Source: an optimization exercise on an open RTL-to-GDS flow (aim: small area). Production flows keep margins and buffers that such runs may drop.
RTL that was checked went through simulation tests only; none was proved equivalent to the original.
Not every run is shown, and edits may drop behaviour that the tests do not exercise.
The RTL of runs 11 and 12 was laid out without a check of its function.

`config.mk`:
```
export PLATFORM = sky130hd
export DESIGN_NAME = pipelined_cordic
export DESIGN_NICKNAME = pipelined_cordic
export VERILOG_FILES = /design/flow/design.v
export SDC_FILE = /design/flow/constraint.sdc
export NUM_CORES = 4
export LEC_CHECK = 0
export CAP_MARGIN = 20
export CORE_MARGIN = 2
export CORE_UTILIZATION = 70
export PLACE_DENSITY = 0.85
export SLEW_MARGIN = 20
export SYNTH_HIERARCHICAL = 1
export SYNTH_MINIMUM_KEEP_SIZE = 0
```
`constraint.sdc`:
```
create_clock -name core_clock -period 4.5 [get_ports {Clk}]
set_input_delay 0.9000 -clock core_clock [delete_from_list [all_inputs] [get_ports {Clk}]]
set_output_delay 0.9000 -clock core_clock [all_outputs]
set_load 0.01 [all_outputs]
```
`design.v`:
```
module pipelined_cordic(
    input Clk, Rst,
    input signed [15:0] x_in, y_in,
    output signed [15:0] magnitude,
    output signed [15:0] angle
);
reg [14:0] x0;
reg [15:0] y0;
reg [14:0] x1;
reg [15:0] y1;
reg [0:0] d1;
reg [14:0] x2;
reg [14:0] y2;
reg [1:0] d2;
reg [14:0] x3;
reg [13:0] y3;
reg [2:0] d3;
reg [14:0] x4;
reg [12:0] y4;
reg [3:0] d4;
reg [14:0] x5;
reg [11:0] y5;
reg [4:0] d5;
reg [14:0] x6;
reg [10:0] y6;
reg [5:0] d6;
reg [14:0] x7;
reg [9:0] y7;
reg [6:0] d7;
reg [14:0] x8;
reg [8:0] y8;
reg [7:0] d8;
reg [14:0] x9;
reg [7:0] y9;
reg [8:0] d9;
reg [14:0] x10;
reg [6:0] y10;
reg [9:0] d10;
reg [14:0] x11;  
reg [5:0] y11;
reg [10:0] d11;
reg cy11;  
reg [14:0] x12;  
reg [5:0] y12;
reg [11:0] d12;
reg cy12;  
reg [14:0] x13;  
reg [4:0] y13;
reg [12:0] d13;
reg cy13;  
wire [14:0] x14;  
wire [4:0] y14;
wire [13:0] d14;
wire cy14;  
reg [14:0] x15; reg [14:0] d15; reg s15;
always @(posedge Clk) begin
    x0 <= x_in[14:0];
    y0 <= y_in;
end
wire s0 = y0[15];
wire ns0 = ~s0;
wire [14:0] u0 = y0[14:0] ^ {15{s0}};
wire [14:0] z0 = ~u0;
wire f_1_s, f_1_c; fa1 f_1 (.a(x0[0]), .b(u0[0]), .c(s0), .s(f_1_s), .co(f_1_c));
wire f_2_s, f_2_c; fa1 f_2 (.a(x0[1]), .b(u0[1]), .c(f_1_c), .s(f_2_s), .co(f_2_c));
wire f_3_s, f_3_c; fa1 f_3 (.a(x0[2]), .b(u0[2]), .c(f_2_c), .s(f_3_s), .co(f_3_c));
wire f_4_s, f_4_c; fa1 f_4 (.a(x0[3]), .b(u0[3]), .c(f_3_c), .s(f_4_s), .co(f_4_c));
wire f_5_s, f_5_c; fa1 f_5 (.a(x0[4]), .b(u0[4]), .c(f_4_c), .s(f_5_s), .co(f_5_c));
wire f_6_s, f_6_c; fa1 f_6 (.a(x0[5]), .b(u0[5]), .c(f_5_c), .s(f_6_s), .co(f_6_c));
wire f_7_s, f_7_c; fa1 f_7 (.a(x0[6]), .b(u0[6]), .c(f_6_c), .s(f_7_s), .co(f_7_c));
wire f_8_s, f_8_c; fa1 f_8 (.a(x0[7]), .b(u0[7]), .c(f_7_c), .s(f_8_s), .co(f_8_c));
wire h_9_s, h_9_c; ha1 h_9 (.a(z0[0]), .b(x0[0]), .s(h_9_s), .co(h_9_c));
wire f_10_s, f_10_c; fa1 f_10 (.a(z0[1]), .b(x0[1]), .c(h_9_c), .s(f_10_s), .co(f_10_c));
wire f_11_s, f_11_c; fa1 f_11 (.a(z0[2]), .b(x0[2]), .c(f_10_c), .s(f_11_s), .co(f_11_c));
wire f_12_s, f_12_c; fa1 f_12 (.a(z0[3]), .b(x0[3]), .c(f_11_c), .s(f_12_s), .co(f_12_c));
wire f_13_s, f_13_c; fa1 f_13 (.a(z0[4]), .b(x0[4]), .c(f_12_c), .s(f_13_s), .co(f_13_c));
wire f_14_s, f_14_c; fa1 f_14 (.a(z0[5]), .b(x0[5]), .c(f_13_c), .s(f_14_s), .co(f_14_c));
wire f_15_s, f_15_c; fa1 f_15 (.a(z0[6]), .b(x0[6]), .c(f_14_c), .s(f_15_s), .co(f_15_c));
wire f_16_s, f_16_c; fa1 f_16 (.a(z0[7]), .b(x0[7]), .c(f_15_c), .s(f_16_s), .co(f_16_c));
reg [7:0] xa, ya; reg cxa, cya; reg [6:0] xh; reg [7:0] yh;
always @(posedge Clk) begin
    xa <= {f_8_s, f_7_s, f_6_s, f_5_s, f_4_s, f_3_s, f_2_s, f_1_s}; cxa <= f_8_c;
    ya <= {f_16_s, f_15_s, f_14_s, f_13_s, f_12_s, f_11_s, f_10_s, h_9_s}; cya <= f_16_c;
    xh <= x0[14:8]; yh <= y0[15:8];
end
wire s0b = yh[7];
wire ns0b = ~s0b;
wire [6:0] uh = yh[6:0] ^ {7{s0b}};
wire [6:0] zh = ~uh;
wire f_17_s, f_17_c; fa1 f_17 (.a(xh[0]), .b(uh[0]), .c(cxa), .s(f_17_s), .co(f_17_c));
wire f_18_s, f_18_c; fa1 f_18 (.a(xh[1]), .b(uh[1]), .c(f_17_c), .s(f_18_s), .co(f_18_c));
wire f_19_s, f_19_c; fa1 f_19 (.a(xh[2]), .b(uh[2]), .c(f_18_c), .s(f_19_s), .co(f_19_c));
wire f_20_s, f_20_c; fa1 f_20 (.a(xh[3]), .b(uh[3]), .c(f_19_c), .s(f_20_s), .co(f_20_c));
wire f_21_s, f_21_c; fa1 f_21 (.a(xh[4]), .b(uh[4]), .c(f_20_c), .s(f_21_s), .co(f_21_c));
wire f_22_s, f_22_c; fa1 f_22 (.a(xh[5]), .b(uh[5]), .c(f_21_c), .s(f_22_s), .co(f_22_c));
wire x_23 = xh[6] ^ uh[6] ^ f_22_c;
wire f_24_s, f_24_c; fa1 f_24 (.a(zh[0]), .b(xh[0]), .c(cya), .s(f_24_s), .co(f_24_c));
wire f_25_s, f_25_c; fa1 f_25 (.a(zh[1]), .b(xh[1]), .c(f_24_c), .s(f_25_s), .co(f_25_c));
wire f_26_s, f_26_c; fa1 f_26 (.a(zh[2]), .b(xh[2]), .c(f_25_c), .s(f_26_s), .co(f_26_c));
wire f_27_s, f_27_c; fa1 f_27 (.a(zh[3]), .b(xh[3]), .c(f_26_c), .s(f_27_s), .co(f_27_c));
wire f_28_s, f_28_c; fa1 f_28 (.a(zh[4]), .b(xh[4]), .c(f_27_c), .s(f_28_s), .co(f_28_c));
wire f_29_s, f_29_c; fa1 f_29 (.a(zh[5]), .b(xh[5]), .c(f_28_c), .s(f_29_s), .co(f_29_c));
wire f_30_s, f_30_c; fa1 f_30 (.a(zh[6]), .b(xh[6]), .c(f_29_c), .s(f_30_s), .co(f_30_c));
wire o_31_s = ~f_30_c;
wire [14:0] xn0 = {x_23, f_22_s, f_21_s, f_20_s, f_19_s, f_18_s, f_17_s, xa[7], xa[6], xa[5], xa[4], xa[3], xa[2], xa[1], xa[0]};
wire [15:0] yn0 = {o_31_s, f_30_s, f_29_s, f_28_s, f_27_s, f_26_s, f_25_s, f_24_s, ya[7], ya[6], ya[5], ya[4], ya[3], ya[2], ya[1], ya[0]};
wire [0:0] dn0 = ns0b;
wire ns1 = ~(y1[15] ^ d1[0]);
wire s1 = ~ns1;
wire [14:0] z1 = y1[14:0] ^ {15{~y1[15]}};
wire [13:0] u1 = ~z1[14:1];
wire f_32_s, f_32_c; fa1 f_32 (.a(x1[0]), .b(u1[0]), .c(s1), .s(f_32_s), .co(f_32_c));
wire f_33_s, f_33_c; fa1 f_33 (.a(x1[1]), .b(u1[1]), .c(f_32_c), .s(f_33_s), .co(f_33_c));
wire f_34_s, f_34_c; fa1 f_34 (.a(x1[2]), .b(u1[2]), .c(f_33_c), .s(f_34_s), .co(f_34_c));
wire f_35_s, f_35_c; fa1 f_35 (.a(x1[3]), .b(u1[3]), .c(f_34_c), .s(f_35_s), .co(f_35_c));
wire f_36_s, f_36_c; fa1 f_36 (.a(x1[4]), .b(u1[4]), .c(f_35_c), .s(f_36_s), .co(f_36_c));
wire f_37_s, f_37_c; fa1 f_37 (.a(x1[5]), .b(u1[5]), .c(f_36_c), .s(f_37_s), .co(f_37_c));
wire f_38_s, f_38_c; fa1 f_38 (.a(x1[6]), .b(u1[6]), .c(f_37_c), .s(f_38_s), .co(f_38_c));
wire f_39_s, f_39_c; fa1 f_39 (.a(x1[7]), .b(u1[7]), .c(f_38_c), .s(f_39_s), .co(f_39_c));
wire h_40_s, h_40_c; ha1 h_40 (.a(x1[8]), .b(u1[8]), .s(h_40_s), .co(h_40_c));
wire f_41_s, f_41_c; fa1 f_41 (.a(x1[9]), .b(u1[9]), .c(h_40_c), .s(f_41_s), .co(f_41_c));
wire f_42_s, f_42_c; fa1 f_42 (.a(x1[10]), .b(u1[10]), .c(f_41_c), .s(f_42_s), .co(f_42_c));
wire f_43_s, f_43_c; fa1 f_43 (.a(x1[11]), .b(u1[11]), .c(f_42_c), .s(f_43_s), .co(f_43_c));
wire f_44_s, f_44_c; fa1 f_44 (.a(x1[12]), .b(u1[12]), .c(f_43_c), .s(f_44_s), .co(f_44_c));
wire f_45_s, f_45_c; fa1 f_45 (.a(x1[13]), .b(u1[13]), .c(f_44_c), .s(f_45_s), .co(f_45_c));
wire x_46 = x1[14] ^ f_45_c;
wire q_47 = h_40_s ^ f_39_c;
wire q_48 = f_41_s ^ (f_39_c & h_40_s);
wire r_49 = h_40_s & f_41_s;
wire q_50 = f_42_s ^ (f_39_c & r_49);
wire r_51 = r_49 & f_42_s;
wire q_52 = f_43_s ^ (f_39_c & r_51);
wire r_53 = r_51 & f_43_s;
wire q_54 = f_44_s ^ (f_39_c & r_53);
wire r_55 = r_53 & f_44_s;
wire q_56 = f_45_s ^ (f_39_c & r_55);
wire r_57 = r_55 & f_45_s;
wire q_58 = x_46 ^ (f_39_c & r_57);
wire [14:0] xn1 = {q_58, q_56, q_54, q_52, q_50, q_48, q_47, f_39_s, f_38_s, f_37_s, f_36_s, f_35_s, f_34_s, f_33_s, f_32_s};
wire h_59_s, h_59_c; ha1 h_59 (.a(z1[0]), .b(x1[1]), .s(h_59_s), .co(h_59_c));
wire f_60_s, f_60_c; fa1 f_60 (.a(z1[1]), .b(x1[2]), .c(h_59_c), .s(f_60_s), .co(f_60_c));
wire f_61_s, f_61_c; fa1 f_61 (.a(z1[2]), .b(x1[3]), .c(f_60_c), .s(f_61_s), .co(f_61_c));
wire f_62_s, f_62_c; fa1 f_62 (.a(z1[3]), .b(x1[4]), .c(f_61_c), .s(f_62_s), .co(f_62_c));
wire f_63_s, f_63_c; fa1 f_63 (.a(z1[4]), .b(x1[5]), .c(f_62_c), .s(f_63_s), .co(f_63_c));
wire f_64_s, f_64_c; fa1 f_64 (.a(z1[5]), .b(x1[6]), .c(f_63_c), .s(f_64_s), .co(f_64_c));
wire f_65_s, f_65_c; fa1 f_65 (.a(z1[6]), .b(x1[7]), .c(f_64_c), .s(f_65_s), .co(f_65_c));
wire f_66_s, f_66_c; fa1 f_66 (.a(z1[7]), .b(x1[8]), .c(f_65_c), .s(f_66_s), .co(f_66_c));
wire h_67_s, h_67_c; ha1 h_67 (.a(z1[8]), .b(x1[9]), .s(h_67_s), .co(h_67_c));
wire f_68_s, f_68_c; fa1 f_68 (.a(z1[9]), .b(x1[10]), .c(h_67_c), .s(f_68_s), .co(f_68_c));
wire f_69_s, f_69_c; fa1 f_69 (.a(z1[10]), .b(x1[11]), .c(f_68_c), .s(f_69_s), .co(f_69_c));
wire f_70_s, f_70_c; fa1 f_70 (.a(z1[11]), .b(x1[12]), .c(f_69_c), .s(f_70_s), .co(f_70_c));
wire f_71_s, f_71_c; fa1 f_71 (.a(z1[12]), .b(x1[13]), .c(f_70_c), .s(f_71_s), .co(f_71_c));
wire f_72_s, f_72_c; fa1 f_72 (.a(z1[13]), .b(x1[14]), .c(f_71_c), .s(f_72_s), .co(f_72_c));
wire x_73 = z1[14] ^ f_72_c;
wire q_74 = h_67_s ^ f_66_c;
wire q_75 = f_68_s ^ (f_66_c & h_67_s);
wire r_76 = h_67_s & f_68_s;
wire q_77 = f_69_s ^ (f_66_c & r_76);
wire r_78 = r_76 & f_69_s;
wire q_79 = f_70_s ^ (f_66_c & r_78);
wire r_80 = r_78 & f_70_s;
wire q_81 = f_71_s ^ (f_66_c & r_80);
wire r_82 = r_80 & f_71_s;
wire q_83 = f_72_s ^ (f_66_c & r_82);
wire r_84 = r_82 & f_72_s;
wire q_85 = x_73 ^ (f_66_c & r_84);
wire [14:0] yn1 = {q_85, q_83, q_81, q_79, q_77, q_75, q_74, f_66_s, f_65_s, f_64_s, f_63_s, f_62_s, f_61_s, f_60_s, h_59_s};
wire [1:0] dn1 = {ns1, d1};
wire ns2 = ~(y2[14] ^ d2[1]);
wire s2 = ~ns2;
wire [13:0] z2 = y2[13:0] ^ {14{~y2[14]}};
wire [11:0] u2 = ~z2[13:2];
wire f_86_s, f_86_c; fa1 f_86 (.a(x2[0]), .b(u2[0]), .c(s2), .s(f_86_s), .co(f_86_c));
wire f_87_s, f_87_c; fa1 f_87 (.a(x2[1]), .b(u2[1]), .c(f_86_c), .s(f_87_s), .co(f_87_c));
wire f_88_s, f_88_c; fa1 f_88 (.a(x2[2]), .b(u2[2]), .c(f_87_c), .s(f_88_s), .co(f_88_c));
wire f_89_s, f_89_c; fa1 f_89 (.a(x2[3]), .b(u2[3]), .c(f_88_c), .s(f_89_s), .co(f_89_c));
wire f_90_s, f_90_c; fa1 f_90 (.a(x2[4]), .b(u2[4]), .c(f_89_c), .s(f_90_s), .co(f_90_c));
wire f_91_s, f_91_c; fa1 f_91 (.a(x2[5]), .b(u2[5]), .c(f_90_c), .s(f_91_s), .co(f_91_c));
wire f_92_s, f_92_c; fa1 f_92 (.a(x2[6]), .b(u2[6]), .c(f_91_c), .s(f_92_s), .co(f_92_c));
wire f_93_s, f_93_c; fa1 f_93 (.a(x2[7]), .b(u2[7]), .c(f_92_c), .s(f_93_s), .co(f_93_c));
wire h_94_s, h_94_c; ha1 h_94 (.a(x2[8]), .b(u2[8]), .s(h_94_s), .co(h_94_c));
wire f_95_s, f_95_c; fa1 f_95 (.a(x2[9]), .b(u2[9]), .c(h_94_c), .s(f_95_s), .co(f_95_c));
wire f_96_s, f_96_c; fa1 f_96 (.a(x2[10]), .b(u2[10]), .c(f_95_c), .s(f_96_s), .co(f_96_c));
wire f_97_s, f_97_c; fa1 f_97 (.a(x2[11]), .b(u2[11]), .c(f_96_c), .s(f_97_s), .co(f_97_c));
wire h_98_s, h_98_c; ha1 h_98 (.a(x2[12]), .b(f_97_c), .s(h_98_s), .co(h_98_c));
wire h_99_s, h_99_c; ha1 h_99 (.a(x2[13]), .b(h_98_c), .s(h_99_s), .co(h_99_c));
wire x_100 = x2[14] ^ h_99_c;
wire q_101 = h_94_s ^ f_93_c;
wire q_102 = f_95_s ^ (f_93_c & h_94_s);
wire r_103 = h_94_s & f_95_s;
wire q_104 = f_96_s ^ (f_93_c & r_103);
wire r_105 = r_103 & f_96_s;
wire q_106 = f_97_s ^ (f_93_c & r_105);
wire r_107 = r_105 & f_97_s;
wire q_108 = h_98_s ^ (f_93_c & r_107);
wire r_109 = r_107 & h_98_s;
wire q_110 = h_99_s ^ (f_93_c & r_109);
wire r_111 = r_109 & h_99_s;
wire q_112 = x_100 ^ (f_93_c & r_111);
wire [14:0] xn2 = {q_112, q_110, q_108, q_106, q_104, q_102, q_101, f_93_s, f_92_s, f_91_s, f_90_s, f_89_s, f_88_s, f_87_s, f_86_s};
wire h_113_s, h_113_c; ha1 h_113 (.a(z2[0]), .b(x2[2]), .s(h_113_s), .co(h_113_c));
wire f_114_s, f_114_c; fa1 f_114 (.a(z2[1]), .b(x2[3]), .c(h_113_c), .s(f_114_s), .co(f_114_c));
wire f_115_s, f_115_c; fa1 f_115 (.a(z2[2]), .b(x2[4]), .c(f_114_c), .s(f_115_s), .co(f_115_c));
wire f_116_s, f_116_c; fa1 f_116 (.a(z2[3]), .b(x2[5]), .c(f_115_c), .s(f_116_s), .co(f_116_c));
wire f_117_s, f_117_c; fa1 f_117 (.a(z2[4]), .b(x2[6]), .c(f_116_c), .s(f_117_s), .co(f_117_c));
wire f_118_s, f_118_c; fa1 f_118 (.a(z2[5]), .b(x2[7]), .c(f_117_c), .s(f_118_s), .co(f_118_c));
wire f_119_s, f_119_c; fa1 f_119 (.a(z2[6]), .b(x2[8]), .c(f_118_c), .s(f_119_s), .co(f_119_c));
wire f_120_s, f_120_c; fa1 f_120 (.a(z2[7]), .b(x2[9]), .c(f_119_c), .s(f_120_s), .co(f_120_c));
wire h_121_s, h_121_c; ha1 h_121 (.a(z2[8]), .b(x2[10]), .s(h_121_s), .co(h_121_c));
wire f_122_s, f_122_c; fa1 f_122 (.a(z2[9]), .b(x2[11]), .c(h_121_c), .s(f_122_s), .co(f_122_c));
wire f_123_s, f_123_c; fa1 f_123 (.a(z2[10]), .b(x2[12]), .c(f_122_c), .s(f_123_s), .co(f_123_c));
wire f_124_s, f_124_c; fa1 f_124 (.a(z2[11]), .b(x2[13]), .c(f_123_c), .s(f_124_s), .co(f_124_c));
wire f_125_s, f_125_c; fa1 f_125 (.a(z2[12]), .b(x2[14]), .c(f_124_c), .s(f_125_s), .co(f_125_c));
wire x_126 = z2[13] ^ f_125_c;
wire q_127 = h_121_s ^ f_120_c;
wire q_128 = f_122_s ^ (f_120_c & h_121_s);
wire r_129 = h_121_s & f_122_s;
wire q_130 = f_123_s ^ (f_120_c & r_129);
wire r_131 = r_129 & f_123_s;
wire q_132 = f_124_s ^ (f_120_c & r_131);
wire r_133 = r_131 & f_124_s;
wire q_134 = f_125_s ^ (f_120_c & r_133);
wire r_135 = r_133 & f_125_s;
wire q_136 = x_126 ^ (f_120_c & r_135);
wire [13:0] yn2 = {q_136, q_134, q_132, q_130, q_128, q_127, f_120_s, f_119_s, f_118_s, f_117_s, f_116_s, f_115_s, f_114_s, h_113_s};
wire [2:0] dn2 = {ns2, d2};
wire ns3 = ~(y3[13] ^ d3[2]);
wire s3 = ~ns3;
wire [12:0] z3 = y3[12:0] ^ {13{~y3[13]}};
wire [9:0] u3 = ~z3[12:3];
wire f_137_s, f_137_c; fa1 f_137 (.a(x3[0]), .b(u3[0]), .c(s3), .s(f_137_s), .co(f_137_c));
wire f_138_s, f_138_c; fa1 f_138 (.a(x3[1]), .b(u3[1]), .c(f_137_c), .s(f_138_s), .co(f_138_c));
wire f_139_s, f_139_c; fa1 f_139 (.a(x3[2]), .b(u3[2]), .c(f_138_c), .s(f_139_s), .co(f_139_c));
wire f_140_s, f_140_c; fa1 f_140 (.a(x3[3]), .b(u3[3]), .c(f_139_c), .s(f_140_s), .co(f_140_c));
wire f_141_s, f_141_c; fa1 f_141 (.a(x3[4]), .b(u3[4]), .c(f_140_c), .s(f_141_s), .co(f_141_c));
wire f_142_s, f_142_c; fa1 f_142 (.a(x3[5]), .b(u3[5]), .c(f_141_c), .s(f_142_s), .co(f_142_c));
wire f_143_s, f_143_c; fa1 f_143 (.a(x3[6]), .b(u3[6]), .c(f_142_c), .s(f_143_s), .co(f_143_c));
wire f_144_s, f_144_c; fa1 f_144 (.a(x3[7]), .b(u3[7]), .c(f_143_c), .s(f_144_s), .co(f_144_c));
wire h_145_s, h_145_c; ha1 h_145 (.a(x3[8]), .b(u3[8]), .s(h_145_s), .co(h_145_c));
wire f_146_s, f_146_c; fa1 f_146 (.a(x3[9]), .b(u3[9]), .c(h_145_c), .s(f_146_s), .co(f_146_c));
wire h_147_s, h_147_c; ha1 h_147 (.a(x3[10]), .b(f_146_c), .s(h_147_s), .co(h_147_c));
wire h_148_s, h_148_c; ha1 h_148 (.a(x3[11]), .b(h_147_c), .s(h_148_s), .co(h_148_c));
wire h_149_s, h_149_c; ha1 h_149 (.a(x3[12]), .b(h_148_c), .s(h_149_s), .co(h_149_c));
wire h_150_s, h_150_c; ha1 h_150 (.a(x3[13]), .b(h_149_c), .s(h_150_s), .co(h_150_c));
wire x_151 = x3[14] ^ h_150_c;
wire q_152 = h_145_s ^ f_144_c;
wire q_153 = f_146_s ^ (f_144_c & h_145_s);
wire r_154 = h_145_s & f_146_s;
wire q_155 = h_147_s ^ (f_144_c & r_154);
wire r_156 = r_154 & h_147_s;
wire q_157 = h_148_s ^ (f_144_c & r_156);
wire r_158 = r_156 & h_148_s;
wire q_159 = h_149_s ^ (f_144_c & r_158);
wire r_160 = r_158 & h_149_s;
wire q_161 = h_150_s ^ (f_144_c & r_160);
wire r_162 = r_160 & h_150_s;
wire q_163 = x_151 ^ (f_144_c & r_162);
wire [14:0] xn3 = {q_163, q_161, q_159, q_157, q_155, q_153, q_152, f_144_s, f_143_s, f_142_s, f_141_s, f_140_s, f_139_s, f_138_s, f_137_s};
wire h_164_s, h_164_c; ha1 h_164 (.a(z3[0]), .b(x3[3]), .s(h_164_s), .co(h_164_c));
wire f_165_s, f_165_c; fa1 f_165 (.a(z3[1]), .b(x3[4]), .c(h_164_c), .s(f_165_s), .co(f_165_c));
wire f_166_s, f_166_c; fa1 f_166 (.a(z3[2]), .b(x3[5]), .c(f_165_c), .s(f_166_s), .co(f_166_c));
wire f_167_s, f_167_c; fa1 f_167 (.a(z3[3]), .b(x3[6]), .c(f_166_c), .s(f_167_s), .co(f_167_c));
wire f_168_s, f_168_c; fa1 f_168 (.a(z3[4]), .b(x3[7]), .c(f_167_c), .s(f_168_s), .co(f_168_c));
wire f_169_s, f_169_c; fa1 f_169 (.a(z3[5]), .b(x3[8]), .c(f_168_c), .s(f_169_s), .co(f_169_c));
wire f_170_s, f_170_c; fa1 f_170 (.a(z3[6]), .b(x3[9]), .c(f_169_c), .s(f_170_s), .co(f_170_c));
wire f_171_s, f_171_c; fa1 f_171 (.a(z3[7]), .b(x3[10]), .c(f_170_c), .s(f_171_s), .co(f_171_c));
wire h_172_s, h_172_c; ha1 h_172 (.a(z3[8]), .b(x3[11]), .s(h_172_s), .co(h_172_c));
wire f_173_s, f_173_c; fa1 f_173 (.a(z3[9]), .b(x3[12]), .c(h_172_c), .s(f_173_s), .co(f_173_c));
wire f_174_s, f_174_c; fa1 f_174 (.a(z3[10]), .b(x3[13]), .c(f_173_c), .s(f_174_s), .co(f_174_c));
wire f_175_s, f_175_c; fa1 f_175 (.a(z3[11]), .b(x3[14]), .c(f_174_c), .s(f_175_s), .co(f_175_c));
wire x_176 = z3[12] ^ f_175_c;
wire q_177 = h_172_s ^ f_171_c;
wire q_178 = f_173_s ^ (f_171_c & h_172_s);
wire r_179 = h_172_s & f_173_s;
wire q_180 = f_174_s ^ (f_171_c & r_179);
wire r_181 = r_179 & f_174_s;
wire q_182 = f_175_s ^ (f_171_c & r_181);
wire r_183 = r_181 & f_175_s;
wire q_184 = x_176 ^ (f_171_c & r_183);
wire [12:0] yn3 = {q_184, q_182, q_180, q_178, q_177, f_171_s, f_170_s, f_169_s, f_168_s, f_167_s, f_166_s, f_165_s, h_164_s};
wire [3:0] dn3 = {ns3, d3};
wire ns4 = ~(y4[12] ^ d4[3]);
wire s4 = ~ns4;
wire [11:0] z4 = y4[11:0] ^ {12{~y4[12]}};
wire [7:0] u4 = ~z4[11:4];
wire f_185_s, f_185_c; fa1 f_185 (.a(x4[0]), .b(u4[0]), .c(s4), .s(f_185_s), .co(f_185_c));
wire f_186_s, f_186_c; fa1 f_186 (.a(x4[1]), .b(u4[1]), .c(f_185_c), .s(f_186_s), .co(f_186_c));
wire f_187_s, f_187_c; fa1 f_187 (.a(x4[2]), .b(u4[2]), .c(f_186_c), .s(f_187_s), .co(f_187_c));
wire f_188_s, f_188_c; fa1 f_188 (.a(x4[3]), .b(u4[3]), .c(f_187_c), .s(f_188_s), .co(f_188_c));
wire f_189_s, f_189_c; fa1 f_189 (.a(x4[4]), .b(u4[4]), .c(f_188_c), .s(f_189_s), .co(f_189_c));
wire f_190_s, f_190_c; fa1 f_190 (.a(x4[5]), .b(u4[5]), .c(f_189_c), .s(f_190_s), .co(f_190_c));
wire f_191_s, f_191_c; fa1 f_191 (.a(x4[6]), .b(u4[6]), .c(f_190_c), .s(f_191_s), .co(f_191_c));
wire f_192_s, f_192_c; fa1 f_192 (.a(x4[7]), .b(u4[7]), .c(f_191_c), .s(f_192_s), .co(f_192_c));
wire q_193 = x4[8] ^ f_192_c;
wire q_194 = x4[9] ^ (f_192_c & x4[8]);
wire r_195 = x4[8] & x4[9];
wire q_196 = x4[10] ^ (f_192_c & r_195);
wire r_197 = r_195 & x4[10];
wire q_198 = x4[11] ^ (f_192_c & r_197);
wire r_199 = r_197 & x4[11];
wire q_200 = x4[12] ^ (f_192_c & r_199);
wire r_201 = r_199 & x4[12];
wire q_202 = x4[13] ^ (f_192_c & r_201);
wire r_203 = r_201 & x4[13];
wire q_204 = x4[14] ^ (f_192_c & r_203);
wire [14:0] xn4 = {q_204, q_202, q_200, q_198, q_196, q_194, q_193, f_192_s, f_191_s, f_190_s, f_189_s, f_188_s, f_187_s, f_186_s, f_185_s};
wire h_205_s, h_205_c; ha1 h_205 (.a(z4[0]), .b(x4[4]), .s(h_205_s), .co(h_205_c));
wire f_206_s, f_206_c; fa1 f_206 (.a(z4[1]), .b(x4[5]), .c(h_205_c), .s(f_206_s), .co(f_206_c));
wire f_207_s, f_207_c; fa1 f_207 (.a(z4[2]), .b(x4[6]), .c(f_206_c), .s(f_207_s), .co(f_207_c));
wire f_208_s, f_208_c; fa1 f_208 (.a(z4[3]), .b(x4[7]), .c(f_207_c), .s(f_208_s), .co(f_208_c));
wire f_209_s, f_209_c; fa1 f_209 (.a(z4[4]), .b(x4[8]), .c(f_208_c), .s(f_209_s), .co(f_209_c));
wire f_210_s, f_210_c; fa1 f_210 (.a(z4[5]), .b(x4[9]), .c(f_209_c), .s(f_210_s), .co(f_210_c));
wire f_211_s, f_211_c; fa1 f_211 (.a(z4[6]), .b(x4[10]), .c(f_210_c), .s(f_211_s), .co(f_211_c));
wire f_212_s, f_212_c; fa1 f_212 (.a(z4[7]), .b(x4[11]), .c(f_211_c), .s(f_212_s), .co(f_212_c));
wire f_213_s, f_213_c; fa1 f_213 (.a(z4[8]), .b(x4[12]), .c(f_212_c), .s(f_213_s), .co(f_213_c));
wire h_214_s, h_214_c; ha1 h_214 (.a(z4[9]), .b(x4[13]), .s(h_214_s), .co(h_214_c));
wire f_215_s, f_215_c; fa1 f_215 (.a(z4[10]), .b(x4[14]), .c(h_214_c), .s(f_215_s), .co(f_215_c));
wire x_216 = z4[11] ^ f_215_c;
wire q_217 = h_214_s ^ f_213_c;
wire q_218 = f_215_s ^ (f_213_c & h_214_s);
wire r_219 = h_214_s & f_215_s;
wire q_220 = x_216 ^ (f_213_c & r_219);
wire [11:0] yn4 = {q_220, q_218, q_217, f_213_s, f_212_s, f_211_s, f_210_s, f_209_s, f_208_s, f_207_s, f_206_s, h_205_s};
wire [4:0] dn4 = {ns4, d4};
wire ns5 = ~(y5[11] ^ d5[4]);
wire s5 = ~ns5;
wire [10:0] z5 = y5[10:0] ^ {11{~y5[11]}};
wire [5:0] u5 = ~z5[10:5];
wire f_221_s, f_221_c; fa1 f_221 (.a(x5[0]), .b(u5[0]), .c(s5), .s(f_221_s), .co(f_221_c));
wire f_222_s, f_222_c; fa1 f_222 (.a(x5[1]), .b(u5[1]), .c(f_221_c), .s(f_222_s), .co(f_222_c));
wire f_223_s, f_223_c; fa1 f_223 (.a(x5[2]), .b(u5[2]), .c(f_222_c), .s(f_223_s), .co(f_223_c));
wire f_224_s, f_224_c; fa1 f_224 (.a(x5[3]), .b(u5[3]), .c(f_223_c), .s(f_224_s), .co(f_224_c));
wire f_225_s, f_225_c; fa1 f_225 (.a(x5[4]), .b(u5[4]), .c(f_224_c), .s(f_225_s), .co(f_225_c));
wire f_226_s, f_226_c; fa1 f_226 (.a(x5[5]), .b(u5[5]), .c(f_225_c), .s(f_226_s), .co(f_226_c));
wire h_227_s, h_227_c; ha1 h_227 (.a(x5[6]), .b(f_226_c), .s(h_227_s), .co(h_227_c));
wire q_228 = x5[7] ^ h_227_c;
wire q_229 = x5[8] ^ (h_227_c & x5[7]);
wire r_230 = x5[7] & x5[8];
wire q_231 = x5[9] ^ (h_227_c & r_230);
wire r_232 = r_230 & x5[9];
wire q_233 = x5[10] ^ (h_227_c & r_232);
wire r_234 = r_232 & x5[10];
wire q_235 = x5[11] ^ (h_227_c & r_234);
wire r_236 = r_234 & x5[11];
wire q_237 = x5[12] ^ (h_227_c & r_236);
wire r_238 = r_236 & x5[12];
wire q_239 = x5[13] ^ (h_227_c & r_238);
wire r_240 = r_238 & x5[13];
wire q_241 = x5[14] ^ (h_227_c & r_240);
wire [14:0] xn5 = {q_241, q_239, q_237, q_235, q_233, q_231, q_229, q_228, h_227_s, f_226_s, f_225_s, f_224_s, f_223_s, f_222_s, f_221_s};
wire h_242_s, h_242_c; ha1 h_242 (.a(z5[0]), .b(x5[5]), .s(h_242_s), .co(h_242_c));
wire f_243_s, f_243_c; fa1 f_243 (.a(z5[1]), .b(x5[6]), .c(h_242_c), .s(f_243_s), .co(f_243_c));
wire f_244_s, f_244_c; fa1 f_244 (.a(z5[2]), .b(x5[7]), .c(f_243_c), .s(f_244_s), .co(f_244_c));
wire f_245_s, f_245_c; fa1 f_245 (.a(z5[3]), .b(x5[8]), .c(f_244_c), .s(f_245_s), .co(f_245_c));
wire f_246_s, f_246_c; fa1 f_246 (.a(z5[4]), .b(x5[9]), .c(f_245_c), .s(f_246_s), .co(f_246_c));
wire f_247_s, f_247_c; fa1 f_247 (.a(z5[5]), .b(x5[10]), .c(f_246_c), .s(f_247_s), .co(f_247_c));
wire f_248_s, f_248_c; fa1 f_248 (.a(z5[6]), .b(x5[11]), .c(f_247_c), .s(f_248_s), .co(f_248_c));
wire f_249_s, f_249_c; fa1 f_249 (.a(z5[7]), .b(x5[12]), .c(f_248_c), .s(f_249_s), .co(f_249_c));
wire f_250_s, f_250_c; fa1 f_250 (.a(z5[8]), .b(x5[13]), .c(f_249_c), .s(f_250_s), .co(f_250_c));
wire f_251_s, f_251_c; fa1 f_251 (.a(z5[9]), .b(x5[14]), .c(f_250_c), .s(f_251_s), .co(f_251_c));
wire x_252 = z5[10] ^ f_251_c;
wire [10:0] yn5 = {x_252, f_251_s, f_250_s, f_249_s, f_248_s, f_247_s, f_246_s, f_245_s, f_244_s, f_243_s, h_242_s};
wire [5:0] dn5 = {ns5, d5};
wire ns6 = ~(y6[10] ^ d6[5]);
wire s6 = ~ns6;
wire [9:0] z6 = y6[9:0] ^ {10{~y6[10]}};
wire [3:0] u6 = ~z6[9:6];
wire f_253_s, f_253_c; fa1 f_253 (.a(x6[0]), .b(u6[0]), .c(s6), .s(f_253_s), .co(f_253_c));
wire f_254_s, f_254_c; fa1 f_254 (.a(x6[1]), .b(u6[1]), .c(f_253_c), .s(f_254_s), .co(f_254_c));
wire f_255_s, f_255_c; fa1 f_255 (.a(x6[2]), .b(u6[2]), .c(f_254_c), .s(f_255_s), .co(f_255_c));
wire f_256_s, f_256_c; fa1 f_256 (.a(x6[3]), .b(u6[3]), .c(f_255_c), .s(f_256_s), .co(f_256_c));
wire h_257_s, h_257_c; ha1 h_257 (.a(x6[4]), .b(f_256_c), .s(h_257_s), .co(h_257_c));
wire h_258_s, h_258_c; ha1 h_258 (.a(x6[5]), .b(h_257_c), .s(h_258_s), .co(h_258_c));
wire h_259_s, h_259_c; ha1 h_259 (.a(x6[6]), .b(h_258_c), .s(h_259_s), .co(h_259_c));
wire h_260_s, h_260_c; ha1 h_260 (.a(x6[7]), .b(h_259_c), .s(h_260_s), .co(h_260_c));
wire q_261 = x6[8] ^ h_260_c;
wire q_262 = x6[9] ^ (h_260_c & x6[8]);
wire r_263 = x6[8] & x6[9];
wire q_264 = x6[10] ^ (h_260_c & r_263);
wire r_265 = r_263 & x6[10];
wire q_266 = x6[11] ^ (h_260_c & r_265);
wire r_267 = r_265 & x6[11];
wire q_268 = x6[12] ^ (h_260_c & r_267);
wire r_269 = r_267 & x6[12];
wire q_270 = x6[13] ^ (h_260_c & r_269);
wire r_271 = r_269 & x6[13];
wire q_272 = x6[14] ^ (h_260_c & r_271);
wire [14:0] xn6 = {q_272, q_270, q_268, q_266, q_264, q_262, q_261, h_260_s, h_259_s, h_258_s, h_257_s, f_256_s, f_255_s, f_254_s, f_253_s};
wire h_273_s, h_273_c; ha1 h_273 (.a(z6[0]), .b(x6[6]), .s(h_273_s), .co(h_273_c));
wire f_274_s, f_274_c; fa1 f_274 (.a(z6[1]), .b(x6[7]), .c(h_273_c), .s(f_274_s), .co(f_274_c));
wire f_275_s, f_275_c; fa1 f_275 (.a(z6[2]), .b(x6[8]), .c(f_274_c), .s(f_275_s), .co(f_275_c));
wire f_276_s, f_276_c; fa1 f_276 (.a(z6[3]), .b(x6[9]), .c(f_275_c), .s(f_276_s), .co(f_276_c));
wire f_277_s, f_277_c; fa1 f_277 (.a(z6[4]), .b(x6[10]), .c(f_276_c), .s(f_277_s), .co(f_277_c));
wire f_278_s, f_278_c; fa1 f_278 (.a(z6[5]), .b(x6[11]), .c(f_277_c), .s(f_278_s), .co(f_278_c));
wire f_279_s, f_279_c; fa1 f_279 (.a(z6[6]), .b(x6[12]), .c(f_278_c), .s(f_279_s), .co(f_279_c));
wire f_280_s, f_280_c; fa1 f_280 (.a(z6[7]), .b(x6[13]), .c(f_279_c), .s(f_280_s), .co(f_280_c));
wire f_281_s, f_281_c; fa1 f_281 (.a(z6[8]), .b(x6[14]), .c(f_280_c), .s(f_281_s), .co(f_281_c));
wire x_282 = z6[9] ^ f_281_c;
wire [9:0] yn6 = {x_282, f_281_s, f_280_s, f_279_s, f_278_s, f_277_s, f_276_s, f_275_s, f_274_s, h_273_s};
wire [6:0] dn6 = {ns6, d6};
wire ns7 = ~(y7[9] ^ d7[6]);
wire s7 = ~ns7;
wire [8:0] z7 = y7[8:0] ^ {9{~y7[9]}};
wire [1:0] u7 = ~z7[8:7];
wire f_283_s, f_283_c; fa1 f_283 (.a(x7[0]), .b(u7[0]), .c(s7), .s(f_283_s), .co(f_283_c));
wire f_284_s, f_284_c; fa1 f_284 (.a(x7[1]), .b(u7[1]), .c(f_283_c), .s(f_284_s), .co(f_284_c));
wire h_285_s, h_285_c; ha1 h_285 (.a(x7[2]), .b(f_284_c), .s(h_285_s), .co(h_285_c));
wire h_286_s, h_286_c; ha1 h_286 (.a(x7[3]), .b(h_285_c), .s(h_286_s), .co(h_286_c));
wire h_287_s, h_287_c; ha1 h_287 (.a(x7[4]), .b(h_286_c), .s(h_287_s), .co(h_287_c));
wire h_288_s, h_288_c; ha1 h_288 (.a(x7[5]), .b(h_287_c), .s(h_288_s), .co(h_288_c));
wire h_289_s, h_289_c; ha1 h_289 (.a(x7[6]), .b(h_288_c), .s(h_289_s), .co(h_289_c));
wire h_290_s, h_290_c; ha1 h_290 (.a(x7[7]), .b(h_289_c), .s(h_290_s), .co(h_290_c));
wire h_291_s, h_291_c; ha1 h_291 (.a(x7[8]), .b(h_290_c), .s(h_291_s), .co(h_291_c));
wire q_292 = x7[9] ^ h_291_c;
wire q_293 = x7[10] ^ (h_291_c & x7[9]);
wire r_294 = x7[9] & x7[10];
wire q_295 = x7[11] ^ (h_291_c & r_294);
wire r_296 = r_294 & x7[11];
wire q_297 = x7[12] ^ (h_291_c & r_296);
wire r_298 = r_296 & x7[12];
wire q_299 = x7[13] ^ (h_291_c & r_298);
wire r_300 = r_298 & x7[13];
wire q_301 = x7[14] ^ (h_291_c & r_300);
wire [14:0] xn7 = {q_301, q_299, q_297, q_295, q_293, q_292, h_291_s, h_290_s, h_289_s, h_288_s, h_287_s, h_286_s, h_285_s, f_284_s, f_283_s};
wire h_302_s, h_302_c; ha1 h_302 (.a(z7[0]), .b(x7[7]), .s(h_302_s), .co(h_302_c));
wire f_303_s, f_303_c; fa1 f_303 (.a(z7[1]), .b(x7[8]), .c(h_302_c), .s(f_303_s), .co(f_303_c));
wire f_304_s, f_304_c; fa1 f_304 (.a(z7[2]), .b(x7[9]), .c(f_303_c), .s(f_304_s), .co(f_304_c));
wire f_305_s, f_305_c; fa1 f_305 (.a(z7[3]), .b(x7[10]), .c(f_304_c), .s(f_305_s), .co(f_305_c));
wire f_306_s, f_306_c; fa1 f_306 (.a(z7[4]), .b(x7[11]), .c(f_305_c), .s(f_306_s), .co(f_306_c));
wire f_307_s, f_307_c; fa1 f_307 (.a(z7[5]), .b(x7[12]), .c(f_306_c), .s(f_307_s), .co(f_307_c));
wire f_308_s, f_308_c; fa1 f_308 (.a(z7[6]), .b(x7[13]), .c(f_307_c), .s(f_308_s), .co(f_308_c));
wire f_309_s, f_309_c; fa1 f_309 (.a(z7[7]), .b(x7[14]), .c(f_308_c), .s(f_309_s), .co(f_309_c));
wire x_310 = z7[8] ^ f_309_c;
wire [8:0] yn7 = {x_310, f_309_s, f_308_s, f_307_s, f_306_s, f_305_s, f_304_s, f_303_s, h_302_s};
wire [7:0] dn7 = {ns7, d7};
wire ns8 = ~(y8[8] ^ d8[7]);
wire s8 = ~ns8;
wire [7:0] z8 = y8[7:0] ^ {8{~y8[8]}};
wire h_311_s, h_311_c; ha1 h_311 (.a(x8[0]), .b(s8), .s(h_311_s), .co(h_311_c));
wire h_312_s, h_312_c; ha1 h_312 (.a(x8[1]), .b(h_311_c), .s(h_312_s), .co(h_312_c));
wire h_313_s, h_313_c; ha1 h_313 (.a(x8[2]), .b(h_312_c), .s(h_313_s), .co(h_313_c));
wire h_314_s, h_314_c; ha1 h_314 (.a(x8[3]), .b(h_313_c), .s(h_314_s), .co(h_314_c));
wire h_315_s, h_315_c; ha1 h_315 (.a(x8[4]), .b(h_314_c), .s(h_315_s), .co(h_315_c));
wire h_316_s, h_316_c; ha1 h_316 (.a(x8[5]), .b(h_315_c), .s(h_316_s), .co(h_316_c));
wire h_317_s, h_317_c; ha1 h_317 (.a(x8[6]), .b(h_316_c), .s(h_317_s), .co(h_317_c));
wire h_318_s, h_318_c; ha1 h_318 (.a(x8[7]), .b(h_317_c), .s(h_318_s), .co(h_318_c));
wire h_319_s, h_319_c; ha1 h_319 (.a(x8[8]), .b(h_318_c), .s(h_319_s), .co(h_319_c));
wire h_320_s, h_320_c; ha1 h_320 (.a(x8[9]), .b(h_319_c), .s(h_320_s), .co(h_320_c));
wire h_321_s, h_321_c; ha1 h_321 (.a(x8[10]), .b(h_320_c), .s(h_321_s), .co(h_321_c));
wire h_322_s, h_322_c; ha1 h_322 (.a(x8[11]), .b(h_321_c), .s(h_322_s), .co(h_322_c));
wire h_323_s, h_323_c; ha1 h_323 (.a(x8[12]), .b(h_322_c), .s(h_323_s), .co(h_323_c));
wire h_324_s, h_324_c; ha1 h_324 (.a(x8[13]), .b(h_323_c), .s(h_324_s), .co(h_324_c));
wire x_325 = x8[14] ^ h_324_c;
wire [14:0] xn8 = {x_325, h_324_s, h_323_s, h_322_s, h_321_s, h_320_s, h_319_s, h_318_s, h_317_s, h_316_s, h_315_s, h_314_s, h_313_s, h_312_s, h_311_s};
wire h_326_s, h_326_c; ha1 h_326 (.a(z8[0]), .b(x8[8]), .s(h_326_s), .co(h_326_c));
wire f_327_s, f_327_c; fa1 f_327 (.a(z8[1]), .b(x8[9]), .c(h_326_c), .s(f_327_s), .co(f_327_c));
wire f_328_s, f_328_c; fa1 f_328 (.a(z8[2]), .b(x8[10]), .c(f_327_c), .s(f_328_s), .co(f_328_c));
wire f_329_s, f_329_c; fa1 f_329 (.a(z8[3]), .b(x8[11]), .c(f_328_c), .s(f_329_s), .co(f_329_c));
wire f_330_s, f_330_c; fa1 f_330 (.a(z8[4]), .b(x8[12]), .c(f_329_c), .s(f_330_s), .co(f_330_c));
wire f_331_s, f_331_c; fa1 f_331 (.a(z8[5]), .b(x8[13]), .c(f_330_c), .s(f_331_s), .co(f_331_c));
wire f_332_s, f_332_c; fa1 f_332 (.a(z8[6]), .b(x8[14]), .c(f_331_c), .s(f_332_s), .co(f_332_c));
wire x_333 = z8[7] ^ f_332_c;
wire [7:0] yn8 = {x_333, f_332_s, f_331_s, f_330_s, f_329_s, f_328_s, f_327_s, h_326_s};
wire [8:0] dn8 = {ns8, d8};
wire ns9 = ~(y9[7] ^ d9[8]);
wire s9 = ~ns9;
wire [6:0] z9 = y9[6:0] ^ {7{~y9[7]}};
wire h_334_s, h_334_c; ha1 h_334 (.a(x9[0]), .b(s9), .s(h_334_s), .co(h_334_c));
wire h_335_s, h_335_c; ha1 h_335 (.a(x9[1]), .b(h_334_c), .s(h_335_s), .co(h_335_c));
wire h_336_s, h_336_c; ha1 h_336 (.a(x9[2]), .b(h_335_c), .s(h_336_s), .co(h_336_c));
wire h_337_s, h_337_c; ha1 h_337 (.a(x9[3]), .b(h_336_c), .s(h_337_s), .co(h_337_c));
wire h_338_s, h_338_c; ha1 h_338 (.a(x9[4]), .b(h_337_c), .s(h_338_s), .co(h_338_c));
wire h_339_s, h_339_c; ha1 h_339 (.a(x9[5]), .b(h_338_c), .s(h_339_s), .co(h_339_c));
wire h_340_s, h_340_c; ha1 h_340 (.a(x9[6]), .b(h_339_c), .s(h_340_s), .co(h_340_c));
wire h_341_s, h_341_c; ha1 h_341 (.a(x9[7]), .b(h_340_c), .s(h_341_s), .co(h_341_c));
wire h_342_s, h_342_c; ha1 h_342 (.a(x9[8]), .b(h_341_c), .s(h_342_s), .co(h_342_c));
wire h_343_s, h_343_c; ha1 h_343 (.a(x9[9]), .b(h_342_c), .s(h_343_s), .co(h_343_c));
wire h_344_s, h_344_c; ha1 h_344 (.a(x9[10]), .b(h_343_c), .s(h_344_s), .co(h_344_c));
wire h_345_s, h_345_c; ha1 h_345 (.a(x9[11]), .b(h_344_c), .s(h_345_s), .co(h_345_c));
wire h_346_s, h_346_c; ha1 h_346 (.a(x9[12]), .b(h_345_c), .s(h_346_s), .co(h_346_c));
wire h_347_s, h_347_c; ha1 h_347 (.a(x9[13]), .b(h_346_c), .s(h_347_s), .co(h_347_c));
wire x_348 = x9[14] ^ h_347_c;
wire [14:0] xn9 = {x_348, h_347_s, h_346_s, h_345_s, h_344_s, h_343_s, h_342_s, h_341_s, h_340_s, h_339_s, h_338_s, h_337_s, h_336_s, h_335_s, h_334_s};
wire h_349_s, h_349_c; ha1 h_349 (.a(z9[0]), .b(x9[9]), .s(h_349_s), .co(h_349_c));
wire f_350_s, f_350_c; fa1 f_350 (.a(z9[1]), .b(x9[10]), .c(h_349_c), .s(f_350_s), .co(f_350_c));
wire f_351_s, f_351_c; fa1 f_351 (.a(z9[2]), .b(x9[11]), .c(f_350_c), .s(f_351_s), .co(f_351_c));
wire f_352_s, f_352_c; fa1 f_352 (.a(z9[3]), .b(x9[12]), .c(f_351_c), .s(f_352_s), .co(f_352_c));
wire f_353_s, f_353_c; fa1 f_353 (.a(z9[4]), .b(x9[13]), .c(f_352_c), .s(f_353_s), .co(f_353_c));
wire f_354_s, f_354_c; fa1 f_354 (.a(z9[5]), .b(x9[14]), .c(f_353_c), .s(f_354_s), .co(f_354_c));
wire x_355 = z9[6] ^ f_354_c;
wire [6:0] yn9 = {x_355, f_354_s, f_353_s, f_352_s, f_351_s, f_350_s, h_349_s};
wire [9:0] dn9 = {ns9, d9};
wire ns10 = ~(y10[6] ^ d10[9]);
wire s10 = ~ns10;
wire [5:0] z10 = y10[5:0] ^ {6{~y10[6]}};
wire [14:0] xn10 = x10;
wire [3:0] c10 = 4'd0 + {3'd0,s10};
wire [3:0] t10 = {1'b0, x10[2:0]} + c10;
wire cyn10 = (&x10[10:3]) & t10[3];
wire h_356_s, h_356_c; ha1 h_356 (.a(z10[0]), .b(x10[10]), .s(h_356_s), .co(h_356_c));
wire f_357_s, f_357_c; fa1 f_357 (.a(z10[1]), .b(x10[11]), .c(h_356_c), .s(f_357_s), .co(f_357_c));
wire f_358_s, f_358_c; fa1 f_358 (.a(z10[2]), .b(x10[12]), .c(f_357_c), .s(f_358_s), .co(f_358_c));
wire f_359_s, f_359_c; fa1 f_359 (.a(z10[3]), .b(x10[13]), .c(f_358_c), .s(f_359_s), .co(f_359_c));
wire f_360_s, f_360_c; fa1 f_360 (.a(z10[4]), .b(x10[14]), .c(f_359_c), .s(f_360_s), .co(f_360_c));
wire x_361 = z10[5] ^ f_360_c;
wire [5:0] yn10 = {x_361, f_360_s, f_359_s, f_358_s, f_357_s, h_356_s};
wire [10:0] dn10 = {ns10, d10};
wire ns11 = ~(y11[5] ^ d11[10]);
wire s11 = ~ns11;
wire [4:0] z11 = y11[4:0] ^ {5{~y11[5]}};
wire [14:0] xn11 = x11;
wire [3:0] c11 = 4'd0 + {3'd0,~d11[10]} + {3'd0,s11};
wire [3:0] t11 = {1'b0, x11[2:0]} + c11;
wire cyn11 = (&x11[11:3]) & t11[3];
wire f_362_s, f_362_c; fa1 f_362 (.a(z11[0]), .b(x11[11]), .c(cy11), .s(f_362_s), .co(f_362_c));
wire f_363_s, f_363_c; fa1 f_363 (.a(z11[1]), .b(x11[12]), .c(f_362_c), .s(f_363_s), .co(f_363_c));
wire f_364_s, f_364_c; fa1 f_364 (.a(z11[2]), .b(x11[13]), .c(f_363_c), .s(f_364_s), .co(f_364_c));
wire f_365_s, f_365_c; fa1 f_365 (.a(z11[3]), .b(x11[14]), .c(f_364_c), .s(f_365_s), .co(f_365_c));
wire h_366_s, h_366_c; ha1 h_366 (.a(z11[4]), .b(f_365_c), .s(h_366_s), .co(h_366_c));
wire o_367_s = ~h_366_c;
wire [5:0] yn11 = {o_367_s, h_366_s, f_365_s, f_364_s, f_363_s, f_362_s};
wire [11:0] dn11 = {ns11, d11};
wire ns12 = ~(y12[5] ^ d12[11]);
wire s12 = ~ns12;
wire [4:0] z12 = y12[4:0] ^ {5{~y12[5]}};
wire [14:0] xn12 = x12;
wire [3:0] c12 = 4'd0 + {3'd0,~d12[10]} + {3'd0,~d12[11]} + {3'd0,s12};
wire [3:0] t12 = {1'b0, x12[2:0]} + c12;
wire cyn12 = (&x12[12:3]) & t12[3];
wire f_368_s, f_368_c; fa1 f_368 (.a(z12[0]), .b(x12[12]), .c(cy12), .s(f_368_s), .co(f_368_c));
wire f_369_s, f_369_c; fa1 f_369 (.a(z12[1]), .b(x12[13]), .c(f_368_c), .s(f_369_s), .co(f_369_c));
wire f_370_s, f_370_c; fa1 f_370 (.a(z12[2]), .b(x12[14]), .c(f_369_c), .s(f_370_s), .co(f_370_c));
wire h_371_s, h_371_c; ha1 h_371 (.a(z12[3]), .b(f_370_c), .s(h_371_s), .co(h_371_c));
wire x_372 = z12[4] ^ h_371_c;
wire [4:0] yn12 = {x_372, h_371_s, f_370_s, f_369_s, f_368_s};
wire [12:0] dn12 = {ns12, d12};
wire ns13 = ~(y13[4] ^ d13[12]);
wire s13 = ~ns13;
wire [3:0] z13 = y13[3:0] ^ {4{~y13[4]}};
wire [14:0] xn13 = x13;
wire [3:0] c13 = 4'd0 + {3'd0,~d13[10]} + {3'd0,~d13[11]} + {3'd0,~d13[12]} + {3'd0,s13};
wire [3:0] t13 = {1'b0, x13[2:0]} + c13;
wire cyn13 = (&x13[13:3]) & t13[3];
wire f_373_s, f_373_c; fa1 f_373 (.a(z13[0]), .b(x13[13]), .c(cy13), .s(f_373_s), .co(f_373_c));
wire f_374_s, f_374_c; fa1 f_374 (.a(z13[1]), .b(x13[14]), .c(f_373_c), .s(f_374_s), .co(f_374_c));
wire h_375_s, h_375_c; ha1 h_375 (.a(z13[2]), .b(f_374_c), .s(h_375_s), .co(h_375_c));
wire h_376_s, h_376_c; ha1 h_376 (.a(z13[3]), .b(h_375_c), .s(h_376_s), .co(h_376_c));
wire o_377_s = ~h_376_c;
wire [4:0] yn13 = {o_377_s, h_376_s, h_375_s, f_374_s, f_373_s};
wire [13:0] dn13 = {ns13, d13};
wire ns14 = ~(y14[4] ^ d14[13]);
wire s14 = ~ns14;
wire [3:0] z14 = y14[3:0] ^ {4{~y14[4]}};
wire [14:0] xn14 = x14;
wire f_378_s, f_378_c; fa1 f_378 (.a(z14[0]), .b(x14[14]), .c(cy14), .s(f_378_s), .co(f_378_c));
wire h_379_s, h_379_c; ha1 h_379 (.a(z14[1]), .b(f_378_c), .s(h_379_s), .co(h_379_c));
wire h_380_s, h_380_c; ha1 h_380 (.a(z14[2]), .b(h_379_c), .s(h_380_s), .co(h_380_c));
wire h_381_s, h_381_c; ha1 h_381 (.a(z14[3]), .b(h_380_c), .s(h_381_s), .co(h_381_c));
wire o_382_s = ~h_381_c;
wire [4:0] yn14 = {o_382_s, h_381_s, h_380_s, h_379_s, f_378_s};
wire [14:0] dn14 = {ns14, d14};
always @(posedge Clk) begin
    x1 <= xn0; y1 <= yn0; d1 <= dn0;
    x2 <= xn1; y2 <= yn1; d2 <= dn1;
    x3 <= xn2; y3 <= yn2; d3 <= dn2;
    x4 <= xn3; y4 <= yn3; d4 <= dn3;
    x5 <= xn4; y5 <= yn4; d5 <= dn4;
    x6 <= xn5; y6 <= yn5; d6 <= dn5;
    x7 <= xn6; y7 <= yn6; d7 <= dn6;
    x8 <= xn7; y8 <= yn7; d8 <= dn7;
    x9 <= xn8; y9 <= yn8; d9 <= dn8;
    x10 <= xn9; y10 <= yn9; d10 <= dn9;
    x11 <= xn10; y11 <= yn10; d11 <= dn10; cy11 <= cyn10;
    x12 <= xn11; y12 <= yn11; d12 <= dn11; cy12 <= cyn11;
    x13 <= xn12; y13 <= yn12; d13 <= dn12; cy13 <= cyn12;
    x15 <= xn14; d15 <= dn14; s15 <= yn14[4] ^ ns14;
end
assign x14 = xn13; assign y14 = yn13; assign d14 = dn13; assign cy14 = cyn13;
wire [15:0] tr;
assign tr[0] = 1'b1;
assign tr[1] = (d15[4:0] == 5'd4) | (d15[4:0] == 5'd5) | (d15[4:0] == 5'd6) | (d15[4:0] == 5'd7) | (d15[4:0] == 5'd8) | (d15[4:0] == 5'd9) | (d15[4:0] == 5'd10) | (d15[4:0] == 5'd11) | (d15[4:0] == 5'd20) | (d15[4:0] == 5'd21) | (d15[4:0] == 5'd22) | (d15[4:0] == 5'd23) | (d15[4:0] == 5'd24) | (d15[4:0] == 5'd25) | (d15[4:0] == 5'd26) | (d15[4:0] == 5'd27);
assign tr[2] = (d15[4:0] == 5'd12) | (d15[4:0] == 5'd13) | (d15[4:0] == 5'd14) | (d15[4:0] == 5'd15) | (d15[4:0] == 5'd16) | (d15[4:0] == 5'd17) | (d15[4:0] == 5'd18) | (d15[4:0] == 5'd19) | (d15[4:0] == 5'd20) | (d15[4:0] == 5'd21) | (d15[4:0] == 5'd22) | (d15[4:0] == 5'd23) | (d15[4:0] == 5'd24) | (d15[4:0] == 5'd25) | (d15[4:0] == 5'd26) | (d15[4:0] == 5'd27);
assign tr[3] = (d15[4:0] == 5'd1) | (d15[4:0] == 5'd2) | (d15[4:0] == 5'd4) | (d15[4:0] == 5'd7) | (d15[4:0] == 5'd8) | (d15[4:0] == 5'd11) | (d15[4:0] == 5'd13) | (d15[4:0] == 5'd14) | (d15[4:0] == 5'd16) | (d15[4:0] == 5'd19) | (d15[4:0] == 5'd21) | (d15[4:0] == 5'd22) | (d15[4:0] == 5'd25) | (d15[4:0] == 5'd26) | (d15[4:0] == 5'd29) | (d15[4:0] == 5'd30);
assign tr[4] = (d15[4:0] == 5'd0) | (d15[4:0] == 5'd1) | (d15[4:0] == 5'd3) | (d15[4:0] == 5'd5) | (d15[4:0] == 5'd8) | (d15[4:0] == 5'd10) | (d15[4:0] == 5'd11) | (d15[4:0] == 5'd12) | (d15[4:0] == 5'd13) | (d15[4:0] == 5'd15) | (d15[4:0] == 5'd17) | (d15[4:0] == 5'd22) | (d15[4:0] == 5'd24) | (d15[4:0] == 5'd25) | (d15[4:0] == 5'd27) | (d15[4:0] == 5'd28) | (d15[4:0] == 5'd29) | (d15[4:0] == 5'd31);
assign tr[5] = (d15[4:0] == 5'd0) | (d15[4:0] == 5'd1) | (d15[4:0] == 5'd6) | (d15[4:0] == 5'd7) | (d15[4:0] == 5'd9) | (d15[4:0] == 5'd10) | (d15[4:0] == 5'd11) | (d15[4:0] == 5'd12) | (d15[4:0] == 5'd13) | (d15[4:0] == 5'd16) | (d15[4:0] == 5'd17) | (d15[4:0] == 5'd23) | (d15[4:0] == 5'd26) | (d15[4:0] == 5'd27) | (d15[4:0] == 5'd28) | (d15[4:0] == 5'd29);
assign tr[6] = (d15[4:0] == 5'd0) | (d15[4:0] == 5'd1) | (d15[4:0] == 5'd2) | (d15[4:0] == 5'd3) | (d15[4:0] == 5'd4) | (d15[4:0] == 5'd5) | (d15[4:0] == 5'd8) | (d15[4:0] == 5'd9) | (d15[4:0] == 5'd16) | (d15[4:0] == 5'd17) | (d15[4:0] == 5'd18) | (d15[4:0] == 5'd19) | (d15[4:0] == 5'd20) | (d15[4:0] == 5'd21) | (d15[4:0] == 5'd24) | (d15[4:0] == 5'd25);
assign tr[7] = (d15[4:0] == 5'd1) | (d15[4:0] == 5'd2) | (d15[4:0] == 5'd4) | (d15[4:0] == 5'd7) | (d15[4:0] == 5'd9) | (d15[4:0] == 5'd10) | (d15[4:0] == 5'd12) | (d15[4:0] == 5'd15) | (d15[4:0] == 5'd17) | (d15[4:0] == 5'd18) | (d15[4:0] == 5'd20) | (d15[4:0] == 5'd23) | (d15[4:0] == 5'd25) | (d15[4:0] == 5'd26) | (d15[4:0] == 5'd28) | (d15[4:0] == 5'd31);
assign tr[8] = (d15[4:0] == 5'd2) | (d15[4:0] == 5'd4) | (d15[4:0] == 5'd6) | (d15[4:0] == 5'd7) | (d15[4:0] == 5'd10) | (d15[4:0] == 5'd12) | (d15[4:0] == 5'd14) | (d15[4:0] == 5'd15) | (d15[4:0] == 5'd18) | (d15[4:0] == 5'd20) | (d15[4:0] == 5'd22) | (d15[4:0] == 5'd23) | (d15[4:0] == 5'd26) | (d15[4:0] == 5'd28) | (d15[4:0] == 5'd30) | (d15[4:0] == 5'd31);
assign tr[9] = (d15[4:0] == 5'd2) | (d15[4:0] == 5'd4) | (d15[4:0] == 5'd6) | (d15[4:0] == 5'd7) | (d15[4:0] == 5'd10) | (d15[4:0] == 5'd12) | (d15[4:0] == 5'd14) | (d15[4:0] == 5'd15) | (d15[4:0] == 5'd18) | (d15[4:0] == 5'd20) | (d15[4:0] == 5'd22) | (d15[4:0] == 5'd23) | (d15[4:0] == 5'd26) | (d15[4:0] == 5'd28) | (d15[4:0] == 5'd30) | (d15[4:0] == 5'd31);
assign tr[10] = (d15[4:0] == 5'd1) | (d15[4:0] == 5'd4) | (d15[4:0] == 5'd5) | (d15[4:0] == 5'd7) | (d15[4:0] == 5'd9) | (d15[4:0] == 5'd12) | (d15[4:0] == 5'd13) | (d15[4:0] == 5'd15) | (d15[4:0] == 5'd17) | (d15[4:0] == 5'd20) | (d15[4:0] == 5'd21) | (d15[4:0] == 5'd23) | (d15[4:0] == 5'd25) | (d15[4:0] == 5'd28) | (d15[4:0] == 5'd29) | (d15[4:0] == 5'd31);
assign tr[11] = (d15[4:0] == 5'd2) | (d15[4:0] == 5'd4) | (d15[4:0] == 5'd6) | (d15[4:0] == 5'd7) | (d15[4:0] == 5'd10) | (d15[4:0] == 5'd12) | (d15[4:0] == 5'd14) | (d15[4:0] == 5'd15) | (d15[4:0] == 5'd16) | (d15[4:0] == 5'd17) | (d15[4:0] == 5'd19) | (d15[4:0] == 5'd21) | (d15[4:0] == 5'd24) | (d15[4:0] == 5'd25) | (d15[4:0] == 5'd27) | (d15[4:0] == 5'd29);
assign tr[12] = (d15[4:0] == 5'd0) | (d15[4:0] == 5'd1) | (d15[4:0] == 5'd3) | (d15[4:0] == 5'd5) | (d15[4:0] == 5'd10) | (d15[4:0] == 5'd12) | (d15[4:0] == 5'd14) | (d15[4:0] == 5'd15) | (d15[4:0] == 5'd16) | (d15[4:0] == 5'd17) | (d15[4:0] == 5'd18) | (d15[4:0] == 5'd19) | (d15[4:0] == 5'd20) | (d15[4:0] == 5'd21) | (d15[4:0] == 5'd22) | (d15[4:0] == 5'd23);
assign tr[13] = (d15[4:0] == 5'd1) | (d15[4:0] == 5'd3) | (d15[4:0] == 5'd4) | (d15[4:0] == 5'd6) | (d15[4:0] == 5'd8) | (d15[4:0] == 5'd12) | (d15[4:0] == 5'd13) | (d15[4:0] == 5'd14) | (d15[4:0] == 5'd17) | (d15[4:0] == 5'd19) | (d15[4:0] == 5'd20) | (d15[4:0] == 5'd22) | (d15[4:0] == 5'd24) | (d15[4:0] == 5'd26) | (d15[4:0] == 5'd29) | (d15[4:0] == 5'd31);
assign tr[14] = (d15[4:0] == 5'd1) | (d15[4:0] == 5'd2) | (d15[4:0] == 5'd6) | (d15[4:0] == 5'd7) | (d15[4:0] == 5'd10) | (d15[4:0] == 5'd11) | (d15[4:0] == 5'd14) | (d15[4:0] == 5'd15) | (d15[4:0] == 5'd17) | (d15[4:0] == 5'd18) | (d15[4:0] == 5'd22) | (d15[4:0] == 5'd23) | (d15[4:0] == 5'd26) | (d15[4:0] == 5'd27) | (d15[4:0] == 5'd28) | (d15[4:0] == 5'd31);
assign tr[15] = (d15[4:0] == 5'd0) | (d15[4:0] == 5'd1) | (d15[4:0] == 5'd2) | (d15[4:0] == 5'd4) | (d15[4:0] == 5'd6) | (d15[4:0] == 5'd8) | (d15[4:0] == 5'd10) | (d15[4:0] == 5'd12) | (d15[4:0] == 5'd14) | (d15[4:0] == 5'd16) | (d15[4:0] == 5'd17) | (d15[4:0] == 5'd18) | (d15[4:0] == 5'd20) | (d15[4:0] == 5'd22) | (d15[4:0] == 5'd24) | (d15[4:0] == 5'd26) | (d15[4:0] == 5'd28);
wire [3:0] cf = {3'd0,s15} + {3'd0,~d15[10]} + {3'd0,~d15[11]} + {3'd0,~d15[12]} + {3'd0,~d15[13]} + {3'd0,~d15[14]};
wire h_383_s, h_383_c; ha1 h_383 (.a(x15[0]), .b(cf[0]), .s(h_383_s), .co(h_383_c));
wire f_384_s, f_384_c; fa1 f_384 (.a(x15[1]), .b(cf[1]), .c(h_383_c), .s(f_384_s), .co(f_384_c));
wire f_385_s, f_385_c; fa1 f_385 (.a(x15[2]), .b(cf[2]), .c(f_384_c), .s(f_385_s), .co(f_385_c));
wire f_386_s, f_386_c; fa1 f_386 (.a(x15[3]), .b(cf[3]), .c(f_385_c), .s(f_386_s), .co(f_386_c));
wire h_387_s, h_387_c; ha1 h_387 (.a(x15[4]), .b(f_386_c), .s(h_387_s), .co(h_387_c));
wire h_388_s, h_388_c; ha1 h_388 (.a(x15[5]), .b(h_387_c), .s(h_388_s), .co(h_388_c));
wire q_389 = x15[6] ^ h_388_c;
wire q_390 = x15[7] ^ (h_388_c & x15[6]);
wire r_391 = x15[6] & x15[7];
wire q_392 = x15[8] ^ (h_388_c & r_391);
wire r_393 = r_391 & x15[8];
wire q_394 = x15[9] ^ (h_388_c & r_393);
wire r_395 = r_393 & x15[9];
wire q_396 = x15[10] ^ (h_388_c & r_395);
wire r_397 = r_395 & x15[10];
wire q_398 = x15[11] ^ (h_388_c & r_397);
wire r_399 = r_397 & x15[11];
wire q_400 = x15[12] ^ (h_388_c & r_399);
wire r_401 = r_399 & x15[12];
wire q_402 = x15[13] ^ (h_388_c & r_401);
wire r_403 = r_401 & x15[13];
wire q_404 = x15[14] ^ (h_388_c & r_403);
wire [14:0] mag_c = {q_404, q_402, q_400, q_398, q_396, q_394, q_392, q_390, q_389, h_388_s, h_387_s, f_386_s, f_385_s, f_384_s, h_383_s};
wire h_405_s, h_405_c; ha1 h_405 (.a(tr[1]), .b(d15[14]), .s(h_405_s), .co(h_405_c));
wire f_406_s, f_406_c; fa1 f_406 (.a(tr[2]), .b(d15[13]), .c(h_405_c), .s(f_406_s), .co(f_406_c));
wire f_407_s, f_407_c; fa1 f_407 (.a(tr[3]), .b(d15[12]), .c(f_406_c), .s(f_407_s), .co(f_407_c));
wire f_408_s, f_408_c; fa1 f_408 (.a(tr[4]), .b(d15[11]), .c(f_407_c), .s(f_408_s), .co(f_408_c));
wire f_409_s, f_409_c; fa1 f_409 (.a(tr[5]), .b(d15[10]), .c(f_408_c), .s(f_409_s), .co(f_409_c));
wire f_410_s, f_410_c; fa1 f_410 (.a(tr[6]), .b(d15[9]), .c(f_409_c), .s(f_410_s), .co(f_410_c));
wire f_411_s, f_411_c; fa1 f_411 (.a(tr[7]), .b(d15[8]), .c(f_410_c), .s(f_411_s), .co(f_411_c));
wire h_412_s, h_412_c; ha1 h_412 (.a(tr[8]), .b(d15[7]), .s(h_412_s), .co(h_412_c));
wire f_413_s, f_413_c; fa1 f_413 (.a(tr[9]), .b(d15[6]), .c(h_412_c), .s(f_413_s), .co(f_413_c));
wire f_414_s, f_414_c; fa1 f_414 (.a(tr[10]), .b(d15[5]), .c(f_413_c), .s(f_414_s), .co(f_414_c));
wire h_415_s, h_415_c; ha1 h_415 (.a(tr[11]), .b(f_414_c), .s(h_415_s), .co(h_415_c));
wire h_416_s, h_416_c; ha1 h_416 (.a(tr[12]), .b(h_415_c), .s(h_416_s), .co(h_416_c));
wire h_417_s, h_417_c; ha1 h_417 (.a(tr[13]), .b(h_416_c), .s(h_417_s), .co(h_417_c));
wire h_418_s, h_418_c; ha1 h_418 (.a(tr[14]), .b(h_417_c), .s(h_418_s), .co(h_418_c));
wire x_419 = tr[15] ^ h_418_c;
wire q_420 = h_412_s ^ f_411_c;
wire q_421 = f_413_s ^ (f_411_c & h_412_s);
wire r_422 = h_412_s & f_413_s;
wire q_423 = f_414_s ^ (f_411_c & r_422);
wire r_424 = r_422 & f_414_s;
wire q_425 = h_415_s ^ (f_411_c & r_424);
wire r_426 = r_424 & h_415_s;
wire q_427 = h_416_s ^ (f_411_c & r_426);
wire r_428 = r_426 & h_416_s;
wire q_429 = h_417_s ^ (f_411_c & r_428);
wire r_430 = r_428 & h_417_s;
wire q_431 = h_418_s ^ (f_411_c & r_430);
wire r_432 = r_430 & h_418_s;
wire q_433 = x_419 ^ (f_411_c & r_432);
wire [15:0] ang_c = {q_433, q_431, q_429, q_427, q_425, q_423, q_421, q_420, f_411_s, f_410_s, f_409_s, f_408_s, f_407_s, f_406_s, h_405_s, tr[0]};
reg [4:0] cnt;
always @(posedge Clk or posedge Rst) begin
    if (Rst) cnt <= 5'd0;
    else if (!cnt[4]) cnt <= cnt + 5'd1;
end
wire [15:0] rom;
assign rom[0] = (cnt[3:0] == 4'd1) | (cnt[3:0] == 4'd2) | (cnt[3:0] == 4'd3) | (cnt[3:0] == 4'd4) | (cnt[3:0] == 4'd5) | (cnt[3:0] == 4'd6) | (cnt[3:0] == 4'd7) | (cnt[3:0] == 4'd8) | (cnt[3:0] == 4'd9) | (cnt[3:0] == 4'd10) | (cnt[3:0] == 4'd11) | (cnt[3:0] == 4'd13) | (cnt[3:0] == 4'd14) | (cnt[3:0] == 4'd15);
assign rom[1] = (cnt[3:0] == 4'd2) | (cnt[3:0] == 4'd3) | (cnt[3:0] == 4'd4) | (cnt[3:0] == 4'd5) | (cnt[3:0] == 4'd6) | (cnt[3:0] == 4'd7) | (cnt[3:0] == 4'd8) | (cnt[3:0] == 4'd9) | (cnt[3:0] == 4'd10) | (cnt[3:0] == 4'd12) | (cnt[3:0] == 4'd13) | (cnt[3:0] == 4'd14) | (cnt[3:0] == 4'd15);
assign rom[2] = (cnt[3:0] == 4'd3) | (cnt[3:0] == 4'd4) | (cnt[3:0] == 4'd5) | (cnt[3:0] == 4'd6) | (cnt[3:0] == 4'd7) | (cnt[3:0] == 4'd8) | (cnt[3:0] == 4'd9) | (cnt[3:0] == 4'd10) | (cnt[3:0] == 4'd11) | (cnt[3:0] == 4'd13) | (cnt[3:0] == 4'd15);
assign rom[3] = (cnt[3:0] == 4'd4) | (cnt[3:0] == 4'd5) | (cnt[3:0] == 4'd6) | (cnt[3:0] == 4'd7) | (cnt[3:0] == 4'd8) | (cnt[3:0] == 4'd9) | (cnt[3:0] == 4'd10) | (cnt[3:0] == 4'd11) | (cnt[3:0] == 4'd13) | (cnt[3:0] == 4'd14) | (cnt[3:0] == 4'd15);
assign rom[4] = (cnt[3:0] == 4'd5) | (cnt[3:0] == 4'd6) | (cnt[3:0] == 4'd7) | (cnt[3:0] == 4'd8) | (cnt[3:0] == 4'd9) | (cnt[3:0] == 4'd10) | (cnt[3:0] == 4'd11) | (cnt[3:0] == 4'd12) | (cnt[3:0] == 4'd13);
assign rom[5] = (cnt[3:0] == 4'd6) | (cnt[3:0] == 4'd7) | (cnt[3:0] == 4'd8) | (cnt[3:0] == 4'd9) | (cnt[3:0] == 4'd10) | (cnt[3:0] == 4'd11) | (cnt[3:0] == 4'd12);
assign rom[6] = (cnt[3:0] == 4'd7) | (cnt[3:0] == 4'd8) | (cnt[3:0] == 4'd9) | (cnt[3:0] == 4'd10) | (cnt[3:0] == 4'd11) | (cnt[3:0] == 4'd12) | (cnt[3:0] == 4'd14);
assign rom[7] = (cnt[3:0] == 4'd8) | (cnt[3:0] == 4'd9) | (cnt[3:0] == 4'd10) | (cnt[3:0] == 4'd11) | (cnt[3:0] == 4'd12) | (cnt[3:0] == 4'd13) | (cnt[3:0] == 4'd15);
assign rom[8] = (cnt[3:0] == 4'd9) | (cnt[3:0] == 4'd10) | (cnt[3:0] == 4'd11) | (cnt[3:0] == 4'd12) | (cnt[3:0] == 4'd13) | (cnt[3:0] == 4'd14) | (cnt[3:0] == 4'd15);
assign rom[9] = (cnt[3:0] == 4'd10) | (cnt[3:0] == 4'd11) | (cnt[3:0] == 4'd12) | (cnt[3:0] == 4'd13) | (cnt[3:0] == 4'd15);
assign rom[10] = (cnt[3:0] == 4'd11) | (cnt[3:0] == 4'd12) | (cnt[3:0] == 4'd13) | (cnt[3:0] == 4'd14) | (cnt[3:0] == 4'd15);
assign rom[11] = (cnt[3:0] == 4'd12) | (cnt[3:0] == 4'd13) | (cnt[3:0] == 4'd14) | (cnt[3:0] == 4'd15);
assign rom[12] = (cnt[3:0] == 4'd13) | (cnt[3:0] == 4'd14);
assign rom[13] = (cnt[3:0] == 4'd14) | (cnt[3:0] == 4'd15);
assign rom[14] = (cnt[3:0] == 4'd15);
assign rom[15] = 1'b0;
reg [14:0] mag_r; reg [15:0] ang_r;
always @(posedge Clk or posedge Rst) begin
    if (Rst) begin
        mag_r <= 15'd0; ang_r <= 16'd0;
    end else if (cnt[4]) begin
        mag_r <= mag_c; ang_r <= ang_c;
    end else begin
        mag_r <= 15'd0; ang_r <= rom;
    end
end
assign magnitude = {1'b0, mag_r};
assign angle = ang_r;
endmodule
module fa1(input a, input b, input c, output s, output co);
    assign s = a ^ b ^ c;
    assign co = (a & b) | (c & (a ^ b));
endmodule
module ha1(input a, input b, output s, output co);
    assign s = a ^ b;
    assign co = a & b;
endmodule
```
`flow/run.sh`:
```
#!/bin/bash
# Standard layout; the port buffers use the smallest buffer cell and the
# clock tree is built without dummy loads.
set -euo pipefail
export BUFFER_PORTS_ARGS="-buffer_cell sky130_fd_sc_hd__buf_1"
export CTS_ARGS="-sink_clustering_enable -repair_clock_nets -sink_clustering_size 20 -sink_clustering_max_diameter 60 -buf_list sky130_fd_sc_hd__clkbuf_8 -dont_use_dummy_load"
bash standard.sh > standard.log 2>&1
```
`standard.sh`:
```
#!/bin/bash
# synth_recipe.tcl (not shown) runs the flow's synth.tcl, then flattens the netlist and writes it again
# the make line also repeats each setting of config.mk as NAME=value (left out here)
make -C /OpenROAD-flow-scripts/flow DESIGN_CONFIG=/design/flow/config.mk WORK_HOME=/design/flow/orfs CLKGATE_MAP_FILE= SYNTH_SCRIPT=/design/flow/synth_recipe.tcl "${@:-finish}"
```
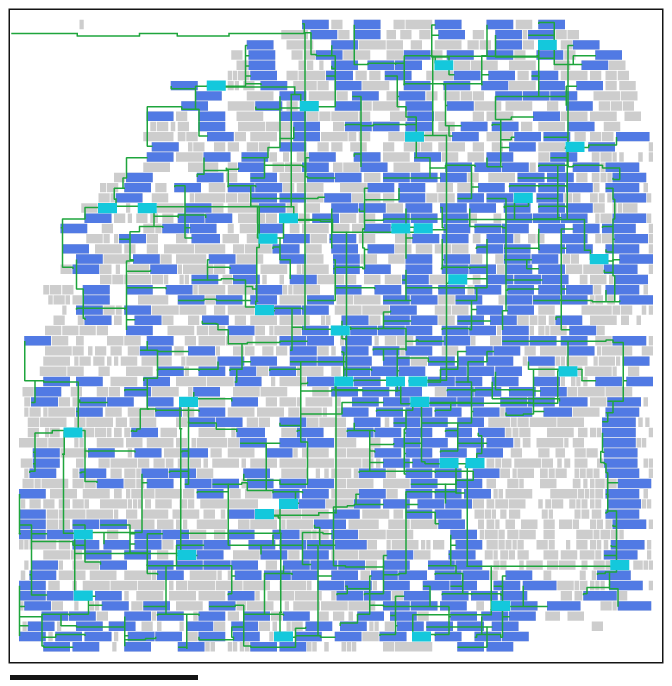
Figure 1: run 1, routed clock nets over the placement.
Scale bar: 50 µm.
- clock wires: green (length 4,760 µm)
- clock-net drivers: cyan (count 35)
- flip-flops: blue (count 552)
- flops lie: spread over the die
- routed clock nets: 36
clk_skew: 86.1 ps

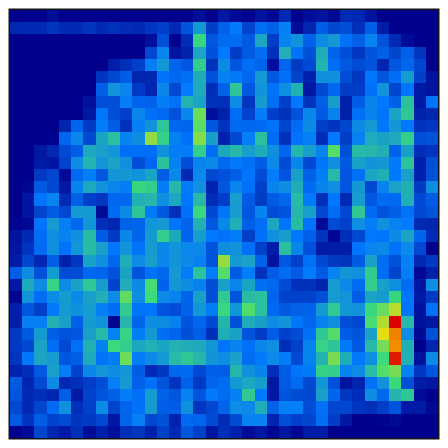
Figure 2: run 1, routed metal per tile.
The die is cut into 35 by 35 equal tiles; dark blue is low, red is high, scaled to the fullest tile. Values are wire area over tile area, all layers added.
- nearly empty tiles: 11%
- fullest tile: 0.69
- tiles over half the peak: 2.0%
- emptiest ninth of the die: top left
- mean over tiles: 0.15
GRT Overall Usage: 20.0%
WL per Instance: 14.7 µm
Vias: 9,612

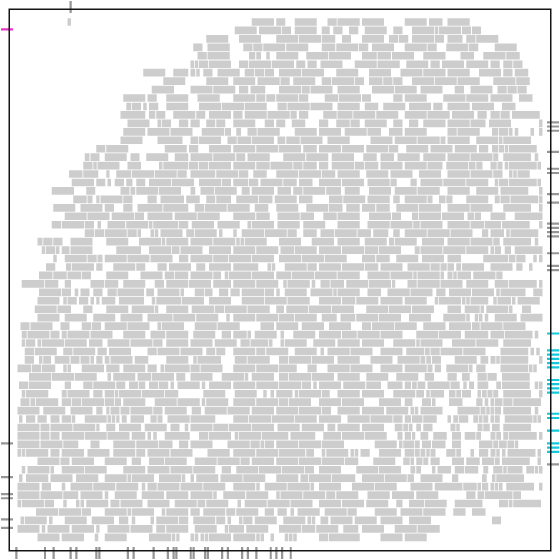
Figure 3: run 1, ports around the boundary.
Pins as bars across the die edge, other pins in grey.
- Clk: magenta (pins 1; direction input; edge left)
- angle: cyan (pins 16; direction output; edge right)
- all pins by edge: 32 right, 26 bottom, 7 left, 1 top
chip width: 174 µm
I/O Buffers: 63
Die Ht: 174 µm

==> impl_metrics.csv, run 1 <==
group,metric,value,unit
critical_path,rrSetupSlack,90,ps
sta,rsz0062_at_grt,"false",
clock_network,path_clk_slew,120,ps
sta,slew-limit-headroom,50.0,%
clock_network,clockBufferDepth,3,
critical_path,timing.critical_path.mode_cell,"fa_1",
critical_path,cp_max_fo,12,
run_status,outcome,"complete, no violations",
clock_network,clock_latency,560,ps
logic_synthesis,synthFlopType,"dfxtp_1",
critical_path,r2r_cells,13,
route,drt_iter0_markers,334,
worst_hold_path,worstHoldStart,"d6[4]",
logic_synthesis,synth-async-reset-ratio,6.52,%
clock_network,ctsHoldBuffers,0,
sta,hold_viol,0,
worst_hold_path,hold_end,"d7[4]",
floorplanning,dieArea,30200,µm²
logic_synthesis,ys_top_cells_by_area,"dfxtp_1 (51%), fa_1 (19%), xnor2_1 (7.7%), ha_1 (6.3%), dfrtp_1 (4.5%)",
critical_path,path_cells,"buf_8, xnor2_1, ha_1, fa_1, fa_1, fa_1, fa_1, fa_1, fa_1, fa_1, and3_1, nand4_1, xnor2_1",
place,numPlacedInstances,1873,
sta,layout_min_cycle_time,4410,ps
floorplanning,placementRows,62,
place,place_area,20900,µm²
global_routing,grt_start_max_net_pins,37,
sta,drv_slew,0,
critical_path,cp_num_buf_inv,1,
floorplanning,coreArea,28500,µm²
route,ant_nets,0,
route,drc_errors,0,
route,drt-total-wl,28200,µm
worst_hold_path,min_path_cells,0,
logic_synthesis,synth_compound_gate_area_share,1.80,%
logic_synthesis,synthesis.area,20200,µm²
clock_network,cts_tree,"yes",
critical_path,cp.arrival,4860,ps
logic_synthesis,ys_types,52,
sta,worst_pin_slew,749,ps
logic_synthesis,yosys.area_share.adder,24.8,%
sta,fmax,227,MHz
final_layout,top_regs,"ang_r (16), y0 (16), y1 (16)",
critical_path,path_class,"flip-flop to flip-flop",
floorplanning,start_util,70.7,%
critical_path,cp_slowest_stage_delay,420,ps
global_routing,grt_pass1_wl,48700,µm
logic_synthesis,ys_seq_area_share,55.6,%
critical_path,end_kind,"flip-flop",
sta,fin_setup_tns,0,ps
clock_network,cts_root_buf,"clkbuf_8",
logic_synthesis,synth_top_family_by_area,"adder cells",
critical_path,r2r-start,"y2[14]",
logic_synthesis,yosysTopAreaCell,"dfxtp_1",
clock_network,ctsHtreeMaxLevel,2,
worst_hold_path,hp-class,"flip-flop to flip-flop",
global_routing,grt_remaining_overflow,0,
critical_path,start_kind,"flip-flop",
logic_synthesis,synth_xor_area_share,11.2,%
final_layout,fin_nets,1851,
place,hpwl,21700,µm
logic_synthesis,synth_edf_count,0,
flow_run,max_cap_violations,0,
clock_network,cts_buffers,35,
logic_synthesis,synthMuxAreaShare,0.211,%
clock_network,cts_sinks,552,
final_layout,instances_no_fill,1912,
logic_synthesis,yosys_warnings,7,
==> run 1: synthesized netlist by cell type (2+ instances only) <==
master and number:
xnor2_1 177, and3_1 4, inv_1 102, a21oi_1 17
nor3_1 2, mux2i_1 2, fa_1 187, nand2_1 27
and2_1 12, nor2b_1 3, nor2_1 28, buf_2 25
nand4_1 21, ha_1 101, nand3_1 29, and4_1 3
dfxtp_1 516, o21ai_1 4, o22ai_1 2, a31oi_1 4
o31ai_1 2, xor2_1 79, o21ai_0 15, a2bb2oi_1 4
clkbuf_1 8, nor4_1 4, o21bai_1 2, dfrtp_1 36
==> run 1: Yosys stat by module (local to each module, per instance) <==
module | times used | flops+latches
pipelined_cordic | 1 | 552
ha1 | 80 | 0
fa1 | 183 | 0
==> run 1: per-layer routing <==
| layer | global-route usage [%] | up-vias | routed length (µm) |
|---|---|---|---|
| met5 | 0 | - | 0 |
| met2 | 38.4 | 140 | 15500 |
| met1 | 23.1 | 4750 | 11100 |
| li1 | - | 4669 | - |
| met3 | 2.87 | 53 | 944 |
| met4 | 5.74 | 0 | 665 |
==> run 1: worst max-delay path by stage <==
stage,startpoint,endpoint,slack [ps],depth (start not counted)
after floorplan,y4[12],y5[10],1,14
after global placement,d15[12],mag_r[14],80,16
after detailed placement,y1[15],x2[14],-40,14
after CTS,y2[14],x3[14],10,14
after global routing,y2[14],y3[13],0.2,13
final,y2[14],y3[13],90,13
==> run 1: layout make-up <==
cell class / count / area [µm²]
Antenna cell: 1 / 2.50
Clock buffer: 35 / 482
Fill cell: 1725 / 7000
Inverter: 103 / 387
Multi-Input combinational cell: 749 / 8510
Sequential cell: 552 / 11200
Tap cell: 384 / 480
Timing Repair Buffer: 88 / 435
==> run 1: through the flow <==
stage	setup WS [ps]	util (%)	hold slack (ps)
finish	85.2	75.5	319
global route	0.216	75.5	309
CTS	12.5	75.0	304
detailed placement	-40.1	73.2	312
global placement	76.5	73.2	312
floorplan	1.40	-	310
==> run 1: layout by cell type, fill, tap and decap left out, types with 3 or more instances in the layout <==
cell	instances
a21oi_1	17
a2bb2oi_1	4
a31oi_1	4
and2_1	12
and3_1	4
buf_1	63
buf_4	23
clkbuf_8	35
dfrtp_1	36
dfxtp_1	508
dfxtp_2	5
dfxtp_4	3
fa_1	168
fa_2	19
ha_1	100
inv_1	102
nand2_1	27
nand3_1	29
nand4_1	21
nor2_1	27
nor2b_1	3
nor4_1	4
o21ai_0	15
o21ai_1	4
xnor2_1	170
xnor2_2	7
xor2_1	79
==> run 1: what timing repair did <==
item | CTS | global route
gates resized for setup | 12 | 33
pin swaps | 0 | 11
buffers inserted | 0 | 3
endpoints found under the setup margin | 13 | 31
==> run 1: cell families (layout without fill, tap and decap cells) <==
| family | count (synthesis) | after routing |
|---|---|---|
| flops | 552 | 552 |
| fa+ha+maj | 288 | 288 |
| xor+xnor | 257 | 257 |
| buf+inv | 140 | 226 |
| simple gates | 139 | 139 |
| compound gates | 59 | 59 |
| mux | 4 | 4 |
| other cells | 1 | 3 |
Figure 4. Clock tree branches (run 1).
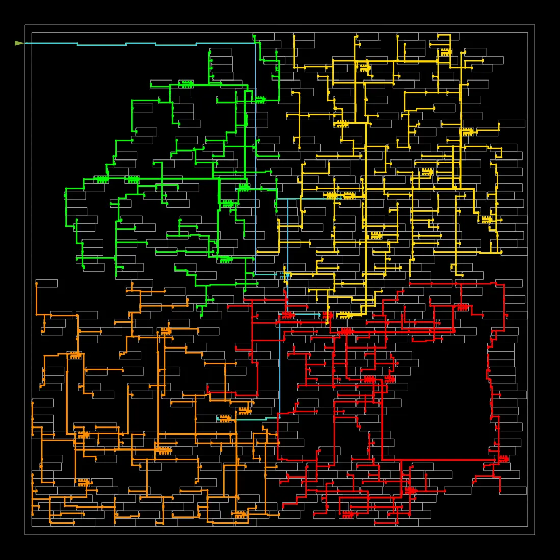

==> run 1 -> run 2 <==
==> flow/run.sh (replaced) <==
#!/bin/bash
# Standard layout; the port buffers use the smallest buffer cell and the
# clock tree is built without dummy loads.
set -euo pipefail
export BUFFER_PORTS_ARGS="-buffer_cell sky130_fd_sc_hd__buf_1"
export CTS_ARGS="-sink_clustering_enable -repair_clock_nets -sink_clustering_size 32 -sink_clustering_max_diameter 60 -buf_list sky130_fd_sc_hd__clkbuf_16 -dont_use_dummy_load"
bash standard.sh > standard.log 2>&1
--- a/config.mk
+++ b/config.mk
@@ -9,4 +9,4 @@
 export CORE_MARGIN = 2
-export CORE_UTILIZATION = 70
-export PLACE_DENSITY = 0.85
+export CORE_UTILIZATION = 60
+export PLACE_DENSITY = 0.75
 export SLEW_MARGIN = 20
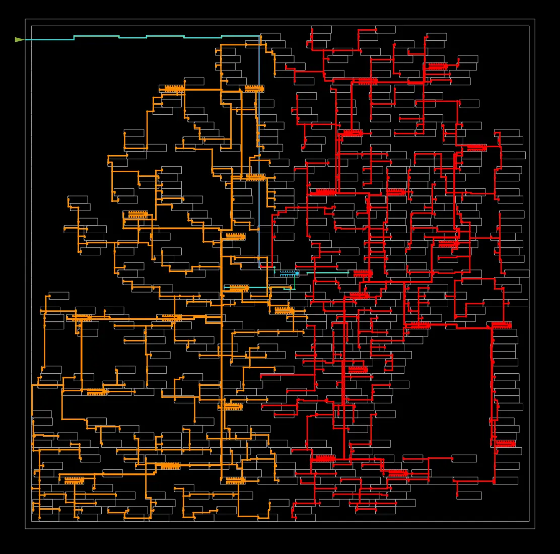
Figure 5: run 2, clock tree branches.
clk root buf: clkbuf_16
Seq cells: 552
cts bufs inserted: 30

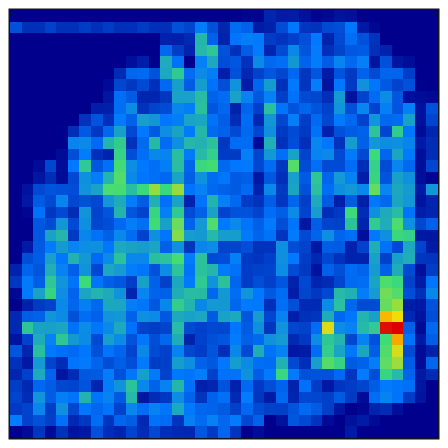
Figure 6: run 2, routed metal per tile.
The die is cut into 37 by 37 equal tiles; dark blue is low, red is high, scaled to the fullest tile. Values are wire area over tile area, all layers added.
- densest ninth of the die: middle
- fullest tile: 0.60
- emptiest ninth of the die: top left
- nearly empty tiles: 14%
- mean over tiles: 0.12
Vias: 9,367
WL per Instance: 13.4 µm
GRT Overall Usage: 16.3%
final WL: 26,400 µm

==> impl_metrics.csv, run 2 <==
group,metric,value,unit
run_status,outcome,"complete, no violations",
final_layout,final_common_cell,"dfxtp_1",
route,drt_iter0_markers,290,
logic_synthesis,synth-async-reset-ratio,6.52,%
sta,layout_min_cycle_time,4360,ps
critical_path,path_cells,"xnor2_1, ha_1, fa_1, fa_1, fa_1, fa_2, fa_1, fa_1, fa_1, fa_2, fa_1, xnor2_1",
clock_network,ctsHtreeMaxLevel,1,
clock_network,cts_tree,"yes",
final_layout,fillers,2414,
floorplanning,fp.dieW,187,µm
flow_run,max_cap_violations,0,
global_routing,grt_pass1_wl,47000,µm
worst_hold_path,hold_end,"d9[6]",
sta,slew-limit-headroom,50.0,%
worst_hold_path,min_path_cells,0,
critical_path,end_kind,"flip-flop",
route,drc_errors,0,
sta,worst_pin_slew,750,ps
floorplanning,coreArea,33400,µm²
floorplanning,placementRows,67,
logic_synthesis,synthesis.area,20200,µm²
sta,drv_slew,0,
final_layout,finish.utilization,65.5,%
logic_synthesis,yosysMostFrequentCell,"dfxtp_1",
logic_synthesis,ys_seq_area_share,55.6,%
critical_path,r2r-start,"y5[11]",
final_layout,multi_input_area,8470,µm²
clock_network,path_clk_slew,100,ps
logic_synthesis,synth.avg_cell_area,14.0,µm²
critical_path,required,4960,ps
logic_synthesis,synthFlopType,"dfxtp_1",
final_layout,register_area,11200,µm²
logic_synthesis,yosys_warnings,7,
final_layout,fin_nets,1845,
logic_synthesis,ys_types,52,
global_routing,grt_remaining_overflow,0,
final_layout,layout_common_cells,"dfxtp_1 (509), fa_1 (173), xnor2_1 (172)",
critical_path,timing.critical_path.mode_cell,"fa_1",
route,ant_nets,0,
clock_network,clock_latency,580,ps
sta,hold_viol,0,
floorplanning,die_y,187,µm
sta,clock-skew-final,52.2,ps
sta,fmax,229,MHz
place,hpwl,20600,µm
final_layout,top_regs,"ang_r (16), y0 (16), y1 (16)",
critical_path,r2r_cells,12,
floorplanning,start_util,60.5,%
worst_hold_path,hp-class,"flip-flop to flip-flop",
critical_path,cp_slowest_stage_delay,390,ps
place,place_area,21000,µm²
global_routing,grt_start_max_net_pins,37,
logic_synthesis,yosysTopAreaCell,"dfxtp_1",
critical_path,path_class,"flip-flop to flip-flop",
floorplanning,dieArea,35100,µm²
final_layout,n_antenna_cell,0,
critical_path,cp_max_fo,3,
place,numPortBuffers,63,
logic_synthesis,ys_top_cells_by_area,"dfxtp_1 (51%), fa_1 (19%), xnor2_1 (7.7%), ha_1 (6.3%), dfrtp_1 (4.5%)",
worst_hold_path,worstHoldStart,"d8[6]",
critical_path,rrSetupSlack,140,ps
critical_path,start_kind,"flip-flop",
critical_path,cp.arrival,4820,ps
clock_network,cts_sinks,552,
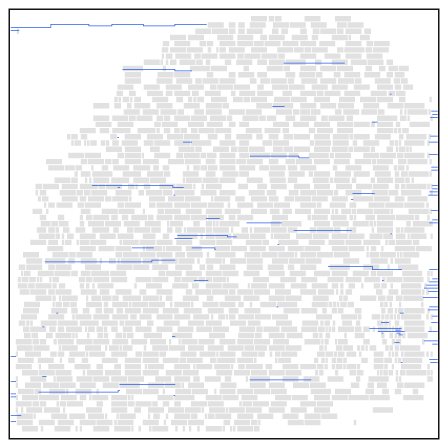
Figure 7: run 2, met3 routing.
Cells faint in the background.
- longest straight run: 46.7 µm
- share of all routed wire: 2.6%
- nets with wire on the layer: 54
- wire length on this layer: 682 µm
- main direction: horizontal
met3 Track Usage GR: 2.05%

==> run 2: cell type report <==
| cell class | count | share of cell area [%] |
|---|---|---|
| Tap cell | 448 | 2.57 |
| Timing Repair Buffer | 87 | 1.99 |
| Multi-Input combinational cell | 749 | 38.8 |
| Sequential cell | 552 | 51.5 |
| Clock buffer | 30 | 3.44 |
| Inverter | 103 | 1.77 |
==> run 2: worst max path at each step <==
stage,from,end,slack [ps],cells after the start
3_3_place_gp,y2[14],x3[14],50,14
5_1_grt,y1[15],y2[14],-1,14
4_1_cts,d15[10],mag_r[14],9,16
3_5_place_dp,d15[10],mag_r[14],-70,16
2_1_floorplan,y4[12],y5[10],1,14
6_report,y5[11],y6[10],140,12
==> run 2: layer usage <==
metal,GRT usage (%),vias up,wire [µm]
li1,-,4647,-
met3,2.05,39,681
met1,19.3,4575,10900
met4,4.21,0,610
met2,31.2,106,14300
met5,0,-,0
==> run 2: critical path, delay by kind of cell, from the launching register on <==
family | cells | cell delay [ps]
xor+xnor | 2 | 260
fa+ha+maj | 10 | 3660
flops | 1 | 350
==> run 2: per-module statistics from Yosys, one instance, submodules excluded <==
module / area, µm² / flip-flops and latches / copies in the design
pipelined_cordic: 15500 / 552 / 1
fa1: 20.0 / 0 / 183
ha1: 12.5 / 0 / 80
==> run 2: per-stage QoR <==
stage | cells | TNS [ps] | worst slack, ps | hold WS (ps)
after floorplan | 1441 | 0 | 1.40 | 310
after CTS | 1968 | 0 | 9.30 | 299
after global routing | 1969 | -1.50 | -1.50 | 312
after detailed placement | 1938 | -248 | -65.2 | 312
after global placement | 1938 | 0 | 48.6 | 311
final | 1969 | 0 | 141 | 298
==> run 2: what timing repair did <==
action / 4_1_cts / 5_1_grt
pin swaps: 0 / 6
resized for setup: 4 / 30
endpoints found under the setup margin: 9 / 34
buffers inserted: 0 / 1
hold buffers: 0 / 0
==> run 2: cells by family after synthesis <==
logic type	share of synthesized area, %
flops	55.6
compound gates	1.80
xor+xnor	11.2
mux	0.211
other cells	0.0186
buf+inv	2.86
simple gates	3.53
fa+ha+maj	24.8
Figure 8. Ports around the boundary (run 2).
Pins as bars across the die edge, other pins in grey.
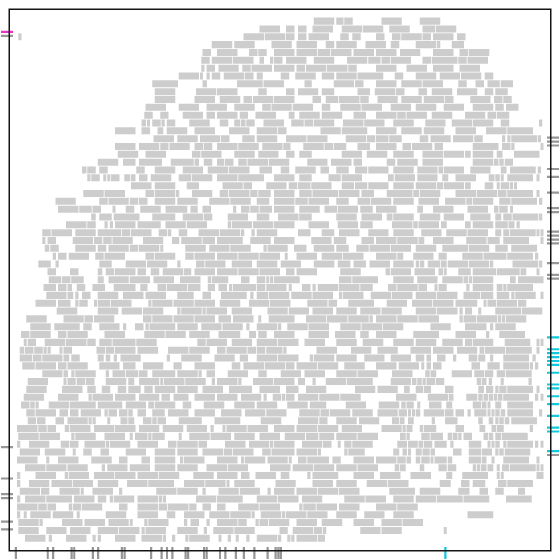

==> run 2 -> run 3 <==
==> flow/run.sh (replaced) <==
#!/bin/bash
# Standard layout; the port buffers use the smallest buffer cell and the
# clock tree is built without dummy loads.
set -euo pipefail
export BUFFER_PORTS_ARGS="-buffer_cell sky130_fd_sc_hd__buf_1"
export CTS_ARGS="-sink_clustering_enable -repair_clock_nets -sink_clustering_size 16 -sink_clustering_max_diameter 80 -buf_list \"sky130_fd_sc_hd__clkbuf_4 sky130_fd_sc_hd__clkbuf_8\" -dont_use_dummy_load"
bash standard.sh > standard.log 2>&1
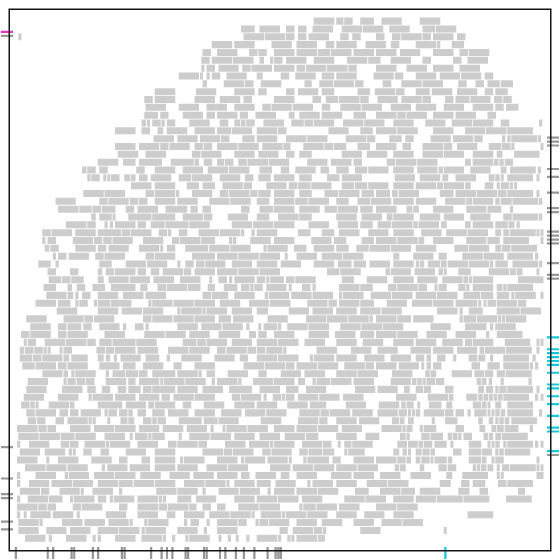
Figure 9: run 3, ports around the boundary.
Pins as bars across the die edge, other pins in grey.
- Clk: magenta (pins 1; direction input; edge left)
- angle: cyan (pins 16; direction output; edge 15 right, 1 bottom)
- all pins by edge: 31 right, 27 bottom, 8 left
chip width: 187 µm
Die Ht: 187 µm

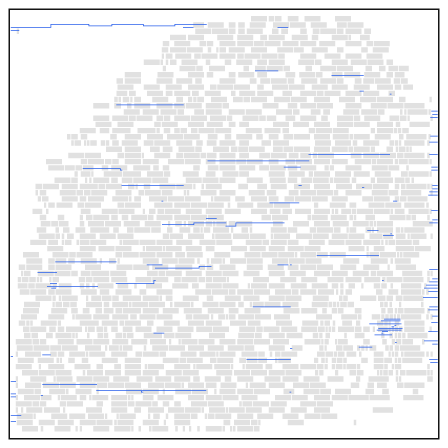
Figure 10: run 3, met3 routing.
Cells faint in the background.
- longest straight run: 47.8 µm
- main direction: horizontal
Vias: 9,376
met3 Track Usage GR: 2.50%
final WL: 26,500 µm

==> impl_metrics.csv, run 3 <==
group,metric,value,unit
sta,worst_slack,159,ps
route,drtPass1Iterations,4,
critical_path,required,4910,ps
final_layout,n_antenna_cell,0,
critical_path,rrSetupSlack,160,ps
clock_network,cts_sinks,552,
place,numPortBuffers,63,
sta,slew-limit-headroom,49.7,%
final_layout,layout-drive-gt1-share,6.53,%
final_layout,register_area,11200,µm²
place,dp_slack,-65.2,ps
sta,worst_pin_slew,754,ps
logic_synthesis,yosysTopAreaCell,"dfxtp_1",
final_layout,stdcell_area,21600,µm²
clock_network,ctsHoldBuffers,0,
floorplanning,placementRows,67,
sta,hold_viol,0,
place,place_congestion,0.831,
place,numPlacedInstances,1938,
clock_network,ctsHtreeMaxLevel,2,
place,place_area,21000,µm²
global_routing,grt_start_max_net_pins,37,
floorplanning,io_pins,66,
logic_synthesis,ys_seq_area_share,55.6,%
clock_network,cts_root_buf,"clkbuf_8",
logic_synthesis,synthCells,1440,
final_layout,top_regs,"ang_r (16), y0 (16), y1 (16)",
final_layout,multi_input_area,8470,µm²
sta,final-setup-viol-count,0,
place,hpwl,20600,µm
floorplanning,start_util,60.5,%
run_status,outcome,"complete, no violations",
logic_synthesis,synthesis.area,20200,µm²
sta,clock-skew-final,77.4,ps
sta,hold_ws,315,ps
sta,fmax,230,MHz
clock_network,clock_latency,570,ps
global_routing,first_global_vias,10400,
final_layout,final_common_cell,"dfxtp_1",
worst_hold_path,worstHoldStart,"d7[4]",
logic_synthesis,ys_types,52,
logic_synthesis,yosysTopAreaCellShare,51.1,%
clock_network,cts_tree,"yes",
critical_path,cp_max_fo,3,
logic_synthesis,yosys_warnings,7,
clock_network,clockBufferDepth,3,
global_routing,grt_pass1_wl,47100,µm
route,ant_nets,0,
critical_path,r2r-start,"y5[11]",
critical_path,r2r-end,"y6[10]",
sta,layout_min_cycle_time,4340,ps
final_layout,area_delta_synth_final,7.18,%
critical_path,end_kind,"flip-flop",
logic_synthesis,synth.ff_latch_count,552,
sta,min_period_over_period,96.5,%
critical_path,r2r_cells,12,
logic_synthesis,synth-async-reset-ratio,6.52,%
final_layout,instances_no_fill,1979,
sta,fin_setup_tns,0,ps
route,viasPerCell,4.74,
global_routing,grt_remaining_overflow,0,
global_routing,antenna_found_initial,0,
floorplanning,dieArea,35100,µm²
logic_synthesis,yosys-top-cells-count,"dfxtp_1 (516), fa_1 (187), xnor2_1 (177), inv_1 (102), ha_1 (101)",
final_layout,finish.utilization,64.9,%
logic_synthesis,yosysMostFrequentCell,"dfxtp_1",
logic_synthesis,synthFlopType,"dfxtp_1",
critical_path,cp-endpoint,"y6[10]",
critical_path,start_kind,"flip-flop",
critical_path,cp.arrival,4750,ps
logic_synthesis,synth.avg_cell_area,14.0,µm²
clock_network,cts_buffers,40,
flow_run,max_cap_violations,0,
critical_path,path_class,"flip-flop to flip-flop",
final_layout,fin_nets,1855,
logic_synthesis,ys_top_cells_by_area,"dfxtp_1 (51%), fa_1 (19%), xnor2_1 (7.7%), ha_1 (6.3%), dfrtp_1 (4.5%)",
floorplanning,coreArea,33400,µm²
logic_synthesis,synth_edf_count,0,
worst_hold_path,hp-class,"flip-flop to flip-flop",
route,drt_iter0_markers,281,
final_layout,layout_common_cells,"dfxtp_1 (509), fa_1 (173), xnor2_1 (172)",
route,drc_errors,0,
final_layout,fillers,2434,
sta,drv_slew,0,
clock_network,path_clk_slew,100,ps
critical_path,critPathLaunch,"y5[11]",
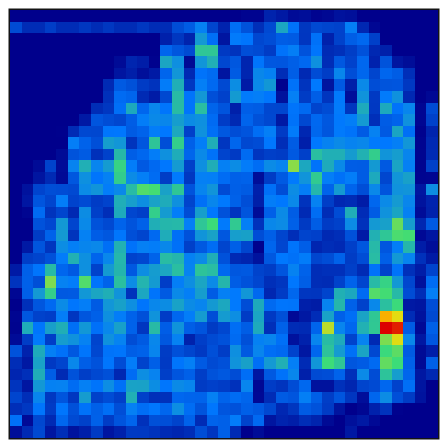
Figure 11: run 3, routed metal per tile.
The die is cut into 37 by 37 equal tiles; dark blue is low, red is high, scaled to the fullest tile. Values are wire area over tile area, all layers added.
- fullest tile: 0.64
- densest ninth of the die: middle
- tiles over half the peak: 1.5%
- nearly empty tiles: 15%
GRT Overall Usage: 16.5%
WL per Instance: 13.4 µm

run 3: cell counts after synthesis:
Identical to the previous run, type by type.
run 3: cells by family after synthesis:
family | after synthesis | share of synthesized area, %
adder cells (fa/ha/maj) | 288 | 24.8
multiplexers | 4 | 0.211
XOR/XNOR | 257 | 11.2
buffers and inverters | 140 | 2.86
AO/OA/AOI/OAI | 59 | 1.80
AND/OR/NAND/NOR | 139 | 3.53
flip-flops | 552 | 55.6
other | 1 | 0.0186
run 3: final cells by class:
type	count	area share, %
sequential	552	51.9
multi-input combinational	749	39.1
tap	448	2.59
clock buffer	40	2.54
timing repair buffer	87	2.02
inverter	103	1.79
run 3: timing repair:
action | in CTS | in global routing
hold endpoints to repair | 0 | 0
setup buffers | 0 | 1
gates cloned | 0 | 0
resized for setup | 9 | 27
pin swaps | 0 | 6
endpoints found under the setup margin | 8 | 27
run 3: critical path: stages, from the launching register on:
cell and delay [ps]:
dfxtp_2 350, xnor2_1 130, ha_1 210, fa_1 380
fa_1 390, fa_1 390, fa_2 350, fa_1 380
fa_1 390, fa_1 390, fa_2 360, fa_1 390
xnor2_1 130
run 3: layer usage:
layer | track usage (%) | share of wire [%] | routed length (µm) | up-vias
li1 | - | - | - | 4654
met1 | 19.4 | 41 | 10800 | 4550
met2 | 31.2 | 54 | 14200 | 125
met5 | 0 | 0 | 0 | -
met3 | 2.50 | 3.1 | 816 | 47
met4 | 4.88 | 2.3 | 606 | 0
run 3: worst min path at each step:
stage,to,cells after the start
global route,yh[2],0
finish,d8[4],0
detailed placement,d11[6],0
floorplan,d10[0],0
global placement,d15[3],0
CTS,d8[4],0
run 3: Yosys stat by module, one instance, submodules excluded:
module,cells,times used
fa1,1,183
pipelined_cordic,1177,1
ha1,1,80
==> run 3 -> run 4 <==
==> flow/run.sh (replaced) <==
#!/bin/bash
# Standard layout; the port buffers use the smallest buffer cell and the
# clock tree is built without dummy loads.
set -euo pipefail
export BUFFER_PORTS_ARGS="-buffer_cell sky130_fd_sc_hd__buf_1"
export CTS_ARGS="-sink_clustering_enable -repair_clock_nets -sink_clustering_size 16 -sink_clustering_max_diameter 80 -buf_list sky130_fd_sc_hd__clkbuf_8 -dont_use_dummy_load"
bash standard.sh > standard.log 2>&1
--- a/config.mk
+++ b/config.mk
@@ -7,3 +7,3 @@
 export LEC_CHECK = 0
-export CAP_MARGIN = 20
+export CAP_MARGIN = 0
 export CORE_MARGIN = 2
@@ -11,3 +11,3 @@
 export PLACE_DENSITY = 0.75
-export SLEW_MARGIN = 20
+export SLEW_MARGIN = 0
 export SYNTH_HIERARCHICAL = 1
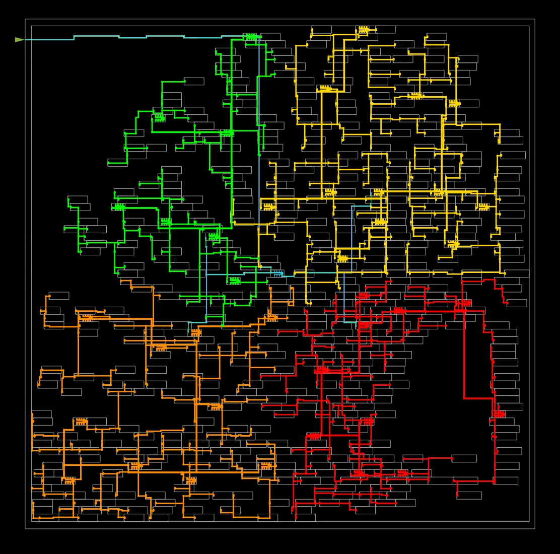
Figure 12: run 4, clock tree branches.
clk root buf: clkbuf_8
cts bufs inserted: 40
H-tree Lvls: 2
clk sink count: 552

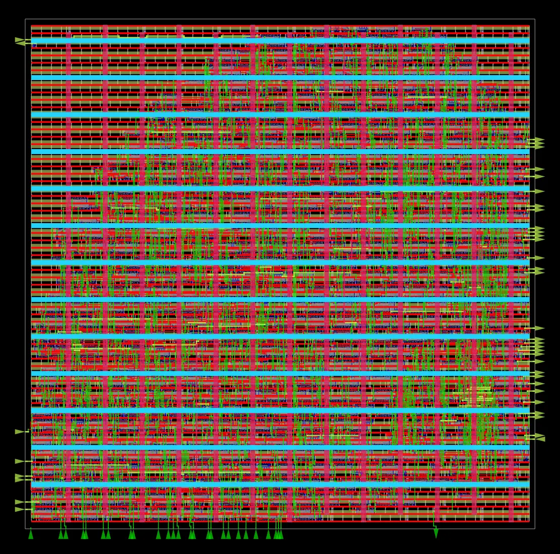
Figure 13: run 4, top view of the die.
Final Util: 64.9%
die area: 35,100 µm²
design area: 21,600 µm²

==> impl_metrics.csv, run 4 <==
group,metric,value,unit
clock_network,ctsHoldBuffers,0,
place,place_area,21000,µm²
critical_path,end_kind,"flip-flop",
route,vias,9376,
sta,clock-skew-final,77.4,ps
global_routing,grt_remaining_overflow,0,
floorplanning,die_y,187,µm
clock_network,path_clk_slew,100,ps
route,drt_iter0_markers,281,
sta,fin_setup_tns,0,ps
logic_synthesis,synth_edf_count,0,
floorplanning,placementRows,67,
critical_path,r2r-start,"y5[11]",
sta,slew-limit-headroom,49.7,%
flow_run,max_cap_violations,0,
route,wl_per_cell,13.4,µm
floorplanning,fp.dieW,187,µm
critical_path,rrSetupSlack,160,ps
logic_synthesis,yosysMostFrequentCell,"dfxtp_1",
final_layout,layout-drive-gt1-share,6.53,%
sta,worst_slack,159,ps
logic_synthesis,ys_seq_area_share,55.6,%
logic_synthesis,synthesis.area,20200,µm²
route,viasPerCell,4.74,
logic_synthesis,yosys_warnings,7,
logic_synthesis,yosys-top-cells-count,"dfxtp_1 (516), fa_1 (187), xnor2_1 (177), inv_1 (102), ha_1 (101)",
route,drt-total-wl,26500,µm
clock_network,cts_tree,"yes",
sta,min_period_over_period,96.5,%
critical_path,path_class,"flip-flop to flip-flop",
route,drc_errors,0,
worst_hold_path,hp-class,"flip-flop to flip-flop",
logic_synthesis,ys_top_cells_by_area,"dfxtp_1 (51%), fa_1 (19%), xnor2_1 (7.7%), ha_1 (6.3%), dfrtp_1 (4.5%)",
worst_hold_path,hold_end,"d8[4]",
critical_path,start_kind,"flip-flop",
final_layout,area_delta_synth_final,7.18,%
critical_path,cp_max_fo,3,
global_routing,grt_use_met1,19.4,%
global_routing,grt_start_max_net_pins,37,
logic_synthesis,ys_types,52,
place,hpwl,20600,µm
sta,fmax,230,MHz
critical_path,r2r_cells,12,
critical_path,required,4910,ps
logic_synthesis,synth.ff_latch_count,552,
run_status,outcome,"complete, no violations",
place,dp_slack,-65.2,ps
logic_synthesis,yosysTopAreaCellShare,51.1,%
place,numPortBuffers,63,
place,numPlacedInstances,1938,
final_layout,layout_common_cells,"dfxtp_1 (509), fa_1 (173), xnor2_1 (172)",
final_layout,n_antenna_cell,0,
global_routing,grt_busiest_layer,"met2",
logic_synthesis,synthCells,1440,
sta,hold_viol,0,
sta,hold_ws,315,ps
global_routing,grt_use_total,16.5,%
sta,drv_slew,0,
worst_hold_path,min_path_cells,0,
clock_network,clockBufferDepth,3,
logic_synthesis,yosysTopAreaCell,"dfxtp_1",
global_routing,grt_pass1_wl,47100,µm
sta,layout_min_cycle_time,4340,ps
floorplanning,io_pins,66,
worst_hold_path,worstHoldStart,"d7[4]",
global_routing,grt.met3_usage,2.50,%
final_layout,instances_no_fill,1979,
route,drtPass1Iterations,4,
critical_path,r2r-end,"y6[10]",
final_layout,top_regs,"ang_r (16), y0 (16), y1 (16)",
floorplanning,start_util,60.5,%
final_layout,fin_nets,1855,
floorplanning,coreArea,33400,µm²
logic_synthesis,synth.avg_cell_area,14.0,µm²
global_routing,antenna_found_initial,0,
sta,worst_pin_slew,754,ps
logic_synthesis,synthFlopType,"dfxtp_1",
sta,final-setup-viol-count,0,
global_routing,grt.met2_usage,31.2,%
critical_path,cp.arrival,4750,ps
route,ant_nets,0,
final_layout,final_common_cell,"dfxtp_1",
place,place_congestion,0.831,
logic_synthesis,synth-async-reset-ratio,6.52,%
global_routing,first_global_vias,10400,
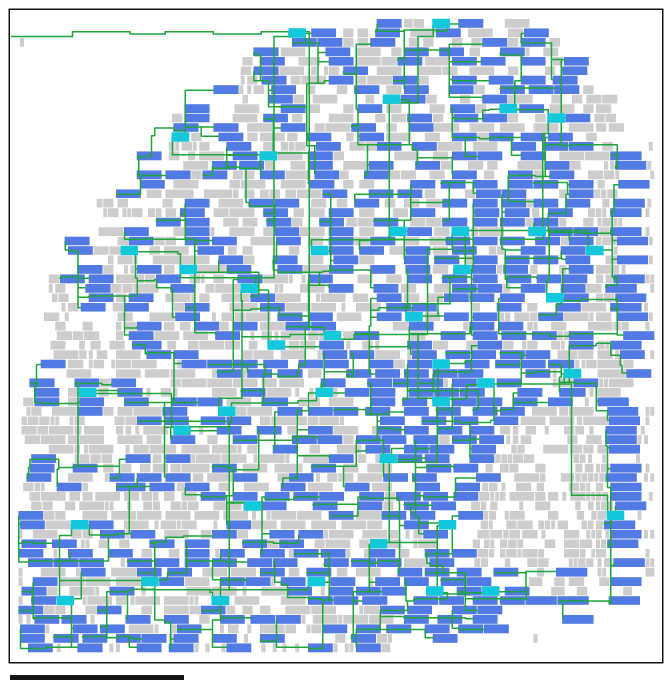
Figure 14: run 4, routed clock nets over the placement.
Scale bar: 50 µm.
- clock wires: green (length 5,090 µm)
- clock-net drivers: cyan (count 40)
- flip-flops: blue (count 552)
- flops lie: spread over the die
- routed clock nets: 41
Worst-Skew Late Latency: 570 ps

run 4: final cells by class:
cell class                 instances  area, µm²
sequential                       552      11200
tap                              448        561
timing repair buffer              87        437
inverter                         103        387
fill                            2434      11700
clock buffer                      40        551
multi-input combinational        749       8470
run 4: worst max-delay path by stage:
stage / from / to / depth (start not counted)
after floorplan: y4[12] / y5[10] / 14
after global placement: y2[14] / x3[14] / 14
after detailed placement: d15[10] / mag_r[14] / 16
after CTS: y3[13] / x4[14] / 14
after global routing: y3[13] / x4[14] / 14
final: y5[11] / y6[10] / 12
run 4: cell families (layout without fill, tap and decap cells):
group,count (synthesis),after routing,synth area share (%)
AO/OA/AOI/OAI,59,59,1.80
flip-flops,552,552,55.6
other,1,2,0.0186
multiplexers,4,4,0.211
XOR/XNOR,257,257,11.2
adder cells (fa/ha/maj),288,288,24.8
AND/OR/NAND/NOR,139,139,3.53
buffers and inverters,140,230,2.86
run 4: Yosys stat by module (local to each module, per instance):
module,flip-flops and latches,times used
ha1,0,80
fa1,0,183
pipelined_cordic,552,1
run 4: layer usage:
layer  part of all wire [%]  wire length, µm
met5                      0                0
met4                    2.3              606
met3                    3.1              816
met2                     54            14200
met1                     41            10800
run 4: timing repair:
action,CTS,global route
buffers inserted,0,1
endpoints found under the setup margin,8,27
resized for setup,9,27
pin swaps,0,6
run 4: worst max-delay path, cell delays in order, from the launching register on:
cell     delay [ps]
dfxtp_2         350
xnor2_1         130
ha_1            210
fa_1            380
fa_1            390
fa_1            390
fa_2            350
fa_1            380
fa_1            390
fa_1            390
fa_2            360
fa_1            390
xnor2_1         130
==> run 4 -> run 5 <==
--- a/config.mk
+++ b/config.mk
@@ -7,7 +7,8 @@
 export LEC_CHECK = 0
-export CAP_MARGIN = 0
+export CAP_MARGIN = 20
 export CORE_MARGIN = 2
 export CORE_UTILIZATION = 60
+export GPL_TIMING_DRIVEN = 0
 export PLACE_DENSITY = 0.75
-export SLEW_MARGIN = 0
+export SLEW_MARGIN = 20
 export SYNTH_HIERARCHICAL = 1
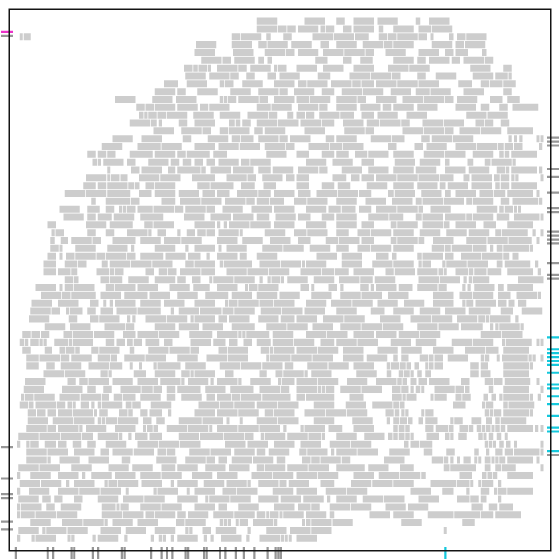
Figure 15: run 5, ports around the boundary.
Pins as bars across the die edge, other pins in grey.
- Clk: magenta (pins 1; direction input; edge left)
- angle: cyan (pins 16; direction output; edge 15 right, 1 bottom)

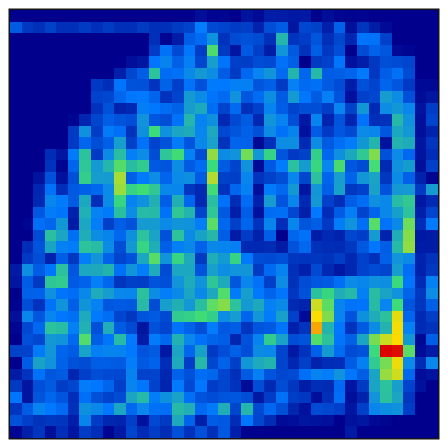
Figure 16: run 5, routed metal per tile.
The die is cut into 37 by 37 equal tiles; dark blue is low, red is high, scaled to the fullest tile. Values are wire area over tile area, all layers added.
- fullest tile: 0.61
- mean over tiles: 0.12
- nearly empty tiles: 14%
- emptiest ninth of the die: top left
- densest ninth of the die: middle
final WL: 26,700 µm
GRT Overall Usage: 16.5%
WL per Instance: 13.3 µm
Vias: 9,587

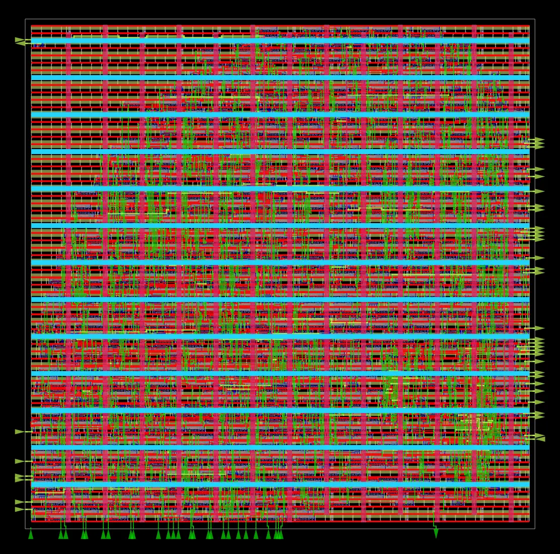
Figure 17: run 5, top view of the die.
Final Util: 65.5%
post-route insts no fill: 2,003
# IOs: 66
design area: 21,900 µm²
Row Count: 67

==> impl_metrics.csv, run 5 <==
group,metric,value,unit
logic_synthesis,yosysMostFrequentCell,"dfxtp_1",
sta,worst_slack,127,ps
sta,clock-skew-final,66.8,ps
route,drc_errors,0,
final_layout,fin_nets,1879,
place,place_congestion,0.869,
sta,worst_pin_slew,710,ps
logic_synthesis,synthCells,1440,
final_layout,final_common_cell,"dfxtp_1",
clock_network,cts_tree,"yes",
logic_synthesis,yosys-top-cells-count,"dfxtp_1 (516), fa_1 (187), xnor2_1 (177), inv_1 (102), ha_1 (101)",
logic_synthesis,ys_top_cells_by_area,"dfxtp_1 (51%), fa_1 (19%), xnor2_1 (7.7%), ha_1 (6.3%), dfrtp_1 (4.5%)",
clock_network,clockBufferDepth,3,
final_layout,layout_common_cells,"dfxtp_1 (511), xnor2_1 (171), fa_1 (164)",
global_routing,grt_pass1_wl,47400,µm
critical_path,path_class,"flip-flop to flip-flop",
place,hpwl,20600,µm
place,place_area,21000,µm²
worst_hold_path,hp-class,"flip-flop to flip-flop",
critical_path,cp_slowest_stage_delay,400,ps
route,drtPass1Iterations,4,
clock_network,cts_sinks,552,
logic_synthesis,synth-async-reset-ratio,6.52,%
global_routing,antenna_found_initial,0,
clock_network,cts_buffers,40,
final_layout,fillers,2466,
global_routing,grt_start_max_net_pins,37,
final_layout,layout-drive-gt1-share,8.10,%
floorplanning,start_util,60.5,%
clock_network,cts_root_buf,"clkbuf_8",
run_status,outcome,"complete, no violations",
logic_synthesis,ys_types,52,
sta,hold_viol,0,
sta,min_period_over_period,97.2,%
place,dp_slack,-274,ps
sta,layout_min_cycle_time,4370,ps
route,viasPerCell,4.79,
global_routing,first_global_vias,10400,
sta,slew-limit-headroom,52.6,%
floorplanning,fp.dieW,187,µm
critical_path,start_kind,"flip-flop",
route,ant_nets,0,
clock_network,ctsHoldBuffers,0,
logic_synthesis,synth.avg_cell_area,14.0,µm²
logic_synthesis,synth.ff_latch_count,552,
critical_path,end_kind,"flip-flop",
route,drt_iter0_markers,288,
floorplanning,dieArea,35100,µm²
sta,fin_setup_tns,0,ps
logic_synthesis,yosys_warnings,7,
sta,drv_slew,0,
critical_path,path_cells,"buf_12, xnor2_1, ha_1, fa_1, fa_1, fa_1, fa_2, fa_1, fa_2, fa_2, fa_2, ha_1, xor2_1",
place,numPortBuffers,63,
sta,fmax,229,MHz
critical_path,cp_max_fo,10,
floorplanning,die_y,187,µm
logic_synthesis,ys_seq_area_share,55.6,%
logic_synthesis,yosysTopAreaCellShare,51.1,%
sta,hold_ws,291,ps
clock_network,path_clk_slew,100,ps
clock_network,clock_latency,580,ps
logic_synthesis,synthesis.area,20200,µm²
critical_path,cp_slowest_cell,"dfxtp_4",
clock_network,ctsHtreeMaxLevel,2,
final_layout,area_delta_synth_final,8.25,%
floorplanning,coreArea,33400,µm²
final_layout,top_regs,"ang_r (16), y0 (16), y1 (16)",
global_routing,grt_remaining_overflow,0,
sta,final-setup-viol-count,0,
run 5: changes by cell type in the layout (fill, tap and decap cells not counted), sizes merged:
cell / before / now
clkbuf: 40 / 48
buf: 87 / 103
run 5: layer usage:
| layer | track usage (%) | vias up | wire, µm |
|---|---|---|---|
| li1 | - | 4716 | - |
| met1 | 19.3 | 4692 | 11100 |
| met2 | 31.2 | 135 | 14200 |
| met3 | 2.57 | 44 | 871 |
| met4 | 5.00 | 0 | 631 |
| met5 | 0 | - | 0 |
run 5: layout make-up:
type / instances / area [µm²] / share of cell area (%)
multi-input cells: 749 / 8540 / 39.1
well taps: 448 / 561 / 2.56
plain buffers: 35 / 246 / 1.13
inverters: 103 / 387 / 1.77
clock buffers: 40 / 551 / 2.52
repair buffers: 76 / 334 / 1.53
flip-flops and latches: 552 / 11200 / 51.4
run 5: Yosys stat by module (local to each module, per instance):
module | flip-flops and latches | cell area (µm²) | copies in the design
ha1 | 0 | 12.5 | 80
fa1 | 0 | 20.0 | 183
pipelined_cordic | 552 | 15500 | 1
run 5: worst max-delay path, delay by kind of cell, from the launching register on:
family                     cells  cell delay [ps]
adders and majority gates     10             3380
xor gates and xnor gates       2              280
DFF                            1              400
buffers and inverters          1              160
run 5: cells by family after synthesis:
| logic type | synth area share [%] |
|---|---|
| other | 0.0186 |
| flip-flops | 55.6 |
| AO/OA/AOI/OAI | 1.80 |
| XOR/XNOR | 11.2 |
| AND/OR/NAND/NOR | 3.53 |
| buffers and inverters | 2.86 |
| adder cells (fa/ha/maj) | 24.8 |
| multiplexers | 0.211 |
run 5: final timing paths:
path | from | endpoint | slack [ps] | cells past startpoint
max in group asynchronous | Rst | mag_r[12] | 3600 | 2
min in group asynchronous | Rst | ang_r[13] | 440 | 2
max reg2reg | y4[12] | y5[10] | 130 | 13
max | y4[12] | y5[10] | 130 | 13
min reg2reg | x0[12] | xh[4] | 290 | 0
min | x0[12] | xh[4] | 290 | 0
run 5: metrics by stage:
stage               utilization [%]  instances
global placement               62.9       1952
floorplan                         -       1441
detailed placement             62.9       1952
finish                         65.5       2003
global route                   65.5       2003
CTS                            65.0       1991
run 5: what timing repair did:
action / CTS / global route
gates cloned: 0 / 0
pin swaps: 4 / 9
resized for setup: 30 / 33
buffers inserted: 1 / 12
endpoints found under the setup margin: 45 / 49
==> run 5 -> run 6 <==
--- a/config.mk
+++ b/config.mk
@@ -10,3 +10,2 @@
 export CORE_UTILIZATION = 60
-export GPL_TIMING_DRIVEN = 0
 export PLACE_DENSITY = 0.75
==> impl_metrics.csv, run 6 <==
group,metric,value,unit
run_status,outcome,"complete, no violations",
floorplanning,io_pins,66,
route,drc_errors,0,
logic_synthesis,synth-async-reset-ratio,6.52,%
global_routing,grt_use_total,16.5,%
floorplanning,die_y,187,µm
logic_synthesis,synth.ff_latch_count,552,
route,ant_nets,0,
route,wl_per_cell,13.4,µm
route,drt-total-wl,26500,µm
critical_path,path_cells,"xnor2_1, ha_1, fa_1, fa_1, fa_1, fa_2, fa_1, fa_1, fa_1, fa_2, fa_1, xnor2_1",
critical_path,path_delay_family,"adder cells",
clock_network,cts_root_buf,"clkbuf_8",
floorplanning,placementRows,67,
logic_synthesis,ys_types,52,
route,drt_iter0_markers,281,
global_routing,antenna_found_initial,0,
sta,min_period_over_period,96.5,%
critical_path,cp_num_buf_inv,0,
final_layout,fin_nets,1855,
sta,layout_min_cycle_time,4340,ps
route,viasPerCell,4.74,
final_layout,top_regs,"ang_r (16), y0 (16), y1 (16)",
global_routing,grt_pass1_wl,47100,µm
sta,worst_pin_slew,754,ps
critical_path,path_class,"flip-flop to flip-flop",
sta,clock-skew-final,77.4,ps
logic_synthesis,yosysTopAreaCellShare,51.1,%
critical_path,cp_slowest_cell,"fa_1",
final_layout,area_delta_synth_final,7.18,%
route,vias,9376,
clock_network,clockBufferDepth,3,
worst_hold_path,min_path_cells,0,
final_layout,final_common_cell,"dfxtp_1",
floorplanning,dieArea,35100,µm²
clock_network,cts_sinks,552,
sta,hold_viol,0,
critical_path,rrSetupSlack,160,ps
logic_synthesis,synth.avg_cell_area,14.0,µm²
final_layout,layout_common_cells,"dfxtp_1 (509), fa_1 (173), xnor2_1 (172)",
logic_synthesis,yosysMostFrequentCell,"dfxtp_1",
logic_synthesis,synthesis.area,20200,µm²
logic_synthesis,yosys-top-cells-count,"dfxtp_1 (516), fa_1 (187), xnor2_1 (177), inv_1 (102), ha_1 (101)",
logic_synthesis,ys_seq_area_share,55.6,%
place,numPortBuffers,63,
critical_path,cp_num_cells,12,
worst_hold_path,hp-class,"flip-flop to flip-flop",
global_routing,first_global_vias,10400,
critical_path,cp_max_fo,3,
critical_path,start_kind,"flip-flop",
critical_path,r2r_cells,12,
final_layout,fillers,2434,
## run 6: metal layers
metal / GRT usage [%] / share of wire (%) / vias to the layer above
met5: 0 / 0 / -
met4: 4.88 / 2.3 / 0
met3: 2.50 / 3.1 / 47
met2: 31.2 / 54 / 125
met1: 19.4 / 41 / 4550
li1: - / - / 4654
## run 6: path summary, 6_finish.rpt
path / to / start
max: y6[10] / y5[11]
min: d8[4] / d7[4]
max reg2reg: y6[10] / y5[11]
min reg2reg: d8[4] / d7[4]
max in group asynchronous: ang_r[6] / Rst
min in group asynchronous: mag_r[14] / Rst
## run 6: cell families after synthesis
kind of cell,count (synthesis),synth area share (%)
adder cells (fa/ha/maj),288,24.8
AND/OR/NAND/NOR,139,3.53
AO/OA/AOI/OAI,59,1.80
XOR/XNOR,257,11.2
flip-flops,552,55.6
multiplexers,4,0.211
buffers and inverters,140,2.86
other,1,0.0186
## run 6: cell type report
class | count | area [µm²] | share of cell area (%)
clock buffer | 40 | 551 | 2.54
inverter | 103 | 387 | 1.79
multi-input combinational | 749 | 8470 | 39.1
sequential | 552 | 11200 | 51.9
tap | 448 | 561 | 2.59
timing repair buffer | 87 | 437 | 2.02
## run 6: per-stage QoR
step	area [µm²]	hold slack (ps)	setup TNS, ps	setup WS, ps	std cells
after detailed placement	21000	312	-248	-65.2	1938
after floorplan	20200	310	0	1.40	1441
after global placement	21000	311	0	48.6	1938
after global routing	21600	326	-52.9	-28.5	1979
final	21600	315	0	159	1979
after CTS	21500	319	0	35.1	1978
## run 6: timing repair
item | CTS | global route
gates resized for setup | 9 | 27
buffers inserted | 0 | 1
endpoints found under the setup margin | 8 | 27
pin swaps | 0 | 6
hold buffers | 0 | 0
hold endpoints to repair | 0 | 0
## run 6: worst register-to-register path, delay by kind of cell (launching register included)
family | cells | cell delay [ps]
adder cells (fa/ha/maj) | 10 | 3630
flip-flops | 1 | 350
XOR/XNOR | 2 | 260
## run 6: per-module statistics from Yosys, one instance, submodules excluded
module / cell area (µm²) / flops+latches / copies in the design / cells
fa1: 20.0 / 0 / 183 / 1
pipelined_cordic: 15500 / 552 / 1 / 1177
ha1: 12.5 / 0 / 80 / 1
==> run 6 -> run 7 <==
--- a/design.v
+++ b/design.v
@@ -35,3 +35,3 @@
 reg [8:0] d9;
-reg [14:0] x10;
+reg [14:0] x10;  
 reg [6:0] y10;
@@ -41,3 +41,2 @@
 reg [10:0] d11;
-reg cy11;  
 reg [14:0] x12;  
@@ -45,3 +44,2 @@
 reg [11:0] d12;
-reg cy12;  
 reg [14:0] x13;  
@@ -49,3 +47,2 @@
 reg [12:0] d13;
-reg cy13;  
 wire [14:0] x14;  
@@ -53,3 +50,2 @@
 wire [13:0] d14;
-wire cy14;  
 reg [14:0] x15; reg [14:0] d15; reg s15;
@@ -467,26 +463,11 @@
 wire [6:0] z9 = y9[6:0] ^ {7{~y9[7]}};
-wire h_334_s, h_334_c; ha1 h_334 (.a(x9[0]), .b(s9), .s(h_334_s), .co(h_334_c));
-wire h_335_s, h_335_c; ha1 h_335 (.a(x9[1]), .b(h_334_c), .s(h_335_s), .co(h_335_c));
-wire h_336_s, h_336_c; ha1 h_336 (.a(x9[2]), .b(h_335_c), .s(h_336_s), .co(h_336_c));
-wire h_337_s, h_337_c; ha1 h_337 (.a(x9[3]), .b(h_336_c), .s(h_337_s), .co(h_337_c));
-wire h_338_s, h_338_c; ha1 h_338 (.a(x9[4]), .b(h_337_c), .s(h_338_s), .co(h_338_c));
-wire h_339_s, h_339_c; ha1 h_339 (.a(x9[5]), .b(h_338_c), .s(h_339_s), .co(h_339_c));
-wire h_340_s, h_340_c; ha1 h_340 (.a(x9[6]), .b(h_339_c), .s(h_340_s), .co(h_340_c));
-wire h_341_s, h_341_c; ha1 h_341 (.a(x9[7]), .b(h_340_c), .s(h_341_s), .co(h_341_c));
-wire h_342_s, h_342_c; ha1 h_342 (.a(x9[8]), .b(h_341_c), .s(h_342_s), .co(h_342_c));
-wire h_343_s, h_343_c; ha1 h_343 (.a(x9[9]), .b(h_342_c), .s(h_343_s), .co(h_343_c));
-wire h_344_s, h_344_c; ha1 h_344 (.a(x9[10]), .b(h_343_c), .s(h_344_s), .co(h_344_c));
-wire h_345_s, h_345_c; ha1 h_345 (.a(x9[11]), .b(h_344_c), .s(h_345_s), .co(h_345_c));
-wire h_346_s, h_346_c; ha1 h_346 (.a(x9[12]), .b(h_345_c), .s(h_346_s), .co(h_346_c));
-wire h_347_s, h_347_c; ha1 h_347 (.a(x9[13]), .b(h_346_c), .s(h_347_s), .co(h_347_c));
-wire x_348 = x9[14] ^ h_347_c;
-wire [14:0] xn9 = {x_348, h_347_s, h_346_s, h_345_s, h_344_s, h_343_s, h_342_s, h_341_s, h_340_s, h_339_s, h_338_s, h_337_s, h_336_s, h_335_s, h_334_s};
-wire h_349_s, h_349_c; ha1 h_349 (.a(z9[0]), .b(x9[9]), .s(h_349_s), .co(h_349_c));
-wire f_350_s, f_350_c; fa1 f_350 (.a(z9[1]), .b(x9[10]), .c(h_349_c), .s(f_350_s), .co(f_350_c));
-wire f_351_s, f_351_c; fa1 f_351 (.a(z9[2]), .b(x9[11]), .c(f_350_c), .s(f_351_s), .co(f_351_c));
-wire f_352_s, f_352_c; fa1 f_352 (.a(z9[3]), .b(x9[12]), .c(f_351_c), .s(f_352_s), .co(f_352_c));
-wire f_353_s, f_353_c; fa1 f_353 (.a(z9[4]), .b(x9[13]), .c(f_352_c), .s(f_353_s), .co(f_353_c));
-wire f_354_s, f_354_c; fa1 f_354 (.a(z9[5]), .b(x9[14]), .c(f_353_c), .s(f_354_s), .co(f_354_c));
-wire x_355 = z9[6] ^ f_354_c;
-wire [6:0] yn9 = {x_355, f_354_s, f_353_s, f_352_s, f_351_s, f_350_s, h_349_s};
+wire [14:0] xn9 = x9;
+wire h_334_s, h_334_c; ha1 h_334 (.a(z9[0]), .b(x9[9]), .s(h_334_s), .co(h_334_c));
+wire f_335_s, f_335_c; fa1 f_335 (.a(z9[1]), .b(x9[10]), .c(h_334_c), .s(f_335_s), .co(f_335_c));
+wire f_336_s, f_336_c; fa1 f_336 (.a(z9[2]), .b(x9[11]), .c(f_335_c), .s(f_336_s), .co(f_336_c));
+wire f_337_s, f_337_c; fa1 f_337 (.a(z9[3]), .b(x9[12]), .c(f_336_c), .s(f_337_s), .co(f_337_c));
+wire f_338_s, f_338_c; fa1 f_338 (.a(z9[4]), .b(x9[13]), .c(f_337_c), .s(f_338_s), .co(f_338_c));
+wire f_339_s, f_339_c; fa1 f_339 (.a(z9[5]), .b(x9[14]), .c(f_338_c), .s(f_339_s), .co(f_339_c));
+wire x_340 = z9[6] ^ f_339_c;
+wire [6:0] yn9 = {x_340, f_339_s, f_338_s, f_337_s, f_336_s, f_335_s, h_334_s};
 wire [9:0] dn9 = {ns9, d9};
@@ -496,12 +477,12 @@
 wire [14:0] xn10 = x10;
-wire [3:0] c10 = 4'd0 + {3'd0,s10};
+wire [3:0] c10 = 4'd0 + {3'd0,~d10[9]};
 wire [3:0] t10 = {1'b0, x10[2:0]} + c10;
-wire cyn10 = (&x10[10:3]) & t10[3];
-wire h_356_s, h_356_c; ha1 h_356 (.a(z10[0]), .b(x10[10]), .s(h_356_s), .co(h_356_c));
-wire f_357_s, f_357_c; fa1 f_357 (.a(z10[1]), .b(x10[11]), .c(h_356_c), .s(f_357_s), .co(f_357_c));
-wire f_358_s, f_358_c; fa1 f_358 (.a(z10[2]), .b(x10[12]), .c(f_357_c), .s(f_358_s), .co(f_358_c));
-wire f_359_s, f_359_c; fa1 f_359 (.a(z10[3]), .b(x10[13]), .c(f_358_c), .s(f_359_s), .co(f_359_c));
-wire f_360_s, f_360_c; fa1 f_360 (.a(z10[4]), .b(x10[14]), .c(f_359_c), .s(f_360_s), .co(f_360_c));
-wire x_361 = z10[5] ^ f_360_c;
-wire [5:0] yn10 = {x_361, f_360_s, f_359_s, f_358_s, f_357_s, h_356_s};
+wire cy10 = (&x10[9:3]) & t10[3];
+wire f_341_s, f_341_c; fa1 f_341 (.a(z10[0]), .b(x10[10]), .c(cy10), .s(f_341_s), .co(f_341_c));
+wire f_342_s, f_342_c; fa1 f_342 (.a(z10[1]), .b(x10[11]), .c(f_341_c), .s(f_342_s), .co(f_342_c));
+wire f_343_s, f_343_c; fa1 f_343 (.a(z10[2]), .b(x10[12]), .c(f_342_c), .s(f_343_s), .co(f_343_c));
+wire f_344_s, f_344_c; fa1 f_344 (.a(z10[3]), .b(x10[13]), .c(f_343_c), .s(f_344_s), .co(f_344_c));
+wire f_345_s, f_345_c; fa1 f_345 (.a(z10[4]), .b(x10[14]), .c(f_344_c), .s(f_345_s), .co(f_345_c));
+wire x_346 = z10[5] ^ f_345_c;
+wire [5:0] yn10 = {x_346, f_345_s, f_344_s, f_343_s, f_342_s, f_341_s};
 wire [10:0] dn10 = {ns10, d10};
@@ -511,12 +492,12 @@
 wire [14:0] xn11 = x11;
-wire [3:0] c11 = 4'd0 + {3'd0,~d11[10]} + {3'd0,s11};
+wire [3:0] c11 = 4'd0 + {3'd0,~d11[9]} + {3'd0,~d11[10]};
 wire [3:0] t11 = {1'b0, x11[2:0]} + c11;
-wire cyn11 = (&x11[11:3]) & t11[3];
-wire f_362_s, f_362_c; fa1 f_362 (.a(z11[0]), .b(x11[11]), .c(cy11), .s(f_362_s), .co(f_362_c));
-wire f_363_s, f_363_c; fa1 f_363 (.a(z11[1]), .b(x11[12]), .c(f_362_c), .s(f_363_s), .co(f_363_c));
-wire f_364_s, f_364_c; fa1 f_364 (.a(z11[2]), .b(x11[13]), .c(f_363_c), .s(f_364_s), .co(f_364_c));
-wire f_365_s, f_365_c; fa1 f_365 (.a(z11[3]), .b(x11[14]), .c(f_364_c), .s(f_365_s), .co(f_365_c));
-wire h_366_s, h_366_c; ha1 h_366 (.a(z11[4]), .b(f_365_c), .s(h_366_s), .co(h_366_c));
-wire o_367_s = ~h_366_c;
-wire [5:0] yn11 = {o_367_s, h_366_s, f_365_s, f_364_s, f_363_s, f_362_s};
+wire cy11 = (&x11[10:3]) & t11[3];
+wire f_347_s, f_347_c; fa1 f_347 (.a(z11[0]), .b(x11[11]), .c(cy11), .s(f_347_s), .co(f_347_c));
+wire f_348_s, f_348_c; fa1 f_348 (.a(z11[1]), .b(x11[12]), .c(f_347_c), .s(f_348_s), .co(f_348_c));
+wire f_349_s, f_349_c; fa1 f_349 (.a(z11[2]), .b(x11[13]), .c(f_348_c), .s(f_349_s), .co(f_349_c));
+wire f_350_s, f_350_c; fa1 f_350 (.a(z11[3]), .b(x11[14]), .c(f_349_c), .s(f_350_s), .co(f_350_c));
+wire h_351_s, h_351_c; ha1 h_351 (.a(z11[4]), .b(f_350_c), .s(h_351_s), .co(h_351_c));
+wire o_352_s = ~h_351_c;
+wire [5:0] yn11 = {o_352_s, h_351_s, f_350_s, f_349_s, f_348_s, f_347_s};
 wire [11:0] dn11 = {ns11, d11};
@@ -526,11 +507,11 @@
 wire [14:0] xn12 = x12;
-wire [3:0] c12 = 4'd0 + {3'd0,~d12[10]} + {3'd0,~d12[11]} + {3'd0,s12};
+wire [3:0] c12 = 4'd0 + {3'd0,~d12[9]} + {3'd0,~d12[10]} + {3'd0,~d12[11]};
 wire [3:0] t12 = {1'b0, x12[2:0]} + c12;
-wire cyn12 = (&x12[12:3]) & t12[3];
-wire f_368_s, f_368_c; fa1 f_368 (.a(z12[0]), .b(x12[12]), .c(cy12), .s(f_368_s), .co(f_368_c));
-wire f_369_s, f_369_c; fa1 f_369 (.a(z12[1]), .b(x12[13]), .c(f_368_c), .s(f_369_s), .co(f_369_c));
-wire f_370_s, f_370_c; fa1 f_370 (.a(z12[2]), .b(x12[14]), .c(f_369_c), .s(f_370_s), .co(f_370_c));
-wire h_371_s, h_371_c; ha1 h_371 (.a(z12[3]), .b(f_370_c), .s(h_371_s), .co(h_371_c));
-wire x_372 = z12[4] ^ h_371_c;
-wire [4:0] yn12 = {x_372, h_371_s, f_370_s, f_369_s, f_368_s};
+wire cy12 = (&x12[11:3]) & t12[3];
+wire f_353_s, f_353_c; fa1 f_353 (.a(z12[0]), .b(x12[12]), .c(cy12), .s(f_353_s), .co(f_353_c));
+wire f_354_s, f_354_c; fa1 f_354 (.a(z12[1]), .b(x12[13]), .c(f_353_c), .s(f_354_s), .co(f_354_c));
+wire f_355_s, f_355_c; fa1 f_355 (.a(z12[2]), .b(x12[14]), .c(f_354_c), .s(f_355_s), .co(f_355_c));
+wire h_356_s, h_356_c; ha1 h_356 (.a(z12[3]), .b(f_355_c), .s(h_356_s), .co(h_356_c));
+wire x_357 = z12[4] ^ h_356_c;
+wire [4:0] yn12 = {x_357, h_356_s, f_355_s, f_354_s, f_353_s};
 wire [12:0] dn12 = {ns12, d12};
@@ -540,11 +521,11 @@
 wire [14:0] xn13 = x13;
-wire [3:0] c13 = 4'd0 + {3'd0,~d13[10]} + {3'd0,~d13[11]} + {3'd0,~d13[12]} + {3'd0,s13};
+wire [3:0] c13 = 4'd0 + {3'd0,~d13[9]} + {3'd0,~d13[10]} + {3'd0,~d13[11]} + {3'd0,~d13[12]};
 wire [3:0] t13 = {1'b0, x13[2:0]} + c13;
-wire cyn13 = (&x13[13:3]) & t13[3];
-wire f_373_s, f_373_c; fa1 f_373 (.a(z13[0]), .b(x13[13]), .c(cy13), .s(f_373_s), .co(f_373_c));
-wire f_374_s, f_374_c; fa1 f_374 (.a(z13[1]), .b(x13[14]), .c(f_373_c), .s(f_374_s), .co(f_374_c));
-wire h_375_s, h_375_c; ha1 h_375 (.a(z13[2]), .b(f_374_c), .s(h_375_s), .co(h_375_c));
-wire h_376_s, h_376_c; ha1 h_376 (.a(z13[3]), .b(h_375_c), .s(h_376_s), .co(h_376_c));
-wire o_377_s = ~h_376_c;
-wire [4:0] yn13 = {o_377_s, h_376_s, h_375_s, f_374_s, f_373_s};
+wire cy13 = (&x13[12:3]) & t13[3];
+wire f_358_s, f_358_c; fa1 f_358 (.a(z13[0]), .b(x13[13]), .c(cy13), .s(f_358_s), .co(f_358_c));
+wire f_359_s, f_359_c; fa1 f_359 (.a(z13[1]), .b(x13[14]), .c(f_358_c), .s(f_359_s), .co(f_359_c));
+wire h_360_s, h_360_c; ha1 h_360 (.a(z13[2]), .b(f_359_c), .s(h_360_s), .co(h_360_c));
+wire h_361_s, h_361_c; ha1 h_361 (.a(z13[3]), .b(h_360_c), .s(h_361_s), .co(h_361_c));
+wire o_362_s = ~h_361_c;
+wire [4:0] yn13 = {o_362_s, h_361_s, h_360_s, f_359_s, f_358_s};
 wire [13:0] dn13 = {ns13, d13};
@@ -554,8 +535,12 @@
 wire [14:0] xn14 = x14;
-wire f_378_s, f_378_c; fa1 f_378 (.a(z14[0]), .b(x14[14]), .c(cy14), .s(f_378_s), .co(f_378_c));
-wire h_379_s, h_379_c; ha1 h_379 (.a(z14[1]), .b(f_378_c), .s(h_379_s), .co(h_379_c));
-wire h_380_s, h_380_c; ha1 h_380 (.a(z14[2]), .b(h_379_c), .s(h_380_s), .co(h_380_c));
-wire h_381_s, h_381_c; ha1 h_381 (.a(z14[3]), .b(h_380_c), .s(h_381_s), .co(h_381_c));
-wire o_382_s = ~h_381_c;
-wire [4:0] yn14 = {o_382_s, h_381_s, h_380_s, h_379_s, f_378_s};
+wire [3:0] c14 = 4'd0 + {3'd0,~d14[9]} + {3'd0,~d14[10]} + {3'd0,~d14[11]} + {3'd0,~d14[12]};
+wire [3:0] t14 = {1'b0, x14[2:0]} + c14;
+wire [3:0] tp14 = {1'b0, x14[2:0]} + c14 + 4'd1;
+wire cy14 = (&x14[13:3]) & (d14[13] ? t14[3] : tp14[3]);
+wire f_363_s, f_363_c; fa1 f_363 (.a(z14[0]), .b(x14[14]), .c(cy14), .s(f_363_s), .co(f_363_c));
+wire h_364_s, h_364_c; ha1 h_364 (.a(z14[1]), .b(f_363_c), .s(h_364_s), .co(h_364_c));
+wire h_365_s, h_365_c; ha1 h_365 (.a(z14[2]), .b(h_364_c), .s(h_365_s), .co(h_365_c));
+wire h_366_s, h_366_c; ha1 h_366 (.a(z14[3]), .b(h_365_c), .s(h_366_s), .co(h_366_c));
+wire o_367_s = ~h_366_c;
+wire [4:0] yn14 = {o_367_s, h_366_s, h_365_s, h_364_s, f_363_s};
 wire [14:0] dn14 = {ns14, d14};
@@ -572,8 +557,8 @@
     x10 <= xn9; y10 <= yn9; d10 <= dn9;
-    x11 <= xn10; y11 <= yn10; d11 <= dn10; cy11 <= cyn10;
-    x12 <= xn11; y12 <= yn11; d12 <= dn11; cy12 <= cyn11;
-    x13 <= xn12; y13 <= yn12; d13 <= dn12; cy13 <= cyn12;
+    x11 <= xn10; y11 <= yn10; d11 <= dn10;
+    x12 <= xn11; y12 <= yn11; d12 <= dn11;
+    x13 <= xn12; y13 <= yn12; d13 <= dn12;
     x15 <= xn14; d15 <= dn14; s15 <= yn14[4] ^ ns14;
 end
-assign x14 = xn13; assign y14 = yn13; assign d14 = dn13; assign cy14 = cyn13;
+assign x14 = xn13; assign y14 = yn13; assign d14 = dn13;
 wire [15:0] tr;
@@ -595,56 +580,56 @@
 assign tr[15] = (d15[4:0] == 5'd0) | (d15[4:0] == 5'd1) | (d15[4:0] == 5'd2) | (d15[4:0] == 5'd4) | (d15[4:0] == 5'd6) | (d15[4:0] == 5'd8) | (d15[4:0] == 5'd10) | (d15[4:0] == 5'd12) | (d15[4:0] == 5'd14) | (d15[4:0] == 5'd16) | (d15[4:0] == 5'd17) | (d15[4:0] == 5'd18) | (d15[4:0] == 5'd20) | (d15[4:0] == 5'd22) | (d15[4:0] == 5'd24) | (d15[4:0] == 5'd26) | (d15[4:0] == 5'd28);
-wire [3:0] cf = {3'd0,s15} + {3'd0,~d15[10]} + {3'd0,~d15[11]} + {3'd0,~d15[12]} + {3'd0,~d15[13]} + {3'd0,~d15[14]};
-wire h_383_s, h_383_c; ha1 h_383 (.a(x15[0]), .b(cf[0]), .s(h_383_s), .co(h_383_c));
-wire f_384_s, f_384_c; fa1 f_384 (.a(x15[1]), .b(cf[1]), .c(h_383_c), .s(f_384_s), .co(f_384_c));
-wire f_385_s, f_385_c; fa1 f_385 (.a(x15[2]), .b(cf[2]), .c(f_384_c), .s(f_385_s), .co(f_385_c));
-wire f_386_s, f_386_c; fa1 f_386 (.a(x15[3]), .b(cf[3]), .c(f_385_c), .s(f_386_s), .co(f_386_c));
-wire h_387_s, h_387_c; ha1 h_387 (.a(x15[4]), .b(f_386_c), .s(h_387_s), .co(h_387_c));
-wire h_388_s, h_388_c; ha1 h_388 (.a(x15[5]), .b(h_387_c), .s(h_388_s), .co(h_388_c));
-wire q_389 = x15[6] ^ h_388_c;
-wire q_390 = x15[7] ^ (h_388_c & x15[6]);
-wire r_391 = x15[6] & x15[7];
-wire q_392 = x15[8] ^ (h_388_c & r_391);
-wire r_393 = r_391 & x15[8];
-wire q_394 = x15[9] ^ (h_388_c & r_393);
-wire r_395 = r_393 & x15[9];
-wire q_396 = x15[10] ^ (h_388_c & r_395);
-wire r_397 = r_395 & x15[10];
-wire q_398 = x15[11] ^ (h_388_c & r_397);
-wire r_399 = r_397 & x15[11];
-wire q_400 = x15[12] ^ (h_388_c & r_399);
-wire r_401 = r_399 & x15[12];
-wire q_402 = x15[13] ^ (h_388_c & r_401);
-wire r_403 = r_401 & x15[13];
-wire q_404 = x15[14] ^ (h_388_c & r_403);
-wire [14:0] mag_c = {q_404, q_402, q_400, q_398, q_396, q_394, q_392, q_390, q_389, h_388_s, h_387_s, f_386_s, f_385_s, f_384_s, h_383_s};
-wire h_405_s, h_405_c; ha1 h_405 (.a(tr[1]), .b(d15[14]), .s(h_405_s), .co(h_405_c));
-wire f_406_s, f_406_c; fa1 f_406 (.a(tr[2]), .b(d15[13]), .c(h_405_c), .s(f_406_s), .co(f_406_c));
-wire f_407_s, f_407_c; fa1 f_407 (.a(tr[3]), .b(d15[12]), .c(f_406_c), .s(f_407_s), .co(f_407_c));
-wire f_408_s, f_408_c; fa1 f_408 (.a(tr[4]), .b(d15[11]), .c(f_407_c), .s(f_408_s), .co(f_408_c));
-wire f_409_s, f_409_c; fa1 f_409 (.a(tr[5]), .b(d15[10]), .c(f_408_c), .s(f_409_s), .co(f_409_c));
-wire f_410_s, f_410_c; fa1 f_410 (.a(tr[6]), .b(d15[9]), .c(f_409_c), .s(f_410_s), .co(f_410_c));
-wire f_411_s, f_411_c; fa1 f_411 (.a(tr[7]), .b(d15[8]), .c(f_410_c), .s(f_411_s), .co(f_411_c));
-wire h_412_s, h_412_c; ha1 h_412 (.a(tr[8]), .b(d15[7]), .s(h_412_s), .co(h_412_c));
-wire f_413_s, f_413_c; fa1 f_413 (.a(tr[9]), .b(d15[6]), .c(h_412_c), .s(f_413_s), .co(f_413_c));
-wire f_414_s, f_414_c; fa1 f_414 (.a(tr[10]), .b(d15[5]), .c(f_413_c), .s(f_414_s), .co(f_414_c));
-wire h_415_s, h_415_c; ha1 h_415 (.a(tr[11]), .b(f_414_c), .s(h_415_s), .co(h_415_c));
-wire h_416_s, h_416_c; ha1 h_416 (.a(tr[12]), .b(h_415_c), .s(h_416_s), .co(h_416_c));
-wire h_417_s, h_417_c; ha1 h_417 (.a(tr[13]), .b(h_416_c), .s(h_417_s), .co(h_417_c));
-wire h_418_s, h_418_c; ha1 h_418 (.a(tr[14]), .b(h_417_c), .s(h_418_s), .co(h_418_c));
-wire x_419 = tr[15] ^ h_418_c;
-wire q_420 = h_412_s ^ f_411_c;
-wire q_421 = f_413_s ^ (f_411_c & h_412_s);
-wire r_422 = h_412_s & f_413_s;
-wire q_423 = f_414_s ^ (f_411_c & r_422);
-wire r_424 = r_422 & f_414_s;
-wire q_425 = h_415_s ^ (f_411_c & r_424);
-wire r_426 = r_424 & h_415_s;
-wire q_427 = h_416_s ^ (f_411_c & r_426);
-wire r_428 = r_426 & h_416_s;
-wire q_429 = h_417_s ^ (f_411_c & r_428);
-wire r_430 = r_428 & h_417_s;
-wire q_431 = h_418_s ^ (f_411_c & r_430);
-wire r_432 = r_430 & h_418_s;
-wire q_433 = x_419 ^ (f_411_c & r_432);
-wire [15:0] ang_c = {q_433, q_431, q_429, q_427, q_425, q_423, q_421, q_420, f_411_s, f_410_s, f_409_s, f_408_s, f_407_s, f_406_s, h_405_s, tr[0]};
+wire [3:0] cf = {3'd0,s15} + {3'd0,~d15[9]} + {3'd0,~d15[10]} + {3'd0,~d15[11]} + {3'd0,~d15[12]} + {3'd0,~d15[13]} + {3'd0,~d15[14]};
+wire h_368_s, h_368_c; ha1 h_368 (.a(x15[0]), .b(cf[0]), .s(h_368_s), .co(h_368_c));
+wire f_369_s, f_369_c; fa1 f_369 (.a(x15[1]), .b(cf[1]), .c(h_368_c), .s(f_369_s), .co(f_369_c));
+wire f_370_s, f_370_c; fa1 f_370 (.a(x15[2]), .b(cf[2]), .c(f_369_c), .s(f_370_s), .co(f_370_c));
+wire f_371_s, f_371_c; fa1 f_371 (.a(x15[3]), .b(cf[3]), .c(f_370_c), .s(f_371_s), .co(f_371_c));
+wire h_372_s, h_372_c; ha1 h_372 (.a(x15[4]), .b(f_371_c), .s(h_372_s), .co(h_372_c));
+wire h_373_s, h_373_c; ha1 h_373 (.a(x15[5]), .b(h_372_c), .s(h_373_s), .co(h_373_c));
+wire q_374 = x15[6] ^ h_373_c;
+wire q_375 = x15[7] ^ (h_373_c & x15[6]);
+wire r_376 = x15[6] & x15[7];
+wire q_377 = x15[8] ^ (h_373_c & r_376);
+wire r_378 = r_376 & x15[8];
+wire q_379 = x15[9] ^ (h_373_c & r_378);
+wire r_380 = r_378 & x15[9];
+wire q_381 = x15[10] ^ (h_373_c & r_380);
+wire r_382 = r_380 & x15[10];
+wire q_383 = x15[11] ^ (h_373_c & r_382);
+wire r_384 = r_382 & x15[11];
+wire q_385 = x15[12] ^ (h_373_c & r_384);
+wire r_386 = r_384 & x15[12];
+wire q_387 = x15[13] ^ (h_373_c & r_386);
+wire r_388 = r_386 & x15[13];
+wire q_389 = x15[14] ^ (h_373_c & r_388);
+wire [14:0] mag_c = {q_389, q_387, q_385, q_383, q_381, q_379, q_377, q_375, q_374, h_373_s, h_372_s, f_371_s, f_370_s, f_369_s, h_368_s};
+wire h_390_s, h_390_c; ha1 h_390 (.a(tr[1]), .b(d15[14]), .s(h_390_s), .co(h_390_c));
+wire f_391_s, f_391_c; fa1 f_391 (.a(tr[2]), .b(d15[13]), .c(h_390_c), .s(f_391_s), .co(f_391_c));
+wire f_392_s, f_392_c; fa1 f_392 (.a(tr[3]), .b(d15[12]), .c(f_391_c), .s(f_392_s), .co(f_392_c));
+wire f_393_s, f_393_c; fa1 f_393 (.a(tr[4]), .b(d15[11]), .c(f_392_c), .s(f_393_s), .co(f_393_c));
+wire f_394_s, f_394_c; fa1 f_394 (.a(tr[5]), .b(d15[10]), .c(f_393_c), .s(f_394_s), .co(f_394_c));
+wire f_395_s, f_395_c; fa1 f_395 (.a(tr[6]), .b(d15[9]), .c(f_394_c), .s(f_395_s), .co(f_395_c));
+wire f_396_s, f_396_c; fa1 f_396 (.a(tr[7]), .b(d15[8]), .c(f_395_c), .s(f_396_s), .co(f_396_c));
+wire h_397_s, h_397_c; ha1 h_397 (.a(tr[8]), .b(d15[7]), .s(h_397_s), .co(h_397_c));
+wire f_398_s, f_398_c; fa1 f_398 (.a(tr[9]), .b(d15[6]), .c(h_397_c), .s(f_398_s), .co(f_398_c));
+wire f_399_s, f_399_c; fa1 f_399 (.a(tr[10]), .b(d15[5]), .c(f_398_c), .s(f_399_s), .co(f_399_c));
+wire h_400_s, h_400_c; ha1 h_400 (.a(tr[11]), .b(f_399_c), .s(h_400_s), .co(h_400_c));
+wire h_401_s, h_401_c; ha1 h_401 (.a(tr[12]), .b(h_400_c), .s(h_401_s), .co(h_401_c));
+wire h_402_s, h_402_c; ha1 h_402 (.a(tr[13]), .b(h_401_c), .s(h_402_s), .co(h_402_c));
+wire h_403_s, h_403_c; ha1 h_403 (.a(tr[14]), .b(h_402_c), .s(h_403_s), .co(h_403_c));
+wire x_404 = tr[15] ^ h_403_c;
+wire q_405 = h_397_s ^ f_396_c;
+wire q_406 = f_398_s ^ (f_396_c & h_397_s);
+wire r_407 = h_397_s & f_398_s;
+wire q_408 = f_399_s ^ (f_396_c & r_407);
+wire r_409 = r_407 & f_399_s;
+wire q_410 = h_400_s ^ (f_396_c & r_409);
+wire r_411 = r_409 & h_400_s;
+wire q_412 = h_401_s ^ (f_396_c & r_411);
+wire r_413 = r_411 & h_401_s;
+wire q_414 = h_402_s ^ (f_396_c & r_413);
+wire r_415 = r_413 & h_402_s;
+wire q_416 = h_403_s ^ (f_396_c & r_415);
+wire r_417 = r_415 & h_403_s;
+wire q_418 = x_404 ^ (f_396_c & r_417);
+wire [15:0] ang_c = {q_418, q_416, q_414, q_412, q_410, q_408, q_406, q_405, f_396_s, f_395_s, f_394_s, f_393_s, f_392_s, f_391_s, h_390_s, tr[0]};
 reg [4:0] cnt;
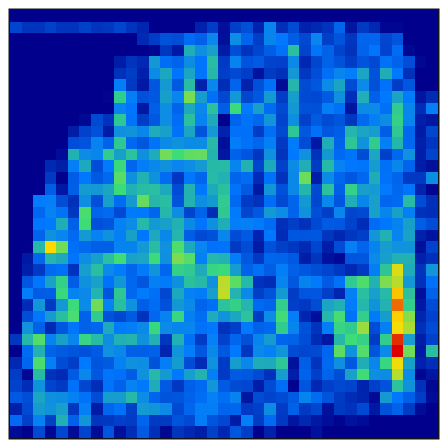
Figure 18: run 7, routed metal per tile.
The die is cut into 37 by 37 equal tiles; dark blue is low, red is high, scaled to the fullest tile. Values are wire area over tile area, all layers added.
- fullest tile: 0.55
- mean over tiles: 0.11
- densest ninth of the die: middle
- tiles over half the peak: 3.3%
- nearly empty tiles: 15%
Vias: 9,335
GRT Overall Usage: 16.0%

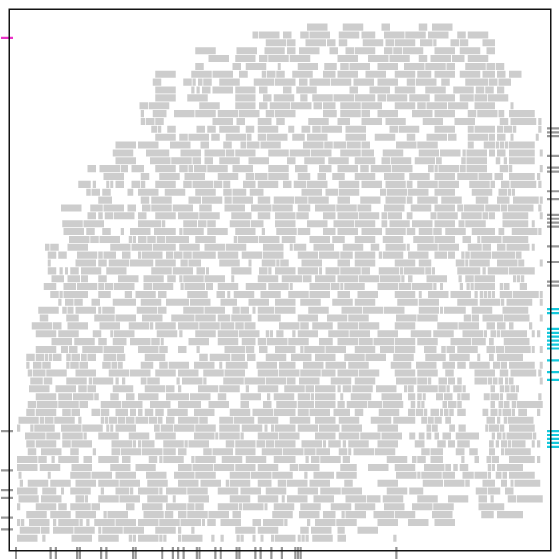
Figure 19: run 7, ports around the boundary.
Pins as bars across the die edge, other pins in grey.
- Clk: magenta (pins 1; direction input; edge left)
- angle: cyan (pins 16; direction output; edge right)
- all pins by edge: 32 right, 27 bottom, 7 left
chip width: 187 µm
Die Ht: 187 µm

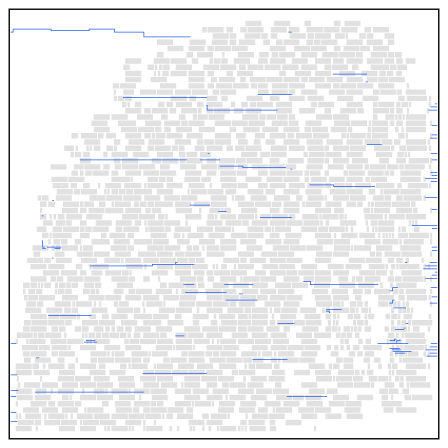
Figure 20: run 7, met3 routing.
Cells faint in the background.
- wire length on this layer: 800 µm
- main direction: horizontal
- nets with wire on the layer: 65
- longest straight run: 47.4 µm
- share of all routed wire: 3.1%
final WL: 25,700 µm
met3 Track Usage GR: 2.48%

==> impl_metrics.csv, run 7 <==
group,metric,value,unit
logic_synthesis,synthCells,1434,
final_layout,finish.utilization,65.9,%
floorplanning,io_pins,66,
worst_hold_path,min_path_cells,0,
critical_path,cp_num_buf_inv,0,
final_layout,layout_common_cells,"dfxtp_1 (506), fa_1 (175), xnor2_1 (172)",
critical_path,rrSetupSlack,130,ps
floorplanning,dieArea,34900,µm²
global_routing,grt_pass1_wl,46400,µm
clock_network,ctsHtreeMaxLevel,2,
clock_network,cts_sinks,549,
critical_path,critPathLaunch,"y5[11]",
sta,worst_pin_slew,698,ps
logic_synthesis,synth_compound_gate_area_share,1.72,%
final_layout,area_delta_synth_final,7.42,%
critical_path,cp_slowest_stage_delay,390,ps
logic_synthesis,synth_edf_count,0,
clock_network,cts_buffers,40,
critical_path,end_kind,"flip-flop",
critical_path,cp_max_fo,3,
critical_path,required,4910,ps
clock_network,clockBufferDepth,3,
critical_path,r2r-end,"y6[10]",
logic_synthesis,synthFlopType,"dfxtp_1",
clock_network,cts_root_buf,"clkbuf_8",
global_routing,first_global_vias,10300,
sta,min_period_over_period,97.1,%
route,drtPass1Iterations,4,
route,drc_errors,0,
sta,layout_min_cycle_time,4370,ps
worst_hold_path,worstHoldStart,"x9[5]",
sta,hold_viol,0,
sta,hold_ws,303,ps
logic_synthesis,yosysTopAreaCell,"dfxtp_1",
critical_path,r2r_cells,12,
critical_path,start_kind,"flip-flop",
final_layout,fin_nets,1839,
logic_synthesis,yosysMostFrequentCell,"dfxtp_1",
final_layout,n_antenna_cell,0,
place,dp_slack,-63.0,ps
logic_synthesis,synthMuxAreaShare,0.162,%
route,wl_per_cell,13.1,µm
global_routing,grt_remaining_overflow,0,
sta,worst_slack,133,ps
clock_network,clock_latency,560,ps
global_routing,grt_busiest_layer,"met2",
clock_network,ctsHoldBuffers,0,
logic_synthesis,yosys-top-cells-count,"dfxtp_1 (513), fa_1 (192), xnor2_1 (178), inv_1 (107), ha_1 (85)",
logic_synthesis,synth_simple_gate_area_share,3.67,%
route,viasPerCell,4.74,
floorplanning,start_util,61.3,%
worst_hold_path,hp-class,"flip-flop to flip-flop",
clock_network,cts_tree,"yes",
final_layout,layout-drive-gt1-share,7.01,%
run_status,outcome,"complete, no violations",
logic_synthesis,synth-async-reset-ratio,6.56,%
global_routing,antenna_found_initial,0,
critical_path,cp.arrival,4780,ps
sta,fmax,229,MHz
logic_synthesis,yosysTopAreaCellShare,51.2,%
final_layout,instances_no_fill,1968,
logic_synthesis,ys_seq_area_share,55.7,%
sta,final-setup-viol-count,0,
logic_synthesis,ys_top_cells_by_area,"dfxtp_1 (51%), fa_1 (19%), xnor2_1 (7.8%), ha_1 (5.3%), dfrtp_1 (4.5%)",
final_layout,final_common_cell,"dfxtp_1",
place,numPlacedInstances,1924,
place,numPortBuffers,63,
critical_path,path_delay_family,"adder cells",
logic_synthesis,synth.avg_cell_area,14.0,µm²
global_routing,grt.met2_usage,30.3,%
sta,clock-skew-final,51.6,ps
logic_synthesis,yosys_warnings,7,
place,hpwl,20200,µm
logic_synthesis,synth_xor_area_share,11.3,%
logic_synthesis,yosys.area_share.adder,24.5,%
critical_path,path_class,"flip-flop to flip-flop",
critical_path,timing.critical_path.mode_cell,"fa_1",
worst_hold_path,hold_end,"x10[5]",
critical_path,path_cells,"xnor2_1, ha_1, fa_1, fa_1, fa_1, fa_1, fa_1, fa_1, fa_2, fa_1, fa_1, xnor2_1",
logic_synthesis,synthesis.area,20000,µm²
floorplanning,coreArea,32700,µm²
sta,slew-limit-headroom,53.5,%
route,ant_nets,0,
clock_network,path_clk_slew,100,ps
logic_synthesis,ys_types,48,
global_routing,grt_start_max_net_pins,37,
critical_path,r2r-start,"y5[11]",
place,place_congestion,0.820,
critical_path,cp_slowest_cell,"fa_1",
logic_synthesis,synth_top_family_by_area,"adder cells",
flow_run,max_cap_violations,0,
route,drt_iter0_markers,262,
logic_synthesis,synth.ff_latch_count,549,
floorplanning,placementRows,66,
final_layout,top_regs,"ang_r (16), y0 (16), y1 (16)",
sta,drv_slew,0,
final_layout,fillers,2325,
global_routing,grt_use_met1,19.0,%
-- run 7: cell types whose count changed after synthesis, moves of 4 or more --
cell / change
nand2_1: +6
a21oi_1: -6
buf_2: -7
ha_1: -16
o21ai_1: -4
fa_1: +5
inv_1: +5
clkbuf_1: +11
-- run 7: repair_timing --
item | 4_1_cts | 5_1_grt
pin swaps | 0 | 7
buffers inserted | 0 | 4
setup endpoints to repair | 10 | 30
resized for setup | 8 | 30
-- run 7: worst max-delay path by stage --
stage | endpoint | slack, ps | depth (start not counted)
6_report | y6[10] | 130 | 12
5_1_grt | y3[13] | -8 | 13
4_1_cts | mag_r[13] | 10 | 18
3_5_place_dp | mag_r[13] | -60 | 18
3_3_place_gp | mag_r[13] | 20 | 18
2_1_floorplan | y5[10] | 1 | 14
-- run 7: layout make-up --
cell class	instances	area, µm²	share of cell area [%]
Inverter	108	405	1.88
Tap cell	442	553	2.57
Sequential cell	549	11200	51.9
Clock buffer	40	551	2.56
Timing Repair Buffer	91	458	2.13
Multi-Input combinational cell	738	8390	38.9
-- run 7: modules after synthesis, one instance, submodules excluded --
module / cells inside / flip-flops and latches / area, µm² / copies in the design
fa1: 1 / 0 / 20.0 / 184
ha1: 1 / 0 / 12.5 / 65
pipelined_cordic: 1185 / 549 / 15600 / 1
-- run 7: cells by family (layout without fill, tap and decap cells) --
| kind of cell | Yosys count | count (layout) |
|---|---|---|
| other cells | 1 | 2 |
| xor+xnor | 257 | 257 |
| fa+ha+maj | 277 | 277 |
| compound gates | 54 | 54 |
| flops | 549 | 549 |
| mux | 3 | 3 |
| buf+inv | 148 | 239 |
| simple gates | 145 | 145 |
-- run 7: per-stage QoR --
stage / cell area [µm²] / TNS (ps)
5_1_grt: 21500 / -14.7
6_report: 21500 / 0
2_1_floorplan: 20100 / 0
3_5_place_dp: 20800 / -252
4_1_cts: 21400 / 0
3_3_place_gp: 20800 / 0
-- run 7: worst reg2reg max path, stage by stage, from the launching register on --
cell,delay (ps)
dfxtp_2,350
xnor2_1,130
ha_1,200
fa_1,380
fa_1,390
fa_1,390
fa_1,390
fa_1,390
fa_1,390
fa_2,360
fa_1,380
fa_1,390
xnor2_1,130
-- run 7: per-layer routing --
metal,wire length (µm),vias to the layer above,share of wire [%]
li1,-,4620,-
met2,13600,129,53
met1,10800,4546,42
met3,799,40,3.1
met4,489,0,1.9
met5,0,-,0
Figure 21. Clock tree branches (run 7).
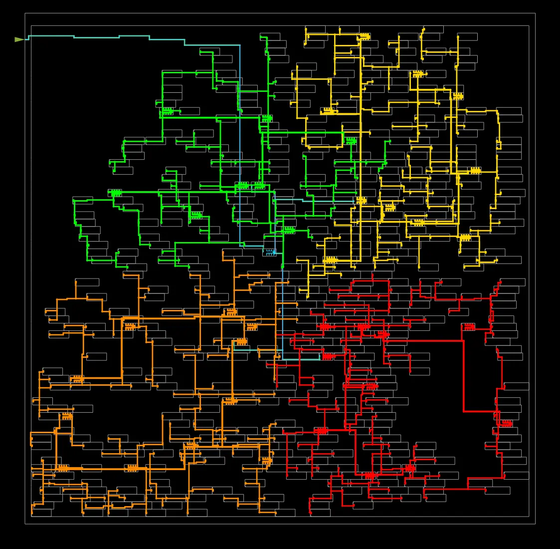

==> run 7 -> run 8 <==
--- a/config.mk
+++ b/config.mk
@@ -9,4 +9,4 @@
 export CORE_MARGIN = 2
-export CORE_UTILIZATION = 60
-export PLACE_DENSITY = 0.75
+export CORE_UTILIZATION = 65
+export PLACE_DENSITY = 0.8
 export SLEW_MARGIN = 20
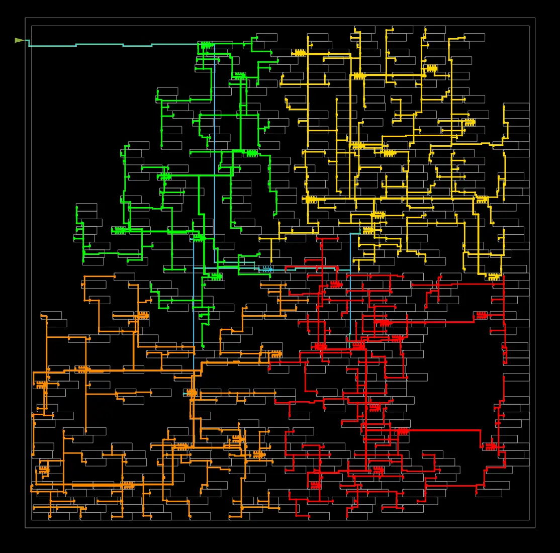
Figure 22: run 8, clock tree branches.
clk sink count: 549
Seq cells: 549

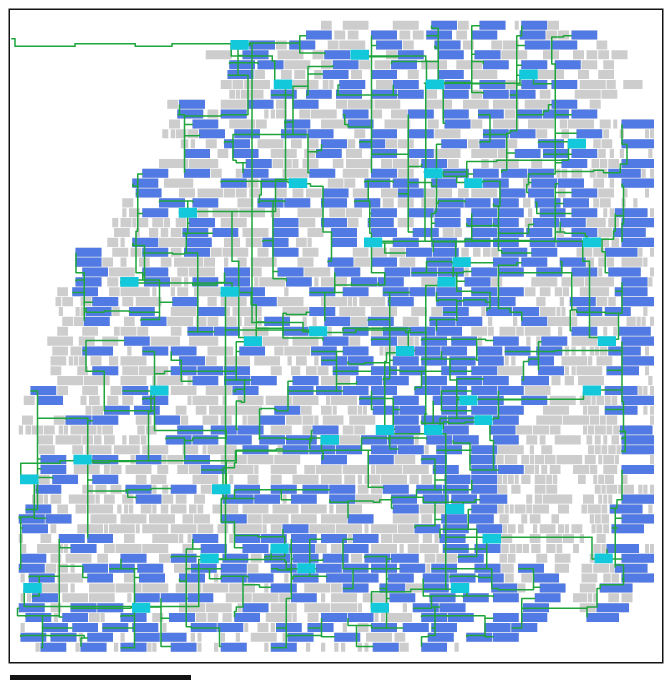
Figure 23: run 8, routed clock nets over the placement.
Scale bar: 50 µm.
- clock wires: green (length 4,840 µm)
- clock-net drivers: cyan (count 40)
- flip-flops: blue (count 549)
- routed clock nets: 41
clk_skew: 52.5 ps

==> impl_metrics.csv, run 8 <==
group,metric,value,unit
critical_path,r2r-end,"y5[11]",
clock_network,cts_tree,"yes",
clock_network,ctsHtreeMaxLevel,2,
sta,drv_slew,0,
route,wl_per_cell,13.8,µm
floorplanning,io_pins,66,
route,drtPass1Iterations,4,
logic_synthesis,synth_compound_gate_area_share,1.72,%
route,drc_errors,0,
place,numPortBuffers,63,
sta,hold_viol,0,
final_layout,fin_nets,1835,
logic_synthesis,synth.ff_latch_count,549,
logic_synthesis,yosys-top-cells-count,"dfxtp_1 (513), fa_1 (192), xnor2_1 (178), inv_1 (107), ha_1 (85)",
final_layout,layout-drive-gt1-share,6.83,%
logic_synthesis,synthFlopType,"dfxtp_1",
sta,final-setup-viol-count,0,
worst_hold_path,hp-class,"flip-flop to flip-flop",
sta,slew-limit-headroom,54.8,%
logic_synthesis,synth-async-reset-ratio,6.56,%
critical_path,cp_num_cells,13,
final_layout,final_common_cell,"dfxtp_1",
critical_path,cp-endpoint,"y5[11]",
critical_path,required,4930,ps
final_layout,finish.utilization,70.3,%
logic_synthesis,synth_simple_gate_area_share,3.67,%
critical_path,timing.critical_path.mode_cell,"fa_1",
floorplanning,coreArea,30500,µm²
logic_synthesis,yosys_warnings,7,
place,place_congestion,0.868,
global_routing,first_global_vias,10400,
logic_synthesis,ys_types,48,
sta,layout_min_cycle_time,4320,ps
flow_run,max_cap_violations,0,
logic_synthesis,synthCells,1434,
critical_path,cp_num_buf_inv,0,
clock_network,clockBufferDepth,3,
sta,worst_pin_slew,678,ps
floorplanning,dieArea,32300,µm²
logic_synthesis,synthMuxAreaShare,0.162,%
floorplanning,start_util,65.7,%
critical_path,path_delay_family,"adder cells",
sta,fmax,232,MHz
run_status,outcome,"complete, no violations",
global_routing,grt.met2_usage,33.5,%
sta,worst_slack,182,ps
logic_synthesis,synth.avg_cell_area,14.0,µm²
critical_path,r2r-start,"y4[12]",
global_routing,grt_busiest_layer,"met2",
logic_synthesis,yosysTopAreaCell,"dfxtp_1",
clock_network,cts_root_buf,"clkbuf_8",
route,ant_nets,0,
global_routing,antenna_found_initial,0,
critical_path,path_cells,"xnor2_1, ha_1, fa_1, fa_1, fa_2, fa_1, fa_1, fa_2, fa_1, fa_2, nand3_1, xnor2_1, xnor2_1",
global_routing,grt_start_max_net_pins,37,
logic_synthesis,yosys.area_share.adder,24.5,%
logic_synthesis,synthesis.area,20000,µm²
clock_network,ctsHoldBuffers,0,
logic_synthesis,ys_seq_area_share,55.7,%
global_routing,grt_use_total,17.6,%
critical_path,end_kind,"flip-flop",
logic_synthesis,synth_edf_count,0,
final_layout,top_regs,"ang_r (16), y0 (16), y1 (16)",
place,dp_slack,-38.5,ps
clock_network,clock_latency,560,ps
logic_synthesis,ys_top_cells_by_area,"dfxtp_1 (51%), fa_1 (19%), xnor2_1 (7.8%), ha_1 (5.3%), dfrtp_1 (4.5%)",
sta,min_period_over_period,95.9,%
critical_path,rrSetupSlack,180,ps
floorplanning,placementRows,64,
critical_path,cp_slowest_cell,"dfxtp_4",
route,viasPerCell,4.90,
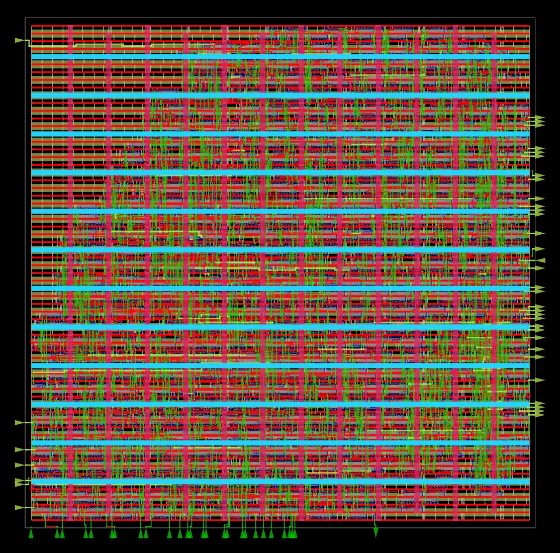
Figure 24: run 8, top view of the die.
chip width: 180 µm
design area: 21,500 µm²
final WL: 26,500 µm
Die Ht: 180 µm
post-route insts no fill: 1,918

==> run 8: cell count changes in the layout (fill, tap and decap cells not counted), moves of 2 or more <==
| cell | previous run | this run |
|---|---|---|
| buf_4 | 25 | 22 |
| buf_6 | 3 | 1 |
| dfxtp_2 | 6 | 4 |
| dfxtp_4 | 1 | 3 |
==> run 8: area by class of cell <==
type	count	area (µm²)
well taps	396	495
multi-input cells	738	8400
fillers	2029	9050
clock buffers	40	551
flip-flops and latches	549	11200
inverters	108	405
repair buffers	87	428
==> run 8: worst reg2reg max path: cells and delay by family (launching register included) <==
family	cells	cell delay, ps
adders and majority gates	9	3220
xor gates and xnor gates	3	470
DFF	1	390
and+or+nand+nor	1	110
==> run 8: what timing repair did <==
item                                    in CTS  in global routing
gates resized for setup                      5                 36
pin swaps                                    0                  9
buffers inserted                             0                  2
endpoints found under the setup margin      12                 35
==> run 8: cell families after synthesis <==
family	Yosys count
compound gates	54
xor+xnor	257
fa+ha+maj	277
buf+inv	148
flops	549
mux	3
other cells	1
simple gates	145
==> run 8: stage by stage <==
step	instances	cell area, µm²	hold slack (ps)
floorplan	1435	20100	310
global placement	1876	20800	311
detailed placement	1876	20800	312
CTS	1916	21300	282
global route	1918	21500	283
finish	1918	21500	280
==> run 8: Yosys stat by module, one instance, submodules excluded <==
module,area [µm²],copies in the design
fa1,20.0,184
ha1,12.5,65
pipelined_cordic,15600,1
==> run 8: worst min-delay path by stage <==
| stage | slack [ps] | from | depth (start not counted) | to |
|---|---|---|---|---|
| floorplan | 310 | d9[0] | 0 | d10[0] |
| global placement | 310 | d13[3] | 0 | d15[3] |
| detailed placement | 310 | d9[3] | 0 | d10[3] |
| CTS | 280 | x0[13] | 0 | xh[5] |
| global route | 280 | x0[13] | 0 | xh[5] |
| finish | 280 | x0[13] | 0 | xh[5] |
==> run 8: metal layers <==
metal  routed length [µm]  up-vias
met5                    0        -
met2                14500      128
met4                  431        0
li1                     -     4603
met1                10700     4630
met3                  905       37
Figure 25. Routed metal per tile (run 8).
The die is cut into 36 by 36 equal tiles; dark blue is low, red is high, scaled to the fullest tile. Values are wire area over tile area, all layers added.
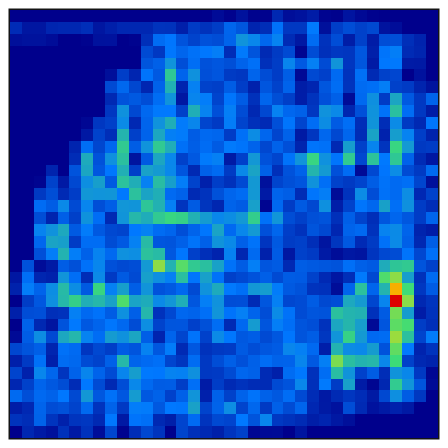

==> run 8 -> run 9 <==
--- a/config.mk
+++ b/config.mk
@@ -9,4 +9,4 @@
 export CORE_MARGIN = 2
-export CORE_UTILIZATION = 65
-export PLACE_DENSITY = 0.8
+export CORE_UTILIZATION = 55
+export PLACE_DENSITY = 0.7
 export SLEW_MARGIN = 20
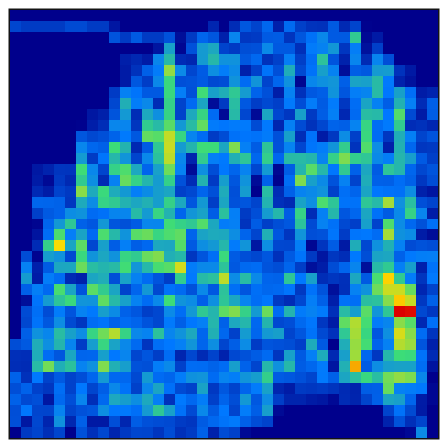
Figure 26: run 9, routed metal per tile.
The die is cut into 39 by 39 equal tiles; dark blue is low, red is high, scaled to the fullest tile. Values are wire area over tile area, all layers added.
- mean over tiles: 0.11
- tiles over half the peak: 5.7%
- fullest tile: 0.49
- emptiest ninth of the die: top left
GRT Overall Usage: 15.2%
final WL: 25,700 µm
Vias: 9,257
WL per Instance: 13.0 µm

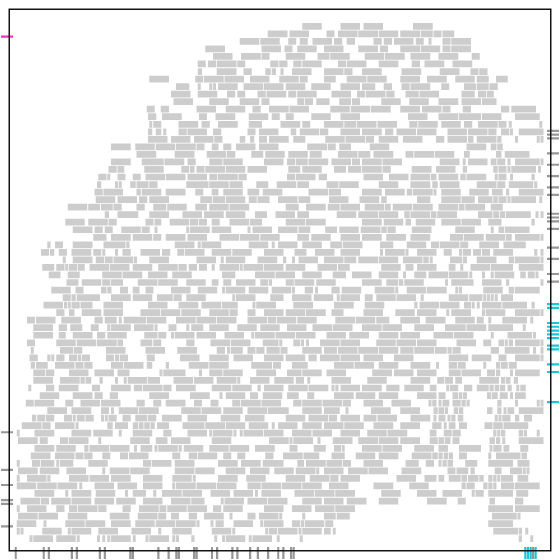
Figure 27: run 9, ports around the boundary.
Pins as bars across the die edge, other pins in grey.
- angle: cyan (pins 16; direction output; edge 12 right, 4 bottom)
- Clk: magenta (pins 1; direction input; edge left)
chip width: 195 µm
Die Ht: 195 µm

==> impl_metrics.csv, run 9 <==
group,metric,value,unit
critical_path,critPathLaunch,"y5[11]",
sta,slew-limit-headroom,53.6,%
critical_path,cp-endpoint,"y6[10]",
critical_path,cp_max_fo,3,
critical_path,path_cells,"xnor2_1, ha_1, fa_1, fa_2, fa_1, fa_1, fa_1, fa_1, fa_1, fa_2, fa_1, xnor2_1",
logic_synthesis,synth_simple_gate_area_share,3.67,%
final_layout,n_antenna_cell,0,
final_layout,top_regs,"ang_r (16), y0 (16), y1 (16)",
sta,min_period_over_period,96.7,%
sta,fmax,230,MHz
sta,drv_slew,0,
floorplanning,start_util,56.1,%
route,drtPass1Iterations,4,
sta,layout_min_cycle_time,4350,ps
final_layout,final_common_cell,"dfxtp_1",
sta,fin_setup_tns,0,ps
logic_synthesis,synth_edf_count,0,
final_layout,stdcell_area,21500,µm²
logic_synthesis,yosys-top-cells-count,"dfxtp_1 (513), fa_1 (192), xnor2_1 (178), inv_1 (107), ha_1 (85)",
sta,final-setup-viol-count,0,
clock_network,cts_sinks,549,
place,hpwl,20200,µm
clock_network,cts_tree,"yes",
critical_path,rrSetupSlack,150,ps
sta,clock-skew-final,31.0,ps
logic_synthesis,ys_top_cells_by_area,"dfxtp_1 (51%), fa_1 (19%), xnor2_1 (7.8%), ha_1 (5.3%), dfrtp_1 (4.5%)",
critical_path,r2r-start,"y5[11]",
route,viasPerCell,4.66,
critical_path,r2r_cells,12,
clock_network,cts_root_buf,"clkbuf_8",
route,drt_iter0_markers,190,
logic_synthesis,synthFlopType,"dfxtp_1",
global_routing,grt_start_max_net_pins,37,
route,wl_met2,13500,µm
run_status,outcome,"complete, no violations",
critical_path,end_kind,"flip-flop",
floorplanning,coreArea,35700,µm²
critical_path,path_class,"flip-flop to flip-flop",
logic_synthesis,ys_seq_area_share,55.7,%
final_layout,area_delta_synth_final,7.41,%
route,drc_errors,0,
clock_network,clockBufferDepth,3,
final_layout,layout_common_cells,"dfxtp_1 (507), fa_1 (182), xnor2_1 (171)",
critical_path,timing.critical_path.mode_cell,"fa_1",
clock_network,ctsHoldBuffers,0,
clock_network,path_clk_slew,90,ps
logic_synthesis,synthMuxAreaShare,0.162,%
global_routing,first_global_vias,10300,
logic_synthesis,synthesis.area,20000,µm²
floorplanning,io_pins,66,
critical_path,cp_slowest_stage_delay,390,ps
logic_synthesis,ys_types,48,
place,dp_slack,-88.8,ps
global_routing,antenna_found_initial,0,
place,place_congestion,0.852,
logic_synthesis,yosys.area_share.adder,24.5,%
clock_network,cts_buffers,40,
final_layout,layout-drive-gt1-share,6.56,%
logic_synthesis,synth_xor_area_share,11.3,%
worst_hold_path,hp-class,"flip-flop to flip-flop",
route,ant_nets,0,
critical_path,required,4970,ps
logic_synthesis,synth.ff_latch_count,549,
clock_network,ctsHtreeMaxLevel,2,
sta,hold_viol,0,
logic_synthesis,synth.avg_cell_area,14.0,µm²
critical_path,start_kind,"flip-flop",
critical_path,cp_slowest_cell,"fa_1",
flow_run,max_cap_violations,0,
logic_synthesis,synthCells,1434,
critical_path,r2r-end,"y6[10]",
logic_synthesis,yosysTopAreaCellShare,51.2,%
sta,worst_slack,151,ps
clock_network,clock_latency,590,ps
sta,worst_pin_slew,695,ps
logic_synthesis,yosys_warnings,7,
final_layout,fillers,2802,
critical_path,cp.arrival,4820,ps
global_routing,grt_remaining_overflow,0,
floorplanning,placementRows,69,
global_routing,grt_pass1_wl,46700,µm
logic_synthesis,synth_top_family_by_area,"adder cells",
place,place_area,20900,µm²
route,met1Wirelength,10600,µm
place,numPlacedInstances,1943,
logic_synthesis,synth_compound_gate_area_share,1.72,%
final_layout,fin_nets,1837,
place,numPortBuffers,63,
route,dr_wl_met3,994,µm
logic_synthesis,yosysMostFrequentCell,"dfxtp_1",
logic_synthesis,synth-async-reset-ratio,6.56,%
route,top_layer,"met4",
logic_synthesis,yosysTopAreaCell,"dfxtp_1",
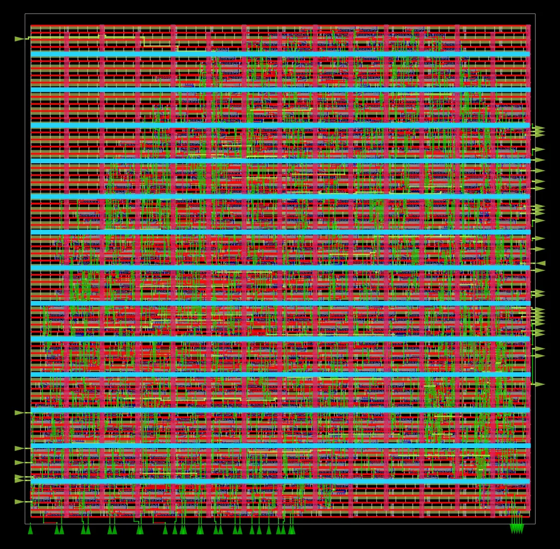
Figure 28: run 9, top view of the die.
die area: 38,000 µm²
post-route insts no fill: 1,985

[run 9: area by class of cell]
type | instances | area [µm²] | share of cell area [%]
multi-input cells | 738 | 8380 | 38.9
flip-flops and latches | 549 | 11200 | 51.9
well taps | 461 | 577 | 2.68
inverters | 108 | 405 | 1.88
repair buffers | 89 | 439 | 2.04
clock buffers | 40 | 551 | 2.56
[run 9: stage by stage]
| stage | utilization, % | hold slack (ps) |
|---|---|---|
| after floorplan | - | 310 |
| after global placement | 58.4 | 311 |
| after detailed placement | 58.4 | 312 |
| after CTS | 59.9 | 306 |
| after global routing | 60.3 | 304 |
| final | 60.3 | 307 |
[run 9: worst min path at each step]
stage / start / end / slack (ps) / depth (start not counted)
2_1_floorplan: d9[0] / d10[0] / 310 / 0
3_3_place_gp: d13[3] / d15[3] / 310 / 0
3_5_place_dp: d6[3] / d7[3] / 310 / 0
4_1_cts: x0[10] / xh[2] / 310 / 0
5_1_grt: y0[12] / yh[4] / 300 / 0
6_report: x0[10] / xh[2] / 310 / 0
[run 9: cells by family (layout without fill, tap and decap cells)]
logic type / count (synthesis) / after routing
XOR/XNOR: 257 / 257
adder cells (fa/ha/maj): 277 / 277
AO/OA/AOI/OAI: 54 / 54
buffers and inverters: 148 / 237
flip-flops: 549 / 549
other: 1 / 2
AND/OR/NAND/NOR: 145 / 145
multiplexers: 3 / 3
[run 9: timing repair]
| action | in CTS | in global routing |
|---|---|---|
| resized for setup | 5 | 27 |
| buffers inserted | 0 | 2 |
| setup endpoints to repair | 7 | 32 |
| pin swaps | 1 | 6 |
[run 9: critical path, delay by kind of cell, from the launching register on]
kind	cells	cell delay [ps]
xor+xnor	2	260
fa+ha+maj	10	3630
flops	1	350
[run 9: modules after synthesis (local to each module, per instance)]
module	area (µm²)	cells	flip-flops and latches
fa1	20.0	1	0
ha1	12.5	1	0
pipelined_cordic	15600	1185	549
[run 9: layer usage]
metal | GRT usage (%) | vias up
met3 | 3.44 | 43
met4 | 4.72 | 0
met2 | 28.0 | 111
met1 | 17.6 | 4489
met5 | 0 | -
li1 | - | 4614
Figure 29. Met3 routing (run 9).
Cells faint in the background.
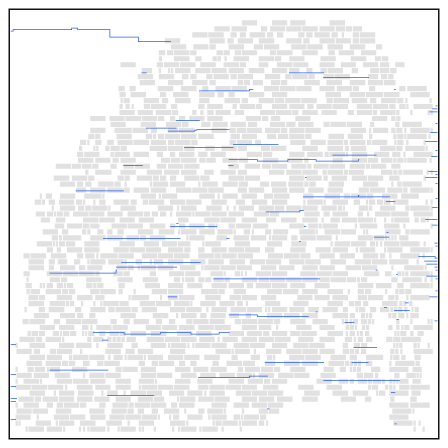

==> run 9 -> run 10 <==
==> flow/run.sh (replaced) <==
#!/bin/bash
# Standard layout; the port buffers use the smallest buffer cell and the
# clock tree is built without dummy loads.
set -euo pipefail
export BUFFER_PORTS_ARGS="-buffer_cell sky130_fd_sc_hd__buf_1"
export CTS_ARGS="-sink_clustering_enable -repair_clock_nets -sink_clustering_size 10 -sink_clustering_max_diameter 50 -buf_list sky130_fd_sc_hd__clkbuf_4 -dont_use_dummy_load"
bash standard.sh > standard.log 2>&1
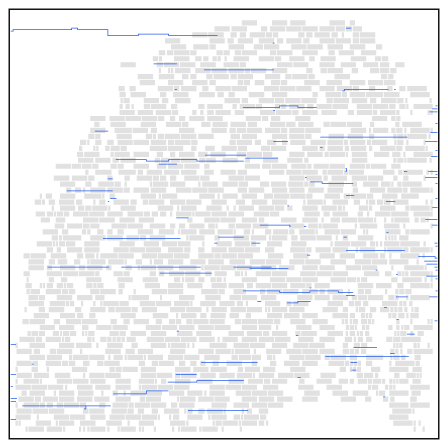
Figure 30: run 10, met3 routing.
Cells faint in the background.
- nets with wire on the layer: 59
- share of all routed wire: 3.9%
- wire length on this layer: 1,020 µm
- longest straight run: 40.0 µm
final WL: 26,200 µm
Vias: 9,442
met3 Track Usage GR: 3.92%

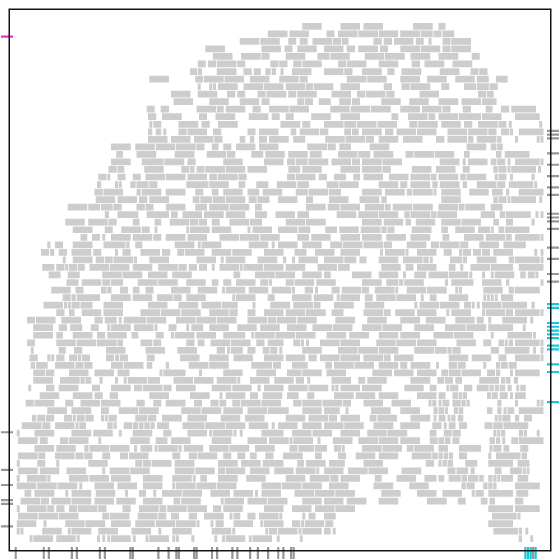
Figure 31: run 10, ports around the boundary.
Pins as bars across the die edge, other pins in grey.
- angle: cyan (pins 16; direction output; edge 12 right, 4 bottom)
- Clk: magenta (pins 1; direction input; edge left)
- all pins by edge: 31 bottom, 28 right, 7 left

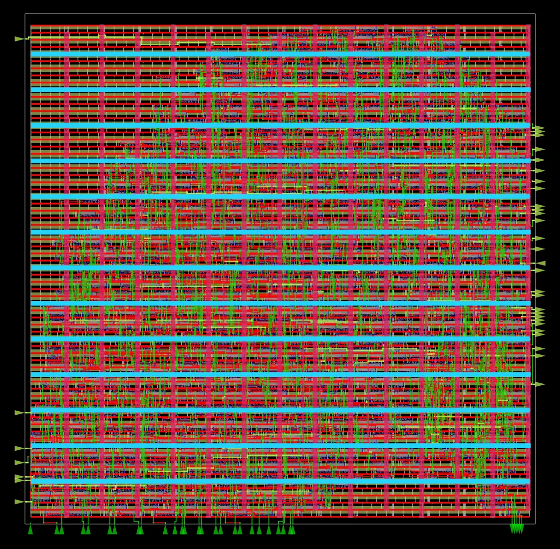
Figure 32: run 10, top view of the die.
Final Util: 60.1%
Row Count: 69
post-route insts no fill: 2,013
design area: 21,500 µm²

==> impl_metrics.csv, run 10 <==
group,metric,value,unit
critical_path,rrSetupSlack,160,ps
critical_path,r2r-end,"y6[10]",
critical_path,cp_slowest_cell,"fa_1",
sta,min_period_over_period,96.4,%
sta,final-setup-viol-count,0,
sta,slew-limit-headroom,53.7,%
clock_network,cts_tree,"yes",
floorplanning,fp.dieW,195,µm
logic_synthesis,synth.ff_latch_count,549,
sta,clock-skew-final,88.3,ps
floorplanning,die_y,195,µm
place,place_area,20900,µm²
logic_synthesis,synthFlopType,"dfxtp_1",
global_routing,grt_start_max_net_pins,37,
place,hpwl,20200,µm
logic_synthesis,yosysMostFrequentCell,"dfxtp_1",
logic_synthesis,yosysTopAreaCellShare,51.2,%
route,wl_per_cell,13.0,µm
clock_network,path_clk_slew,100,ps
critical_path,required,5110,ps
critical_path,cp_max_fo,3,
final_layout,layout_common_cells,"dfxtp_1 (507), fa_1 (179), xnor2_1 (171)",
logic_synthesis,ys_seq_area_share,55.7,%
route,viasPerCell,4.69,
critical_path,cp_slowest_stage_delay,390,ps
clock_network,clock_latency,720,ps
critical_path,cp.arrival,4940,ps
final_layout,layout-drive-gt1-share,8.26,%
floorplanning,start_util,56.1,%
final_layout,area_delta_synth_final,7.19,%
critical_path,timing.critical_path.mode_cell,"fa_1",
clock_network,ctsHoldBuffers,0,
clock_network,clockBufferDepth,3,
floorplanning,io_pins,66,
route,drtPass1Iterations,4,
route,drc_errors,0,
logic_synthesis,ys_top_cells_by_area,"dfxtp_1 (51%), fa_1 (19%), xnor2_1 (7.8%), ha_1 (5.3%), dfrtp_1 (4.5%)",
clock_network,cts_sinks,549,
sta,fmax,231,MHz
final_layout,register_area,11200,µm²
sta,hold_ws,203,ps
critical_path,path_class,"flip-flop to flip-flop",
final_layout,final_common_cell,"dfxtp_1",
critical_path,r2r-start,"y5[11]",
flow_run,max_cap_violations,0,
place,place_congestion,0.852,
global_routing,grt_remaining_overflow,0,
logic_synthesis,yosys-top-cells-count,"dfxtp_1 (513), fa_1 (192), xnor2_1 (178), inv_1 (107), ha_1 (85)",
sta,worst_pin_slew,694,ps
logic_synthesis,synthesis.area,20000,µm²
critical_path,r2r_cells,12,
floorplanning,dieArea,38000,µm²
global_routing,first_global_vias,10500,
logic_synthesis,synth_edf_count,0,
logic_synthesis,synth-async-reset-ratio,6.56,%
critical_path,path_cells,"xnor2_1, ha_1, fa_1, fa_2, fa_1, fa_1, fa_1, fa_1, fa_1, fa_2, fa_1, xnor2_1",
critical_path,end_kind,"flip-flop",
final_layout,fin_nets,1863,
logic_synthesis,synth.avg_cell_area,14.0,µm²
logic_synthesis,yosysTopAreaCell,"dfxtp_1",
critical_path,start_kind,"flip-flop",
worst_hold_path,hp-class,"input pin to async pin",
route,ant_nets,0,
logic_synthesis,synthCells,1434,
critical_path,cp_num_buf_inv,0,
logic_synthesis,yosys_warnings,7,
global_routing,grt_pass1_wl,47300,µm
sta,drv_slew,0,
run_status,outcome,"complete, no violations",
sta,hold_viol,0,
final_layout,fillers,2851,
place,numPortBuffers,63,
global_routing,antenna_found_initial,2,
critical_path,path_delay_family,"adder cells",
floorplanning,coreArea,35700,µm²
final_layout,top_regs,"ang_r (16), y0 (16), y1 (16)",
route,drt_iter0_markers,188,
logic_synthesis,ys_types,48,
clock_network,cts_buffers,66,
sta,layout_min_cycle_time,4340,ps
global_routing,grt_use_total,15.5,%
clock_network,ctsHtreeMaxLevel,3,
final_layout,multi_input_area,8390,µm²
clock_network,cts_root_buf,"clkbuf_4",
-- run 10: worst max-delay path by stage --
stage,from,to,slack [ps],depth (start not counted)
after global routing,y2[14],y3[13],-9,13
after floorplan,y4[12],y5[10],1,14
after global placement,d15[9],mag_r[13],20,18
after CTS,d15[9],mag_r[13],2,18
after detailed placement,d15[9],mag_r[13],-90,18
final,y5[11],y6[10],160,12
-- run 10: routing by layer --
layer  vias to the layer above  GRT usage, %  wire length [µm]
li1                       4693             -                 -
met1                      4550          17.5             10700
met2                       138          28.0             13600
met3                        61          3.92              1020
met4                         0          6.36               894
met5                         -             0                 0
-- run 10: repair_timing --
action	CTS	global route
buffers inserted	0	2
gates resized for setup	6	28
setup endpoints to repair	8	31
pin swaps	0	4
-- run 10: worst min-delay path: stages --
cell and delay [ps]:
buf_1 70, inv_1 40, buf_4 370
-- run 10: area by class of cell --
type / count / share of cell area [%]
Timing Repair Buffer: 89 / 2.04
Multi-Input combinational cell: 738 / 39.0
Sequential cell: 549 / 52.0
Tap cell: 461 / 2.68
Inverter: 108 / 1.89
Antenna cell: 2 / 0.0233
Clock buffer: 66 / 2.31
-- run 10: cells by family after synthesis --
| group | synth area share, % |
|---|---|
| mux | 0.162 |
| xor+xnor | 11.3 |
| other cells | 0.0187 |
| fa+ha+maj | 24.5 |
| buf+inv | 2.94 |
| simple gates | 3.67 |
| compound gates | 1.72 |
| flops | 55.7 |
-- run 10: Yosys stat by module (local to each module, per instance) --
module / times used / flip-flops and latches / cells inside
pipelined_cordic: 1 / 549 / 1185
fa1: 184 / 0 / 1
ha1: 65 / 0 / 1
-- run 10: through the flow --
stage / worst slack (ps) / setup TNS, ps / cells / utilization, %
floorplan: 1.40 / 0 / 1435 / -
global placement: 17.9 / 0 / 1943 / 58.4
detailed placement: -88.8 / -161 / 1943 / 58.4
CTS: 1.58 / 0 / 2009 / 59.8
global route: -8.85 / -8.85 / 2013 / 60.1
finish: 164 / 0 / 2013 / 60.1
Figure 33. Routed metal per tile (run 10).
The die is cut into 39 by 39 equal tiles; dark blue is low, red is high, scaled to the fullest tile. Values are wire area over tile area, all layers added.
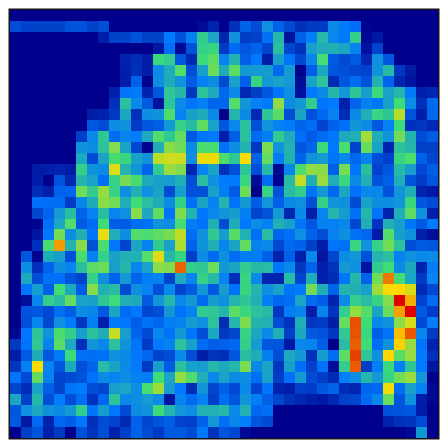

## Run 11: large edit since run 10, in outline
design.v: 677 -> 701 lines; modules unchanged: 2
  pipelined_cordic: edited, 669 -> 693 lines
==> flow/run.sh (replaced) <==
#!/bin/bash
# Standard layout; the port buffers use the smallest buffer cell and the
# clock tree is built without dummy loads.
set -euo pipefail
export BUFFER_PORTS_ARGS="-buffer_cell sky130_fd_sc_hd__buf_1"
export CTS_ARGS="-sink_clustering_enable -repair_clock_nets -sink_clustering_size 16 -sink_clustering_max_diameter 80 -buf_list sky130_fd_sc_hd__clkbuf_8 -dont_use_dummy_load"
bash standard.sh > standard.log 2>&1
--- a/config.mk
+++ b/config.mk
@@ -8,6 +8,9 @@
 export CAP_MARGIN = 20
 export CORE_MARGIN = 2
-export CORE_UTILIZATION = 55
-export PLACE_DENSITY = 0.7
+export CORE_UTILIZATION = 40
+export CTS_BUF_LIST = sky130_fd_sc_hd__clkbuf_8
+export CTS_CLUSTER_DIAMETER = 80
+export CTS_CLUSTER_SIZE = 16
+export PLACE_DENSITY = 0.6
 export SLEW_MARGIN = 20
 export SYNTH_HIERARCHICAL = 1
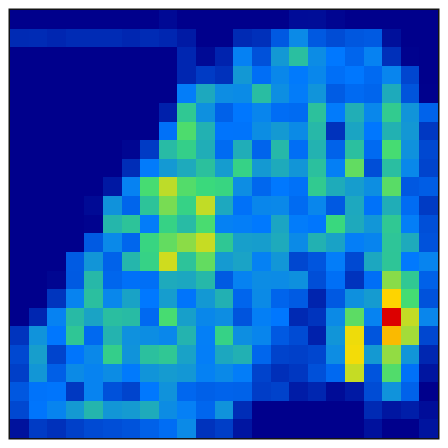
Figure 34: run 11, routed metal per tile.
The die is cut into 23 by 23 equal tiles; dark blue is low, red is high, scaled to the fullest tile. Values are wire area over tile area, all layers added.
- densest ninth of the die: middle
- fullest tile: 0.38
- mean over tiles: 0.081
- tiles over half the peak: 5.5%
- emptiest ninth of the die: top left
- nearly empty tiles: 24%
final WL: 27,300 µm
WL per Instance: 12.1 µm

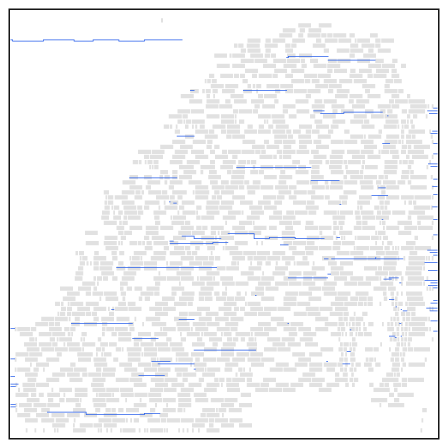
Figure 35: run 11, met3 routing.
Cells faint in the background.
- wire length on this layer: 898 µm
- share of all routed wire: 3.3%
- longest straight run: 53.8 µm
- main direction: horizontal
met3 Track Usage GR: 2.06%
Vias: 9,662

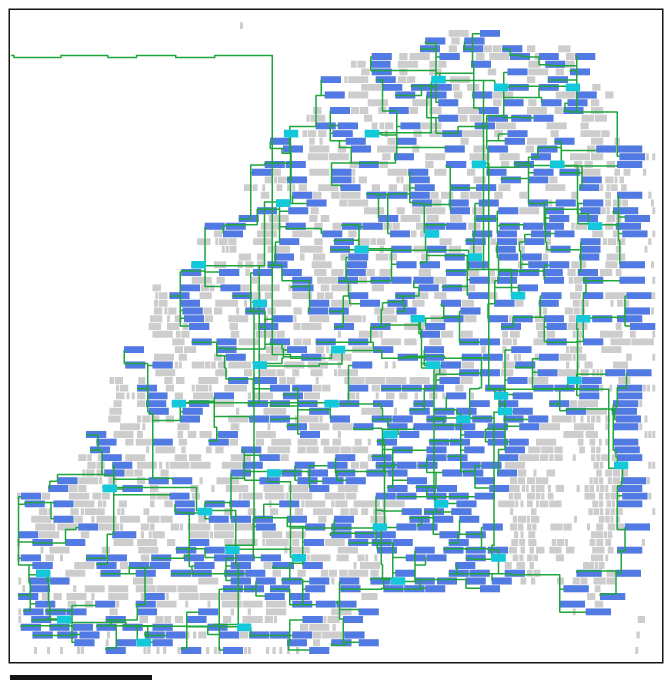
Figure 36: run 11, routed clock nets over the placement.
Scale bar: 50 µm.
- clock-net drivers: cyan (count 41)
- clock wires: green (length 5,730 µm)
- flip-flops: blue (count 552)
- routed clock nets: 42
- flops lie: spread over the die
Worst-Skew Late Latency: 620 ps
clk_skew: 92.3 ps

==> impl_metrics.csv, run 11 <==
group,metric,value,unit
run_status,outcome,"complete, no violations",
route,drt_iter0_markers,288,
logic_synthesis,synth.ff_latch_count,552,
route,ant_nets,0,
floorplanning,placementRows,82,
global_routing,grt.met2_usage,21.8,%
sta,worst_slack,160,ps
logic_synthesis,ys_types,51,
floorplanning,die_y,230,µm
logic_synthesis,synth-async-reset-ratio,6.52,%
floorplanning,dieArea,52900,µm²
critical_path,required,4950,ps
logic_synthesis,synth.avg_cell_area,13.8,µm²
critical_path,cp.arrival,4790,ps
sta,slew-limit-headroom,63.6,%
place,place_congestion,0.793,
place,numPortBuffers,63,
place,hpwl,21500,µm
final_layout,layout_common_cells,"dfxtp_1 (511), xnor2_1 (178), fa_1 (172)",
route,viasPerCell,4.30,
global_routing,grt_use_met1,11.9,%
clock_network,cts_tree,"yes",
floorplanning,start_util,40.6,%
sta,worst_pin_slew,542,ps
critical_path,timing.critical_path.mode_cell,"fa_1",
clock_network,cts_root_buf,"clkbuf_8",
final_layout,instances_no_fill,2248,
sta,fmax,230,MHz
sta,hold_viol,0,
logic_synthesis,yosys-top-cells-count,"dfxtp_1 (516), fa_1 (189), xnor2_1 (185), inv_1 (111), ha_1 (98)",
critical_path,cp_slowest_stage_delay,390,ps
global_routing,grt_use_total,11.3,%
critical_path,path_cells,"xnor2_1, ha_1, fa_1, fa_1, fa_2, fa_1, fa_2, fa_1, fa_1, fa_1, fa_1, xnor2_1",
logic_synthesis,yosysMostFrequentCell,"dfxtp_1",
sta,drv_slew,0,
clock_network,clockBufferDepth,3,
sta,final-setup-viol-count,0,
critical_path,cp_slowest_cell,"fa_1",
place,dp_slack,-56.9,ps
route,drtPass1Iterations,4,
logic_synthesis,synthesis.area,20400,µm²
global_routing,grt_busiest_layer,"met2",
global_routing,grt_start_max_net_pins,43,
final_layout,fin_nets,1899,
global_routing,grt_pass1_wl,48700,µm
logic_synthesis,synthFlopType,"dfxtp_1",
clock_network,path_clk_slew,90,ps
logic_synthesis,ys_seq_area_share,55.0,%
critical_path,r2r-start,"y5[11]",
clock_network,cts_buffers,41,
critical_path,rrSetupSlack,160,ps
critical_path,start_kind,"flip-flop",
final_layout,final_common_cell,"dfxtp_1",
global_routing,first_global_vias,10600,
logic_synthesis,yosysTopAreaCellShare,50.6,%
clock_network,ctsHtreeMaxLevel,2,
sta,hold_ws,299,ps
sta,layout_min_cycle_time,4340,ps
final_layout,n_antenna_cell,0,
critical_path,end_kind,"flip-flop",
place,place_area,21500,µm²
final_layout,top_regs,"ang_r (16), y0 (16), y1 (16)",
floorplanning,fp.dieW,230,µm
sta,min_period_over_period,96.4,%
route,drc_errors,0,
critical_path,path_class,"flip-flop to flip-flop",
critical_path,r2r_cells,12,
-- run 11: Yosys stat by module, one instance, submodules excluded --
module	flops+latches	cells inside	cell area, µm²	times used
fa1	0	1	20.0	183
ha1	0	1	12.5	75
pipelined_cordic	552	1220	15800	1
-- run 11: timing repair --
item | CTS | global route
gates resized for setup | 6 | 32
setup buffers | 1 | 2
endpoints found under the setup margin | 10 | 34
hold buffers | 0 | 0
pin swaps | 2 | 3
-- run 11: worst max path at each step --
stage	depth (start not counted)	endpoint	startpoint	slack, ps
2_1_floorplan	14	y5[10]	y4[12]	1
3_3_place_gp	13	y3[13]	y2[14]	30
3_5_place_dp	13	y3[13]	y2[14]	-60
4_1_cts	13	y3[13]	y2[14]	10
5_1_grt	15	x6[13]	y5[11]	5
6_report	12	y6[10]	y5[11]	160
-- run 11: cell families after synthesis --
family / share of synthesized area [%]
AO/OA/AOI/OAI: 2.14
XOR/XNOR: 11.3
adder cells (fa/ha/maj): 24.5
buffers and inverters: 2.79
flip-flops: 55.0
multiplexers: 0.159
other: 0.0184
AND/OR/NAND/NOR: 4.01
-- run 11: per-layer routing --
metal	part of all wire [%]	vias to the layer above	routed length (µm)
li1	-	4799	-
met1	39	4695	10600
met2	55	110	14900
met3	3.3	58	898
met4	3.2	0	861
met5	0	-	0
-- run 11: per-stage QoR --
step | utilization, % | setup TNS, ps
floorplan | - | 0
global placement | 42.8 | 0
detailed placement | 42.8 | -60.0
CTS | 44.0 | 0
global route | 44.3 | 0
finish | 44.3 | 0
-- run 11: worst max-delay path, delay by kind of cell (launching register included) --
| kind | cells | cell delay (ps) |
|---|---|---|
| XOR/XNOR | 2 | 260 |
| adder cells (fa/ha/maj) | 10 | 3620 |
| flip-flops | 1 | 350 |
-- run 11: cell type report --
class | instances | area, µm² | share of cell area [%]
inverter | 111 | 417 | 1.87
sequential | 552 | 11200 | 50.5
multi-input combinational | 780 | 8730 | 39.2
clock buffer | 41 | 564 | 2.54
tap | 672 | 841 | 3.78
timing repair buffer | 92 | 462 | 2.07
Figure 37. Clock tree branches (run 11).
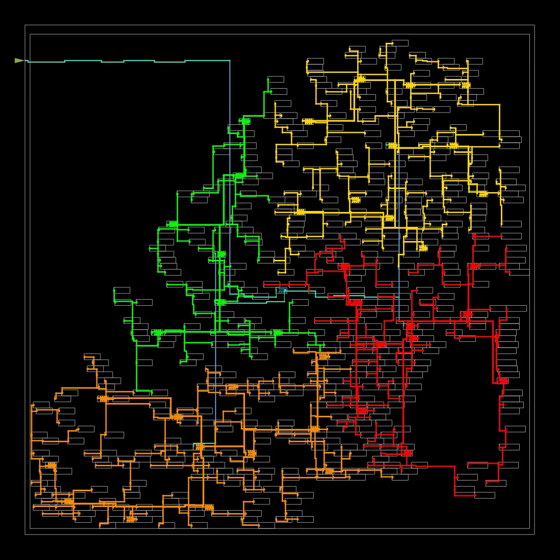

==> run 11 -> run 12 <==
--- a/config.mk
+++ b/config.mk
@@ -9,7 +9,4 @@
 export CORE_MARGIN = 2
-export CORE_UTILIZATION = 40
-export CTS_BUF_LIST = sky130_fd_sc_hd__clkbuf_8
-export CTS_CLUSTER_DIAMETER = 80
-export CTS_CLUSTER_SIZE = 16
-export PLACE_DENSITY = 0.6
+export CORE_UTILIZATION = 60
+export PLACE_DENSITY = 0.75
 export SLEW_MARGIN = 20
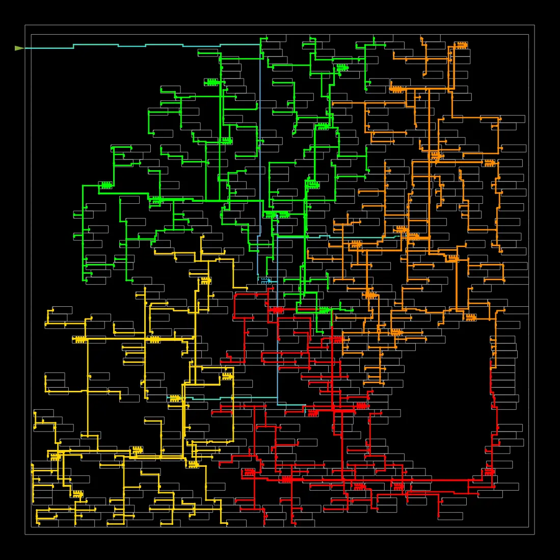
Figure 38: run 12, clock tree branches.
clk sink count: 552
Seq cells: 552

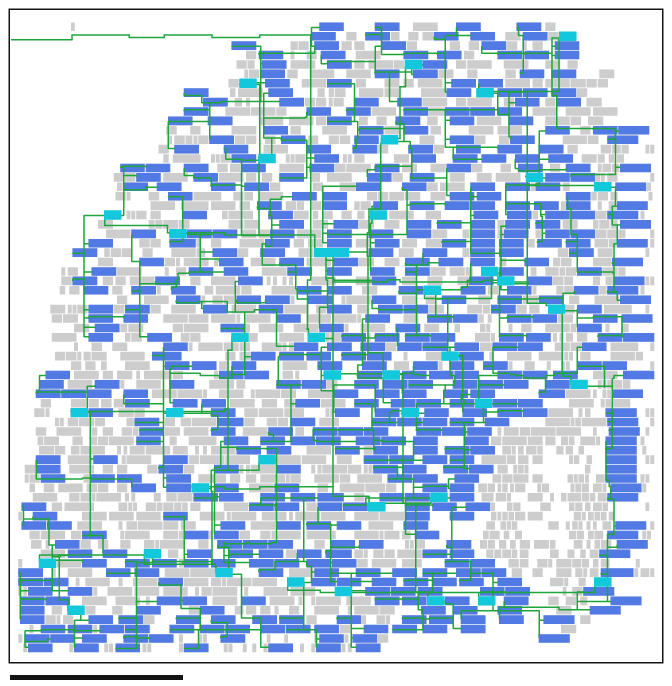
Figure 39: run 12, routed clock nets over the placement.
Scale bar: 50 µm.
- clock wires: green (length 5,040 µm)
- clock-net drivers: cyan (count 40)
- flip-flops: blue (count 552)
- routed clock nets: 41
- flops lie: spread over the die
Worst-Skew Late Latency: 560 ps
clk_skew: 28.3 ps

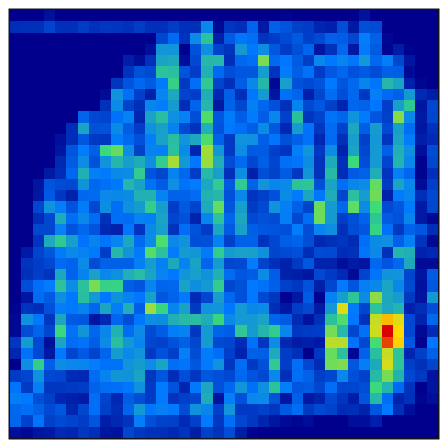
Figure 40: run 12, routed metal per tile.
The die is cut into 38 by 38 equal tiles; dark blue is low, red is high, scaled to the fullest tile. Values are wire area over tile area, all layers added.
- nearly empty tiles: 15%
- tiles over half the peak: 2.8%
- densest ninth of the die: middle
- mean over tiles: 0.12
final WL: 26,300 µm
GRT Overall Usage: 16.3%
Vias: 9,652
WL per Instance: 13.0 µm

==> impl_metrics.csv, run 12 <==
group,metric,value,unit
critical_path,cp.arrival,4780,ps
sta,drv_slew,0,
logic_synthesis,yosys_warnings,7,
global_routing,antenna_found_initial,0,
final_layout,fin_nets,1894,
critical_path,path_class,"flip-flop to flip-flop",
clock_network,cts_root_buf,"clkbuf_8",
critical_path,cp_max_fo,3,
logic_synthesis,yosys-top-cells-count,"dfxtp_1 (516), fa_1 (189), xnor2_1 (185), inv_1 (111), ha_1 (98)",
route,viasPerCell,4.78,
place,numPortBuffers,63,
logic_synthesis,ys_types,51,
sta,worst_pin_slew,648,ps
route,ant_nets,0,
clock_network,clockBufferDepth,3,
floorplanning,io_pins,66,
logic_synthesis,ys_top_cells_by_area,"dfxtp_1 (51%), fa_1 (19%), xnor2_1 (7.9%), ha_1 (6.0%), dfrtp_1 (4.4%)",
run_status,outcome,"complete, no violations",
logic_synthesis,yosysTopAreaCell,"dfxtp_1",
clock_network,ctsHtreeMaxLevel,2,
sta,fin_setup_tns,0,ps
logic_synthesis,synth.avg_cell_area,13.8,µm²
logic_synthesis,yosysMostFrequentCell,"dfxtp_1",
route,drc_errors,0,
logic_synthesis,ys_seq_area_share,55.0,%
floorplanning,start_util,60.9,%
global_routing,grt_start_max_net_pins,47,
floorplanning,placementRows,67,
global_routing,first_global_vias,10600,
logic_synthesis,yosysTopAreaCellShare,50.6,%
floorplanning,fp.dieW,188,µm
critical_path,required,4950,ps
global_routing,grt_remaining_overflow,0,
sta,min_period_over_period,96.2,%
critical_path,r2r_cells,12,
global_routing,grt_use_met1,19.0,%
global_routing,grt.met2_usage,30.5,%
sta,hold_viol,0,
critical_path,end_kind,"flip-flop",
sta,fmax,231,MHz
final_layout,top_regs,"ang_r (16), y0 (16), y1 (16)",
worst_hold_path,hp-class,"flip-flop to flip-flop",
clock_network,cts_tree,"yes",
floorplanning,dieArea,35500,µm²
logic_synthesis,synth_edf_count,0,
clock_network,path_clk_slew,100,ps
floorplanning,coreArea,33500,µm²
place,hpwl,20600,µm
sta,hold_ws,297,ps
route,drtPass1Iterations,4,
floorplanning,die_y,188,µm
logic_synthesis,synth.ff_latch_count,552,
critical_path,start_kind,"flip-flop",
place,place_congestion,0.872,
logic_synthesis,synthFlopType,"dfxtp_1",
global_routing,grt_busiest_layer,"met2",
final_layout,layout_common_cells,"dfxtp_1 (510), fa_1 (181), xnor2_1 (179)",
sta,layout_min_cycle_time,4330,ps
sta,rsz0062_at_grt,"false",
flow_run,max_cap_violations,0,
sta,final-setup-viol-count,0,
clock_network,cts_buffers,40,
route,drt_iter0_markers,311,
final_layout,fillers,2467,
logic_synthesis,synth-async-reset-ratio,6.52,%
final_layout,layout-drive-gt1-share,6.37,%
logic_synthesis,synthesis.area,20400,µm²
worst_hold_path,min_path_cells,0,
global_routing,grt_pass1_wl,47200,µm
final_layout,final_common_cell,"dfxtp_1",
clock_network,ctsHoldBuffers,0,
sta,slew-limit-headroom,56.8,%
final_layout,area_delta_synth_final,7.25,%
global_routing,grt.met3_usage,2.87,%
logic_synthesis,synthCells,1478,
## run 12: cell counts after synthesis
Identical to the previous run, type by type.
## run 12: worst paths after layout
kind                        start       end  slack [ps]
hold reg to reg             x0[9]     xh[1]         300
setup / recovery           y5[11]    y6[10]         170
setup reg to reg           y5[11]    y6[10]         170
hold / removal              x0[9]     xh[1]         300
min in group asynchronous     Rst  ang_r[7]         390
max in group asynchronous     Rst    cnt[4]        3780
## run 12: repair_timing
item,CTS,global route
endpoints found under the setup margin,0,30
hold endpoints to repair,0,0
gates resized for setup,0,27
buffers inserted,0,2
## run 12: layer usage
layer  share of wire, %  up-vias
li1                   -     4788
met2                 53      139
met4                2.5        0
met3                3.3       51
met1                 42     4674
met5                  0        -
## run 12: layout make-up
type                       count  area (µm²)  share of cell area, %
tap                          448         561                   2.56
multi-input combinational    780        8690                   39.7
timing repair buffer          88         432                   1.97
clock buffer                  40         551                   2.51
inverter                     111         417                   1.90
antenna                        1        2.50                 0.0114
sequential                   552       11200                   51.3
## run 12: cell families after synthesis
| logic type | synth area share [%] |
|---|---|
| adders and majority gates | 24.5 |
| muxes | 0.159 |
| other | 0.0184 |
| DFF | 55.0 |
| buffers and inverters | 2.79 |
| AOI/OAI and AO/OA | 2.14 |
| and+or+nand+nor | 4.01 |
| xor gates and xnor gates | 11.3 |
## run 12: per-module statistics from Yosys, one instance, submodules excluded
module,cells,flops+latches
ha1,1,0
pipelined_cordic,1220,552
fa1,1,0
## run 12: worst max-delay path, cell delays in order (launching register included)
cell	delay, ps
dfxtp_2	350
xnor2_1	130
ha_1	220
fa_1	380
fa_1	400
fa_1	400
fa_1	390
fa_2	350
fa_2	350
fa_2	350
fa_1	390
fa_1	380
xnor2_1	130
## run 12: metrics by stage
step                std cells  instance area, µm²  worst slack, ps  util (%)
finish                   2020               21900              171      65.3
floorplan                1479               20400             1.40         -
global route             2019               21900             11.4      65.3
global placement         1977               21200             79.0      63.3
CTS                      2017               21800             14.8      65.0
detailed placement       1977               21200             37.9      63.3
Figure 41. Ports around the boundary (run 12).
Pins as bars across the die edge, other pins in grey.
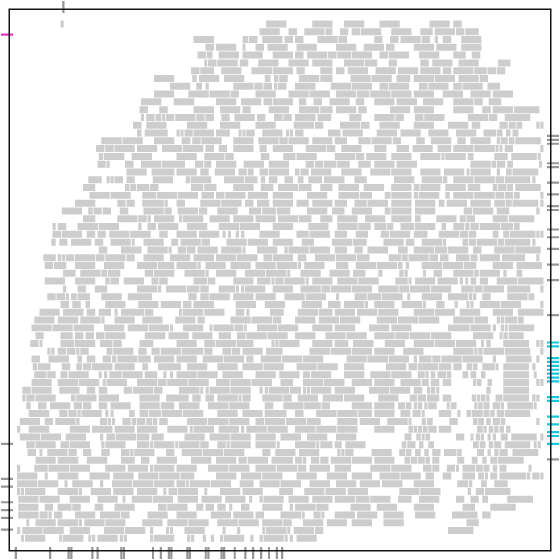

## Run 13: large edit since run 12, in outline
design.v: 701 -> 660 lines; modules unchanged: 2
  pipelined_cordic: edited, 693 -> 652 lines
==> flow/run.sh (replaced) <==
#!/bin/bash
# Standard layout; the port buffers use the smallest buffer cell and the
# clock tree is built without dummy loads.
set -euo pipefail
export BUFFER_PORTS_ARGS="-buffer_cell sky130_fd_sc_hd__buf_1"
export CTS_ARGS="-sink_clustering_enable -repair_clock_nets -sink_clustering_size 10 -sink_clustering_max_diameter 50 -buf_list sky130_fd_sc_hd__clkbuf_4 -dont_use_dummy_load"
bash standard.sh > standard.log 2>&1
--- a/config.mk
+++ b/config.mk
@@ -8,6 +8,6 @@
 export CAP_MARGIN = 20
 export CORE_MARGIN = 2
-export CORE_UTILIZATION = 60
-export PLACE_DENSITY = 0.75
+export CORE_UTILIZATION = 70
+export PLACE_DENSITY = 0.85
 export SLEW_MARGIN = 20
 export SYNTH_HIERARCHICAL = 1
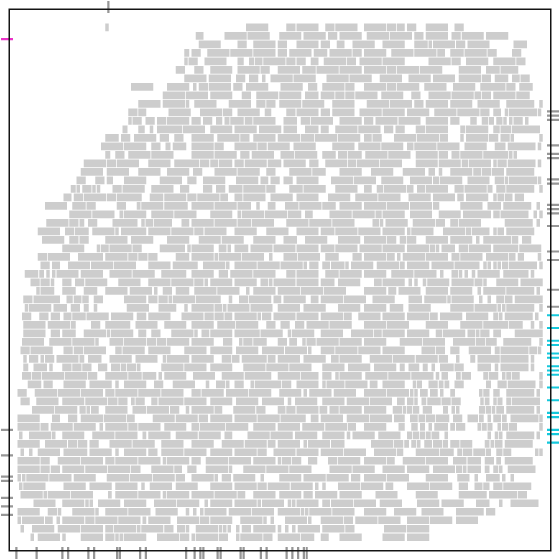
Figure 42: run 13, ports around the boundary.
Pins as bars across the die edge, other pins in grey.
- Clk: magenta (pins 1; direction input; edge left)
- angle: cyan (pins 16; direction output; edge right)
- all pins by edge: 32 right, 25 bottom, 8 left, 1 top
Die Ht: 173 µm
chip width: 173 µm

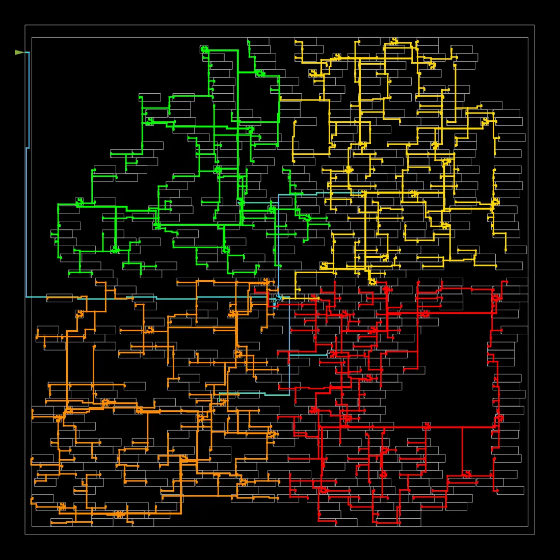
Figure 43: run 13, clock tree branches.
cts bufs inserted: 61
clk root buf: clkbuf_4

==> impl_metrics.csv, run 13 <==
group,metric,value,unit
run_status,outcome,"complete, no violations",
clock_network,cts_tree,"yes",
critical_path,required,5050,ps
clock_network,ctsHoldBuffers,0,
critical_path,path_class,"flip-flop to flip-flop",
clock_network,path_clk_slew,110,ps
global_routing,first_global_vias,10600,
floorplanning,coreArea,27900,µm²
final_layout,fin_nets,1833,
worst_hold_path,min_path_cells,1,
critical_path,rrSetupSlack,80,ps
sta,final-setup-viol-count,0,
critical_path,r2r_cells,12,
logic_synthesis,ys_seq_area_share,56.3,%
clock_network,clockBufferDepth,3,
logic_synthesis,yosysMostFrequentCell,"dfxtp_1",
place,place_congestion,0.904,
final_layout,final_common_cell,"dfxtp_1",
worst_hold_path,hp-class,"input pin to flip-flop",
logic_synthesis,yosysTopAreaCellShare,51.8,%
critical_path,end_kind,"flip-flop",
critical_path,critPathLaunch,"y3[13]",
logic_synthesis,yosys_warnings,7,
place,numPlacedInstances,1836,
critical_path,r2r-end,"y4[9]",
global_routing,antenna_found_initial,1,
final_layout,area_delta_synth_final,6.60,%
sta,clock-skew-final,83.3,ps
final_layout,register_area,11200,µm²
sta,drv_slew,0,
final_layout,multi_input_area,8290,µm²
final_layout,fillers,1681,
logic_synthesis,synth.avg_cell_area,14.1,µm²
global_routing,grt_use_total,20.3,%
global_routing,grt_start_max_net_pins,37,
sta,slew-limit-headroom,47.8,%
route,drtPass1Iterations,4,
route,drt_iter0_markers,328,
logic_synthesis,synthCells,1412,
logic_synthesis,yosysTopAreaCell,"dfxtp_1",
route,vias,9528,
logic_synthesis,ys_top_cells_by_area,"dfxtp_1 (52%), fa_1 (19%), xnor2_1 (7.5%), ha_1 (5.1%), dfrtp_1 (4.5%)",
final_layout,top_regs,"ang_r (16), y1 (16)",
clock_network,clock_latency,730,ps
sta,fmax,226,MHz
global_routing,grt_remaining_overflow,0,
route,viasPerCell,5.01,
logic_synthesis,synth-async-reset-ratio,6.52,%
logic_synthesis,synthFlopType,"dfxtp_1",
critical_path,start_kind,"flip-flop",
floorplanning,io_pins,66,
route,drc_errors,0,
route,wl_per_cell,15.0,µm
clock_network,ctsHtreeMaxLevel,2,
sta,hold_viol,0,
logic_synthesis,synthesis.area,20000,µm²
logic_synthesis,synth_edf_count,0,
sta,worst_pin_slew,782,ps
floorplanning,start_util,71.4,%
final_layout,layout-drive-gt1-share,9.07,%
place,hpwl,21800,µm
sta,min_period_over_period,98.3,%
place,numPortBuffers,63,
critical_path,cp_max_fo,11,
logic_synthesis,synth.ff_latch_count,552,
flow_run,max_cap_violations,0,
sta,layout_min_cycle_time,4420,ps
final_layout,layout_common_cells,"dfxtp_1 (509), fa_1 (172), xnor2_1 (167)",
place,place_area,20600,µm²
worst_hold_path,hold_end,"xh[7]",
logic_synthesis,ys_types,53,
critical_path,r2r-start,"y3[13]",
route,ant_nets,0,
worst_hold_path,worstHoldStart,"x_in[14]",
logic_synthesis,yosys-top-cells-count,"dfxtp_1 (516), fa_1 (194), xnor2_1 (172), inv_1 (103), ha_1 (81)",
global_routing,grt_pass1_wl,48900,µm
critical_path,cp.arrival,4980,ps
clock_network,cts_sinks,552,
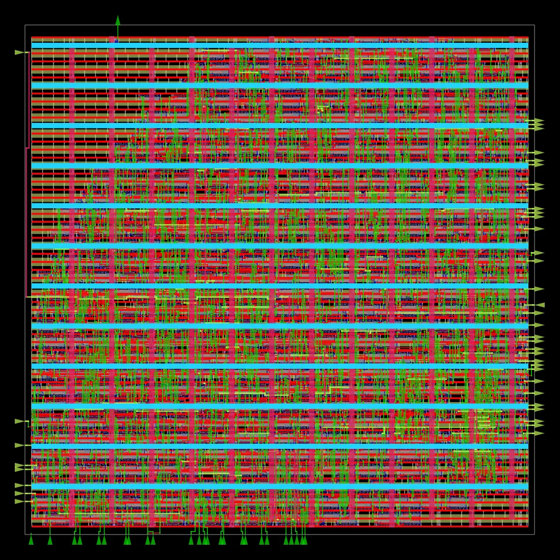
Figure 44: run 13, top view of the die.
final WL: 28,600 µm
die area: 29,900 µm²
Row Count: 61
design area: 21,300 µm²
post-route insts no fill: 1,901

[run 13: how the worst max path moves through the flow]
stage | slack (ps) | to | depth (start not counted)
2_1_floorplan | 1 | y5[10] | 14
3_3_place_gp | 40 | mag_r[14] | 18
3_5_place_dp | -140 | x3[14] | 14
4_1_cts | 5 | x4[14] | 14
5_1_grt | -70 | mag_r[14] | 18
6_report | 80 | y4[9] | 12
[run 13: stage by stage]
stage               util, %  TNS, ps  hold WS [ps]  setup slack [ps]
finish                 76.2        0           252              76.9
global route           76.2     -175           197             -73.5
CTS                    75.6        0           185              5.50
detailed placement     73.9     -798           312              -144
global placement       73.9        0           310              43.0
floorplan                 -        0           310              1.40
[run 13: cell families (layout without fill, tap and decap cells)]
group / Yosys count / count (layout) / synth area share (%)
other cells: 1 / 3 / 0.0188
buf+inv: 143 / 252 / 2.90
flops: 552 / 552 / 56.3
fa+ha+maj: 275 / 275 / 24.5
xor+xnor: 247 / 247 / 10.9
compound gates: 56 / 56 / 1.75
simple gates: 134 / 134 / 3.42
mux: 4 / 4 / 0.213
[run 13: layer usage]
metal	track usage, %	share of wire [%]
met1	23.5	39
met2	38.3	55
met3	3.30	3.3
met4	6.25	2.5
met5	0	0
[run 13: timing repair]
action | CTS | global route
endpoints found under the hold margin | 0 | 0
resized for setup | 12 | 39
buffers inserted | 0 | 3
pin swaps | 2 | 14
setup endpoints to repair | 17 | 29
[run 13: layout make-up]
| class | instances | area share [%] |
|---|---|---|
| well taps | 378 | 2.22 |
| clock buffers | 61 | 2.15 |
| multi-input cells | 718 | 39.0 |
| repair buffers | 86 | 1.92 |
| diodes | 1 | 0.0118 |
| flip-flops and latches | 552 | 52.9 |
| inverters | 105 | 1.85 |
[run 13: critical path: stages (launching register included)]
cell and delay (ps):
dfxtp_4 400, buf_4 240, xnor2_1 110, ha_1 220, fa_1 390, fa_1 400, fa_1 410, fa_1 410
fa_1 420, fa_1 400, fa_1 440, ha_1 240, xor2_1 170
[run 13: per-module statistics from Yosys, one instance, submodules excluded]
module	times used	cell area [µm²]	flip-flops and latches	cells inside
fa1	186	20.0	0	1
pipelined_cordic	1	15400	552	1163
ha1	63	12.5	0	1
Figure 45. Routed clock nets over the placement (run 13).
Scale bar: 50 µm.
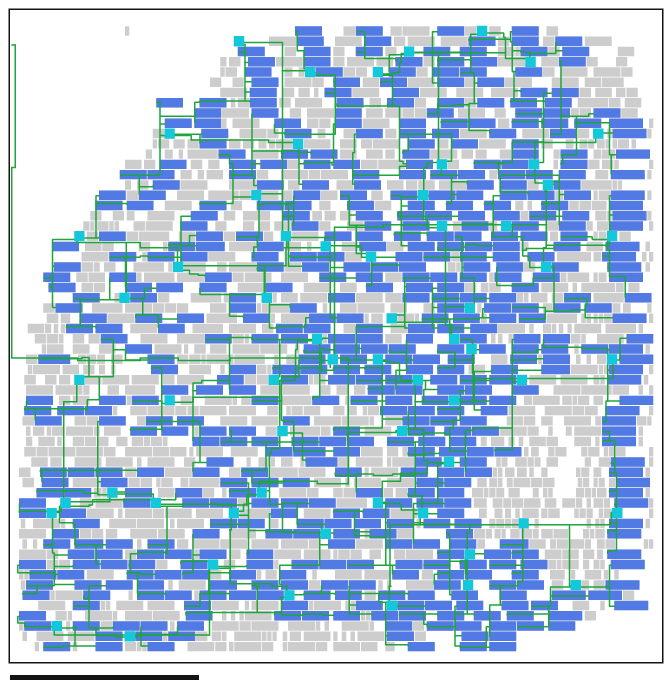

==> run 13 -> run 14 <==
--- a/config.mk
+++ b/config.mk
@@ -9,4 +9,4 @@
 export CORE_MARGIN = 2
-export CORE_UTILIZATION = 70
-export PLACE_DENSITY = 0.85
+export CORE_UTILIZATION = 55
+export PLACE_DENSITY = 0.7
 export SLEW_MARGIN = 20
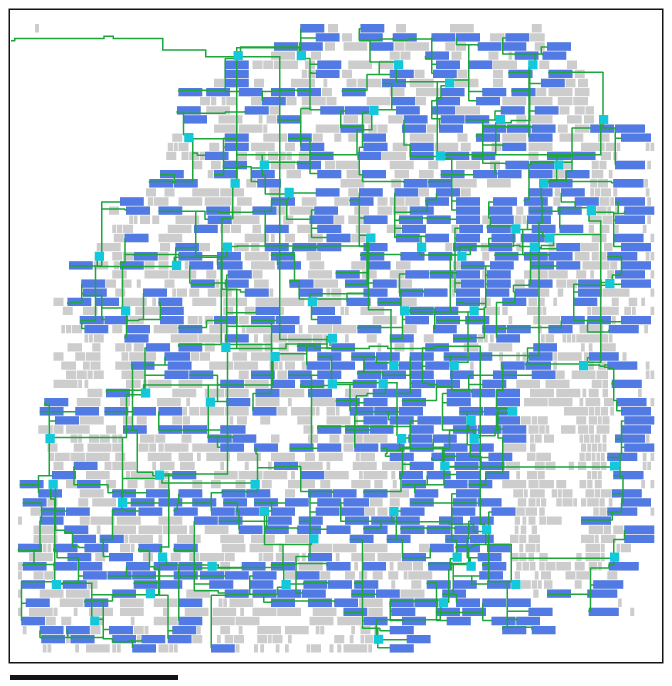
Figure 46: run 14, routed clock nets over the placement.
Scale bar: 50 µm.
- clock wires: green (length 5,730 µm)
- flip-flops: blue (count 552)
- clock-net drivers: cyan (count 67)
- flops lie: spread over the die
clk_skew: 68.2 ps
Worst-Skew Late Latency: 730 ps

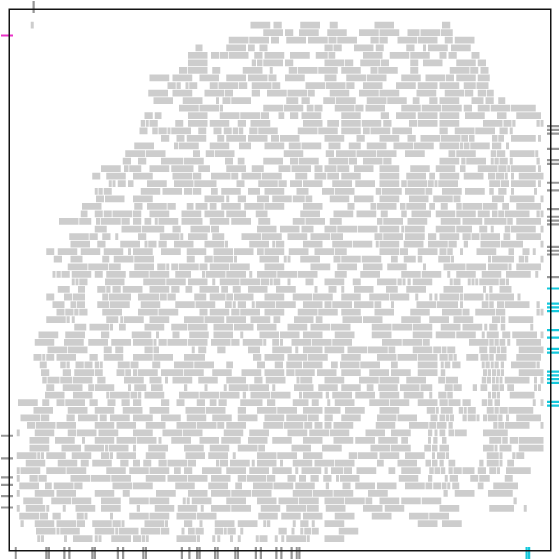
Figure 47: run 14, ports around the boundary.
Pins as bars across the die edge, other pins in grey.
- Clk: magenta (pins 1; direction input; edge left)
- angle: cyan (pins 16; direction output; edge 14 right, 2 bottom)
- all pins by edge: 30 right, 28 bottom, 7 left, 1 top
Die Ht: 194 µm
chip width: 194 µm

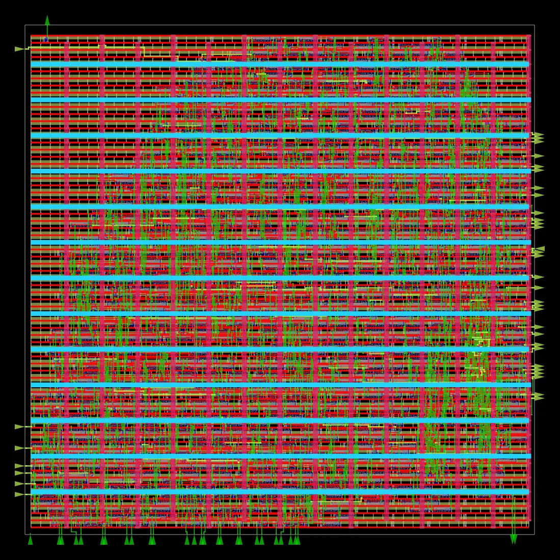
Figure 48: run 14, top view of the die.
final WL: 26,300 µm
post-route insts no fill: 1,991
Row Count: 69
design area: 21,400 µm²

==> impl_metrics.csv, run 14 <==
group,metric,value,unit
route,dr_wl_met3,1110,µm
logic_synthesis,yosysTopAreaCell,"dfxtp_1",
logic_synthesis,yosys-top-cells-count,"dfxtp_1 (516), fa_1 (194), xnor2_1 (172), inv_1 (103), ha_1 (81)",
sta,slew-limit-headroom,48.9,%
critical_path,end_kind,"flip-flop",
floorplanning,dieArea,37800,µm²
global_routing,antenna_found_initial,1,
global_routing,grt_start_max_net_pins,37,
critical_path,required,5090,ps
global_routing,grt_remaining_overflow,0,
clock_network,cts_tree,"yes",
route,viasPerCell,4.72,
sta,min_period_over_period,96.2,%
clock_network,clockBufferDepth,3,
logic_synthesis,yosysMostFrequentCell,"dfxtp_1",
run_status,outcome,"complete, no violations",
sta,fmax,231,MHz
place,place_area,20800,µm²
clock_network,cts_sinks,552,
logic_synthesis,synthFlopType,"dfxtp_1",
critical_path,r2r-end,"y3[13]",
critical_path,r2r_cells,13,
logic_synthesis,yosysTopAreaCellShare,51.8,%
sta,drv_slew,0,
route,met1Wirelength,10900,µm
global_routing,grt_use_total,15.4,%
final_layout,finish.utilization,60.0,%
final_layout,top_regs,"ang_r (16), y1 (16)",
logic_synthesis,synth.ff_latch_count,552,
clock_network,cts_buffers,67,
critical_path,cp_max_fo,12,
global_routing,grt_pass1_wl,46800,µm
place,numPortBuffers,63,
sta,final-setup-viol-count,0,
clock_network,cts_root_buf,"clkbuf_4",
route,drc_errors,0,
logic_synthesis,ys_seq_area_share,56.3,%
floorplanning,start_util,56.0,%
final_layout,layout_common_cells,"dfxtp_1 (511), fa_1 (182), xnor2_1 (166)",
flow_run,max_cap_violations,0,
logic_synthesis,synthesis.area,20000,µm²
logic_synthesis,synthCells,1412,
critical_path,r2r-start,"y2[14]",
-- run 14: cell counts after synthesis --
No cell type changed its count.
-- run 14: final cells by class --
type	count	area, µm²	share of cell area, %
diodes	1	2.50	0.0117
clock buffers	67	503	2.35
inverters	105	394	1.84
multi-input cells	718	8250	38.6
flip-flops and latches	552	11200	52.6
well taps	461	577	2.70
repair buffers	87	420	1.97
-- run 14: cells by family after synthesis --
logic type,count (synthesis),synth area share (%)
adder cells (fa/ha/maj),275,24.5
AND/OR/NAND/NOR,134,3.42
buffers and inverters,143,2.90
AO/OA/AOI/OAI,56,1.75
multiplexers,4,0.213
other,1,0.0188
flip-flops,552,56.3
XOR/XNOR,247,10.9
-- run 14: metal layers --
metal	vias up	track usage, %
met5	-	0
met4	0	6.21
met3	66	3.49
met2	157	28.1
met1	4550	17.5
li1	4625	-
-- run 14: worst max-delay path by stage --
| stage | from | to | depth (start not counted) | slack, ps |
|---|---|---|---|---|
| 6_report | y2[14] | y3[13] | 13 | 170 |
| 5_1_grt | y3[13] | x4[13] | 14 | -10 |
| 4_1_cts | y3[13] | x4[13] | 14 | 30 |
| 3_5_place_dp | d15[9] | mag_r[14] | 18 | -30 |
| 3_3_place_gp | d15[9] | mag_r[14] | 18 | 30 |
| 2_1_floorplan | y4[12] | y5[10] | 14 | 1 |
-- run 14: metrics by stage --
| stage | TNS [ps] | hold WS (ps) | worst slack (ps) |
|---|---|---|---|
| 3_5_place_dp | -83.0 | 312 | -25.8 |
| 6_report | 0 | 222 | 171 |
| 5_1_grt | -10.4 | 191 | -10.4 |
| 4_1_cts | 0 | 147 | 26.7 |
| 2_1_floorplan | 0 | 310 | 1.40 |
| 3_3_place_gp | 0 | 310 | 32.3 |
-- run 14: worst max-delay path, stage by stage (launching register included) --
cell	delay [ps]
dfxtp_2	400
buf_6	200
xnor2_1	100
ha_1	210
fa_1	390
fa_1	400
fa_1	390
fa_1	390
fa_1	390
fa_1	390
fa_1	400
and3_1	260
nand4_1	130
xnor2_1	170
-- run 14: timing repair --
item	in CTS	in global routing
gates resized for setup	4	27
endpoints found under the setup margin	5	25
buffers inserted	0	2
pin swaps	0	7
-- run 14: modules after synthesis, one instance, submodules excluded --
| module | cells | flops+latches |
|---|---|---|
| pipelined_cordic | 1163 | 552 |
| fa1 | 1 | 0 |
| ha1 | 1 | 0 |
Figure 49. Routed metal per tile (run 14).
The die is cut into 39 by 39 equal tiles; dark blue is low, red is high, scaled to the fullest tile. Values are wire area over tile area, all layers added.
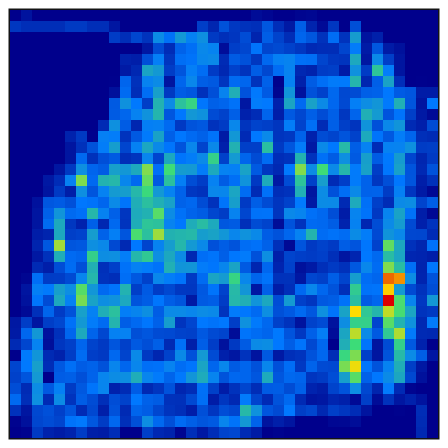

==> run 14 -> run 15 <==
--- a/config.mk
+++ b/config.mk
@@ -9,4 +9,4 @@
 export CORE_MARGIN = 2
-export CORE_UTILIZATION = 55
-export PLACE_DENSITY = 0.7
+export CORE_UTILIZATION = 65
+export PLACE_DENSITY = 0.8
 export SLEW_MARGIN = 20
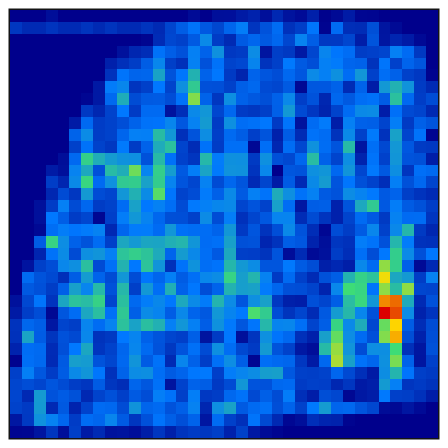
Figure 50: run 15, routed metal per tile.
The die is cut into 36 by 36 equal tiles; dark blue is low, red is high, scaled to the fullest tile. Values are wire area over tile area, all layers added.
- mean over tiles: 0.13
- fullest tile: 0.70
- emptiest ninth of the die: top left
- tiles over half the peak: 1.7%
- nearly empty tiles: 13%
GRT Overall Usage: 18.3%
Vias: 9,398

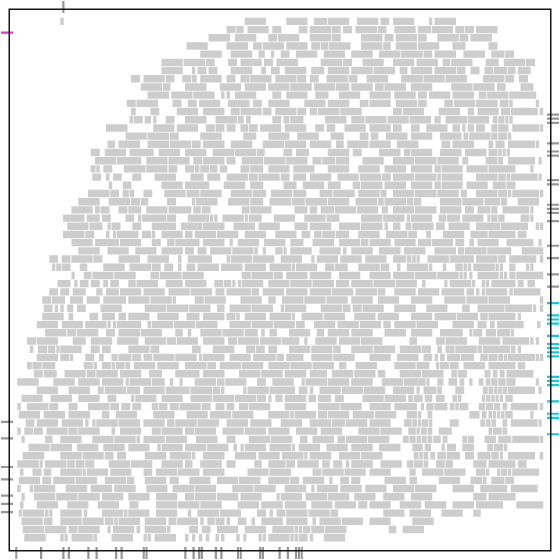
Figure 51: run 15, ports around the boundary.
Pins as bars across the die edge, other pins in grey.
- angle: cyan (pins 16; direction output; edge right)
- Clk: magenta (pins 1; direction input; edge left)
chip width: 179 µm
Die Ht: 179 µm

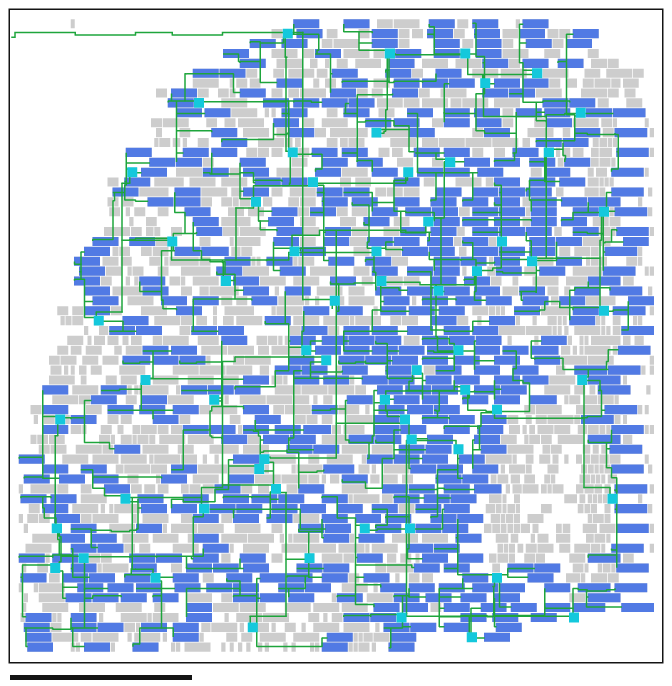
Figure 52: run 15, routed clock nets over the placement.
Scale bar: 50 µm.
- clock wires: green (length 5,110 µm)
- flip-flops: blue (count 552)
- clock-net drivers: cyan (count 61)
- flops lie: spread over the die
clk_skew: 63.0 ps
Worst-Skew Late Latency: 720 ps

==> impl_metrics.csv, run 15 <==
group,metric,value,unit
run_status,outcome,"complete, no violations",
critical_path,path_cells,"xnor2_1, ha_1, fa_1, fa_2, fa_1, fa_1, fa_1, fa_1, fa_1, fa_2, fa_2, xnor2_1",
critical_path,cp_max_fo,3,
global_routing,antenna_found_initial,1,
sta,hold_ws,242,ps
critical_path,r2r-start,"y5[11]",
final_layout,stdcell_area,21200,µm²
logic_synthesis,yosysTopAreaCellShare,51.8,%
critical_path,cp_slowest_cell,"fa_1",
flow_run,max_cap_violations,0,
clock_network,ctsHtreeMaxLevel,2,
final_layout,area_delta_synth_final,6.40,%
sta,hold_viol,0,
critical_path,cp_slowest_stage_delay,410,ps
logic_synthesis,synth-async-reset-ratio,6.52,%
sta,drv_slew,0,
final_layout,fillers,2113,
critical_path,start_kind,"flip-flop",
floorplanning,dieArea,32100,µm²
floorplanning,placementRows,64,
place,dp_slack,-93.5,ps
critical_path,timing.critical_path.mode_cell,"fa_1",
logic_synthesis,yosysMostFrequentCell,"dfxtp_1",
sta,slew-limit-headroom,47.9,%
sta,worst_slack,159,ps
final_layout,fin_nets,1832,
global_routing,first_global_vias,10200,
clock_network,cts_tree,"yes",
logic_synthesis,synthesis.area,20000,µm²
global_routing,grt_remaining_overflow,0,
critical_path,path_class,"flip-flop to flip-flop",
sta,min_period_over_period,96.5,%
logic_synthesis,yosys-top-cells-count,"dfxtp_1 (516), fa_1 (194), xnor2_1 (172), inv_1 (103), ha_1 (81)",
logic_synthesis,yosysTopAreaCell,"dfxtp_1",
clock_network,clockBufferDepth,3,
clock_network,ctsHoldBuffers,0,
final_layout,layout_common_cells,"dfxtp_1 (509), fa_1 (178), xnor2_1 (167)",
final_layout,finish.utilization,69.8,%
sta,layout_min_cycle_time,4340,ps
clock_network,cts_root_buf,"clkbuf_4",
logic_synthesis,synth.ff_latch_count,552,
sta,final-setup-viol-count,0,
critical_path,required,5070,ps
critical_path,r2r_cells,12,
clock_network,cts_sinks,552,
global_routing,grt_pass1_wl,46500,µm
logic_synthesis,synth_edf_count,0,
final_layout,multi_input_area,8240,µm²
logic_synthesis,synthFlopType,"dfxtp_1",
critical_path,r2r-end,"y6[10]",
logic_synthesis,synthCells,1412,
sta,fmax,230,MHz
final_layout,top_regs,"ang_r (16), y1 (16)",
final_layout,register_area,11200,µm²
global_routing,grt_start_max_net_pins,37,
logic_synthesis,ys_top_cells_by_area,"dfxtp_1 (52%), fa_1 (19%), xnor2_1 (7.5%), ha_1 (5.1%), dfrtp_1 (4.5%)",
route,drt-total-wl,26500,µm
place,numPortBuffers,63,
critical_path,end_kind,"flip-flop",
clock_network,cts_buffers,61,
place,place_area,20700,µm²
floorplanning,start_util,65.6,%
route,drc_errors,0,
clock_network,path_clk_slew,100,ps
logic_synthesis,ys_seq_area_share,56.3,%
route,viasPerCell,4.90,
==> run 15: area by class of cell <==
| class | instances | share of cell area [%] |
|---|---|---|
| timing repair buffer | 85 | 1.89 |
| antenna | 1 | 0.0118 |
| multi-input combinational | 718 | 38.8 |
| clock buffer | 61 | 2.16 |
| inverter | 105 | 1.86 |
| tap | 396 | 2.33 |
| sequential | 552 | 52.9 |
==> run 15: metrics by stage <==
step	setup TNS [ps]	instances
3_3_place_gp	0	1855
3_5_place_dp	-265	1855
6_report	0	1918
4_1_cts	0	1916
2_1_floorplan	0	1413
5_1_grt	-39.3	1918
==> run 15: cell families (layout without fill, tap and decap cells) <==
kind of cell    Yosys count  after routing  share of synthesized area (%)
fa+ha+maj               275            275                           24.5
simple gates            134            134                           3.42
buf+inv                 143            251                           2.90
mux                       4              4                          0.213
xor+xnor                247            247                           10.9
other cells               1              3                         0.0188
compound gates           56             56                           1.75
flops                   552            552                           56.3
==> run 15: Yosys stat by module, one instance, submodules excluded <==
module	cell area, µm²	times used	flip-flops and latches
fa1	20.0	186	0
pipelined_cordic	15400	1	552
ha1	12.5	63	0
==> run 15: critical path, delay by kind of cell, from the launching register on <==
family / cells / cell delay, ps
flip-flops: 1 / 350
adder cells (fa/ha/maj): 10 / 3590
XOR/XNOR: 2 / 280
==> run 15: per-layer routing <==
metal / wire length, µm / global-route usage [%] / vias to the layer above
li1: - / - / 4610
met1: 10700 / 21.4 / 4587
met2: 14500 / 34.3 / 159
met3: 885 / 3.22 / 42
met4: 444 / 5.28 / 0
met5: 0 / 0 / -
==> run 15: worst max-delay path by stage <==
| stage | from | end | slack, ps | depth (start not counted) |
|---|---|---|---|---|
| 6_report | y5[11] | y6[10] | 160 | 12 |
| 5_1_grt | y3[13] | x4[14] | -20 | 14 |
| 4_1_cts | y5[11] | y6[10] | 20 | 12 |
| 3_5_place_dp | d15[9] | mag_r[12] | -90 | 18 |
| 3_3_place_gp | d15[9] | mag_r[14] | 40 | 18 |
| 2_1_floorplan | y4[12] | y5[10] | 1 | 14 |
==> run 15: timing repair <==
action                                  4_1_cts  5_1_grt
pin swaps                                     0       11
resized for setup                             5       29
endpoints found under the setup margin        8       28
setup buffers                                 0        1
hold endpoints to repair                      0        0
gates cloned                                  0        0
Figure 53. Met3 routing (run 15).
Cells faint in the background.
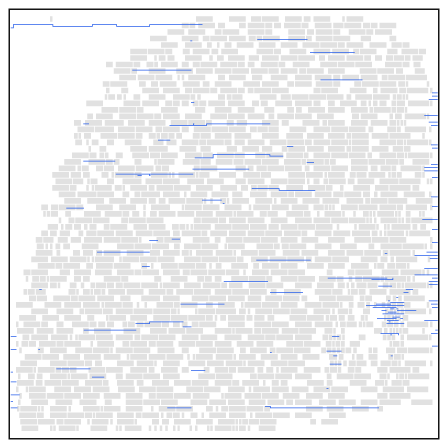

==> run 15 -> run 16 <==
==> flow/run.sh (replaced) <==
#!/bin/bash
# Standard layout; the port buffers use the smallest buffer cell and the
# clock tree is built without dummy loads.
set -euo pipefail
export BUFFER_PORTS_ARGS="-buffer_cell sky130_fd_sc_hd__buf_1"
export CTS_ARGS="-sink_clustering_enable -repair_clock_nets -sink_clustering_size 11 -sink_clustering_max_diameter 45 -buf_list sky130_fd_sc_hd__clkbuf_4 -dont_use_dummy_load"
bash standard.sh > standard.log 2>&1
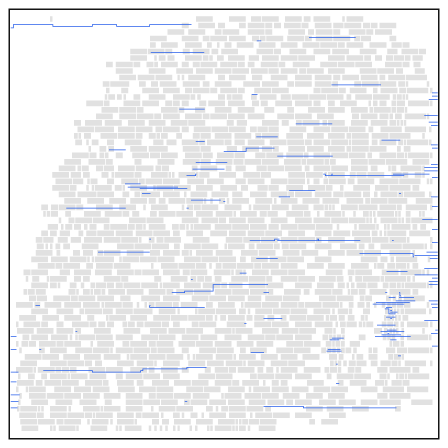
Figure 54: run 16, met3 routing.
Cells faint in the background.
- wire length on this layer: 1,010 µm
- main direction: horizontal
final WL: 26,700 µm
Vias: 9,370
met3 Track Usage GR: 3.24%

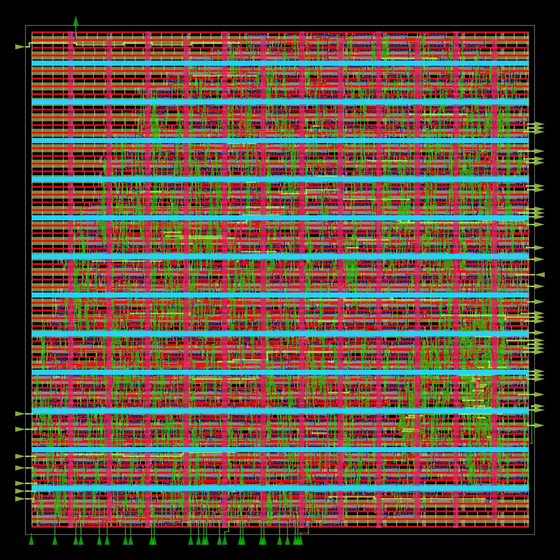
Figure 55: run 16, top view of the die.
Row Count: 64
die area: 32,100 µm²
design area: 21,200 µm²
Final Util: 69.7%
post-route insts no fill: 1,914

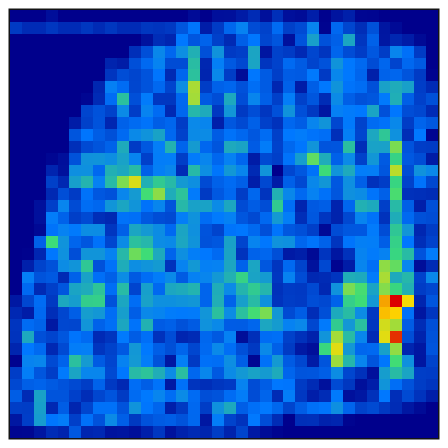
Figure 56: run 16, routed metal per tile.
The die is cut into 36 by 36 equal tiles; dark blue is low, red is high, scaled to the fullest tile. Values are wire area over tile area, all layers added.
- nearly empty tiles: 12%
- densest ninth of the die: middle
- mean over tiles: 0.13
- fullest tile: 0.67
- tiles over half the peak: 2.7%
- emptiest ninth of the die: top left
GRT Overall Usage: 18.3%
WL per Instance: 14.0 µm

==> impl_metrics.csv, run 16 <==
group,metric,value,unit
run_status,outcome,"complete, no violations",
route,drt_iter0_markers,337,
critical_path,path_cells,"xnor2_1, ha_1, fa_1, fa_2, fa_1, fa_1, fa_1, fa_1, fa_2, fa_1, fa_2, xnor2_1",
clock_network,clockBufferDepth,3,
place,place_congestion,0.923,
logic_synthesis,synth-async-reset-ratio,6.52,%
clock_network,ctsHoldBuffers,0,
floorplanning,io_pins,66,
logic_synthesis,synth_edf_count,0,
clock_network,cts_buffers,57,
sta,hold_viol,0,
final_layout,fin_nets,1828,
floorplanning,start_util,65.6,%
sta,rsz0062_at_grt,"true",
logic_synthesis,ys_seq_area_share,56.3,%
global_routing,first_global_vias,10300,
logic_synthesis,synthFlopType,"dfxtp_1",
floorplanning,fp.dieW,179,µm
sta,slew-limit-headroom,47.0,%
floorplanning,coreArea,30400,µm²
clock_network,cts_tree,"yes",
critical_path,cp.arrival,4870,ps
logic_synthesis,yosys_warnings,7,
critical_path,end_kind,"flip-flop",
critical_path,required,5020,ps
route,ant_nets,0,
final_layout,final_common_cell,"dfxtp_1",
sta,final-setup-viol-count,0,
logic_synthesis,synthCells,1412,
global_routing,grt_start_max_net_pins,37,
critical_path,timing.critical_path.mode_cell,"fa_1",
sta,worst_pin_slew,795,ps
critical_path,cp_slowest_stage_delay,400,ps
place,numPortBuffers,63,
critical_path,cp_slowest_cell,"fa_1",
logic_synthesis,yosysTopAreaCellShare,51.8,%
final_layout,top_regs,"ang_r (16), y1 (16)",
critical_path,path_class,"flip-flop to flip-flop",
sta,clock-skew-final,93.5,ps
clock_network,ctsHtreeMaxLevel,2,
clock_network,cts_root_buf,"clkbuf_4",
place,hpwl,20700,µm
worst_hold_path,hp-class,"input pin to async pin",
logic_synthesis,yosys-top-cells-count,"dfxtp_1 (516), fa_1 (194), xnor2_1 (172), inv_1 (103), ha_1 (81)",
clock_network,cts_sinks,552,
sta,layout_min_cycle_time,4350,ps
global_routing,antenna_found_initial,1,
logic_synthesis,synth.ff_latch_count,552,
global_routing,grt_remaining_overflow,0,
route,drc_errors,0,
critical_path,cp_max_fo,3,
logic_synthesis,synthesis.area,20000,µm²
floorplanning,die_y,179,µm
sta,min_period_over_period,96.7,%
sta,fin_setup_tns,0,ps
route,drtPass1Iterations,5,
logic_synthesis,ys_types,53,
logic_synthesis,ys_top_cells_by_area,"dfxtp_1 (52%), fa_1 (19%), xnor2_1 (7.5%), ha_1 (5.1%), dfrtp_1 (4.5%)",
logic_synthesis,yosysTopAreaCell,"dfxtp_1",
global_routing,grt_pass1_wl,46500,µm
critical_path,start_kind,"flip-flop",
final_layout,layout_common_cells,"dfxtp_1 (509), fa_1 (179), xnor2_1 (168)",
sta,fmax,230,MHz
sta,drv_slew,0,
final_layout,area_delta_synth_final,6.31,%
clock_network,path_clk_slew,110,ps
logic_synthesis,yosysMostFrequentCell,"dfxtp_1",
clock_network,clock_latency,720,ps
final_layout,layout-drive-gt1-share,8.11,%
route,viasPerCell,4.90,
flow_run,max_cap_violations,0,
logic_synthesis,synth.avg_cell_area,14.1,µm²
[run 16: per-module statistics from Yosys (local to each module, per instance)]
module / cells / flip-flops and latches / times used / cell area, µm²
pipelined_cordic: 1163 / 552 / 1 / 15400
fa1: 1 / 0 / 186 / 20.0
ha1: 1 / 0 / 63 / 12.5
[run 16: worst max-delay path, delay by kind of cell (launching register included)]
kind | cells | cell delay, ps
adders and majority gates | 10 | 3580
DFF | 1 | 350
xor gates and xnor gates | 2 | 280
[run 16: logic make-up (layout without fill, tap and decap cells)]
family / after synthesis / after routing / synth area share, %
DFF: 552 / 552 / 56.3
adders and majority gates: 275 / 275 / 24.5
buffers and inverters: 143 / 247 / 2.90
muxes: 4 / 4 / 0.213
AOI/OAI and AO/OA: 56 / 56 / 1.75
xor gates and xnor gates: 247 / 247 / 10.9
and+or+nand+nor: 134 / 134 / 3.42
other: 1 / 3 / 0.0188
[run 16: per-layer routing]
layer  vias to the layer above  share of wire, %  global-route usage, %
met1                      4540                40                   21.4
li1                       4603                 -                      -
met3                        59               3.8                   3.24
met4                         0               2.1                   5.54
met2                       168                54                   34.2
met5                         -                 0                      0
[run 16: stage by stage]
step / hold slack (ps) / instance area [µm²] / setup WS, ps / instances
finish: 229 / 21200 / 150 / 1914
global route: 202 / 21200 / -70.1 / 1914
CTS: 167 / 21100 / 13.7 / 1912
detailed placement: 312 / 20700 / -93.5 / 1855
global placement: 311 / 20700 / 39.3 / 1855
floorplan: 310 / 20000 / 1.40 / 1413
[run 16: cell type report]
cell class / count / area [µm²]
antenna: 1 / 2.50
clock buffer: 57 / 428
fill: 2120 / 9210
inverter: 105 / 394
multi-input combinational: 718 / 8250
sequential: 552 / 11200
tap: 396 / 495
timing repair buffer: 85 / 402
[run 16: path summary, 6_finish.rpt]
kind                         from       end  slack, ps  cells past startpoint
max in group asynchronous     Rst    cnt[1]       3940                      3
hold reg to reg             x9[5]    x10[5]        270                      0
hold / removal                Rst  mag_r[1]        230                      3
setup / recovery           y5[11]    y6[10]        150                     12
setup reg to reg           y5[11]    y6[10]        150                     12
min in group core_clock     x9[5]    x10[5]        270                      0
[run 16: timing repair]
action / CTS / global route
cloned: 0 / 0
gates resized for setup: 7 / 32
buffers inserted: 0 / 1
pin swaps: 0 / 14
endpoints found under the setup margin: 9 / 27

==> layout pictures side by side <==
Top view of the die.
image #1
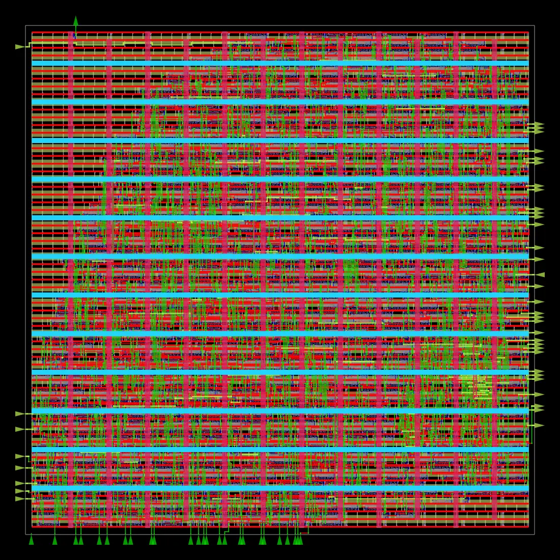
image #2
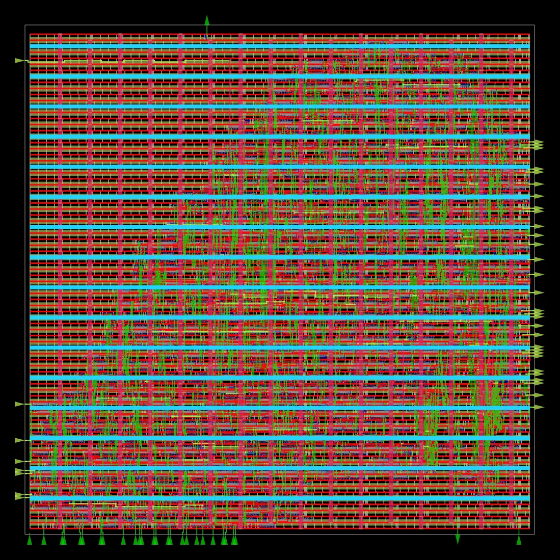
The one with the largest die is image #2.
The one with the most cells is image #2.
- run 11 = image #2
- run 15 = image #1

-- afterwards: timing with drivers on the ports --
Ports are ideal in the flow. The routed layouts listed here were re-timed in OpenROAD. Step 1: set_driving_cell puts a clkbuf_16 on Clk and a buf_2 on each other input, an assumption about the parent block. Step 2 adds t to the input delays and takes it off the output delays; t is the mean of the earliest and latest rising clock arrival at the registers after step 1. Input paths then give back, and output paths get back, about the clock's delay inside the block. a / b / c = ideal ports / drivers / drivers and shift; a / b = the first two.
run	t, ns	setup WS [ns]	worst slew at a driven data input, ns
run 1	0.568	0.085 / 0.085 / 0.085	0.03
run 2	0.605	0.141 / 0.141 / 0.141	0.04
run 3	0.583	0.159 / 0.159 / 0.159	0.04
run 4	0.583	0.159 / 0.159 / 0.159	0.04
run 5	0.597	0.127 / 0.127 / 0.127	0.03
run 6	0.583	0.159 / 0.159 / 0.159	0.04
run 7	0.578	0.133 / 0.133 / 0.133	0.03
run 8	0.581	0.182 / 0.182 / 0.182	0.03
run 9	0.626	0.151 / 0.151 / 0.151	0.03
run 10	0.737	0.164 / 0.164 / 0.164	0.03
run 11	0.627	0.160 / 0.160 / 0.160	0.03
run 12	0.586	0.171 / 0.171 / 0.171	0.03
run 13	0.731	0.077 / 0.077 / 0.077	0.04
run 14	0.739	0.171 / 0.171 / 0.171	0.03
run 15	0.726	0.159 / 0.159 / 0.159	0.03
run 16	0.714	0.150 / 0.150 / 0.150	0.03
After both steps every run listed still meets setup and hold.
